This is an optimization exercise on Yosys and OpenROAD, whose aim is small area, not a production implementation. Only simulation tests tie the RTL to the original design; equivalence was not proved. Not every run is shown, and edits may drop behaviour that the tests do not exercise. Power figures rest on the tool's default switching activity, not on a simulated workload.

### M1 wires, run 1

Bar = 200 um.
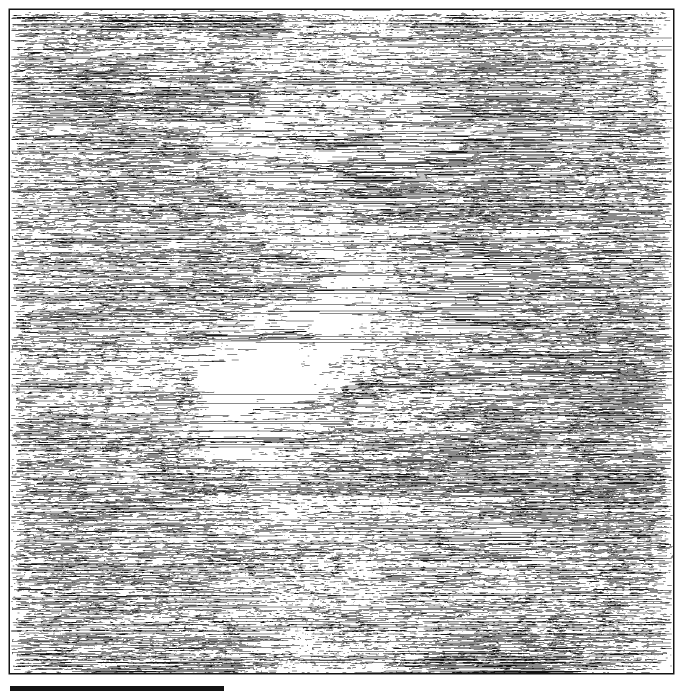
### Metal 2, run 1

Bar = 200 um.
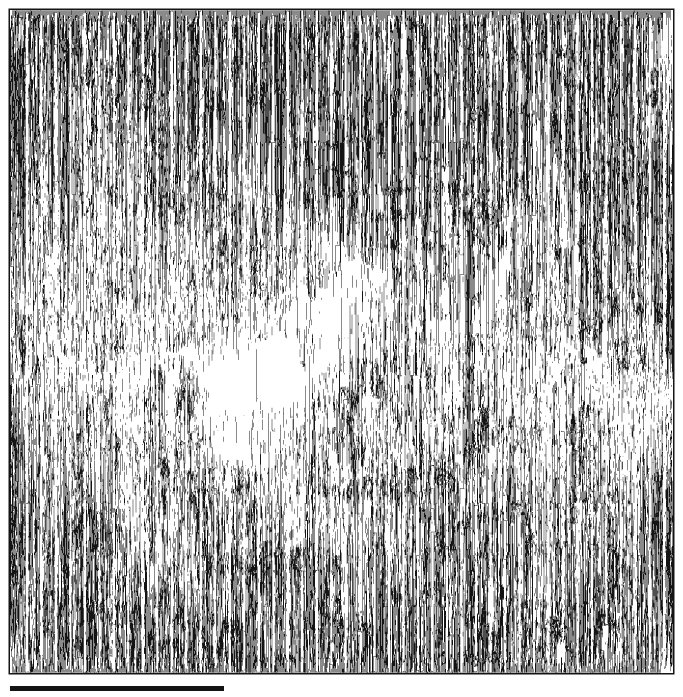
### Met3 routing, run 1

Bar = 200 um.
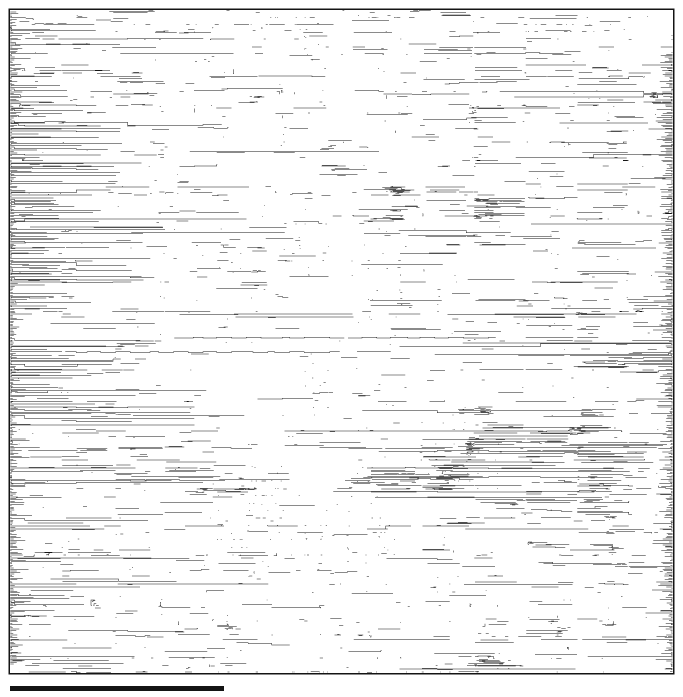
===== config.mk =====
export PLATFORM = sky130hd
export DESIGN_NAME = fan_top
export DESIGN_NICKNAME = fan_top
export VERILOG_FILES = /design/flow/design.v
export SDC_FILE = /design/flow/constraint.sdc
export NUM_CORES = 8
export LEC_CHECK = 0
export CAP_MARGIN = 20
export CORE_MARGIN = 2
export CORE_UTILIZATION = 45
export PLACE_DENSITY = 0.6
export SLEW_MARGIN = 20

===== constraint.sdc =====
create_clock -name core_clock -period 7.0 [get_ports {clk}]
set_input_delay 1.4000 -clock core_clock [delete_from_list [all_inputs] [get_ports {clk}]]
set_output_delay 1.4000 -clock core_clock [all_outputs]
set_load 0.01 [all_outputs]

===== design.v =====
`timescale 100ps / 100ps
module fan_top (
    input clk,
    input rst_n,
    input i_valid,
    input [127:0] i_vn,
    input [1023:0] i_data,
    output o_valid,
    output [31:0] o_valid_bus,
    output [1023:0] o_data
);
    wire [30:0] w_eq;
    assign w_eq[0] = (i_vn[0 +: 4] == i_vn[4 +: 4]);
    assign w_eq[1] = (i_vn[4 +: 4] == i_vn[8 +: 4]);
    assign w_eq[2] = (i_vn[8 +: 4] == i_vn[12 +: 4]);
    assign w_eq[3] = (i_vn[12 +: 4] == i_vn[16 +: 4]);
    assign w_eq[4] = (i_vn[16 +: 4] == i_vn[20 +: 4]);
    assign w_eq[5] = (i_vn[20 +: 4] == i_vn[24 +: 4]);
    assign w_eq[6] = (i_vn[24 +: 4] == i_vn[28 +: 4]);
    assign w_eq[7] = (i_vn[28 +: 4] == i_vn[32 +: 4]);
    assign w_eq[8] = (i_vn[32 +: 4] == i_vn[36 +: 4]);
    assign w_eq[9] = (i_vn[36 +: 4] == i_vn[40 +: 4]);
    assign w_eq[10] = (i_vn[40 +: 4] == i_vn[44 +: 4]);
    assign w_eq[11] = (i_vn[44 +: 4] == i_vn[48 +: 4]);
    assign w_eq[12] = (i_vn[48 +: 4] == i_vn[52 +: 4]);
    assign w_eq[13] = (i_vn[52 +: 4] == i_vn[56 +: 4]);
    assign w_eq[14] = (i_vn[56 +: 4] == i_vn[60 +: 4]);
    assign w_eq[15] = (i_vn[60 +: 4] == i_vn[64 +: 4]);
    assign w_eq[16] = (i_vn[64 +: 4] == i_vn[68 +: 4]);
    assign w_eq[17] = (i_vn[68 +: 4] == i_vn[72 +: 4]);
    assign w_eq[18] = (i_vn[72 +: 4] == i_vn[76 +: 4]);
    assign w_eq[19] = (i_vn[76 +: 4] == i_vn[80 +: 4]);
    assign w_eq[20] = (i_vn[80 +: 4] == i_vn[84 +: 4]);
    assign w_eq[21] = (i_vn[84 +: 4] == i_vn[88 +: 4]);
    assign w_eq[22] = (i_vn[88 +: 4] == i_vn[92 +: 4]);
    assign w_eq[23] = (i_vn[92 +: 4] == i_vn[96 +: 4]);
    assign w_eq[24] = (i_vn[96 +: 4] == i_vn[100 +: 4]);
    assign w_eq[25] = (i_vn[100 +: 4] == i_vn[104 +: 4]);
    assign w_eq[26] = (i_vn[104 +: 4] == i_vn[108 +: 4]);
    assign w_eq[27] = (i_vn[108 +: 4] == i_vn[112 +: 4]);
    assign w_eq[28] = (i_vn[112 +: 4] == i_vn[116 +: 4]);
    assign w_eq[29] = (i_vn[116 +: 4] == i_vn[120 +: 4]);
    assign w_eq[30] = (i_vn[120 +: 4] == i_vn[124 +: 4]);
    reg [7:0] r_v;
    always @(posedge clk or negedge rst_n)
        if (!rst_n) r_v <= 8'd0;
        else r_v <= {r_v[6:0], i_valid};
    reg [30:0] q0;
    reg [30:0] q1;
    reg [30:0] q2;
    reg [30:0] q3;
    reg [30:0] q4;
    reg [30:0] q5;
    reg [30:0] q6;
    reg [30:0] q7;
    always @(posedge clk) begin
        q0 <= w_eq;
        q1 <= q0;
        q2 <= q1;
        q3 <= q2;
        q4 <= q3;
        q5 <= q4;
        q6 <= q5;
        q7 <= q6;
    end
    reg [31:0] r2_0;
    reg [31:0] r2_1;
    reg [31:0] r2_2;
    reg [31:0] r2_3;
    reg [31:0] r2_4;
    reg [31:0] r2_5;
    reg [31:0] r2_6;
    reg [31:0] r2_7;
    reg [31:0] r2_8;
    reg [31:0] r2_9;
    reg [31:0] r2_10;
    reg [31:0] r2_11;
    reg [31:0] r2_12;
    reg [31:0] r2_13;
    reg [31:0] r2_14;
    reg [31:0] r2_15;
    reg [31:0] r2_16;
    reg [31:0] r2_17;
    reg [31:0] r2_18;
    reg [31:0] r2_19;
    reg [31:0] r2_20;
    reg [31:0] r2_21;
    reg [31:0] r2_22;
    reg [31:0] r2_23;
    reg [31:0] r2_24;
    reg [31:0] r2_25;
    reg [31:0] r2_26;
    reg [31:0] r2_27;
    reg [31:0] r2_28;
    reg [31:0] r2_29;
    reg [31:0] r2_30;
    reg [31:0] r2_31;
    reg [31:0] r3_0;
    reg [31:0] r3_1;
    reg [31:0] r3_2;
    reg [31:0] r3_3;
    reg [31:0] r3_4;
    reg [31:0] r3_5;
    reg [31:0] r3_6;
    reg [31:0] r3_7;
    reg [31:0] r3_8;
    reg [31:0] r3_9;
    reg [31:0] r3_10;
    reg [31:0] r3_11;
    reg [31:0] r3_12;
    reg [31:0] r3_13;
    reg [31:0] r3_14;
    reg [31:0] r3_15;
    reg [31:0] r3_16;
    reg [31:0] r3_17;
    reg [31:0] r3_18;
    reg [31:0] r3_19;
    reg [31:0] r3_20;
    reg [31:0] r3_21;
    reg [31:0] r3_22;
    reg [31:0] r3_23;
    reg [31:0] r3_24;
    reg [31:0] r3_25;
    reg [31:0] r3_26;
    reg [31:0] r3_27;
    reg [31:0] r3_28;
    reg [31:0] r3_29;
    reg [31:0] r3_30;
    reg [31:0] r3_31;
    reg [31:0] r4_0;
    reg [31:0] r4_1;
    reg [31:0] r4_2;
    reg [31:0] r4_3;
    reg [31:0] r4_4;
    reg [31:0] r4_5;
    reg [31:0] r4_6;
    reg [31:0] r4_7;
    reg [31:0] r4_8;
    reg [31:0] r4_9;
    reg [31:0] r4_10;
    reg [31:0] r4_11;
    reg [31:0] r4_12;
    reg [31:0] r4_13;
    reg [31:0] r4_14;
    reg [31:0] r4_15;
    reg [31:0] r4_16;
    reg [31:0] r4_17;
    reg [31:0] r4_18;
    reg [31:0] r4_19;
    reg [31:0] r4_20;
    reg [31:0] r4_21;
    reg [31:0] r4_22;
    reg [31:0] r4_23;
    reg [31:0] r4_24;
    reg [31:0] r4_25;
    reg [31:0] r4_26;
    reg [31:0] r4_27;
    reg [31:0] r4_28;
    reg [31:0] r4_29;
    reg [31:0] r4_30;
    reg [31:0] r4_31;
    reg [31:0] r5_0;
    reg [31:0] r5_1;
    reg [31:0] r5_2;
    reg [31:0] r5_3;
    reg [31:0] r5_4;
    reg [31:0] r5_5;
    reg [31:0] r5_6;
    reg [31:0] r5_7;
    reg [31:0] r5_8;
    reg [31:0] r5_9;
    reg [31:0] r5_10;
    reg [31:0] r5_11;
    reg [31:0] r5_12;
    reg [31:0] r5_13;
    reg [31:0] r5_14;
    reg [31:0] r5_15;
    reg [31:0] r5_16;
    reg [31:0] r5_17;
    reg [31:0] r5_18;
    reg [31:0] r5_19;
    reg [31:0] r5_20;
    reg [31:0] r5_21;
    reg [31:0] r5_22;
    reg [31:0] r5_23;
    reg [31:0] r5_24;
    reg [31:0] r5_25;
    reg [31:0] r5_26;
    reg [31:0] r5_27;
    reg [31:0] r5_28;
    reg [31:0] r5_29;
    reg [31:0] r5_30;
    reg [31:0] r5_31;
    reg [31:0] r6_0;
    reg [31:0] r6_1;
    reg [31:0] r6_2;
    reg [31:0] r6_3;
    reg [31:0] r6_4;
    reg [31:0] r6_5;
    reg [31:0] r6_6;
    reg [31:0] r6_7;
    reg [31:0] r6_8;
    reg [31:0] r6_9;
    reg [31:0] r6_10;
    reg [31:0] r6_11;
    reg [31:0] r6_12;
    reg [31:0] r6_13;
    reg [31:0] r6_14;
    reg [31:0] r6_15;
    reg [31:0] r6_16;
    reg [31:0] r6_17;
    reg [31:0] r6_18;
    reg [31:0] r6_19;
    reg [31:0] r6_20;
    reg [31:0] r6_21;
    reg [31:0] r6_22;
    reg [31:0] r6_23;
    reg [31:0] r6_24;
    reg [31:0] r6_25;
    reg [31:0] r6_26;
    reg [31:0] r6_27;
    reg [31:0] r6_28;
    reg [31:0] r6_29;
    reg [31:0] r6_30;
    reg [31:0] r6_31;
    reg [31:0] r7_0;
    reg [31:0] r7_1;
    reg [31:0] r7_2;
    reg [31:0] r7_3;
    reg [31:0] r7_4;
    reg [31:0] r7_5;
    reg [31:0] r7_6;
    reg [31:0] r7_7;
    reg [31:0] r7_8;
    reg [31:0] r7_9;
    reg [31:0] r7_10;
    reg [31:0] r7_11;
    reg [31:0] r7_12;
    reg [31:0] r7_13;
    reg [31:0] r7_14;
    reg [31:0] r7_15;
    reg [31:0] r7_16;
    reg [31:0] r7_17;
    reg [31:0] r7_18;
    reg [31:0] r7_19;
    reg [31:0] r7_20;
    reg [31:0] r7_21;
    reg [31:0] r7_22;
    reg [31:0] r7_23;
    reg [31:0] r7_24;
    reg [31:0] r7_25;
    reg [31:0] r7_26;
    reg [31:0] r7_27;
    reg [31:0] r7_28;
    reg [31:0] r7_29;
    reg [31:0] r7_30;
    reg [31:0] r7_31;
    always @(posedge clk) begin
        r2_0 <= i_data[0 +: 32];
        r2_1 <= i_data[32 +: 32];
        r2_2 <= i_data[64 +: 32];
        r2_3 <= i_data[96 +: 32];
        r2_4 <= i_data[128 +: 32];
        r2_5 <= i_data[160 +: 32];
        r2_6 <= i_data[192 +: 32];
        r2_7 <= i_data[224 +: 32];
        r2_8 <= i_data[256 +: 32];
        r2_9 <= i_data[288 +: 32];
        r2_10 <= i_data[320 +: 32];
        r2_11 <= i_data[352 +: 32];
        r2_12 <= i_data[384 +: 32];
        r2_13 <= i_data[416 +: 32];
        r2_14 <= i_data[448 +: 32];
        r2_15 <= i_data[480 +: 32];
        r2_16 <= i_data[512 +: 32];
        r2_17 <= i_data[544 +: 32];
        r2_18 <= i_data[576 +: 32];
        r2_19 <= i_data[608 +: 32];
        r2_20 <= i_data[640 +: 32];
        r2_21 <= i_data[672 +: 32];
        r2_22 <= i_data[704 +: 32];
        r2_23 <= i_data[736 +: 32];
        r2_24 <= i_data[768 +: 32];
        r2_25 <= i_data[800 +: 32];
        r2_26 <= i_data[832 +: 32];
        r2_27 <= i_data[864 +: 32];
        r2_28 <= i_data[896 +: 32];
        r2_29 <= i_data[928 +: 32];
        r2_30 <= i_data[960 +: 32];
        r2_31 <= i_data[992 +: 32];
    end
    wire [31:0] c2_0 = {r2_0[31:11], n2_0[10:0]};
    wire [31:0] c2_1 = {r2_1[31:8], n2_1[7:0]};
    wire [31:0] c2_2 = {r2_2[31:11], n2_2[10:0]};
    wire [31:0] c2_3 = {r2_3[31:5], n2_3[4:0]};
    wire [31:0] c2_4 = {r2_4[31:11], n2_4[10:0]};
    wire [31:0] c2_5 = {r2_5[31:8], n2_5[7:0]};
    wire [31:0] c2_6 = {r2_6[31:11], n2_6[10:0]};
    wire [31:0] c2_7 = {r2_7[31:3], n2_7[2:0]};
    wire [31:0] c2_8 = {r2_8[31:11], n2_8[10:0]};
    wire [31:0] c2_9 = {r2_9[31:8], n2_9[7:0]};
    wire [31:0] c2_10 = {r2_10[31:11], n2_10[10:0]};
    wire [31:0] c2_11 = {r2_11[31:5], n2_11[4:0]};
    wire [31:0] c2_12 = {r2_12[31:11], n2_12[10:0]};
    wire [31:0] c2_13 = {r2_13[31:8], n2_13[7:0]};
    wire [31:0] c2_14 = {r2_14[31:11], n2_14[10:0]};
    wire [31:0] c2_16 = {r2_16[31:11], n2_16[10:0]};
    wire [31:0] c2_17 = {r2_17[31:8], n2_17[7:0]};
    wire [31:0] c2_18 = {r2_18[31:11], n2_18[10:0]};
    wire [31:0] c2_19 = {r2_19[31:5], n2_19[4:0]};
    wire [31:0] c2_20 = {r2_20[31:11], n2_20[10:0]};
    wire [31:0] c2_21 = {r2_21[31:8], n2_21[7:0]};
    wire [31:0] c2_22 = {r2_22[31:11], n2_22[10:0]};
    wire [31:0] c2_23 = {r2_23[31:3], n2_23[2:0]};
    wire [31:0] c2_24 = {r2_24[31:11], n2_24[10:0]};
    wire [31:0] c2_25 = {r2_25[31:8], n2_25[7:0]};
    wire [31:0] c2_26 = {r2_26[31:11], n2_26[10:0]};
    wire [31:0] c2_27 = {r2_27[31:5], n2_27[4:0]};
    wire [31:0] c2_28 = {r2_28[31:11], n2_28[10:0]};
    wire [31:0] c2_29 = {r2_29[31:8], n2_29[7:0]};
    wire [31:0] c2_30 = {r2_30[31:11], n2_30[10:0]};
    wire [10:0] l2_0 = r2_0[10:0];
    wire sr2_0_0 = q2[0];
    wire [10:0] m2_0 = ({11{sr2_0_0}} & r2_1[10:0]);
    wire [11:0] y2_0;
    assign y2_0[0] = 1'b0;
    wire [10:0] n2_0 = l2_0 ^ m2_0 ^ y2_0[10:0];
    assign y2_0[11:1] = (l2_0 & m2_0) | (l2_0 & y2_0[10:0]) | (m2_0 & y2_0[10:0]);
    reg k3_0;
    always @(posedge clk) k3_0 <= y2_0[11];
    wire sl2_1_0 = ~q2[0];
    wire sl2_1_1 = (&q2[0:0]);
    wire [7:0] l2_1 = ({8{sl2_1_0}} & r2_1[7:0]) | ({8{sl2_1_1}} & c2_0[7:0]);
    wire sr2_1_0 = q2[1];
    wire [7:0] m2_1 = ({8{sr2_1_0}} & c2_2[7:0]);
    wire [8:0] y2_1;
    assign y2_1[0] = 1'b0;
    wire [7:0] n2_1 = l2_1 ^ m2_1 ^ y2_1[7:0];
    assign y2_1[8:1] = (l2_1 & m2_1) | (l2_1 & y2_1[7:0]) | (m2_1 & y2_1[7:0]);
    reg k3_1;
    always @(posedge clk) k3_1 <= y2_1[8];
    wire [10:0] l2_2 = r2_2[10:0];
    wire sr2_2_0 = q2[2];
    wire [10:0] m2_2 = ({11{sr2_2_0}} & r2_3[10:0]);
    wire [11:0] y2_2;
    assign y2_2[0] = 1'b0;
    wire [10:0] n2_2 = l2_2 ^ m2_2 ^ y2_2[10:0];
    assign y2_2[11:1] = (l2_2 & m2_2) | (l2_2 & y2_2[10:0]) | (m2_2 & y2_2[10:0]);
    reg k3_2;
    always @(posedge clk) k3_2 <= y2_2[11];
    wire sl2_3_0 = ~q2[2];
    wire sl2_3_1 = (&q2[2:2]) & ~(&q2[2:1]);
    wire sl2_3_2 = (&q2[2:1]);
    wire [4:0] l2_3 = ({5{sl2_3_0}} & r2_3[4:0]) | ({5{sl2_3_1}} & c2_2[4:0]) | ({5{sl2_3_2}} & c2_1[4:0]);
    wire sr2_3_0 = q2[3] & ~(&q2[5:4]);
    wire sr2_3_1 = q2[3] & (&q2[5:4]);
    wire [4:0] m2_3 = ({5{sr2_3_0}} & c2_4[4:0]) | ({5{sr2_3_1}} & c2_5[4:0]);
    wire [5:0] y2_3;
    assign y2_3[0] = 1'b0;
    wire [4:0] n2_3 = l2_3 ^ m2_3 ^ y2_3[4:0];
    assign y2_3[5:1] = (l2_3 & m2_3) | (l2_3 & y2_3[4:0]) | (m2_3 & y2_3[4:0]);
    reg k3_3;
    always @(posedge clk) k3_3 <= y2_3[5];
    wire [10:0] l2_4 = r2_4[10:0];
    wire sr2_4_0 = q2[4];
    wire [10:0] m2_4 = ({11{sr2_4_0}} & r2_5[10:0]);
    wire [11:0] y2_4;
    assign y2_4[0] = 1'b0;
    wire [10:0] n2_4 = l2_4 ^ m2_4 ^ y2_4[10:0];
    assign y2_4[11:1] = (l2_4 & m2_4) | (l2_4 & y2_4[10:0]) | (m2_4 & y2_4[10:0]);
    reg k3_4;
    always @(posedge clk) k3_4 <= y2_4[11];
    wire sl2_5_0 = ~q2[4];
    wire sl2_5_1 = (&q2[4:4]);
    wire [7:0] l2_5 = ({8{sl2_5_0}} & r2_5[7:0]) | ({8{sl2_5_1}} & c2_4[7:0]);
    wire sr2_5_0 = q2[5];
    wire [7:0] m2_5 = ({8{sr2_5_0}} & c2_6[7:0]);
    wire [8:0] y2_5;
    assign y2_5[0] = 1'b0;
    wire [7:0] n2_5 = l2_5 ^ m2_5 ^ y2_5[7:0];
    assign y2_5[8:1] = (l2_5 & m2_5) | (l2_5 & y2_5[7:0]) | (m2_5 & y2_5[7:0]);
    reg k3_5;
    always @(posedge clk) k3_5 <= y2_5[8];
    wire [10:0] l2_6 = r2_6[10:0];
    wire sr2_6_0 = q2[6];
    wire [10:0] m2_6 = ({11{sr2_6_0}} & r2_7[10:0]);
    wire [11:0] y2_6;
    assign y2_6[0] = 1'b0;
    wire [10:0] n2_6 = l2_6 ^ m2_6 ^ y2_6[10:0];
    assign y2_6[11:1] = (l2_6 & m2_6) | (l2_6 & y2_6[10:0]) | (m2_6 & y2_6[10:0]);
    reg k3_6;
    always @(posedge clk) k3_6 <= y2_6[11];
    wire sl2_7_0 = ~q2[6];
    wire sl2_7_1 = (&q2[6:6]) & ~(&q2[6:5]);
    wire sl2_7_2 = (&q2[6:5]) & ~(&q2[6:3]);
    wire sl2_7_3 = (&q2[6:3]);
    wire [2:0] l2_7 = ({3{sl2_7_0}} & r2_7[2:0]) | ({3{sl2_7_1}} & c2_6[2:0]) | ({3{sl2_7_2}} & c2_5[2:0]) | ({3{sl2_7_3}} & c2_3[2:0]);
    wire sr2_7_0 = q2[7] & ~(&q2[9:8]);
    wire sr2_7_1 = q2[7] & (&q2[9:8]) & ~(&q2[11:8]);
    wire sr2_7_2 = q2[7] & (&q2[11:8]);
    wire [2:0] m2_7 = ({3{sr2_7_0}} & c2_8[2:0]) | ({3{sr2_7_1}} & c2_9[2:0]) | ({3{sr2_7_2}} & c2_11[2:0]);
    wire [3:0] y2_7;
    assign y2_7[0] = 1'b0;
    wire [2:0] n2_7 = l2_7 ^ m2_7 ^ y2_7[2:0];
    assign y2_7[3:1] = (l2_7 & m2_7) | (l2_7 & y2_7[2:0]) | (m2_7 & y2_7[2:0]);
    reg k3_7;
    always @(posedge clk) k3_7 <= y2_7[3];
    wire [10:0] l2_8 = r2_8[10:0];
    wire sr2_8_0 = q2[8];
    wire [10:0] m2_8 = ({11{sr2_8_0}} & r2_9[10:0]);
    wire [11:0] y2_8;
    assign y2_8[0] = 1'b0;
    wire [10:0] n2_8 = l2_8 ^ m2_8 ^ y2_8[10:0];
    assign y2_8[11:1] = (l2_8 & m2_8) | (l2_8 & y2_8[10:0]) | (m2_8 & y2_8[10:0]);
    reg k3_8;
    always @(posedge clk) k3_8 <= y2_8[11];
    wire sl2_9_0 = ~q2[8];
    wire sl2_9_1 = (&q2[8:8]);
    wire [7:0] l2_9 = ({8{sl2_9_0}} & r2_9[7:0]) | ({8{sl2_9_1}} & c2_8[7:0]);
    wire sr2_9_0 = q2[9];
    wire [7:0] m2_9 = ({8{sr2_9_0}} & c2_10[7:0]);
    wire [8:0] y2_9;
    assign y2_9[0] = 1'b0;
    wire [7:0] n2_9 = l2_9 ^ m2_9 ^ y2_9[7:0];
    assign y2_9[8:1] = (l2_9 & m2_9) | (l2_9 & y2_9[7:0]) | (m2_9 & y2_9[7:0]);
    reg k3_9;
    always @(posedge clk) k3_9 <= y2_9[8];
    wire [10:0] l2_10 = r2_10[10:0];
    wire sr2_10_0 = q2[10];
    wire [10:0] m2_10 = ({11{sr2_10_0}} & r2_11[10:0]);
    wire [11:0] y2_10;
    assign y2_10[0] = 1'b0;
    wire [10:0] n2_10 = l2_10 ^ m2_10 ^ y2_10[10:0];
    assign y2_10[11:1] = (l2_10 & m2_10) | (l2_10 & y2_10[10:0]) | (m2_10 & y2_10[10:0]);
    reg k3_10;
    always @(posedge clk) k3_10 <= y2_10[11];
    wire sl2_11_0 = ~q2[10];
    wire sl2_11_1 = (&q2[10:10]) & ~(&q2[10:9]);
    wire sl2_11_2 = (&q2[10:9]);
    wire [4:0] l2_11 = ({5{sl2_11_0}} & r2_11[4:0]) | ({5{sl2_11_1}} & c2_10[4:0]) | ({5{sl2_11_2}} & c2_9[4:0]);
    wire sr2_11_0 = q2[11] & ~(&q2[13:12]);
    wire sr2_11_1 = q2[11] & (&q2[13:12]);
    wire [4:0] m2_11 = ({5{sr2_11_0}} & c2_12[4:0]) | ({5{sr2_11_1}} & c2_13[4:0]);
    wire [5:0] y2_11;
    assign y2_11[0] = 1'b0;
    wire [4:0] n2_11 = l2_11 ^ m2_11 ^ y2_11[4:0];
    assign y2_11[5:1] = (l2_11 & m2_11) | (l2_11 & y2_11[4:0]) | (m2_11 & y2_11[4:0]);
    reg k3_11;
    always @(posedge clk) k3_11 <= y2_11[5];
    wire [10:0] l2_12 = r2_12[10:0];
    wire sr2_12_0 = q2[12];
    wire [10:0] m2_12 = ({11{sr2_12_0}} & r2_13[10:0]);
    wire [11:0] y2_12;
    assign y2_12[0] = 1'b0;
    wire [10:0] n2_12 = l2_12 ^ m2_12 ^ y2_12[10:0];
    assign y2_12[11:1] = (l2_12 & m2_12) | (l2_12 & y2_12[10:0]) | (m2_12 & y2_12[10:0]);
    reg k3_12;
    always @(posedge clk) k3_12 <= y2_12[11];
    wire sl2_13_0 = ~q2[12];
    wire sl2_13_1 = (&q2[12:12]);
    wire [7:0] l2_13 = ({8{sl2_13_0}} & r2_13[7:0]) | ({8{sl2_13_1}} & c2_12[7:0]);
    wire sr2_13_0 = q2[13];
    wire [7:0] m2_13 = ({8{sr2_13_0}} & c2_14[7:0]);
    wire [8:0] y2_13;
    assign y2_13[0] = 1'b0;
    wire [7:0] n2_13 = l2_13 ^ m2_13 ^ y2_13[7:0];
    assign y2_13[8:1] = (l2_13 & m2_13) | (l2_13 & y2_13[7:0]) | (m2_13 & y2_13[7:0]);
    reg k3_13;
    always @(posedge clk) k3_13 <= y2_13[8];
    wire [10:0] l2_14 = r2_14[10:0];
    wire sr2_14_0 = q2[14];
    wire [10:0] m2_14 = ({11{sr2_14_0}} & r2_15[10:0]);
    wire [11:0] y2_14;
    assign y2_14[0] = 1'b0;
    wire [10:0] n2_14 = l2_14 ^ m2_14 ^ y2_14[10:0];
    assign y2_14[11:1] = (l2_14 & m2_14) | (l2_14 & y2_14[10:0]) | (m2_14 & y2_14[10:0]);
    reg k3_14;
    always @(posedge clk) k3_14 <= y2_14[11];
    wire [10:0] l2_16 = r2_16[10:0];
    wire sr2_16_0 = q2[16];
    wire [10:0] m2_16 = ({11{sr2_16_0}} & r2_17[10:0]);
    wire [11:0] y2_16;
    assign y2_16[0] = 1'b0;
    wire [10:0] n2_16 = l2_16 ^ m2_16 ^ y2_16[10:0];
    assign y2_16[11:1] = (l2_16 & m2_16) | (l2_16 & y2_16[10:0]) | (m2_16 & y2_16[10:0]);
    reg k3_16;
    always @(posedge clk) k3_16 <= y2_16[11];
    wire sl2_17_0 = ~q2[16];
    wire sl2_17_1 = (&q2[16:16]);
    wire [7:0] l2_17 = ({8{sl2_17_0}} & r2_17[7:0]) | ({8{sl2_17_1}} & c2_16[7:0]);
    wire sr2_17_0 = q2[17];
    wire [7:0] m2_17 = ({8{sr2_17_0}} & c2_18[7:0]);
    wire [8:0] y2_17;
    assign y2_17[0] = 1'b0;
    wire [7:0] n2_17 = l2_17 ^ m2_17 ^ y2_17[7:0];
    assign y2_17[8:1] = (l2_17 & m2_17) | (l2_17 & y2_17[7:0]) | (m2_17 & y2_17[7:0]);
    reg k3_17;
    always @(posedge clk) k3_17 <= y2_17[8];
    wire [10:0] l2_18 = r2_18[10:0];
    wire sr2_18_0 = q2[18];
    wire [10:0] m2_18 = ({11{sr2_18_0}} & r2_19[10:0]);
    wire [11:0] y2_18;
    assign y2_18[0] = 1'b0;
    wire [10:0] n2_18 = l2_18 ^ m2_18 ^ y2_18[10:0];
    assign y2_18[11:1] = (l2_18 & m2_18) | (l2_18 & y2_18[10:0]) | (m2_18 & y2_18[10:0]);
    reg k3_18;
    always @(posedge clk) k3_18 <= y2_18[11];
    wire sl2_19_0 = ~q2[18];
    wire sl2_19_1 = (&q2[18:18]) & ~(&q2[18:17]);
    wire sl2_19_2 = (&q2[18:17]);
    wire [4:0] l2_19 = ({5{sl2_19_0}} & r2_19[4:0]) | ({5{sl2_19_1}} & c2_18[4:0]) | ({5{sl2_19_2}} & c2_17[4:0]);
    wire sr2_19_0 = q2[19] & ~(&q2[21:20]);
    wire sr2_19_1 = q2[19] & (&q2[21:20]);
    wire [4:0] m2_19 = ({5{sr2_19_0}} & c2_20[4:0]) | ({5{sr2_19_1}} & c2_21[4:0]);
    wire [5:0] y2_19;
    assign y2_19[0] = 1'b0;
    wire [4:0] n2_19 = l2_19 ^ m2_19 ^ y2_19[4:0];
    assign y2_19[5:1] = (l2_19 & m2_19) | (l2_19 & y2_19[4:0]) | (m2_19 & y2_19[4:0]);
    reg k3_19;
    always @(posedge clk) k3_19 <= y2_19[5];
    wire [10:0] l2_20 = r2_20[10:0];
    wire sr2_20_0 = q2[20];
    wire [10:0] m2_20 = ({11{sr2_20_0}} & r2_21[10:0]);
    wire [11:0] y2_20;
    assign y2_20[0] = 1'b0;
    wire [10:0] n2_20 = l2_20 ^ m2_20 ^ y2_20[10:0];
    assign y2_20[11:1] = (l2_20 & m2_20) | (l2_20 & y2_20[10:0]) | (m2_20 & y2_20[10:0]);
    reg k3_20;
    always @(posedge clk) k3_20 <= y2_20[11];
    wire sl2_21_0 = ~q2[20];
    wire sl2_21_1 = (&q2[20:20]);
    wire [7:0] l2_21 = ({8{sl2_21_0}} & r2_21[7:0]) | ({8{sl2_21_1}} & c2_20[7:0]);
    wire sr2_21_0 = q2[21];
    wire [7:0] m2_21 = ({8{sr2_21_0}} & c2_22[7:0]);
    wire [8:0] y2_21;
    assign y2_21[0] = 1'b0;
    wire [7:0] n2_21 = l2_21 ^ m2_21 ^ y2_21[7:0];
    assign y2_21[8:1] = (l2_21 & m2_21) | (l2_21 & y2_21[7:0]) | (m2_21 & y2_21[7:0]);
    reg k3_21;
    always @(posedge clk) k3_21 <= y2_21[8];
    wire [10:0] l2_22 = r2_22[10:0];
    wire sr2_22_0 = q2[22];
    wire [10:0] m2_22 = ({11{sr2_22_0}} & r2_23[10:0]);
    wire [11:0] y2_22;
    assign y2_22[0] = 1'b0;
    wire [10:0] n2_22 = l2_22 ^ m2_22 ^ y2_22[10:0];
    assign y2_22[11:1] = (l2_22 & m2_22) | (l2_22 & y2_22[10:0]) | (m2_22 & y2_22[10:0]);
    reg k3_22;
    always @(posedge clk) k3_22 <= y2_22[11];
    wire sl2_23_0 = ~q2[22];
    wire sl2_23_1 = (&q2[22:22]) & ~(&q2[22:21]);
    wire sl2_23_2 = (&q2[22:21]) & ~(&q2[22:19]);
    wire sl2_23_3 = (&q2[22:19]);
    wire [2:0] l2_23 = ({3{sl2_23_0}} & r2_23[2:0]) | ({3{sl2_23_1}} & c2_22[2:0]) | ({3{sl2_23_2}} & c2_21[2:0]) | ({3{sl2_23_3}} & c2_19[2:0]);
    wire sr2_23_0 = q2[23] & ~(&q2[25:24]);
    wire sr2_23_1 = q2[23] & (&q2[25:24]) & ~(&q2[27:24]);
    wire sr2_23_2 = q2[23] & (&q2[27:24]);
    wire [2:0] m2_23 = ({3{sr2_23_0}} & c2_24[2:0]) | ({3{sr2_23_1}} & c2_25[2:0]) | ({3{sr2_23_2}} & c2_27[2:0]);
    wire [3:0] y2_23;
    assign y2_23[0] = 1'b0;
    wire [2:0] n2_23 = l2_23 ^ m2_23 ^ y2_23[2:0];
    assign y2_23[3:1] = (l2_23 & m2_23) | (l2_23 & y2_23[2:0]) | (m2_23 & y2_23[2:0]);
    reg k3_23;
    always @(posedge clk) k3_23 <= y2_23[3];
    wire [10:0] l2_24 = r2_24[10:0];
    wire sr2_24_0 = q2[24];
    wire [10:0] m2_24 = ({11{sr2_24_0}} & r2_25[10:0]);
    wire [11:0] y2_24;
    assign y2_24[0] = 1'b0;
    wire [10:0] n2_24 = l2_24 ^ m2_24 ^ y2_24[10:0];
    assign y2_24[11:1] = (l2_24 & m2_24) | (l2_24 & y2_24[10:0]) | (m2_24 & y2_24[10:0]);
    reg k3_24;
    always @(posedge clk) k3_24 <= y2_24[11];
    wire sl2_25_0 = ~q2[24];
    wire sl2_25_1 = (&q2[24:24]);
    wire [7:0] l2_25 = ({8{sl2_25_0}} & r2_25[7:0]) | ({8{sl2_25_1}} & c2_24[7:0]);
    wire sr2_25_0 = q2[25];
    wire [7:0] m2_25 = ({8{sr2_25_0}} & c2_26[7:0]);
    wire [8:0] y2_25;
    assign y2_25[0] = 1'b0;
    wire [7:0] n2_25 = l2_25 ^ m2_25 ^ y2_25[7:0];
    assign y2_25[8:1] = (l2_25 & m2_25) | (l2_25 & y2_25[7:0]) | (m2_25 & y2_25[7:0]);
    reg k3_25;
    always @(posedge clk) k3_25 <= y2_25[8];
    wire [10:0] l2_26 = r2_26[10:0];
    wire sr2_26_0 = q2[26];
    wire [10:0] m2_26 = ({11{sr2_26_0}} & r2_27[10:0]);
    wire [11:0] y2_26;
    assign y2_26[0] = 1'b0;
    wire [10:0] n2_26 = l2_26 ^ m2_26 ^ y2_26[10:0];
    assign y2_26[11:1] = (l2_26 & m2_26) | (l2_26 & y2_26[10:0]) | (m2_26 & y2_26[10:0]);
    reg k3_26;
    always @(posedge clk) k3_26 <= y2_26[11];
    wire sl2_27_0 = ~q2[26];
    wire sl2_27_1 = (&q2[26:26]) & ~(&q2[26:25]);
    wire sl2_27_2 = (&q2[26:25]);
    wire [4:0] l2_27 = ({5{sl2_27_0}} & r2_27[4:0]) | ({5{sl2_27_1}} & c2_26[4:0]) | ({5{sl2_27_2}} & c2_25[4:0]);
    wire sr2_27_0 = q2[27] & ~(&q2[29:28]);
    wire sr2_27_1 = q2[27] & (&q2[29:28]);
    wire [4:0] m2_27 = ({5{sr2_27_0}} & c2_28[4:0]) | ({5{sr2_27_1}} & c2_29[4:0]);
    wire [5:0] y2_27;
    assign y2_27[0] = 1'b0;
    wire [4:0] n2_27 = l2_27 ^ m2_27 ^ y2_27[4:0];
    assign y2_27[5:1] = (l2_27 & m2_27) | (l2_27 & y2_27[4:0]) | (m2_27 & y2_27[4:0]);
    reg k3_27;
    always @(posedge clk) k3_27 <= y2_27[5];
    wire [10:0] l2_28 = r2_28[10:0];
    wire sr2_28_0 = q2[28];
    wire [10:0] m2_28 = ({11{sr2_28_0}} & r2_29[10:0]);
    wire [11:0] y2_28;
    assign y2_28[0] = 1'b0;
    wire [10:0] n2_28 = l2_28 ^ m2_28 ^ y2_28[10:0];
    assign y2_28[11:1] = (l2_28 & m2_28) | (l2_28 & y2_28[10:0]) | (m2_28 & y2_28[10:0]);
    reg k3_28;
    always @(posedge clk) k3_28 <= y2_28[11];
    wire sl2_29_0 = ~q2[28];
    wire sl2_29_1 = (&q2[28:28]);
    wire [7:0] l2_29 = ({8{sl2_29_0}} & r2_29[7:0]) | ({8{sl2_29_1}} & c2_28[7:0]);
    wire sr2_29_0 = q2[29];
    wire [7:0] m2_29 = ({8{sr2_29_0}} & c2_30[7:0]);
    wire [8:0] y2_29;
    assign y2_29[0] = 1'b0;
    wire [7:0] n2_29 = l2_29 ^ m2_29 ^ y2_29[7:0];
    assign y2_29[8:1] = (l2_29 & m2_29) | (l2_29 & y2_29[7:0]) | (m2_29 & y2_29[7:0]);
    reg k3_29;
    always @(posedge clk) k3_29 <= y2_29[8];
    wire [10:0] l2_30 = r2_30[10:0];
    wire sr2_30_0 = q2[30];
    wire [10:0] m2_30 = ({11{sr2_30_0}} & r2_31[10:0]);
    wire [11:0] y2_30;
    assign y2_30[0] = 1'b0;
    wire [10:0] n2_30 = l2_30 ^ m2_30 ^ y2_30[10:0];
    assign y2_30[11:1] = (l2_30 & m2_30) | (l2_30 & y2_30[10:0]) | (m2_30 & y2_30[10:0]);
    reg k3_30;
    always @(posedge clk) k3_30 <= y2_30[11];
    always @(posedge clk) begin
        r3_0 <= c2_0;
        r3_1 <= c2_1;
        r3_2 <= c2_2;
        r3_3 <= c2_3;
        r3_4 <= c2_4;
        r3_5 <= c2_5;
        r3_6 <= c2_6;
        r3_7 <= c2_7;
        r3_8 <= c2_8;
        r3_9 <= c2_9;
        r3_10 <= c2_10;
        r3_11 <= c2_11;
        r3_12 <= c2_12;
        r3_13 <= c2_13;
        r3_14 <= c2_14;
        r3_15 <= r2_15;
        r3_16 <= c2_16;
        r3_17 <= c2_17;
        r3_18 <= c2_18;
        r3_19 <= c2_19;
        r3_20 <= c2_20;
        r3_21 <= c2_21;
        r3_22 <= c2_22;
        r3_23 <= c2_23;
        r3_24 <= c2_24;
        r3_25 <= c2_25;
        r3_26 <= c2_26;
        r3_27 <= c2_27;
        r3_28 <= c2_28;
        r3_29 <= c2_29;
        r3_30 <= c2_30;
        r3_31 <= r2_31;
    end
    wire [31:0] c3_0 = {r3_0[31:22], n3_0[21:11], r3_0[10:0]};
    wire [31:0] c3_1 = {r3_1[31:19], n3_1[18:8], r3_1[7:0]};
    wire [31:0] c3_2 = {r3_2[31:22], n3_2[21:11], r3_2[10:0]};
    wire [31:0] c3_3 = {r3_3[31:16], n3_3[15:5], r3_3[4:0]};
    wire [31:0] c3_4 = {r3_4[31:22], n3_4[21:11], r3_4[10:0]};
    wire [31:0] c3_5 = {r3_5[31:19], n3_5[18:8], r3_5[7:0]};
    wire [31:0] c3_6 = {r3_6[31:22], n3_6[21:11], r3_6[10:0]};
    wire [31:0] c3_7 = {r3_7[31:14], n3_7[13:3], r3_7[2:0]};
    wire [31:0] c3_8 = {r3_8[31:22], n3_8[21:11], r3_8[10:0]};
    wire [31:0] c3_9 = {r3_9[31:19], n3_9[18:8], r3_9[7:0]};
    wire [31:0] c3_10 = {r3_10[31:22], n3_10[21:11], r3_10[10:0]};
    wire [31:0] c3_11 = {r3_11[31:16], n3_11[15:5], r3_11[4:0]};
    wire [31:0] c3_12 = {r3_12[31:22], n3_12[21:11], r3_12[10:0]};
    wire [31:0] c3_13 = {r3_13[31:19], n3_13[18:8], r3_13[7:0]};
    wire [31:0] c3_14 = {r3_14[31:22], n3_14[21:11], r3_14[10:0]};
    wire [31:0] c3_15 = {r3_15[31:11], n3_15[10:0]};
    wire [31:0] c3_16 = {r3_16[31:22], n3_16[21:11], r3_16[10:0]};
    wire [31:0] c3_17 = {r3_17[31:19], n3_17[18:8], r3_17[7:0]};
    wire [31:0] c3_18 = {r3_18[31:22], n3_18[21:11], r3_18[10:0]};
    wire [31:0] c3_19 = {r3_19[31:16], n3_19[15:5], r3_19[4:0]};
    wire [31:0] c3_20 = {r3_20[31:22], n3_20[21:11], r3_20[10:0]};
    wire [31:0] c3_21 = {r3_21[31:19], n3_21[18:8], r3_21[7:0]};
    wire [31:0] c3_22 = {r3_22[31:22], n3_22[21:11], r3_22[10:0]};
    wire [31:0] c3_23 = {r3_23[31:14], n3_23[13:3], r3_23[2:0]};
    wire [31:0] c3_24 = {r3_24[31:22], n3_24[21:11], r3_24[10:0]};
    wire [31:0] c3_25 = {r3_25[31:19], n3_25[18:8], r3_25[7:0]};
    wire [31:0] c3_26 = {r3_26[31:22], n3_26[21:11], r3_26[10:0]};
    wire [31:0] c3_27 = {r3_27[31:16], n3_27[15:5], r3_27[4:0]};
    wire [31:0] c3_28 = {r3_28[31:22], n3_28[21:11], r3_28[10:0]};
    wire [31:0] c3_29 = {r3_29[31:19], n3_29[18:8], r3_29[7:0]};
    wire [31:0] c3_30 = {r3_30[31:22], n3_30[21:11], r3_30[10:0]};
    wire [21:11] l3_0 = r3_0[21:11];
    wire sr3_0_0 = q3[0];
    wire [21:11] m3_0 = ({11{sr3_0_0}} & r3_1[21:11]);
    wire [22:11] y3_0;
    assign y3_0[11] = k3_0;
    wire [21:11] n3_0 = l3_0 ^ m3_0 ^ y3_0[21:11];
    assign y3_0[22:12] = (l3_0 & m3_0) | (l3_0 & y3_0[21:11]) | (m3_0 & y3_0[21:11]);
    reg k4_0;
    always @(posedge clk) k4_0 <= y3_0[22];
    wire sl3_1_0 = ~q3[0];
    wire sl3_1_1 = (&q3[0:0]);
    wire [18:8] l3_1 = ({11{sl3_1_0}} & r3_1[18:8]) | ({11{sl3_1_1}} & c3_0[18:8]);
    wire sr3_1_0 = q3[1];
    wire [18:8] m3_1 = ({11{sr3_1_0}} & c3_2[18:8]);
    wire [19:8] y3_1;
    assign y3_1[8] = k3_1;
    wire [18:8] n3_1 = l3_1 ^ m3_1 ^ y3_1[18:8];
    assign y3_1[19:9] = (l3_1 & m3_1) | (l3_1 & y3_1[18:8]) | (m3_1 & y3_1[18:8]);
    reg k4_1;
    always @(posedge clk) k4_1 <= y3_1[19];
    wire [21:11] l3_2 = r3_2[21:11];
    wire sr3_2_0 = q3[2];
    wire [21:11] m3_2 = ({11{sr3_2_0}} & r3_3[21:11]);
    wire [22:11] y3_2;
    assign y3_2[11] = k3_2;
    wire [21:11] n3_2 = l3_2 ^ m3_2 ^ y3_2[21:11];
    assign y3_2[22:12] = (l3_2 & m3_2) | (l3_2 & y3_2[21:11]) | (m3_2 & y3_2[21:11]);
    reg k4_2;
    always @(posedge clk) k4_2 <= y3_2[22];
    wire sl3_3_0 = ~q3[2];
    wire sl3_3_1 = (&q3[2:2]) & ~(&q3[2:1]);
    wire sl3_3_2 = (&q3[2:1]);
    wire [15:5] l3_3 = ({11{sl3_3_0}} & r3_3[15:5]) | ({11{sl3_3_1}} & c3_2[15:5]) | ({11{sl3_3_2}} & c3_1[15:5]);
    wire sr3_3_0 = q3[3] & ~(&q3[5:4]);
    wire sr3_3_1 = q3[3] & (&q3[5:4]);
    wire [15:5] m3_3 = ({11{sr3_3_0}} & c3_4[15:5]) | ({11{sr3_3_1}} & c3_5[15:5]);
    wire [16:5] y3_3;
    assign y3_3[5] = k3_3;
    wire [15:5] n3_3 = l3_3 ^ m3_3 ^ y3_3[15:5];
    assign y3_3[16:6] = (l3_3 & m3_3) | (l3_3 & y3_3[15:5]) | (m3_3 & y3_3[15:5]);
    reg k4_3;
    always @(posedge clk) k4_3 <= y3_3[16];
    wire [21:11] l3_4 = r3_4[21:11];
    wire sr3_4_0 = q3[4];
    wire [21:11] m3_4 = ({11{sr3_4_0}} & r3_5[21:11]);
    wire [22:11] y3_4;
    assign y3_4[11] = k3_4;
    wire [21:11] n3_4 = l3_4 ^ m3_4 ^ y3_4[21:11];
    assign y3_4[22:12] = (l3_4 & m3_4) | (l3_4 & y3_4[21:11]) | (m3_4 & y3_4[21:11]);
    reg k4_4;
    always @(posedge clk) k4_4 <= y3_4[22];
    wire sl3_5_0 = ~q3[4];
    wire sl3_5_1 = (&q3[4:4]);
    wire [18:8] l3_5 = ({11{sl3_5_0}} & r3_5[18:8]) | ({11{sl3_5_1}} & c3_4[18:8]);
    wire sr3_5_0 = q3[5];
    wire [18:8] m3_5 = ({11{sr3_5_0}} & c3_6[18:8]);
    wire [19:8] y3_5;
    assign y3_5[8] = k3_5;
    wire [18:8] n3_5 = l3_5 ^ m3_5 ^ y3_5[18:8];
    assign y3_5[19:9] = (l3_5 & m3_5) | (l3_5 & y3_5[18:8]) | (m3_5 & y3_5[18:8]);
    reg k4_5;
    always @(posedge clk) k4_5 <= y3_5[19];
    wire [21:11] l3_6 = r3_6[21:11];
    wire sr3_6_0 = q3[6];
    wire [21:11] m3_6 = ({11{sr3_6_0}} & r3_7[21:11]);
    wire [22:11] y3_6;
    assign y3_6[11] = k3_6;
    wire [21:11] n3_6 = l3_6 ^ m3_6 ^ y3_6[21:11];
    assign y3_6[22:12] = (l3_6 & m3_6) | (l3_6 & y3_6[21:11]) | (m3_6 & y3_6[21:11]);
    reg k4_6;
    always @(posedge clk) k4_6 <= y3_6[22];
    wire sl3_7_0 = ~q3[6];
    wire sl3_7_1 = (&q3[6:6]) & ~(&q3[6:5]);
    wire sl3_7_2 = (&q3[6:5]) & ~(&q3[6:3]);
    wire sl3_7_3 = (&q3[6:3]);
    wire [13:3] l3_7 = ({11{sl3_7_0}} & r3_7[13:3]) | ({11{sl3_7_1}} & c3_6[13:3]) | ({11{sl3_7_2}} & c3_5[13:3]) | ({11{sl3_7_3}} & c3_3[13:3]);
    wire sr3_7_0 = q3[7] & ~(&q3[9:8]);
    wire sr3_7_1 = q3[7] & (&q3[9:8]) & ~(&q3[11:8]);
    wire sr3_7_2 = q3[7] & (&q3[11:8]);
    wire [13:3] m3_7 = ({11{sr3_7_0}} & c3_8[13:3]) | ({11{sr3_7_1}} & c3_9[13:3]) | ({11{sr3_7_2}} & c3_11[13:3]);
    wire [14:3] y3_7;
    assign y3_7[3] = k3_7;
    wire [13:3] n3_7 = l3_7 ^ m3_7 ^ y3_7[13:3];
    assign y3_7[14:4] = (l3_7 & m3_7) | (l3_7 & y3_7[13:3]) | (m3_7 & y3_7[13:3]);
    reg k4_7;
    always @(posedge clk) k4_7 <= y3_7[14];
    wire [21:11] l3_8 = r3_8[21:11];
    wire sr3_8_0 = q3[8];
    wire [21:11] m3_8 = ({11{sr3_8_0}} & r3_9[21:11]);
    wire [22:11] y3_8;
    assign y3_8[11] = k3_8;
    wire [21:11] n3_8 = l3_8 ^ m3_8 ^ y3_8[21:11];
    assign y3_8[22:12] = (l3_8 & m3_8) | (l3_8 & y3_8[21:11]) | (m3_8 & y3_8[21:11]);
    reg k4_8;
    always @(posedge clk) k4_8 <= y3_8[22];
    wire sl3_9_0 = ~q3[8];
    wire sl3_9_1 = (&q3[8:8]);
    wire [18:8] l3_9 = ({11{sl3_9_0}} & r3_9[18:8]) | ({11{sl3_9_1}} & c3_8[18:8]);
    wire sr3_9_0 = q3[9];
    wire [18:8] m3_9 = ({11{sr3_9_0}} & c3_10[18:8]);
    wire [19:8] y3_9;
    assign y3_9[8] = k3_9;
    wire [18:8] n3_9 = l3_9 ^ m3_9 ^ y3_9[18:8];
    assign y3_9[19:9] = (l3_9 & m3_9) | (l3_9 & y3_9[18:8]) | (m3_9 & y3_9[18:8]);
    reg k4_9;
    always @(posedge clk) k4_9 <= y3_9[19];
    wire [21:11] l3_10 = r3_10[21:11];
    wire sr3_10_0 = q3[10];
    wire [21:11] m3_10 = ({11{sr3_10_0}} & r3_11[21:11]);
    wire [22:11] y3_10;
    assign y3_10[11] = k3_10;
    wire [21:11] n3_10 = l3_10 ^ m3_10 ^ y3_10[21:11];
    assign y3_10[22:12] = (l3_10 & m3_10) | (l3_10 & y3_10[21:11]) | (m3_10 & y3_10[21:11]);
    reg k4_10;
    always @(posedge clk) k4_10 <= y3_10[22];
    wire sl3_11_0 = ~q3[10];
    wire sl3_11_1 = (&q3[10:10]) & ~(&q3[10:9]);
    wire sl3_11_2 = (&q3[10:9]);
    wire [15:5] l3_11 = ({11{sl3_11_0}} & r3_11[15:5]) | ({11{sl3_11_1}} & c3_10[15:5]) | ({11{sl3_11_2}} & c3_9[15:5]);
    wire sr3_11_0 = q3[11] & ~(&q3[13:12]);
    wire sr3_11_1 = q3[11] & (&q3[13:12]);
    wire [15:5] m3_11 = ({11{sr3_11_0}} & c3_12[15:5]) | ({11{sr3_11_1}} & c3_13[15:5]);
    wire [16:5] y3_11;
    assign y3_11[5] = k3_11;
    wire [15:5] n3_11 = l3_11 ^ m3_11 ^ y3_11[15:5];
    assign y3_11[16:6] = (l3_11 & m3_11) | (l3_11 & y3_11[15:5]) | (m3_11 & y3_11[15:5]);
    reg k4_11;
    always @(posedge clk) k4_11 <= y3_11[16];
    wire [21:11] l3_12 = r3_12[21:11];
    wire sr3_12_0 = q3[12];
    wire [21:11] m3_12 = ({11{sr3_12_0}} & r3_13[21:11]);
    wire [22:11] y3_12;
    assign y3_12[11] = k3_12;
    wire [21:11] n3_12 = l3_12 ^ m3_12 ^ y3_12[21:11];
    assign y3_12[22:12] = (l3_12 & m3_12) | (l3_12 & y3_12[21:11]) | (m3_12 & y3_12[21:11]);
    reg k4_12;
    always @(posedge clk) k4_12 <= y3_12[22];
    wire sl3_13_0 = ~q3[12];
    wire sl3_13_1 = (&q3[12:12]);
    wire [18:8] l3_13 = ({11{sl3_13_0}} & r3_13[18:8]) | ({11{sl3_13_1}} & c3_12[18:8]);
    wire sr3_13_0 = q3[13];
    wire [18:8] m3_13 = ({11{sr3_13_0}} & c3_14[18:8]);
    wire [19:8] y3_13;
    assign y3_13[8] = k3_13;
    wire [18:8] n3_13 = l3_13 ^ m3_13 ^ y3_13[18:8];
    assign y3_13[19:9] = (l3_13 & m3_13) | (l3_13 & y3_13[18:8]) | (m3_13 & y3_13[18:8]);
    reg k4_13;
    always @(posedge clk) k4_13 <= y3_13[19];
    wire [21:11] l3_14 = r3_14[21:11];
    wire sr3_14_0 = q3[14];
    wire [21:11] m3_14 = ({11{sr3_14_0}} & r3_15[21:11]);
    wire [22:11] y3_14;
    assign y3_14[11] = k3_14;
    wire [21:11] n3_14 = l3_14 ^ m3_14 ^ y3_14[21:11];
    assign y3_14[22:12] = (l3_14 & m3_14) | (l3_14 & y3_14[21:11]) | (m3_14 & y3_14[21:11]);
    reg k4_14;
    always @(posedge clk) k4_14 <= y3_14[22];
    wire sl3_15_0 = ~q3[14];
    wire sl3_15_1 = (&q3[14:14]) & ~(&q3[14:13]);
    wire sl3_15_2 = (&q3[14:13]) & ~(&q3[14:11]);
    wire sl3_15_3 = (&q3[14:11]) & ~(&q3[14:7]);
    wire sl3_15_4 = (&q3[14:7]);
    wire [10:0] l3_15 = ({11{sl3_15_0}} & r3_15[10:0]) | ({11{sl3_15_1}} & c3_14[10:0]) | ({11{sl3_15_2}} & c3_13[10:0]) | ({11{sl3_15_3}} & c3_11[10:0]) | ({11{sl3_15_4}} & c3_7[10:0]);
    wire sr3_15_0 = q3[15] & ~(&q3[17:16]);
    wire sr3_15_1 = q3[15] & (&q3[17:16]) & ~(&q3[19:16]);
    wire sr3_15_2 = q3[15] & (&q3[19:16]) & ~(&q3[23:16]);
    wire sr3_15_3 = q3[15] & (&q3[23:16]);
    wire [10:0] m3_15 = ({11{sr3_15_0}} & c3_16[10:0]) | ({11{sr3_15_1}} & c3_17[10:0]) | ({11{sr3_15_2}} & c3_19[10:0]) | ({11{sr3_15_3}} & c3_23[10:0]);
    wire [11:0] y3_15;
    assign y3_15[0] = 1'b0;
    wire [10:0] n3_15 = l3_15 ^ m3_15 ^ y3_15[10:0];
    assign y3_15[11:1] = (l3_15 & m3_15) | (l3_15 & y3_15[10:0]) | (m3_15 & y3_15[10:0]);
    reg k4_15;
    always @(posedge clk) k4_15 <= y3_15[11];
    wire [21:11] l3_16 = r3_16[21:11];
    wire sr3_16_0 = q3[16];
    wire [21:11] m3_16 = ({11{sr3_16_0}} & r3_17[21:11]);
    wire [22:11] y3_16;
    assign y3_16[11] = k3_16;
    wire [21:11] n3_16 = l3_16 ^ m3_16 ^ y3_16[21:11];
    assign y3_16[22:12] = (l3_16 & m3_16) | (l3_16 & y3_16[21:11]) | (m3_16 & y3_16[21:11]);
    reg k4_16;
    always @(posedge clk) k4_16 <= y3_16[22];
    wire sl3_17_0 = ~q3[16];
    wire sl3_17_1 = (&q3[16:16]);
    wire [18:8] l3_17 = ({11{sl3_17_0}} & r3_17[18:8]) | ({11{sl3_17_1}} & c3_16[18:8]);
    wire sr3_17_0 = q3[17];
    wire [18:8] m3_17 = ({11{sr3_17_0}} & c3_18[18:8]);
    wire [19:8] y3_17;
    assign y3_17[8] = k3_17;
    wire [18:8] n3_17 = l3_17 ^ m3_17 ^ y3_17[18:8];
    assign y3_17[19:9] = (l3_17 & m3_17) | (l3_17 & y3_17[18:8]) | (m3_17 & y3_17[18:8]);
    reg k4_17;
    always @(posedge clk) k4_17 <= y3_17[19];
    wire [21:11] l3_18 = r3_18[21:11];
    wire sr3_18_0 = q3[18];
    wire [21:11] m3_18 = ({11{sr3_18_0}} & r3_19[21:11]);
    wire [22:11] y3_18;
    assign y3_18[11] = k3_18;
    wire [21:11] n3_18 = l3_18 ^ m3_18 ^ y3_18[21:11];
    assign y3_18[22:12] = (l3_18 & m3_18) | (l3_18 & y3_18[21:11]) | (m3_18 & y3_18[21:11]);
    reg k4_18;
    always @(posedge clk) k4_18 <= y3_18[22];
    wire sl3_19_0 = ~q3[18];
    wire sl3_19_1 = (&q3[18:18]) & ~(&q3[18:17]);
    wire sl3_19_2 = (&q3[18:17]);
    wire [15:5] l3_19 = ({11{sl3_19_0}} & r3_19[15:5]) | ({11{sl3_19_1}} & c3_18[15:5]) | ({11{sl3_19_2}} & c3_17[15:5]);
    wire sr3_19_0 = q3[19] & ~(&q3[21:20]);
    wire sr3_19_1 = q3[19] & (&q3[21:20]);
    wire [15:5] m3_19 = ({11{sr3_19_0}} & c3_20[15:5]) | ({11{sr3_19_1}} & c3_21[15:5]);
    wire [16:5] y3_19;
    assign y3_19[5] = k3_19;
    wire [15:5] n3_19 = l3_19 ^ m3_19 ^ y3_19[15:5];
    assign y3_19[16:6] = (l3_19 & m3_19) | (l3_19 & y3_19[15:5]) | (m3_19 & y3_19[15:5]);
    reg k4_19;
    always @(posedge clk) k4_19 <= y3_19[16];
    wire [21:11] l3_20 = r3_20[21:11];
    wire sr3_20_0 = q3[20];
    wire [21:11] m3_20 = ({11{sr3_20_0}} & r3_21[21:11]);
    wire [22:11] y3_20;
    assign y3_20[11] = k3_20;
    wire [21:11] n3_20 = l3_20 ^ m3_20 ^ y3_20[21:11];
    assign y3_20[22:12] = (l3_20 & m3_20) | (l3_20 & y3_20[21:11]) | (m3_20 & y3_20[21:11]);
    reg k4_20;
    always @(posedge clk) k4_20 <= y3_20[22];
    wire sl3_21_0 = ~q3[20];
    wire sl3_21_1 = (&q3[20:20]);
    wire [18:8] l3_21 = ({11{sl3_21_0}} & r3_21[18:8]) | ({11{sl3_21_1}} & c3_20[18:8]);
    wire sr3_21_0 = q3[21];
    wire [18:8] m3_21 = ({11{sr3_21_0}} & c3_22[18:8]);
    wire [19:8] y3_21;
    assign y3_21[8] = k3_21;
    wire [18:8] n3_21 = l3_21 ^ m3_21 ^ y3_21[18:8];
    assign y3_21[19:9] = (l3_21 & m3_21) | (l3_21 & y3_21[18:8]) | (m3_21 & y3_21[18:8]);
    reg k4_21;
    always @(posedge clk) k4_21 <= y3_21[19];
    wire [21:11] l3_22 = r3_22[21:11];
    wire sr3_22_0 = q3[22];
    wire [21:11] m3_22 = ({11{sr3_22_0}} & r3_23[21:11]);
    wire [22:11] y3_22;
    assign y3_22[11] = k3_22;
    wire [21:11] n3_22 = l3_22 ^ m3_22 ^ y3_22[21:11];
    assign y3_22[22:12] = (l3_22 & m3_22) | (l3_22 & y3_22[21:11]) | (m3_22 & y3_22[21:11]);
    reg k4_22;
    always @(posedge clk) k4_22 <= y3_22[22];
    wire sl3_23_0 = ~q3[22];
    wire sl3_23_1 = (&q3[22:22]) & ~(&q3[22:21]);
    wire sl3_23_2 = (&q3[22:21]) & ~(&q3[22:19]);
    wire sl3_23_3 = (&q3[22:19]);
    wire [13:3] l3_23 = ({11{sl3_23_0}} & r3_23[13:3]) | ({11{sl3_23_1}} & c3_22[13:3]) | ({11{sl3_23_2}} & c3_21[13:3]) | ({11{sl3_23_3}} & c3_19[13:3]);
    wire sr3_23_0 = q3[23] & ~(&q3[25:24]);
    wire sr3_23_1 = q3[23] & (&q3[25:24]) & ~(&q3[27:24]);
    wire sr3_23_2 = q3[23] & (&q3[27:24]);
    wire [13:3] m3_23 = ({11{sr3_23_0}} & c3_24[13:3]) | ({11{sr3_23_1}} & c3_25[13:3]) | ({11{sr3_23_2}} & c3_27[13:3]);
    wire [14:3] y3_23;
    assign y3_23[3] = k3_23;
    wire [13:3] n3_23 = l3_23 ^ m3_23 ^ y3_23[13:3];
    assign y3_23[14:4] = (l3_23 & m3_23) | (l3_23 & y3_23[13:3]) | (m3_23 & y3_23[13:3]);
    reg k4_23;
    always @(posedge clk) k4_23 <= y3_23[14];
    wire [21:11] l3_24 = r3_24[21:11];
    wire sr3_24_0 = q3[24];
    wire [21:11] m3_24 = ({11{sr3_24_0}} & r3_25[21:11]);
    wire [22:11] y3_24;
    assign y3_24[11] = k3_24;
    wire [21:11] n3_24 = l3_24 ^ m3_24 ^ y3_24[21:11];
    assign y3_24[22:12] = (l3_24 & m3_24) | (l3_24 & y3_24[21:11]) | (m3_24 & y3_24[21:11]);
    reg k4_24;
    always @(posedge clk) k4_24 <= y3_24[22];
    wire sl3_25_0 = ~q3[24];
    wire sl3_25_1 = (&q3[24:24]);
    wire [18:8] l3_25 = ({11{sl3_25_0}} & r3_25[18:8]) | ({11{sl3_25_1}} & c3_24[18:8]);
    wire sr3_25_0 = q3[25];
    wire [18:8] m3_25 = ({11{sr3_25_0}} & c3_26[18:8]);
    wire [19:8] y3_25;
    assign y3_25[8] = k3_25;
    wire [18:8] n3_25 = l3_25 ^ m3_25 ^ y3_25[18:8];
    assign y3_25[19:9] = (l3_25 & m3_25) | (l3_25 & y3_25[18:8]) | (m3_25 & y3_25[18:8]);
    reg k4_25;
    always @(posedge clk) k4_25 <= y3_25[19];
    wire [21:11] l3_26 = r3_26[21:11];
    wire sr3_26_0 = q3[26];
    wire [21:11] m3_26 = ({11{sr3_26_0}} & r3_27[21:11]);
    wire [22:11] y3_26;
    assign y3_26[11] = k3_26;
    wire [21:11] n3_26 = l3_26 ^ m3_26 ^ y3_26[21:11];
    assign y3_26[22:12] = (l3_26 & m3_26) | (l3_26 & y3_26[21:11]) | (m3_26 & y3_26[21:11]);
    reg k4_26;
    always @(posedge clk) k4_26 <= y3_26[22];
    wire sl3_27_0 = ~q3[26];
    wire sl3_27_1 = (&q3[26:26]) & ~(&q3[26:25]);
    wire sl3_27_2 = (&q3[26:25]);
    wire [15:5] l3_27 = ({11{sl3_27_0}} & r3_27[15:5]) | ({11{sl3_27_1}} & c3_26[15:5]) | ({11{sl3_27_2}} & c3_25[15:5]);
    wire sr3_27_0 = q3[27] & ~(&q3[29:28]);
    wire sr3_27_1 = q3[27] & (&q3[29:28]);
    wire [15:5] m3_27 = ({11{sr3_27_0}} & c3_28[15:5]) | ({11{sr3_27_1}} & c3_29[15:5]);
    wire [16:5] y3_27;
    assign y3_27[5] = k3_27;
    wire [15:5] n3_27 = l3_27 ^ m3_27 ^ y3_27[15:5];
    assign y3_27[16:6] = (l3_27 & m3_27) | (l3_27 & y3_27[15:5]) | (m3_27 & y3_27[15:5]);
    reg k4_27;
    always @(posedge clk) k4_27 <= y3_27[16];
    wire [21:11] l3_28 = r3_28[21:11];
    wire sr3_28_0 = q3[28];
    wire [21:11] m3_28 = ({11{sr3_28_0}} & r3_29[21:11]);
    wire [22:11] y3_28;
    assign y3_28[11] = k3_28;
    wire [21:11] n3_28 = l3_28 ^ m3_28 ^ y3_28[21:11];
    assign y3_28[22:12] = (l3_28 & m3_28) | (l3_28 & y3_28[21:11]) | (m3_28 & y3_28[21:11]);
    reg k4_28;
    always @(posedge clk) k4_28 <= y3_28[22];
    wire sl3_29_0 = ~q3[28];
    wire sl3_29_1 = (&q3[28:28]);
    wire [18:8] l3_29 = ({11{sl3_29_0}} & r3_29[18:8]) | ({11{sl3_29_1}} & c3_28[18:8]);
    wire sr3_29_0 = q3[29];
    wire [18:8] m3_29 = ({11{sr3_29_0}} & c3_30[18:8]);
    wire [19:8] y3_29;
    assign y3_29[8] = k3_29;
    wire [18:8] n3_29 = l3_29 ^ m3_29 ^ y3_29[18:8];
    assign y3_29[19:9] = (l3_29 & m3_29) | (l3_29 & y3_29[18:8]) | (m3_29 & y3_29[18:8]);
    reg k4_29;
    always @(posedge clk) k4_29 <= y3_29[19];
    wire [21:11] l3_30 = r3_30[21:11];
    wire sr3_30_0 = q3[30];
    wire [21:11] m3_30 = ({11{sr3_30_0}} & r3_31[21:11]);
    wire [22:11] y3_30;
    assign y3_30[11] = k3_30;
    wire [21:11] n3_30 = l3_30 ^ m3_30 ^ y3_30[21:11];
    assign y3_30[22:12] = (l3_30 & m3_30) | (l3_30 & y3_30[21:11]) | (m3_30 & y3_30[21:11]);
    reg k4_30;
    always @(posedge clk) k4_30 <= y3_30[22];
    always @(posedge clk) begin
        r4_0 <= c3_0;
        r4_1 <= c3_1;
        r4_2 <= c3_2;
        r4_3 <= c3_3;
        r4_4 <= c3_4;
        r4_5 <= c3_5;
        r4_6 <= c3_6;
        r4_7 <= c3_7;
        r4_8 <= c3_8;
        r4_9 <= c3_9;
        r4_10 <= c3_10;
        r4_11 <= c3_11;
        r4_12 <= c3_12;
        r4_13 <= c3_13;
        r4_14 <= c3_14;
        r4_15 <= c3_15;
        r4_16 <= c3_16;
        r4_17 <= c3_17;
        r4_18 <= c3_18;
        r4_19 <= c3_19;
        r4_20 <= c3_20;
        r4_21 <= c3_21;
        r4_22 <= c3_22;
        r4_23 <= c3_23;
        r4_24 <= c3_24;
        r4_25 <= c3_25;
        r4_26 <= c3_26;
        r4_27 <= c3_27;
        r4_28 <= c3_28;
        r4_29 <= c3_29;
        r4_30 <= c3_30;
        r4_31 <= r3_31;
    end
    wire [31:0] c4_0 = {n4_0[31:22], r4_0[21:0]};
    wire [31:0] c4_1 = {r4_1[31:30], n4_1[29:19], r4_1[18:0]};
    wire [31:0] c4_2 = {n4_2[31:22], r4_2[21:0]};
    wire [31:0] c4_3 = {r4_3[31:28], n4_3[27:16], r4_3[15:0]};
    wire [31:0] c4_4 = {n4_4[31:22], r4_4[21:0]};
    wire [31:0] c4_5 = {r4_5[31:30], n4_5[29:19], r4_5[18:0]};
    wire [31:0] c4_6 = {n4_6[31:22], r4_6[21:0]};
    wire [31:0] c4_7 = {r4_7[31:25], n4_7[24:14], r4_7[13:0]};
    wire [31:0] c4_8 = {n4_8[31:22], r4_8[21:0]};
    wire [31:0] c4_9 = {r4_9[31:30], n4_9[29:19], r4_9[18:0]};
    wire [31:0] c4_10 = {n4_10[31:22], r4_10[21:0]};
    wire [31:0] c4_11 = {r4_11[31:28], n4_11[27:16], r4_11[15:0]};
    wire [31:0] c4_12 = {n4_12[31:22], r4_12[21:0]};
    wire [31:0] c4_13 = {r4_13[31:30], n4_13[29:19], r4_13[18:0]};
    wire [31:0] c4_14 = {n4_14[31:22], r4_14[21:0]};
    wire [31:0] c4_15 = {r4_15[31:22], n4_15[21:11], r4_15[10:0]};
    wire [31:0] c4_16 = {n4_16[31:22], r4_16[21:0]};
    wire [31:0] c4_17 = {r4_17[31:30], n4_17[29:19], r4_17[18:0]};
    wire [31:0] c4_18 = {n4_18[31:22], r4_18[21:0]};
    wire [31:0] c4_19 = {r4_19[31:28], n4_19[27:16], r4_19[15:0]};
    wire [31:0] c4_20 = {n4_20[31:22], r4_20[21:0]};
    wire [31:0] c4_21 = {r4_21[31:30], n4_21[29:19], r4_21[18:0]};
    wire [31:0] c4_22 = {n4_22[31:22], r4_22[21:0]};
    wire [31:0] c4_23 = {r4_23[31:25], n4_23[24:14], r4_23[13:0]};
    wire [31:0] c4_24 = {n4_24[31:22], r4_24[21:0]};
    wire [31:0] c4_25 = {r4_25[31:30], n4_25[29:19], r4_25[18:0]};
    wire [31:0] c4_26 = {n4_26[31:22], r4_26[21:0]};
    wire [31:0] c4_27 = {r4_27[31:28], n4_27[27:16], r4_27[15:0]};
    wire [31:0] c4_28 = {n4_28[31:22], r4_28[21:0]};
    wire [31:0] c4_29 = {r4_29[31:30], n4_29[29:19], r4_29[18:0]};
    wire [31:0] c4_30 = {n4_30[31:22], r4_30[21:0]};
    wire [31:22] l4_0 = r4_0[31:22];
    wire sr4_0_0 = q4[0];
    wire [31:22] m4_0 = ({10{sr4_0_0}} & r4_1[31:22]);
    wire [32:22] y4_0;
    assign y4_0[22] = k4_0;
    wire [31:22] n4_0 = l4_0 ^ m4_0 ^ y4_0[31:22];
    assign y4_0[32:23] = (l4_0 & m4_0) | (l4_0 & y4_0[31:22]) | (m4_0 & y4_0[31:22]);
    wire sl4_1_0 = ~q4[0];
    wire sl4_1_1 = (&q4[0:0]);
    wire [29:19] l4_1 = ({11{sl4_1_0}} & r4_1[29:19]) | ({11{sl4_1_1}} & c4_0[29:19]);
    wire sr4_1_0 = q4[1];
    wire [29:19] m4_1 = ({11{sr4_1_0}} & c4_2[29:19]);
    wire [30:19] y4_1;
    assign y4_1[19] = k4_1;
    wire [29:19] n4_1 = l4_1 ^ m4_1 ^ y4_1[29:19];
    assign y4_1[30:20] = (l4_1 & m4_1) | (l4_1 & y4_1[29:19]) | (m4_1 & y4_1[29:19]);
    reg k5_1;
    always @(posedge clk) k5_1 <= y4_1[30];
    wire [31:22] l4_2 = r4_2[31:22];
    wire sr4_2_0 = q4[2];
    wire [31:22] m4_2 = ({10{sr4_2_0}} & r4_3[31:22]);
    wire [32:22] y4_2;
    assign y4_2[22] = k4_2;
    wire [31:22] n4_2 = l4_2 ^ m4_2 ^ y4_2[31:22];
    assign y4_2[32:23] = (l4_2 & m4_2) | (l4_2 & y4_2[31:22]) | (m4_2 & y4_2[31:22]);
    wire sl4_3_0 = ~q4[2];
    wire sl4_3_1 = (&q4[2:2]) & ~(&q4[2:1]);
    wire sl4_3_2 = (&q4[2:1]);
    wire [27:16] l4_3 = ({12{sl4_3_0}} & r4_3[27:16]) | ({12{sl4_3_1}} & c4_2[27:16]) | ({12{sl4_3_2}} & c4_1[27:16]);
    wire sr4_3_0 = q4[3] & ~(&q4[5:4]);
    wire sr4_3_1 = q4[3] & (&q4[5:4]);
    wire [27:16] m4_3 = ({12{sr4_3_0}} & c4_4[27:16]) | ({12{sr4_3_1}} & c4_5[27:16]);
    wire [28:16] y4_3;
    assign y4_3[16] = k4_3;
    wire [27:16] n4_3 = l4_3 ^ m4_3 ^ y4_3[27:16];
    assign y4_3[28:17] = (l4_3 & m4_3) | (l4_3 & y4_3[27:16]) | (m4_3 & y4_3[27:16]);
    reg k5_3;
    always @(posedge clk) k5_3 <= y4_3[28];
    wire [31:22] l4_4 = r4_4[31:22];
    wire sr4_4_0 = q4[4];
    wire [31:22] m4_4 = ({10{sr4_4_0}} & r4_5[31:22]);
    wire [32:22] y4_4;
    assign y4_4[22] = k4_4;
    wire [31:22] n4_4 = l4_4 ^ m4_4 ^ y4_4[31:22];
    assign y4_4[32:23] = (l4_4 & m4_4) | (l4_4 & y4_4[31:22]) | (m4_4 & y4_4[31:22]);
    wire sl4_5_0 = ~q4[4];
    wire sl4_5_1 = (&q4[4:4]);
    wire [29:19] l4_5 = ({11{sl4_5_0}} & r4_5[29:19]) | ({11{sl4_5_1}} & c4_4[29:19]);
    wire sr4_5_0 = q4[5];
    wire [29:19] m4_5 = ({11{sr4_5_0}} & c4_6[29:19]);
    wire [30:19] y4_5;
    assign y4_5[19] = k4_5;
    wire [29:19] n4_5 = l4_5 ^ m4_5 ^ y4_5[29:19];
    assign y4_5[30:20] = (l4_5 & m4_5) | (l4_5 & y4_5[29:19]) | (m4_5 & y4_5[29:19]);
    reg k5_5;
    always @(posedge clk) k5_5 <= y4_5[30];
    wire [31:22] l4_6 = r4_6[31:22];
    wire sr4_6_0 = q4[6];
    wire [31:22] m4_6 = ({10{sr4_6_0}} & r4_7[31:22]);
    wire [32:22] y4_6;
    assign y4_6[22] = k4_6;
    wire [31:22] n4_6 = l4_6 ^ m4_6 ^ y4_6[31:22];
    assign y4_6[32:23] = (l4_6 & m4_6) | (l4_6 & y4_6[31:22]) | (m4_6 & y4_6[31:22]);
    wire sl4_7_0 = ~q4[6];
    wire sl4_7_1 = (&q4[6:6]) & ~(&q4[6:5]);
    wire sl4_7_2 = (&q4[6:5]) & ~(&q4[6:3]);
    wire sl4_7_3 = (&q4[6:3]);
    wire [24:14] l4_7 = ({11{sl4_7_0}} & r4_7[24:14]) | ({11{sl4_7_1}} & c4_6[24:14]) | ({11{sl4_7_2}} & c4_5[24:14]) | ({11{sl4_7_3}} & c4_3[24:14]);
    wire sr4_7_0 = q4[7] & ~(&q4[9:8]);
    wire sr4_7_1 = q4[7] & (&q4[9:8]) & ~(&q4[11:8]);
    wire sr4_7_2 = q4[7] & (&q4[11:8]);
    wire [24:14] m4_7 = ({11{sr4_7_0}} & c4_8[24:14]) | ({11{sr4_7_1}} & c4_9[24:14]) | ({11{sr4_7_2}} & c4_11[24:14]);
    wire [25:14] y4_7;
    assign y4_7[14] = k4_7;
    wire [24:14] n4_7 = l4_7 ^ m4_7 ^ y4_7[24:14];
    assign y4_7[25:15] = (l4_7 & m4_7) | (l4_7 & y4_7[24:14]) | (m4_7 & y4_7[24:14]);
    reg k5_7;
    always @(posedge clk) k5_7 <= y4_7[25];
    wire [31:22] l4_8 = r4_8[31:22];
    wire sr4_8_0 = q4[8];
    wire [31:22] m4_8 = ({10{sr4_8_0}} & r4_9[31:22]);
    wire [32:22] y4_8;
    assign y4_8[22] = k4_8;
    wire [31:22] n4_8 = l4_8 ^ m4_8 ^ y4_8[31:22];
    assign y4_8[32:23] = (l4_8 & m4_8) | (l4_8 & y4_8[31:22]) | (m4_8 & y4_8[31:22]);
    wire sl4_9_0 = ~q4[8];
    wire sl4_9_1 = (&q4[8:8]);
    wire [29:19] l4_9 = ({11{sl4_9_0}} & r4_9[29:19]) | ({11{sl4_9_1}} & c4_8[29:19]);
    wire sr4_9_0 = q4[9];
    wire [29:19] m4_9 = ({11{sr4_9_0}} & c4_10[29:19]);
    wire [30:19] y4_9;
    assign y4_9[19] = k4_9;
    wire [29:19] n4_9 = l4_9 ^ m4_9 ^ y4_9[29:19];
    assign y4_9[30:20] = (l4_9 & m4_9) | (l4_9 & y4_9[29:19]) | (m4_9 & y4_9[29:19]);
    reg k5_9;
    always @(posedge clk) k5_9 <= y4_9[30];
    wire [31:22] l4_10 = r4_10[31:22];
    wire sr4_10_0 = q4[10];
    wire [31:22] m4_10 = ({10{sr4_10_0}} & r4_11[31:22]);
    wire [32:22] y4_10;
    assign y4_10[22] = k4_10;
    wire [31:22] n4_10 = l4_10 ^ m4_10 ^ y4_10[31:22];
    assign y4_10[32:23] = (l4_10 & m4_10) | (l4_10 & y4_10[31:22]) | (m4_10 & y4_10[31:22]);
    wire sl4_11_0 = ~q4[10];
    wire sl4_11_1 = (&q4[10:10]) & ~(&q4[10:9]);
    wire sl4_11_2 = (&q4[10:9]);
    wire [27:16] l4_11 = ({12{sl4_11_0}} & r4_11[27:16]) | ({12{sl4_11_1}} & c4_10[27:16]) | ({12{sl4_11_2}} & c4_9[27:16]);
    wire sr4_11_0 = q4[11] & ~(&q4[13:12]);
    wire sr4_11_1 = q4[11] & (&q4[13:12]);
    wire [27:16] m4_11 = ({12{sr4_11_0}} & c4_12[27:16]) | ({12{sr4_11_1}} & c4_13[27:16]);
    wire [28:16] y4_11;
    assign y4_11[16] = k4_11;
    wire [27:16] n4_11 = l4_11 ^ m4_11 ^ y4_11[27:16];
    assign y4_11[28:17] = (l4_11 & m4_11) | (l4_11 & y4_11[27:16]) | (m4_11 & y4_11[27:16]);
    reg k5_11;
    always @(posedge clk) k5_11 <= y4_11[28];
    wire [31:22] l4_12 = r4_12[31:22];
    wire sr4_12_0 = q4[12];
    wire [31:22] m4_12 = ({10{sr4_12_0}} & r4_13[31:22]);
    wire [32:22] y4_12;
    assign y4_12[22] = k4_12;
    wire [31:22] n4_12 = l4_12 ^ m4_12 ^ y4_12[31:22];
    assign y4_12[32:23] = (l4_12 & m4_12) | (l4_12 & y4_12[31:22]) | (m4_12 & y4_12[31:22]);
    wire sl4_13_0 = ~q4[12];
    wire sl4_13_1 = (&q4[12:12]);
    wire [29:19] l4_13 = ({11{sl4_13_0}} & r4_13[29:19]) | ({11{sl4_13_1}} & c4_12[29:19]);
    wire sr4_13_0 = q4[13];
    wire [29:19] m4_13 = ({11{sr4_13_0}} & c4_14[29:19]);
    wire [30:19] y4_13;
    assign y4_13[19] = k4_13;
    wire [29:19] n4_13 = l4_13 ^ m4_13 ^ y4_13[29:19];
    assign y4_13[30:20] = (l4_13 & m4_13) | (l4_13 & y4_13[29:19]) | (m4_13 & y4_13[29:19]);
    reg k5_13;
    always @(posedge clk) k5_13 <= y4_13[30];
    wire [31:22] l4_14 = r4_14[31:22];
    wire sr4_14_0 = q4[14];
    wire [31:22] m4_14 = ({10{sr4_14_0}} & r4_15[31:22]);
    wire [32:22] y4_14;
    assign y4_14[22] = k4_14;
    wire [31:22] n4_14 = l4_14 ^ m4_14 ^ y4_14[31:22];
    assign y4_14[32:23] = (l4_14 & m4_14) | (l4_14 & y4_14[31:22]) | (m4_14 & y4_14[31:22]);
    wire sl4_15_0 = ~q4[14];
    wire sl4_15_1 = (&q4[14:14]) & ~(&q4[14:13]);
    wire sl4_15_2 = (&q4[14:13]) & ~(&q4[14:11]);
    wire sl4_15_3 = (&q4[14:11]) & ~(&q4[14:7]);
    wire sl4_15_4 = (&q4[14:7]);
    wire [21:11] l4_15 = ({11{sl4_15_0}} & r4_15[21:11]) | ({11{sl4_15_1}} & c4_14[21:11]) | ({11{sl4_15_2}} & c4_13[21:11]) | ({11{sl4_15_3}} & c4_11[21:11]) | ({11{sl4_15_4}} & c4_7[21:11]);
    wire sr4_15_0 = q4[15] & ~(&q4[17:16]);
    wire sr4_15_1 = q4[15] & (&q4[17:16]) & ~(&q4[19:16]);
    wire sr4_15_2 = q4[15] & (&q4[19:16]) & ~(&q4[23:16]);
    wire sr4_15_3 = q4[15] & (&q4[23:16]);
    wire [21:11] m4_15 = ({11{sr4_15_0}} & c4_16[21:11]) | ({11{sr4_15_1}} & c4_17[21:11]) | ({11{sr4_15_2}} & c4_19[21:11]) | ({11{sr4_15_3}} & c4_23[21:11]);
    wire [22:11] y4_15;
    assign y4_15[11] = k4_15;
    wire [21:11] n4_15 = l4_15 ^ m4_15 ^ y4_15[21:11];
    assign y4_15[22:12] = (l4_15 & m4_15) | (l4_15 & y4_15[21:11]) | (m4_15 & y4_15[21:11]);
    reg k5_15;
    always @(posedge clk) k5_15 <= y4_15[22];
    wire [31:22] l4_16 = r4_16[31:22];
    wire sr4_16_0 = q4[16];
    wire [31:22] m4_16 = ({10{sr4_16_0}} & r4_17[31:22]);
    wire [32:22] y4_16;
    assign y4_16[22] = k4_16;
    wire [31:22] n4_16 = l4_16 ^ m4_16 ^ y4_16[31:22];
    assign y4_16[32:23] = (l4_16 & m4_16) | (l4_16 & y4_16[31:22]) | (m4_16 & y4_16[31:22]);
    wire sl4_17_0 = ~q4[16];
    wire sl4_17_1 = (&q4[16:16]);
    wire [29:19] l4_17 = ({11{sl4_17_0}} & r4_17[29:19]) | ({11{sl4_17_1}} & c4_16[29:19]);
    wire sr4_17_0 = q4[17];
    wire [29:19] m4_17 = ({11{sr4_17_0}} & c4_18[29:19]);
    wire [30:19] y4_17;
    assign y4_17[19] = k4_17;
    wire [29:19] n4_17 = l4_17 ^ m4_17 ^ y4_17[29:19];
    assign y4_17[30:20] = (l4_17 & m4_17) | (l4_17 & y4_17[29:19]) | (m4_17 & y4_17[29:19]);
    reg k5_17;
    always @(posedge clk) k5_17 <= y4_17[30];
    wire [31:22] l4_18 = r4_18[31:22];
    wire sr4_18_0 = q4[18];
    wire [31:22] m4_18 = ({10{sr4_18_0}} & r4_19[31:22]);
    wire [32:22] y4_18;
    assign y4_18[22] = k4_18;
    wire [31:22] n4_18 = l4_18 ^ m4_18 ^ y4_18[31:22];
    assign y4_18[32:23] = (l4_18 & m4_18) | (l4_18 & y4_18[31:22]) | (m4_18 & y4_18[31:22]);
    wire sl4_19_0 = ~q4[18];
    wire sl4_19_1 = (&q4[18:18]) & ~(&q4[18:17]);
    wire sl4_19_2 = (&q4[18:17]);
    wire [27:16] l4_19 = ({12{sl4_19_0}} & r4_19[27:16]) | ({12{sl4_19_1}} & c4_18[27:16]) | ({12{sl4_19_2}} & c4_17[27:16]);
    wire sr4_19_0 = q4[19] & ~(&q4[21:20]);
    wire sr4_19_1 = q4[19] & (&q4[21:20]);
    wire [27:16] m4_19 = ({12{sr4_19_0}} & c4_20[27:16]) | ({12{sr4_19_1}} & c4_21[27:16]);
    wire [28:16] y4_19;
    assign y4_19[16] = k4_19;
    wire [27:16] n4_19 = l4_19 ^ m4_19 ^ y4_19[27:16];
    assign y4_19[28:17] = (l4_19 & m4_19) | (l4_19 & y4_19[27:16]) | (m4_19 & y4_19[27:16]);
    reg k5_19;
    always @(posedge clk) k5_19 <= y4_19[28];
    wire [31:22] l4_20 = r4_20[31:22];
    wire sr4_20_0 = q4[20];
    wire [31:22] m4_20 = ({10{sr4_20_0}} & r4_21[31:22]);
    wire [32:22] y4_20;
    assign y4_20[22] = k4_20;
    wire [31:22] n4_20 = l4_20 ^ m4_20 ^ y4_20[31:22];
    assign y4_20[32:23] = (l4_20 & m4_20) | (l4_20 & y4_20[31:22]) | (m4_20 & y4_20[31:22]);
    wire sl4_21_0 = ~q4[20];
    wire sl4_21_1 = (&q4[20:20]);
    wire [29:19] l4_21 = ({11{sl4_21_0}} & r4_21[29:19]) | ({11{sl4_21_1}} & c4_20[29:19]);
    wire sr4_21_0 = q4[21];
    wire [29:19] m4_21 = ({11{sr4_21_0}} & c4_22[29:19]);
    wire [30:19] y4_21;
    assign y4_21[19] = k4_21;
    wire [29:19] n4_21 = l4_21 ^ m4_21 ^ y4_21[29:19];
    assign y4_21[30:20] = (l4_21 & m4_21) | (l4_21 & y4_21[29:19]) | (m4_21 & y4_21[29:19]);
    reg k5_21;
    always @(posedge clk) k5_21 <= y4_21[30];
    wire [31:22] l4_22 = r4_22[31:22];
    wire sr4_22_0 = q4[22];
    wire [31:22] m4_22 = ({10{sr4_22_0}} & r4_23[31:22]);
    wire [32:22] y4_22;
    assign y4_22[22] = k4_22;
    wire [31:22] n4_22 = l4_22 ^ m4_22 ^ y4_22[31:22];
    assign y4_22[32:23] = (l4_22 & m4_22) | (l4_22 & y4_22[31:22]) | (m4_22 & y4_22[31:22]);
    wire sl4_23_0 = ~q4[22];
    wire sl4_23_1 = (&q4[22:22]) & ~(&q4[22:21]);
    wire sl4_23_2 = (&q4[22:21]) & ~(&q4[22:19]);
    wire sl4_23_3 = (&q4[22:19]);
    wire [24:14] l4_23 = ({11{sl4_23_0}} & r4_23[24:14]) | ({11{sl4_23_1}} & c4_22[24:14]) | ({11{sl4_23_2}} & c4_21[24:14]) | ({11{sl4_23_3}} & c4_19[24:14]);
    wire sr4_23_0 = q4[23] & ~(&q4[25:24]);
    wire sr4_23_1 = q4[23] & (&q4[25:24]) & ~(&q4[27:24]);
    wire sr4_23_2 = q4[23] & (&q4[27:24]);
    wire [24:14] m4_23 = ({11{sr4_23_0}} & c4_24[24:14]) | ({11{sr4_23_1}} & c4_25[24:14]) | ({11{sr4_23_2}} & c4_27[24:14]);
    wire [25:14] y4_23;
    assign y4_23[14] = k4_23;
    wire [24:14] n4_23 = l4_23 ^ m4_23 ^ y4_23[24:14];
    assign y4_23[25:15] = (l4_23 & m4_23) | (l4_23 & y4_23[24:14]) | (m4_23 & y4_23[24:14]);
    reg k5_23;
    always @(posedge clk) k5_23 <= y4_23[25];
    wire [31:22] l4_24 = r4_24[31:22];
    wire sr4_24_0 = q4[24];
    wire [31:22] m4_24 = ({10{sr4_24_0}} & r4_25[31:22]);
    wire [32:22] y4_24;
    assign y4_24[22] = k4_24;
    wire [31:22] n4_24 = l4_24 ^ m4_24 ^ y4_24[31:22];
    assign y4_24[32:23] = (l4_24 & m4_24) | (l4_24 & y4_24[31:22]) | (m4_24 & y4_24[31:22]);
    wire sl4_25_0 = ~q4[24];
    wire sl4_25_1 = (&q4[24:24]);
    wire [29:19] l4_25 = ({11{sl4_25_0}} & r4_25[29:19]) | ({11{sl4_25_1}} & c4_24[29:19]);
    wire sr4_25_0 = q4[25];
    wire [29:19] m4_25 = ({11{sr4_25_0}} & c4_26[29:19]);
    wire [30:19] y4_25;
    assign y4_25[19] = k4_25;
    wire [29:19] n4_25 = l4_25 ^ m4_25 ^ y4_25[29:19];
    assign y4_25[30:20] = (l4_25 & m4_25) | (l4_25 & y4_25[29:19]) | (m4_25 & y4_25[29:19]);
    reg k5_25;
    always @(posedge clk) k5_25 <= y4_25[30];
    wire [31:22] l4_26 = r4_26[31:22];
    wire sr4_26_0 = q4[26];
    wire [31:22] m4_26 = ({10{sr4_26_0}} & r4_27[31:22]);
    wire [32:22] y4_26;
    assign y4_26[22] = k4_26;
    wire [31:22] n4_26 = l4_26 ^ m4_26 ^ y4_26[31:22];
    assign y4_26[32:23] = (l4_26 & m4_26) | (l4_26 & y4_26[31:22]) | (m4_26 & y4_26[31:22]);
    wire sl4_27_0 = ~q4[26];
    wire sl4_27_1 = (&q4[26:26]) & ~(&q4[26:25]);
    wire sl4_27_2 = (&q4[26:25]);
    wire [27:16] l4_27 = ({12{sl4_27_0}} & r4_27[27:16]) | ({12{sl4_27_1}} & c4_26[27:16]) | ({12{sl4_27_2}} & c4_25[27:16]);
    wire sr4_27_0 = q4[27] & ~(&q4[29:28]);
    wire sr4_27_1 = q4[27] & (&q4[29:28]);
    wire [27:16] m4_27 = ({12{sr4_27_0}} & c4_28[27:16]) | ({12{sr4_27_1}} & c4_29[27:16]);
    wire [28:16] y4_27;
    assign y4_27[16] = k4_27;
    wire [27:16] n4_27 = l4_27 ^ m4_27 ^ y4_27[27:16];
    assign y4_27[28:17] = (l4_27 & m4_27) | (l4_27 & y4_27[27:16]) | (m4_27 & y4_27[27:16]);
    reg k5_27;
    always @(posedge clk) k5_27 <= y4_27[28];
    wire [31:22] l4_28 = r4_28[31:22];
    wire sr4_28_0 = q4[28];
    wire [31:22] m4_28 = ({10{sr4_28_0}} & r4_29[31:22]);
    wire [32:22] y4_28;
    assign y4_28[22] = k4_28;
    wire [31:22] n4_28 = l4_28 ^ m4_28 ^ y4_28[31:22];
    assign y4_28[32:23] = (l4_28 & m4_28) | (l4_28 & y4_28[31:22]) | (m4_28 & y4_28[31:22]);
    wire sl4_29_0 = ~q4[28];
    wire sl4_29_1 = (&q4[28:28]);
    wire [29:19] l4_29 = ({11{sl4_29_0}} & r4_29[29:19]) | ({11{sl4_29_1}} & c4_28[29:19]);
    wire sr4_29_0 = q4[29];
    wire [29:19] m4_29 = ({11{sr4_29_0}} & c4_30[29:19]);
    wire [30:19] y4_29;
    assign y4_29[19] = k4_29;
    wire [29:19] n4_29 = l4_29 ^ m4_29 ^ y4_29[29:19];
    assign y4_29[30:20] = (l4_29 & m4_29) | (l4_29 & y4_29[29:19]) | (m4_29 & y4_29[29:19]);
    reg k5_29;
    always @(posedge clk) k5_29 <= y4_29[30];
    wire [31:22] l4_30 = r4_30[31:22];
    wire sr4_30_0 = q4[30];
    wire [31:22] m4_30 = ({10{sr4_30_0}} & r4_31[31:22]);
    wire [32:22] y4_30;
    assign y4_30[22] = k4_30;
    wire [31:22] n4_30 = l4_30 ^ m4_30 ^ y4_30[31:22];
    assign y4_30[32:23] = (l4_30 & m4_30) | (l4_30 & y4_30[31:22]) | (m4_30 & y4_30[31:22]);
    always @(posedge clk) begin
        r5_0 <= c4_0;
        r5_1 <= c4_1;
        r5_2 <= c4_2;
        r5_3 <= c4_3;
        r5_4 <= c4_4;
        r5_5 <= c4_5;
        r5_6 <= c4_6;
        r5_7 <= c4_7;
        r5_8 <= c4_8;
        r5_9 <= c4_9;
        r5_10 <= c4_10;
        r5_11 <= c4_11;
        r5_12 <= c4_12;
        r5_13 <= c4_13;
        r5_14 <= c4_14;
        r5_15 <= c4_15;
        r5_16 <= c4_16;
        r5_17 <= c4_17;
        r5_18 <= c4_18;
        r5_19 <= c4_19;
        r5_20 <= c4_20;
        r5_21 <= c4_21;
        r5_22 <= c4_22;
        r5_23 <= c4_23;
        r5_24 <= c4_24;
        r5_25 <= c4_25;
        r5_26 <= c4_26;
        r5_27 <= c4_27;
        r5_28 <= c4_28;
        r5_29 <= c4_29;
        r5_30 <= c4_30;
        r5_31 <= r4_31;
    end
    wire [31:0] c5_1 = {n5_1[31:30], r5_1[29:0]};
    wire [31:0] c5_3 = {n5_3[31:28], r5_3[27:0]};
    wire [31:0] c5_5 = {n5_5[31:30], r5_5[29:0]};
    wire [31:0] c5_7 = {n5_7[31:25], r5_7[24:0]};
    wire [31:0] c5_9 = {n5_9[31:30], r5_9[29:0]};
    wire [31:0] c5_11 = {n5_11[31:28], r5_11[27:0]};
    wire [31:0] c5_13 = {n5_13[31:30], r5_13[29:0]};
    wire [31:0] c5_15 = {n5_15[31:22], r5_15[21:0]};
    wire [31:0] c5_17 = {n5_17[31:30], r5_17[29:0]};
    wire [31:0] c5_19 = {n5_19[31:28], r5_19[27:0]};
    wire [31:0] c5_21 = {n5_21[31:30], r5_21[29:0]};
    wire [31:0] c5_23 = {n5_23[31:25], r5_23[24:0]};
    wire [31:0] c5_25 = {n5_25[31:30], r5_25[29:0]};
    wire [31:0] c5_27 = {n5_27[31:28], r5_27[27:0]};
    wire [31:0] c5_29 = {n5_29[31:30], r5_29[29:0]};
    wire sl5_1_0 = ~q5[0];
    wire sl5_1_1 = (&q5[0:0]);
    wire [31:30] l5_1 = ({2{sl5_1_0}} & r5_1[31:30]) | ({2{sl5_1_1}} & r5_0[31:30]);
    wire sr5_1_0 = q5[1];
    wire [31:30] m5_1 = ({2{sr5_1_0}} & r5_2[31:30]);
    wire [32:30] y5_1;
    assign y5_1[30] = k5_1;
    wire [31:30] n5_1 = l5_1 ^ m5_1 ^ y5_1[31:30];
    assign y5_1[32:31] = (l5_1 & m5_1) | (l5_1 & y5_1[31:30]) | (m5_1 & y5_1[31:30]);
    wire sl5_3_0 = ~q5[2];
    wire sl5_3_1 = (&q5[2:2]) & ~(&q5[2:1]);
    wire sl5_3_2 = (&q5[2:1]);
    wire [31:28] l5_3 = ({4{sl5_3_0}} & r5_3[31:28]) | ({4{sl5_3_1}} & r5_2[31:28]) | ({4{sl5_3_2}} & c5_1[31:28]);
    wire sr5_3_0 = q5[3] & ~(&q5[5:4]);
    wire sr5_3_1 = q5[3] & (&q5[5:4]);
    wire [31:28] m5_3 = ({4{sr5_3_0}} & r5_4[31:28]) | ({4{sr5_3_1}} & c5_5[31:28]);
    wire [32:28] y5_3;
    assign y5_3[28] = k5_3;
    wire [31:28] n5_3 = l5_3 ^ m5_3 ^ y5_3[31:28];
    assign y5_3[32:29] = (l5_3 & m5_3) | (l5_3 & y5_3[31:28]) | (m5_3 & y5_3[31:28]);
    wire sl5_5_0 = ~q5[4];
    wire sl5_5_1 = (&q5[4:4]);
    wire [31:30] l5_5 = ({2{sl5_5_0}} & r5_5[31:30]) | ({2{sl5_5_1}} & r5_4[31:30]);
    wire sr5_5_0 = q5[5];
    wire [31:30] m5_5 = ({2{sr5_5_0}} & r5_6[31:30]);
    wire [32:30] y5_5;
    assign y5_5[30] = k5_5;
    wire [31:30] n5_5 = l5_5 ^ m5_5 ^ y5_5[31:30];
    assign y5_5[32:31] = (l5_5 & m5_5) | (l5_5 & y5_5[31:30]) | (m5_5 & y5_5[31:30]);
    wire sl5_7_0 = ~q5[6];
    wire sl5_7_1 = (&q5[6:6]) & ~(&q5[6:5]);
    wire sl5_7_2 = (&q5[6:5]) & ~(&q5[6:3]);
    wire sl5_7_3 = (&q5[6:3]);
    wire [31:25] l5_7 = ({7{sl5_7_0}} & r5_7[31:25]) | ({7{sl5_7_1}} & r5_6[31:25]) | ({7{sl5_7_2}} & c5_5[31:25]) | ({7{sl5_7_3}} & c5_3[31:25]);
    wire sr5_7_0 = q5[7] & ~(&q5[9:8]);
    wire sr5_7_1 = q5[7] & (&q5[9:8]) & ~(&q5[11:8]);
    wire sr5_7_2 = q5[7] & (&q5[11:8]);
    wire [31:25] m5_7 = ({7{sr5_7_0}} & r5_8[31:25]) | ({7{sr5_7_1}} & c5_9[31:25]) | ({7{sr5_7_2}} & c5_11[31:25]);
    wire [32:25] y5_7;
    assign y5_7[25] = k5_7;
    wire [31:25] n5_7 = l5_7 ^ m5_7 ^ y5_7[31:25];
    assign y5_7[32:26] = (l5_7 & m5_7) | (l5_7 & y5_7[31:25]) | (m5_7 & y5_7[31:25]);
    wire sl5_9_0 = ~q5[8];
    wire sl5_9_1 = (&q5[8:8]);
    wire [31:30] l5_9 = ({2{sl5_9_0}} & r5_9[31:30]) | ({2{sl5_9_1}} & r5_8[31:30]);
    wire sr5_9_0 = q5[9];
    wire [31:30] m5_9 = ({2{sr5_9_0}} & r5_10[31:30]);
    wire [32:30] y5_9;
    assign y5_9[30] = k5_9;
    wire [31:30] n5_9 = l5_9 ^ m5_9 ^ y5_9[31:30];
    assign y5_9[32:31] = (l5_9 & m5_9) | (l5_9 & y5_9[31:30]) | (m5_9 & y5_9[31:30]);
    wire sl5_11_0 = ~q5[10];
    wire sl5_11_1 = (&q5[10:10]) & ~(&q5[10:9]);
    wire sl5_11_2 = (&q5[10:9]);
    wire [31:28] l5_11 = ({4{sl5_11_0}} & r5_11[31:28]) | ({4{sl5_11_1}} & r5_10[31:28]) | ({4{sl5_11_2}} & c5_9[31:28]);
    wire sr5_11_0 = q5[11] & ~(&q5[13:12]);
    wire sr5_11_1 = q5[11] & (&q5[13:12]);
    wire [31:28] m5_11 = ({4{sr5_11_0}} & r5_12[31:28]) | ({4{sr5_11_1}} & c5_13[31:28]);
    wire [32:28] y5_11;
    assign y5_11[28] = k5_11;
    wire [31:28] n5_11 = l5_11 ^ m5_11 ^ y5_11[31:28];
    assign y5_11[32:29] = (l5_11 & m5_11) | (l5_11 & y5_11[31:28]) | (m5_11 & y5_11[31:28]);
    wire sl5_13_0 = ~q5[12];
    wire sl5_13_1 = (&q5[12:12]);
    wire [31:30] l5_13 = ({2{sl5_13_0}} & r5_13[31:30]) | ({2{sl5_13_1}} & r5_12[31:30]);
    wire sr5_13_0 = q5[13];
    wire [31:30] m5_13 = ({2{sr5_13_0}} & r5_14[31:30]);
    wire [32:30] y5_13;
    assign y5_13[30] = k5_13;
    wire [31:30] n5_13 = l5_13 ^ m5_13 ^ y5_13[31:30];
    assign y5_13[32:31] = (l5_13 & m5_13) | (l5_13 & y5_13[31:30]) | (m5_13 & y5_13[31:30]);
    wire sl5_15_0 = ~q5[14];
    wire sl5_15_1 = (&q5[14:14]) & ~(&q5[14:13]);
    wire sl5_15_2 = (&q5[14:13]) & ~(&q5[14:11]);
    wire sl5_15_3 = (&q5[14:11]) & ~(&q5[14:7]);
    wire sl5_15_4 = (&q5[14:7]);
    wire [31:22] l5_15 = ({10{sl5_15_0}} & r5_15[31:22]) | ({10{sl5_15_1}} & r5_14[31:22]) | ({10{sl5_15_2}} & c5_13[31:22]) | ({10{sl5_15_3}} & c5_11[31:22]) | ({10{sl5_15_4}} & c5_7[31:22]);
    wire sr5_15_0 = q5[15] & ~(&q5[17:16]);
    wire sr5_15_1 = q5[15] & (&q5[17:16]) & ~(&q5[19:16]);
    wire sr5_15_2 = q5[15] & (&q5[19:16]) & ~(&q5[23:16]);
    wire sr5_15_3 = q5[15] & (&q5[23:16]);
    wire [31:22] m5_15 = ({10{sr5_15_0}} & r5_16[31:22]) | ({10{sr5_15_1}} & c5_17[31:22]) | ({10{sr5_15_2}} & c5_19[31:22]) | ({10{sr5_15_3}} & c5_23[31:22]);
    wire [32:22] y5_15;
    assign y5_15[22] = k5_15;
    wire [31:22] n5_15 = l5_15 ^ m5_15 ^ y5_15[31:22];
    assign y5_15[32:23] = (l5_15 & m5_15) | (l5_15 & y5_15[31:22]) | (m5_15 & y5_15[31:22]);
    wire sl5_17_0 = ~q5[16];
    wire sl5_17_1 = (&q5[16:16]);
    wire [31:30] l5_17 = ({2{sl5_17_0}} & r5_17[31:30]) | ({2{sl5_17_1}} & r5_16[31:30]);
    wire sr5_17_0 = q5[17];
    wire [31:30] m5_17 = ({2{sr5_17_0}} & r5_18[31:30]);
    wire [32:30] y5_17;
    assign y5_17[30] = k5_17;
    wire [31:30] n5_17 = l5_17 ^ m5_17 ^ y5_17[31:30];
    assign y5_17[32:31] = (l5_17 & m5_17) | (l5_17 & y5_17[31:30]) | (m5_17 & y5_17[31:30]);
    wire sl5_19_0 = ~q5[18];
    wire sl5_19_1 = (&q5[18:18]) & ~(&q5[18:17]);
    wire sl5_19_2 = (&q5[18:17]);
    wire [31:28] l5_19 = ({4{sl5_19_0}} & r5_19[31:28]) | ({4{sl5_19_1}} & r5_18[31:28]) | ({4{sl5_19_2}} & c5_17[31:28]);
    wire sr5_19_0 = q5[19] & ~(&q5[21:20]);
    wire sr5_19_1 = q5[19] & (&q5[21:20]);
    wire [31:28] m5_19 = ({4{sr5_19_0}} & r5_20[31:28]) | ({4{sr5_19_1}} & c5_21[31:28]);
    wire [32:28] y5_19;
    assign y5_19[28] = k5_19;
    wire [31:28] n5_19 = l5_19 ^ m5_19 ^ y5_19[31:28];
    assign y5_19[32:29] = (l5_19 & m5_19) | (l5_19 & y5_19[31:28]) | (m5_19 & y5_19[31:28]);
    wire sl5_21_0 = ~q5[20];
    wire sl5_21_1 = (&q5[20:20]);
    wire [31:30] l5_21 = ({2{sl5_21_0}} & r5_21[31:30]) | ({2{sl5_21_1}} & r5_20[31:30]);
    wire sr5_21_0 = q5[21];
    wire [31:30] m5_21 = ({2{sr5_21_0}} & r5_22[31:30]);
    wire [32:30] y5_21;
    assign y5_21[30] = k5_21;
    wire [31:30] n5_21 = l5_21 ^ m5_21 ^ y5_21[31:30];
    assign y5_21[32:31] = (l5_21 & m5_21) | (l5_21 & y5_21[31:30]) | (m5_21 & y5_21[31:30]);
    wire sl5_23_0 = ~q5[22];
    wire sl5_23_1 = (&q5[22:22]) & ~(&q5[22:21]);
    wire sl5_23_2 = (&q5[22:21]) & ~(&q5[22:19]);
    wire sl5_23_3 = (&q5[22:19]);
    wire [31:25] l5_23 = ({7{sl5_23_0}} & r5_23[31:25]) | ({7{sl5_23_1}} & r5_22[31:25]) | ({7{sl5_23_2}} & c5_21[31:25]) | ({7{sl5_23_3}} & c5_19[31:25]);
    wire sr5_23_0 = q5[23] & ~(&q5[25:24]);
    wire sr5_23_1 = q5[23] & (&q5[25:24]) & ~(&q5[27:24]);
    wire sr5_23_2 = q5[23] & (&q5[27:24]);
    wire [31:25] m5_23 = ({7{sr5_23_0}} & r5_24[31:25]) | ({7{sr5_23_1}} & c5_25[31:25]) | ({7{sr5_23_2}} & c5_27[31:25]);
    wire [32:25] y5_23;
    assign y5_23[25] = k5_23;
    wire [31:25] n5_23 = l5_23 ^ m5_23 ^ y5_23[31:25];
    assign y5_23[32:26] = (l5_23 & m5_23) | (l5_23 & y5_23[31:25]) | (m5_23 & y5_23[31:25]);
    wire sl5_25_0 = ~q5[24];
    wire sl5_25_1 = (&q5[24:24]);
    wire [31:30] l5_25 = ({2{sl5_25_0}} & r5_25[31:30]) | ({2{sl5_25_1}} & r5_24[31:30]);
    wire sr5_25_0 = q5[25];
    wire [31:30] m5_25 = ({2{sr5_25_0}} & r5_26[31:30]);
    wire [32:30] y5_25;
    assign y5_25[30] = k5_25;
    wire [31:30] n5_25 = l5_25 ^ m5_25 ^ y5_25[31:30];
    assign y5_25[32:31] = (l5_25 & m5_25) | (l5_25 & y5_25[31:30]) | (m5_25 & y5_25[31:30]);
    wire sl5_27_0 = ~q5[26];
    wire sl5_27_1 = (&q5[26:26]) & ~(&q5[26:25]);
    wire sl5_27_2 = (&q5[26:25]);
    wire [31:28] l5_27 = ({4{sl5_27_0}} & r5_27[31:28]) | ({4{sl5_27_1}} & r5_26[31:28]) | ({4{sl5_27_2}} & c5_25[31:28]);
    wire sr5_27_0 = q5[27] & ~(&q5[29:28]);
    wire sr5_27_1 = q5[27] & (&q5[29:28]);
    wire [31:28] m5_27 = ({4{sr5_27_0}} & r5_28[31:28]) | ({4{sr5_27_1}} & c5_29[31:28]);
    wire [32:28] y5_27;
    assign y5_27[28] = k5_27;
    wire [31:28] n5_27 = l5_27 ^ m5_27 ^ y5_27[31:28];
    assign y5_27[32:29] = (l5_27 & m5_27) | (l5_27 & y5_27[31:28]) | (m5_27 & y5_27[31:28]);
    wire sl5_29_0 = ~q5[28];
    wire sl5_29_1 = (&q5[28:28]);
    wire [31:30] l5_29 = ({2{sl5_29_0}} & r5_29[31:30]) | ({2{sl5_29_1}} & r5_28[31:30]);
    wire sr5_29_0 = q5[29];
    wire [31:30] m5_29 = ({2{sr5_29_0}} & r5_30[31:30]);
    wire [32:30] y5_29;
    assign y5_29[30] = k5_29;
    wire [31:30] n5_29 = l5_29 ^ m5_29 ^ y5_29[31:30];
    assign y5_29[32:31] = (l5_29 & m5_29) | (l5_29 & y5_29[31:30]) | (m5_29 & y5_29[31:30]);
    always @(posedge clk) begin
        r6_0 <= r5_0;
        r6_1 <= c5_1;
        r6_2 <= r5_2;
        r6_3 <= c5_3;
        r6_4 <= r5_4;
        r6_5 <= c5_5;
        r6_6 <= r5_6;
        r6_7 <= c5_7;
        r6_8 <= r5_8;
        r6_9 <= c5_9;
        r6_10 <= r5_10;
        r6_11 <= c5_11;
        r6_12 <= r5_12;
        r6_13 <= c5_13;
        r6_14 <= r5_14;
        r6_15 <= c5_15;
        r6_16 <= r5_16;
        r6_17 <= c5_17;
        r6_18 <= r5_18;
        r6_19 <= c5_19;
        r6_20 <= r5_20;
        r6_21 <= c5_21;
        r6_22 <= r5_22;
        r6_23 <= c5_23;
        r6_24 <= r5_24;
        r6_25 <= c5_25;
        r6_26 <= r5_26;
        r6_27 <= c5_27;
        r6_28 <= r5_28;
        r6_29 <= c5_29;
        r6_30 <= r5_30;
        r6_31 <= r5_31;
    end
    always @(posedge clk) begin
        r7_0 <= r6_0;
        r7_1 <= r6_1;
        r7_2 <= r6_2;
        r7_3 <= r6_3;
        r7_4 <= r6_4;
        r7_5 <= r6_5;
        r7_6 <= r6_6;
        r7_7 <= r6_7;
        r7_8 <= r6_8;
        r7_9 <= r6_9;
        r7_10 <= r6_10;
        r7_11 <= r6_11;
        r7_12 <= r6_12;
        r7_13 <= r6_13;
        r7_14 <= r6_14;
        r7_15 <= r6_15;
        r7_16 <= r6_16;
        r7_17 <= r6_17;
        r7_18 <= r6_18;
        r7_19 <= r6_19;
        r7_20 <= r6_20;
        r7_21 <= r6_21;
        r7_22 <= r6_22;
        r7_23 <= r6_23;
        r7_24 <= r6_24;
        r7_25 <= r6_25;
        r7_26 <= r6_26;
        r7_27 <= r6_27;
        r7_28 <= r6_28;
        r7_29 <= r6_29;
        r7_30 <= r6_30;
        r7_31 <= r6_31;
    end
    assign o_valid = r_v[7];
    wire [32:0] qx = {1'b0, q7, 1'b0};   
    assign o_valid_bus[0] = r_v[7] & ((~qx[0] & ~qx[1]) | (q7[0] & ~(&q7[1:1])));
    assign o_valid_bus[1] = r_v[7] & ((~qx[1] & ~qx[2]) | (q7[1] & ~(&q7[3:2])));
    assign o_valid_bus[2] = r_v[7] & ((~qx[2] & ~qx[3]) | (q7[2] & ~(&q7[1:1]) & ~(&q7[3:3])));
    assign o_valid_bus[3] = r_v[7] & ((~qx[3] & ~qx[4]) | (q7[3] & ~(&q7[7:4])));
    assign o_valid_bus[4] = r_v[7] & ((~qx[4] & ~qx[5]) | (q7[4] & ~(&q7[3:3]) & ~(&q7[5:5])));
    assign o_valid_bus[5] = r_v[7] & ((~qx[5] & ~qx[6]) | (q7[5] & ~(&q7[4:3]) & ~(&q7[7:6])));
    assign o_valid_bus[6] = r_v[7] & ((~qx[6] & ~qx[7]) | (q7[6] & ~(&q7[5:5]) & ~(&q7[7:7])));
    assign o_valid_bus[7] = r_v[7] & ((~qx[7] & ~qx[8]) | (q7[7] & ~(&q7[15:8])));
    assign o_valid_bus[8] = r_v[7] & ((~qx[8] & ~qx[9]) | (q7[8] & ~(&q7[7:7]) & ~(&q7[9:9])));
    assign o_valid_bus[9] = r_v[7] & ((~qx[9] & ~qx[10]) | (q7[9] & ~(&q7[8:7]) & ~(&q7[11:10])));
    assign o_valid_bus[10] = r_v[7] & ((~qx[10] & ~qx[11]) | (q7[10] & ~(&q7[9:9]) & ~(&q7[11:11])));
    assign o_valid_bus[11] = r_v[7] & ((~qx[11] & ~qx[12]) | (q7[11] & ~(&q7[10:7]) & ~(&q7[15:12])));
    assign o_valid_bus[12] = r_v[7] & ((~qx[12] & ~qx[13]) | (q7[12] & ~(&q7[11:11]) & ~(&q7[13:13])));
    assign o_valid_bus[13] = r_v[7] & ((~qx[13] & ~qx[14]) | (q7[13] & ~(&q7[12:11]) & ~(&q7[15:14])));
    assign o_valid_bus[14] = r_v[7] & ((~qx[14] & ~qx[15]) | (q7[14] & ~(&q7[13:13]) & ~(&q7[15:15])));
    assign o_valid_bus[15] = r_v[7] & ((~qx[15] & ~qx[16]) | (q7[15]));
    assign o_valid_bus[16] = r_v[7] & ((~qx[16] & ~qx[17]) | (q7[16] & ~(&q7[15:15]) & ~(&q7[17:17])));
    assign o_valid_bus[17] = r_v[7] & ((~qx[17] & ~qx[18]) | (q7[17] & ~(&q7[16:15]) & ~(&q7[19:18])));
    assign o_valid_bus[18] = r_v[7] & ((~qx[18] & ~qx[19]) | (q7[18] & ~(&q7[17:17]) & ~(&q7[19:19])));
    assign o_valid_bus[19] = r_v[7] & ((~qx[19] & ~qx[20]) | (q7[19] & ~(&q7[18:15]) & ~(&q7[23:20])));
    assign o_valid_bus[20] = r_v[7] & ((~qx[20] & ~qx[21]) | (q7[20] & ~(&q7[19:19]) & ~(&q7[21:21])));
    assign o_valid_bus[21] = r_v[7] & ((~qx[21] & ~qx[22]) | (q7[21] & ~(&q7[20:19]) & ~(&q7[23:22])));
    assign o_valid_bus[22] = r_v[7] & ((~qx[22] & ~qx[23]) | (q7[22] & ~(&q7[21:21]) & ~(&q7[23:23])));
    assign o_valid_bus[23] = r_v[7] & ((~qx[23] & ~qx[24]) | (q7[23] & ~(&q7[22:15])));
    assign o_valid_bus[24] = r_v[7] & ((~qx[24] & ~qx[25]) | (q7[24] & ~(&q7[23:23]) & ~(&q7[25:25])));
    assign o_valid_bus[25] = r_v[7] & ((~qx[25] & ~qx[26]) | (q7[25] & ~(&q7[24:23]) & ~(&q7[27:26])));
    assign o_valid_bus[26] = r_v[7] & ((~qx[26] & ~qx[27]) | (q7[26] & ~(&q7[25:25]) & ~(&q7[27:27])));
    assign o_valid_bus[27] = r_v[7] & ((~qx[27] & ~qx[28]) | (q7[27] & ~(&q7[26:23])));
    assign o_valid_bus[28] = r_v[7] & ((~qx[28] & ~qx[29]) | (q7[28] & ~(&q7[27:27]) & ~(&q7[29:29])));
    assign o_valid_bus[29] = r_v[7] & ((~qx[29] & ~qx[30]) | (q7[29] & ~(&q7[28:27])));
    assign o_valid_bus[30] = r_v[7] & ((~qx[30] & ~qx[31]) | (q7[30] & ~(&q7[29:29])));
    assign o_valid_bus[31] = r_v[7] & (~qx[31] & ~qx[32]);
    assign o_data[0 +: 32] = r7_0;
    assign o_data[32 +: 32] = r7_1;
    assign o_data[64 +: 32] = r7_2;
    assign o_data[96 +: 32] = r7_3;
    assign o_data[128 +: 32] = r7_4;
    assign o_data[160 +: 32] = r7_5;
    assign o_data[192 +: 32] = r7_6;
    assign o_data[224 +: 32] = r7_7;
    assign o_data[256 +: 32] = r7_8;
    assign o_data[288 +: 32] = r7_9;
    assign o_data[320 +: 32] = r7_10;
    assign o_data[352 +: 32] = r7_11;
    assign o_data[384 +: 32] = r7_12;
    assign o_data[416 +: 32] = r7_13;
    assign o_data[448 +: 32] = r7_14;
    assign o_data[480 +: 32] = r7_15;
    assign o_data[512 +: 32] = r7_16;
    assign o_data[544 +: 32] = r7_17;
    assign o_data[576 +: 32] = r7_18;
    assign o_data[608 +: 32] = r7_19;
    assign o_data[640 +: 32] = r7_20;
    assign o_data[672 +: 32] = r7_21;
    assign o_data[704 +: 32] = r7_22;
    assign o_data[736 +: 32] = r7_23;
    assign o_data[768 +: 32] = r7_24;
    assign o_data[800 +: 32] = r7_25;
    assign o_data[832 +: 32] = r7_26;
    assign o_data[864 +: 32] = r7_27;
    assign o_data[896 +: 32] = r7_28;
    assign o_data[928 +: 32] = r7_29;
    assign o_data[960 +: 32] = r7_30;
    assign o_data[992 +: 32] = r7_31;
endmodule

===== run.sh =====
#!/bin/bash
# synth_recipe.tcl (not shown) runs the flow's synth.tcl, then flattens the netlist and writes it again
# the make line also repeats each setting of config.mk as NAME=value (left out here)
make -C /OpenROAD-flow-scripts/flow DESIGN_CONFIG=/design/flow/config.mk WORK_HOME=/design/flow/orfs CLKGATE_MAP_FILE= SYNTH_SCRIPT=/design/flow/synth_recipe.tcl finish

==> summary.txt, run 1 <==
routed len/inst = 32.32 um
CTS tree = built
Setup crit end kind = flip-flop
P&R area growth vs syn = 29.51%
Die Footprint = 385700 um2
Worst setup SP type = flip-flop
Total Power = 84.45 mW
gr busiest metal = met2
final max-slew violation count = 0
f_max = 153.2 MHz
cell family with most CP delay = adder cells
Final HPWL DP = 542.0 mm
Post-CTS Setup Bufs = 0
Critical Path Most Common Cell = fa_1
Hold EP = r5_22[4]
status = complete, no violations
number of core rows = 226
worst reg2reg endpoint = r4_23[13]
sequential cell area = 129700 um2
Synth area leaders = dfxtp_1, fa_1, inv_1, nand2_1, mux2i_1
fill count = 29870
worst path cell trace = and2_1, nand2_1, nand2_1, nand2_1, fa_1, fa_1, o21ai_0, a221oi_1, fa_1, fa_1, fa_1, fa_1, fa_1, fa_1, fa_1, inv_1, fa_1
sequential area share after synthesis = 75.68%
initial drt markers = 7607
clock buffer count from CTS = 622
CTS root buf = clkbuf_16
Synth Register Bits = 6476
First-pass DRT Iterations = 13
later-pin clock latency in the skew report = 1.04 ns
EDFF count, synth = 0
CP Class = flip-flop to flip-flop
slowest CP cell = fa_1
Hold Slack = 0.2749 ns
total negative slack = 0 ns
RSZ-0062 raised after global routing = no
Synth top cells by count = dfxtp_1, inv_1, fa_1
FFs w/ async S/R, synth = 0.1235%
Peak VDD IR = 0.2469 mV
biggest area consumer among synthesized cells = dfxtp_1
GR Util met1 = 40.61%
About 'M1 wires':
nets with wire on the layer: 15510
wire length on this layer: 257 mm

About 'Metal 2':
nets with wire on the layer: 14510
longest straight run: 195 um
share of all routed wire: 48%
via count: 92800
met2 usage: 53.86%

About 'Met3 routing':
longest straight run: 242 um
nets with wire on the layer: 1875
main direction: horizontal
share of all routed wire: 6.7%
wire length on this layer: 43.4 mm
met3 Usage GRT: 7.605%
final WL: 644.0 mm

==> run 1: logic make-up after synthesis <==
family	after synthesis	share of synthesized area, %
XOR/XNOR	181	0.9661
AO/OA/AOI/OAI	638	2.622
AND/OR/NAND/NOR	1456	3.970
multiplexers	418	2.579
buffers and inverters	1409	3.087
adder cells (fa/ha/maj)	961	11.09
flip-flops	6476	75.68
==> run 1: how the worst max path moves through the flow <==
stage,cells past startpoint,slack [ns],end,startpoint
after floorplan,19,0.71,r5_23[24],q4[25]
after global placement,15,0.20,r5_15[21],q4[23]
after detailed placement,15,0.28,r5_15[21],q4[23]
after CTS,15,0.24,r5_15[21],q4[23]
after global routing,17,0.16,r4_23[13],q3[20]
final,17,0.47,r4_23[13],q3[20]
==> run 1: metrics by stage <==
stage / std cells / setup WS, ns
after floorplan: 11540 / 0.7095
after global placement: 18660 / 0.1996
after detailed placement: 18670 / 0.2806
after CTS: 19790 / 0.2448
after global routing: 19880 / 0.1619
final: 19930 / 0.4712
==> run 1: area by class of cell <==
class / count / share of cell area (%)
Inverter: 1152 / 1.949
Clock buffer: 869 / 8.025
Clock inverter: 259 / 1.698
Timing Repair Buffer: 2370 / 10.51
Sequential cell: 6476 / 58.44
Tap cell: 5016 / 2.828
Multi-Input combinational cell: 3654 / 16.41
Antenna cell: 131 / 0.1477
==> run 1: power by group <==
| group | leakage, nW | internal, mW | switching (mW) |
|---|---|---|---|
| clock | 10.5 | 20.2 | 14.5 |
| sequential | 54.6 | 40.7 | 2.74 |
| combinational | 28.5 | 2.89 | 3.37 |
==> run 1: cell usage in the layout, fill, tap and decap left out, types with 21 or more instances in the layout <==
cell and count:
nor2b_1 93, nand2_1 780, ha_1 31, a21oi_1 153, inv_1 1151, xor2_1 145, o211ai_1 25, nor4_1 30
clkbuf_16 626, a222oi_1 97, and3_1 26, a221o_1 21, xnor2_1 31, diode_2 131, o21ai_0 131, a22oi_1 36
and2_1 318, clkdlybuf4s50_1 2211, bufinv_16 59, a21boi_0 53, nand3_1 34, fa_1 930, clkinv_2 105, a221oi_1 31
dfxtp_1 6468, buf_4 153, clkinvlp_4 25, clkbuf_8 123, clkbuf_1 120, o211a_1 30, mux2_2 188, nor2_1 133
mux2i_1 230
==> run 1: per-layer routing <==
layer  part of all wire (%)  vias to the layer above
li1                       -                    41500
met1                     40                    46360
met2                     48                     3773
met3                    6.7                     1096
met4                    5.6                       72
met5                  0.070                        -
### The metal 4 layer, run 1

Cells faint in the background.
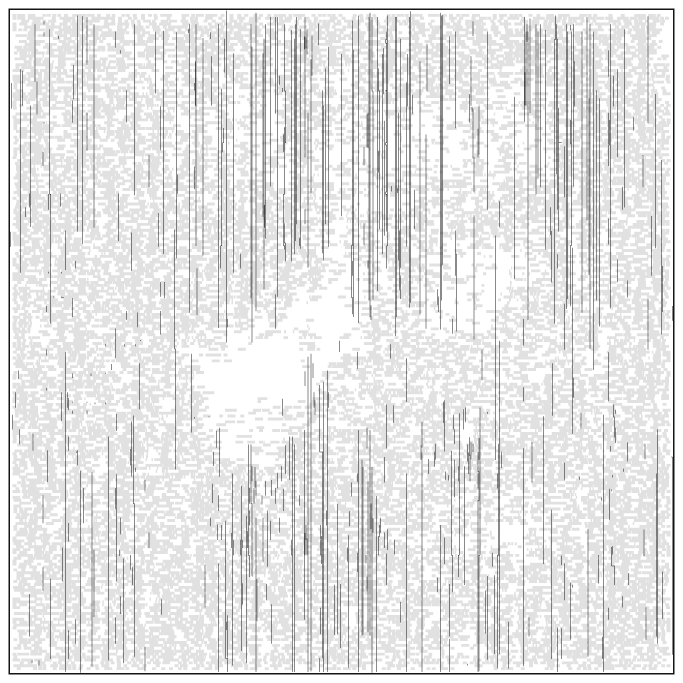

## Run 2: large edit since run 1, in outline
design.v: 1736 -> 2609 lines; modules unchanged: 0
  fan_top: edited, 1735 -> 2589 lines
  hadd: new, 9 lines
  fadd: new, 10 lines
==> module hadd as of run 2 <==
module hadd (
    input a,
    input b,
    output s,
    output co
);
    assign s = a ^ b;
    assign co = a & b;
endmodule
==> module fadd as of run 2 <==
module fadd (
    input a,
    input b,
    input ci,
    output s,
    output co
);
    assign s = a ^ b ^ ci;
    assign co = (a & b) | (a & ci) | (b & ci);
endmodule
==> flow/run.sh (new file) <==
#!/bin/bash
# The standard layout (standard.sh: standard synthesis, floorplan, power grid,
# placement, CTS, routing), with two settings changed:
#  - each port gets a buf_1 as its port buffer (BUFFER_PORTS_ARGS);
#  - clock tree: clkbuf_16 buffers, sinks clustered up to 30 within 60 um,
#    no dummy loads (CTS_ARGS).
# The make output goes to standard.log; each step's own log is in orfs/logs.
set -euo pipefail
bash standard.sh \
  "BUFFER_PORTS_ARGS=-buffer_cell sky130_fd_sc_hd__buf_1" \
  "CTS_ARGS=-sink_clustering_enable -repair_clock_nets -dont_use_dummy_load -sink_clustering_size 30 -sink_clustering_max_diameter 60 -buf_list sky130_fd_sc_hd__clkbuf_16" \
  finish > standard.log 2>&1
==> standard.sh (new file) <==
#!/bin/bash
# synth_recipe.tcl (not shown) runs the flow's synth.tcl, then flattens the netlist and writes it again
# the make line also repeats each setting of config.mk as NAME=value (left out here)
make -C /OpenROAD-flow-scripts/flow DESIGN_CONFIG=/design/flow/config.mk WORK_HOME=/design/flow/orfs CLKGATE_MAP_FILE= SYNTH_SCRIPT=/design/flow/synth_recipe.tcl "${@:-finish}"
--- a/config.mk
+++ b/config.mk
@@ -11,2 +11,3 @@
 export PLACE_DENSITY = 0.6
 export SLEW_MARGIN = 20
+export SYNTH_HIERARCHICAL = 1
removed: run.sh
### The metal 4 layer, run 2

Cells faint in the background.
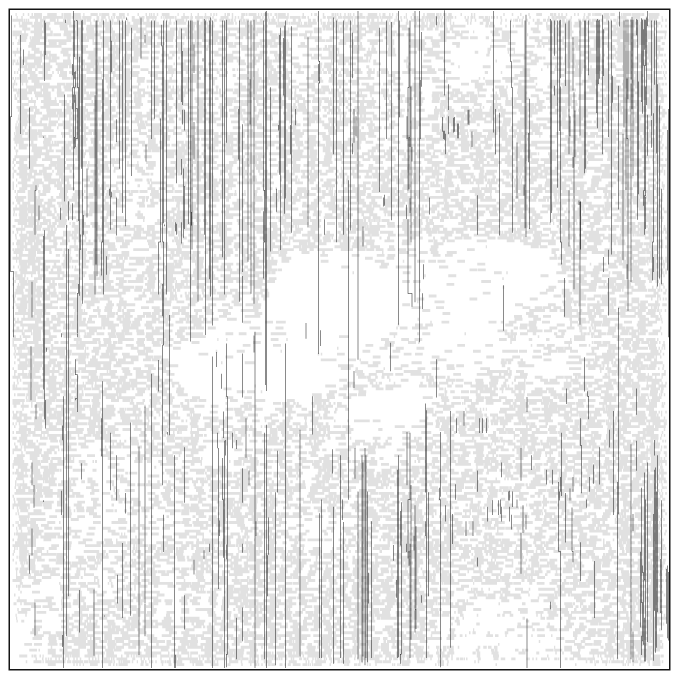
nets with wire on the layer: 340
wire length on this layer: 39.2 mm
longest straight run: 385 um
via count: 86320
final WL: 603.7 mm

==> run 2 against run 1 <==
Still clean. Cell count is 9.2% lower. Utilization is 6.9 points lower. Global-route usage is 1.8 points lower. Critical path type unchanged. Critical endpoint is now r5_23[24]. Largest cell class unchanged.
==> summary.txt, run 2 <==
adder-cell share of the synthesized area = 11.59%
Post-CTS Setup Bufs = 0
biggest area consumer among synthesized cells = dfxtp_1
CTS tree = built
crit path to = r5_23[24]
sequential cell area = 129700 um2
clock buffer count from CTS = 404
routed len/inst = 33.35 um
Setup crit end kind = flip-flop
commonest non-fill, non-tap cell in the layout = dfxtp_1
later-pin clock latency in the skew report = 1.00 ns
Final HPWL DP = 513.2 mm
initial drt markers = 6816
complex-gate fraction of the synthesized area = 2.581%
Synth top cells by count = dfxtp_1, fa_1, and2_1
RSZ-0062 raised after global routing = no
Worst setup SP type = flip-flop
Synth Register Bits = 6476
total negative slack = 0 ns
worst reg2reg endpoint = r5_23[24]
Worst setup startpoint = q4[29]
mux contribution to synthesized area = 2.747%
largest family of logic cells by synthesized area = adder cells
number of core rows = 225
fill count = 31740
sequential area share after synthesis = 76.55%
Peak VDD IR = 0.2325 mV
P&R area growth vs syn = 14.48%
f_max = 156.7 MHz
status = complete, no violations
First-pass DRT Iterations = 5
final max-slew violation count = 0
FFs w/ async S/R, synth = 0.1235%
simple-gate share of the synthesized area = 5.082%
### IR drop map, run 2

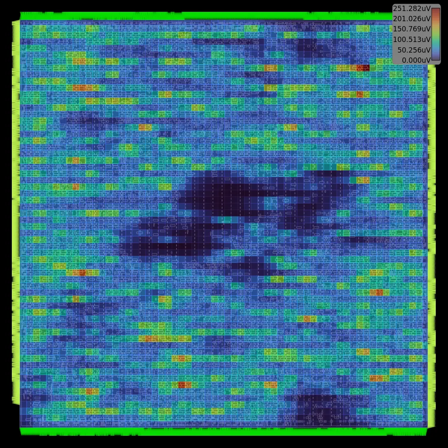
Total Power: 69.76 mW
Power Dens Cells: 359.7 nW/um2
NetSw: 17.42 mW

run 2: cell count changes after synthesis, sizes merged, moves of 86 or more:
cell / change
inv: -1110
and2: +518
nand2: -472
o21ai: -108
buf: +106
a221o: +101
clkbuf: -101
a222oi: -97
nor2: +86
run 2: where the power goes:
| part | internal, mW | switching (mW) |
|---|---|---|
| sequential | 40.7 | 2.97 |
| combinational | 1.45 | 2.96 |
| clock | 10.2 | 11.5 |
| total | 52.3 | 17.4 |
run 2: logic make-up (layout without fill, tap and decap cells):
group / count (synthesis) / in the layout
flops: 6476 / 6476
simple gates: 1595 / 1595
other cells: 0 / 114
mux: 433 / 433
compound gates: 616 / 616
fa+ha+maj: 992 / 992
buf+inv: 304 / 2759
xor+xnor: 124 / 124
run 2: layer usage:
metal	vias to the layer above	global-route usage (%)	routed length [um]
li1	38320	-	-
met1	43530	39.70	246500
met2	3428	49.87	280300
met3	1018	5.871	37540
met4	20	17.67	39200
met5	-	0	138
run 2: worst min path at each step:
| stage | slack [ns] | startpoint | endpoint | cells past startpoint |
|---|---|---|---|---|
| after CTS | 0.23 | r5_18[22] | r6_18[22] | 0 |
| after detailed placement | 0.31 | r3_6[25] | r4_6[25] | 0 |
| after global placement | 0.31 | r5_31[8] | r6_31[8] | 0 |
| after floorplan | 0.31 | q0[0] | q1[0] | 0 |
| final | 0.24 | r5_18[22] | r6_18[22] | 0 |
| after global routing | 0.24 | r5_18[22] | r6_18[22] | 0 |
run 2: cell type report:
type / count / share of cell area [%]
sequential: 6476 / 66.87
multi-input combinational: 3760 / 19.79
clock buffer: 404 / 5.213
timing repair buffer: 2313 / 4.679
tap: 4994 / 3.222
antenna: 114 / 0.1471
inverter: 42 / 0.08129
run 2: metrics by stage:
step | std cells | hold slack, ns | setup slack (ns) | util [%] | power (mW)
after global placement | 17580 | 0.3096 | 0.6415 | 48.90 | 48.83
after CTS | 17990 | 0.2302 | 0.6359 | 51.60 | 70.09
after global routing | 18050 | 0.2357 | 0.4496 | 51.64 | 71.84
after floorplan | 10540 | 0.3096 | 1.398 | - | 44.28
final | 18100 | 0.2376 | 0.6163 | 51.68 | 69.76
after detailed placement | 17590 | 0.3121 | 0.5978 | 48.91 | 48.83
run 2: modules after synthesis, one instance, submodules excluded:
module   copies in the design  cells inside  flops+latches  area (um2)
fadd                      961             1              0       20.02
hadd                       31             1              0       12.51
fan_top                     1          9548           6476      149800
run 2: worst max-delay path, stage by stage, from the launching register on:
cell and delay [ns]:
dfxtp_1 0.33, buf_4 0.18, and2_1 0.41, nand2_1 0.11
a21boi_0 0.50, fa_1 0.54, a221o_1 0.48, fa_1 0.47
fa_1 0.39, fa_1 0.41, fa_1 0.41, fa_1 0.40
fa_1 0.40, fa_1 0.40, fa_1 0.41, fa_1 0.44
### M1 wires, run 2

Bar = 200 um.
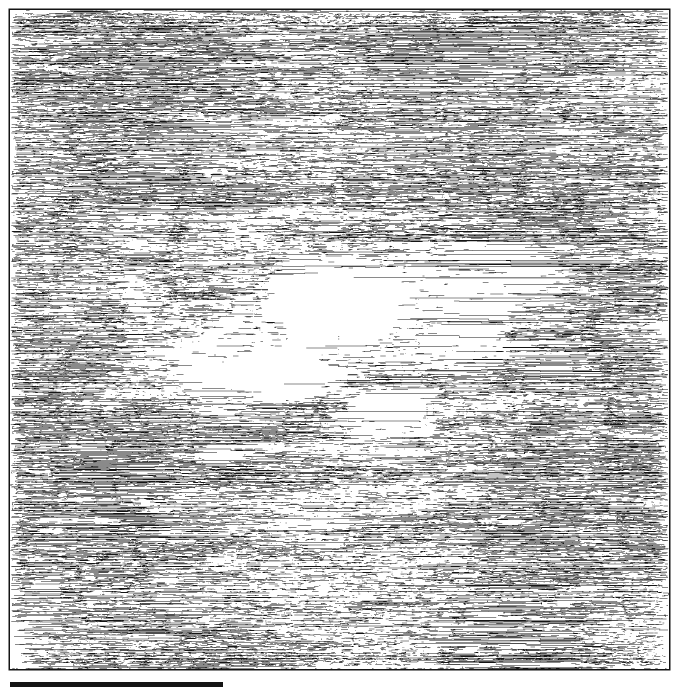

==> inputs of run 3 (changes only) <==
==> flow/run.sh (replaced) <==
#!/bin/bash
# The standard layout (standard.sh: standard synthesis, floorplan, power grid,
# placement, CTS, routing), with two settings changed:
#  - each port gets a buf_1 as its port buffer (BUFFER_PORTS_ARGS);
#  - clock tree: clkbuf_8 buffers, sinks clustered up to 16 within 60 um,
#    no dummy loads (CTS_ARGS).
# The make output goes to standard.log; each step's own log is in orfs/logs.
set -euo pipefail
bash standard.sh \
  "BUFFER_PORTS_ARGS=-buffer_cell sky130_fd_sc_hd__buf_1" \
  "CTS_ARGS=-sink_clustering_enable -repair_clock_nets -dont_use_dummy_load -sink_clustering_size 16 -sink_clustering_max_diameter 60 -buf_list sky130_fd_sc_hd__clkbuf_8" \
  finish > standard.log 2>&1
### M1 wires, run 3

Bar = 200 um.
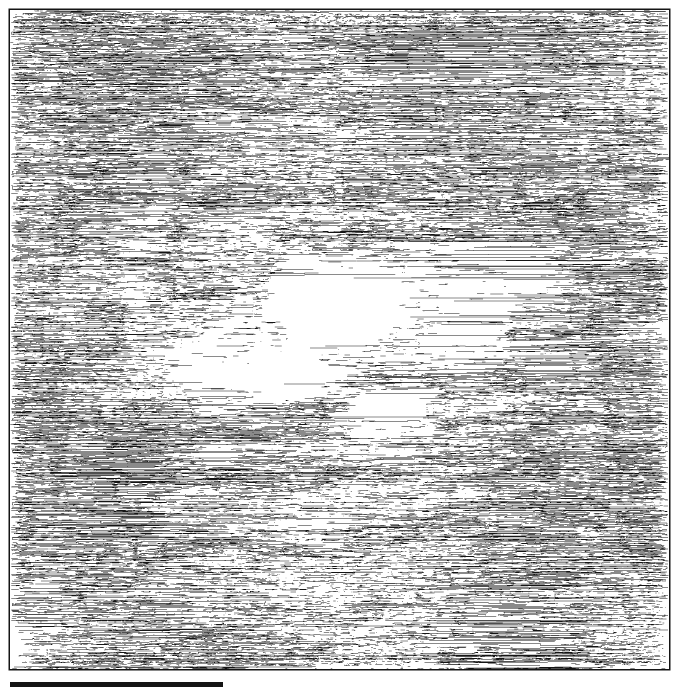
share of all routed wire: 41%
main direction: horizontal

### Metal 2, run 3

Bar = 200 um.
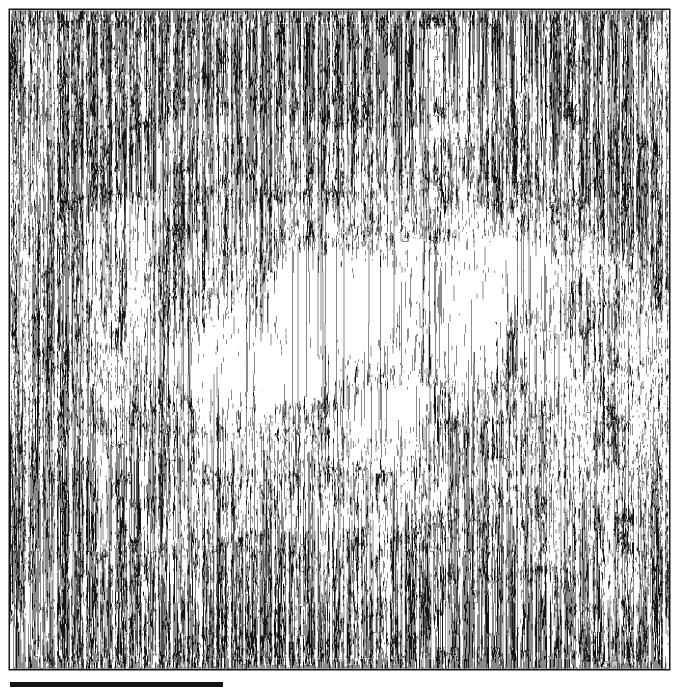
share of all routed wire: 46%
main direction: vertical

==> run 3 against run 2 <==
Clock-buffer cell count increased by 74. Area after synthesis unchanged. Total power decreased by 6.6%. Die area unchanged. Largest power group unchanged. Largest cell class unchanged. Global-route usage increased by 0.057 points. Sequential share of layout area increased by 1.2 points. Sequential power about the same.
==> summary.txt, run 3 <==
met2 usage = 49.97%
Setup crit end kind = flip-flop
largest family of logic cells by synthesized area = adder cells
First-pass DRT Iterations = 7
routed len/inst = 33.27 um
Worst setup startpoint = q4[29]
EDFF count, synth = 0
Synth area leaders = dfxtp_1, fa_1, and2_1, mux2_2, mux2i_1
simple-gate share of the synthesized area = 5.082%
sequential area share after synthesis = 76.55%
P&R area growth vs syn = 12.39%
CTS tree = built
Synth top cells by count = dfxtp_1, fa_1, and2_1
number of core rows = 225
Worst setup SP type = flip-flop
commonest non-fill, non-tap cell in the layout = dfxtp_1
Die Footprint = 381400 um2
CP Class = flip-flop to flip-flop
worst reg2reg endpoint = r5_23[24]
Final HPWL DP = 513.2 mm
Synth Register Bits = 6476
RSZ-0062 raised after global routing = no
Peak VDD IR = 0.2449 mV
GR Util met1 = 39.62%
biggest area consumer among synthesized cells = dfxtp_1
f_max = 153.6 MHz
status = complete, no violations
final max-slew violation count = 0
Post-CTS Setup Bufs = 0
later-pin clock latency in the skew report = 1.17 ns
Total Power = 65.19 mW
Layout Utilization = 50.74%
via count = 86660
Synth Area in XOR/XNOR = 0.6411%
met3 Usage GRT = 5.776%
FFs w/ async S/R, synth = 0.1235%
run 3: cells by family after synthesis:
logic type      count (synthesis)
compound gates                616
xor+xnor                      124
fa+ha+maj                     992
buf+inv                       304
flops                        6476
mux                           433
simple gates                 1595
run 3: worst max-delay path, cell delays in order (launching register included):
cell and delay (ns):
dfxtp_1 0.34, buf_4 0.18, and2_1 0.41, nand2_1 0.11
a21boi_0 0.49, fa_1 0.54, a221o_1 0.48, fa_1 0.47
fa_1 0.39, fa_1 0.41, fa_1 0.41, fa_1 0.41
fa_1 0.40, fa_1 0.41, fa_1 0.41, fa_1 0.44
run 3: area by class of cell:
cell class,count,area (um2)
antenna,115,287.8
clock buffer,478,6579
fill,32160,184900
inverter,42,157.7
multi-input combinational,3760,38370
sequential,6476,129700
tap,4994,6248
timing repair buffer,2313,9075
run 3: stage by stage:
step	hold WS (ns)	cells	setup WS, ns
final	0.1964	18180	0.4910
after global placement	0.3096	17580	0.6415
after CTS	0.04400	18060	0.5432
after floorplan	0.3096	10540	1.398
after detailed placement	0.3121	17590	0.5978
after global routing	0.1501	18120	0.3588
run 3: worst max path at each step:
stage,endpoint,slack [ns],cells after the start
after global routing,r5_23[24],0.36,15
after CTS,r5_23[24],0.54,15
after detailed placement,r5_23[24],0.60,15
after global placement,r5_15[21],0.64,15
final,r5_23[24],0.49,15
after floorplan,r5_3[27],1.40,15
run 3: per-module statistics from Yosys, one instance, submodules excluded:
module   cell area, um2  cells  flip-flops and latches
fadd              20.02      1                       0
hadd              12.51      1                       0
fan_top          149800   9548                    6476
run 3: report_power, final:
group | total, mW | internal, mW | switching, mW
registers | 43.7 | 40.7 | 2.97
clock network | 17.1 | 6.07 | 11.1
logic | 4.40 | 1.45 | 2.95
total | 65.2 | 48.2 | 17.0
run 3: layer usage:
layer  routed length, um  up-vias
li1                    -    38370
met1              246900    43700
met2              279700     3454
met3               36920     1108
met4               41040       26
met5                 162        -
### IR drop map, run 3

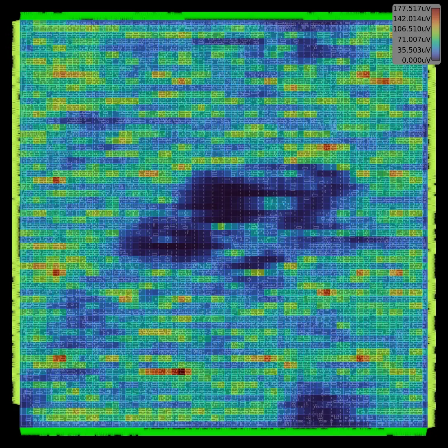

--- run 4: outline of the changes from run 3 ---
design.v: 2609 -> 2673 lines; modules unchanged: 2
  fan_top: edited, 2589 -> 2653 lines
### IR drop map, run 4

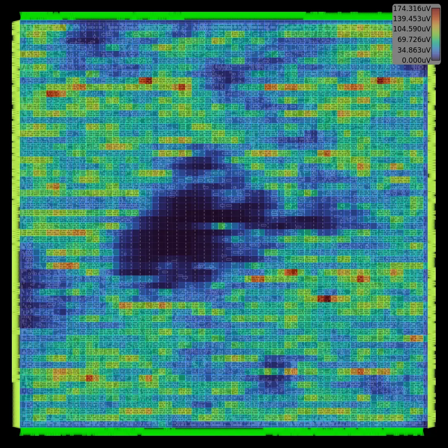
NetSw: 16.91 mW
internal power: 48.14 mW
Power Dens Cells: 342.4 nW/um2

### M1 wires, run 4

Bar = 200 um.
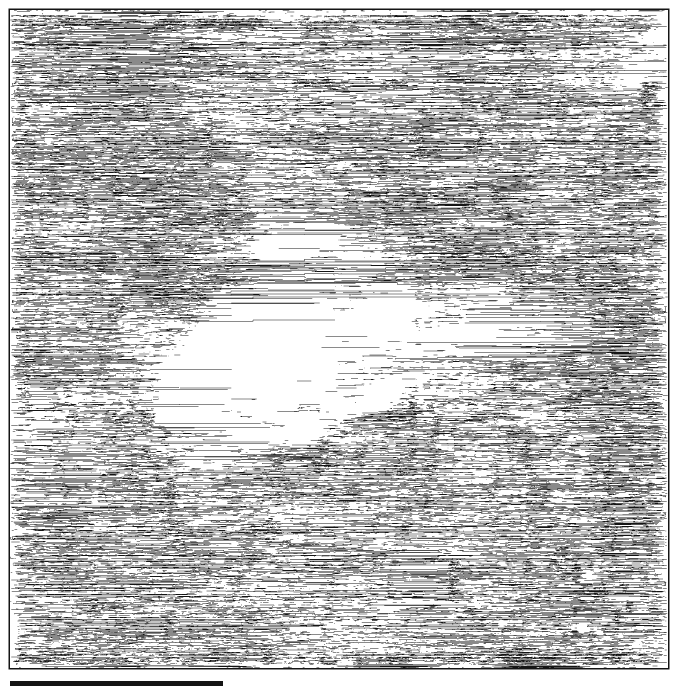
main direction: horizontal
share of all routed wire: 41%
nets with wire on the layer: 14259
longest straight run: 305 um
via count: 88350
final WL: 617.9 mm

==> run 4 against run 3 <==
Still clean. Highest routed layer unchanged. Largest cell class unchanged. Combinational power down 0.9%. Area after synthesis down 0.37%. Non-clock buffer count decreased by 9.
==> summary.txt, run 4 <==
CTS root buf = clkbuf_8
First-pass DRT Iterations = 8
Gate power share = 6.7%
Clock Power Share = 26.1%
FFs w/ async S/R, synth = 0.1235%
P&R area growth vs syn = 12.57%
vias per inst = 4.854
routed len/inst = 33.95 um
Synth top cells by count = dfxtp_1, fa_1, and2_1
final max-slew violation count = 0
area of the multi-input gates = 37630 um2
Post-CTS Setup Bufs = 0
later-pin clock latency in the skew report = 1.15 ns
final cycle utilization of the critical path = 88.41%
initial drt markers = 8584
status = complete, no violations
Setup crit end kind = flip-flop
clock buffer count from CTS = 473
Peak VDD IR = 0.2177 mV
Worst setup SP type = flip-flop
sequential cell area = 129800 um2
sequential area share after synthesis = 76.89%
Seq pwr share = 67.1%
gr busiest metal = met2
EDFF count, synth = 0
CP Class = flip-flop to flip-flop
Final HPWL DP = 523.9 mm
total negative slack = 0 ns
biggest area consumer among synthesized cells = dfxtp_1
switch share = 25.99%
Hold Slack = 0.1626 ns
Top FF cell, synth = dfxtp_1
min cycle time layout = 6.189 ns
number of core rows = 224
Synth area leaders = dfxtp_1, fa_1, and2_1, mux2_2, mux2i_1
GR Util met1 = 41.29%
Req. time, crit path = 7.96 ns
Layout Utilization = 50.97%
Synth Register Bits = 6480
f_max = 161.6 MHz
CTS tree = built
met2 usage = 49.48%
RSZ-0062 raised after global routing = no
commonest non-fill, non-tap cell in the layout = dfxtp_1
==> run 4: logic make-up (layout without fill, tap and decap cells) <==
group	Yosys count	count (layout)	share of synthesized area (%)
other	0	113	0
and+or+nand+nor	1434	1434	4.509
buffers and inverters	366	2916	0.8281
muxes	423	423	2.696
DFF	6480	6480	76.89
xor gates and xnor gates	185	185	0.9645
adders and majority gates	961	961	11.26
AOI/OAI and AO/OA	717	717	2.855
==> run 4: worst max-delay path, stage by stage, from the launching register on <==
cell      delay (ns)
dfxtp_1         0.38
buf_4           0.30
mux2_2          0.39
fa_1            0.56
nand3_1         0.08
a21boi_0        0.55
fa_1            0.63
a222oi_1        1.00
buf_4           0.28
inv_1           0.06
fa_1            0.41
fa_1            0.52
mux2i_1         0.16
o21ai_0         0.09
buf_4           0.19
fa_1            0.44
==> run 4: final timing paths <==
kind	end	cells after the start	from
max	r5_15[19]	15	q4[28]
min	r_v[3]	1	rst_n
max reg2reg	r5_15[19]	15	q4[28]
min reg2reg	r7_23[19]	0	r6_23[19]
max in group asynchronous	r_v[7]	1	rst_n
min in group core_clock	r7_23[19]	0	r6_23[19]
==> run 4: cell type report <==
class                   instances  share of cell area, %
inverters                     139                 0.2746
clock buffers                 473                  3.426
multi-input cells            3720                  19.81
flip-flops and latches       6480                  68.30
repair buffers               2304                  4.770
diodes                        113                 0.1488
well taps                    4972                  3.274
==> run 4: power by group through the flow <==
stage / registers (mW) / clock network (mW) / logic [mW]
CTS: 43.7 / 17.3 / 4.34
floorplan: 42.8 / 0 / 1.48
finish: 43.7 / 17.0 / 4.36
global route: 43.9 / 18.6 / 4.61
global placement: 44.5 / 0 / 4.27
detailed placement: 44.5 / 0 / 4.33
==> run 4: per-stage QoR <==
stage	total power [mW]	instances	setup WS [ns]	instance area (um2)
6_report	65.05	18200	0.8113	190000
5_1_grt	67.09	18140	0.6696	189800
4_1_cts	65.29	18090	0.8791	189700
3_5_place_dp	48.79	17620	0.9598	183200
3_3_place_gp	48.75	17610	0.9678	183200
2_1_floorplan	44.24	10570	1.425	168800
==> run 4: per-layer routing <==
layer	share of wire (%)	wire [um]
met2	45	278700
met4	6.2	38600
met3	7.2	44380
met5	0.044	273
met1	41	256000
==> run 4: per-module statistics from Yosys, one instance, submodules excluded <==
| module | flops+latches | area [um2] | times used |
|---|---|---|---|
| fan_top | 6480 | 149800 | 1 |
| hadd | 0 | 12.51 | 31 |
| fadd | 0 | 20.02 | 930 |

[port drivers added, routing unchanged]
No port has a modelled driver above. Below, the same layouts with a new extraction and two added sets of constraints.
Step 1, drivers: a clkbuf_16 drives clk and a buf_2 each remaining input, both assumed.
Step 2 times the ports against the registers' clock, not the clock port: input delays grow and output delays shrink by t, the midpoint of the rising clock arrivals with the driver on.
Three values: ideal, step 1, step 2; two values: the first two.
run | shift t [ns] | setup slack, ns | clock arrival spread, ns
run 1 | 1.139 | 0.471 / 0.471 / 0.471 | 0.067 / 0.067
run 2 | 1.052 | 0.616 / 0.616 / 0.616 | 0.150 / 0.150
run 3 | 1.219 | 0.491 / 0.491 / 0.491 | 0.179 / 0.179
run 4 | 1.175 | 0.811 / 0.811 / 0.811 | 0.197 / 0.198
After both steps every run listed still meets setup and hold.
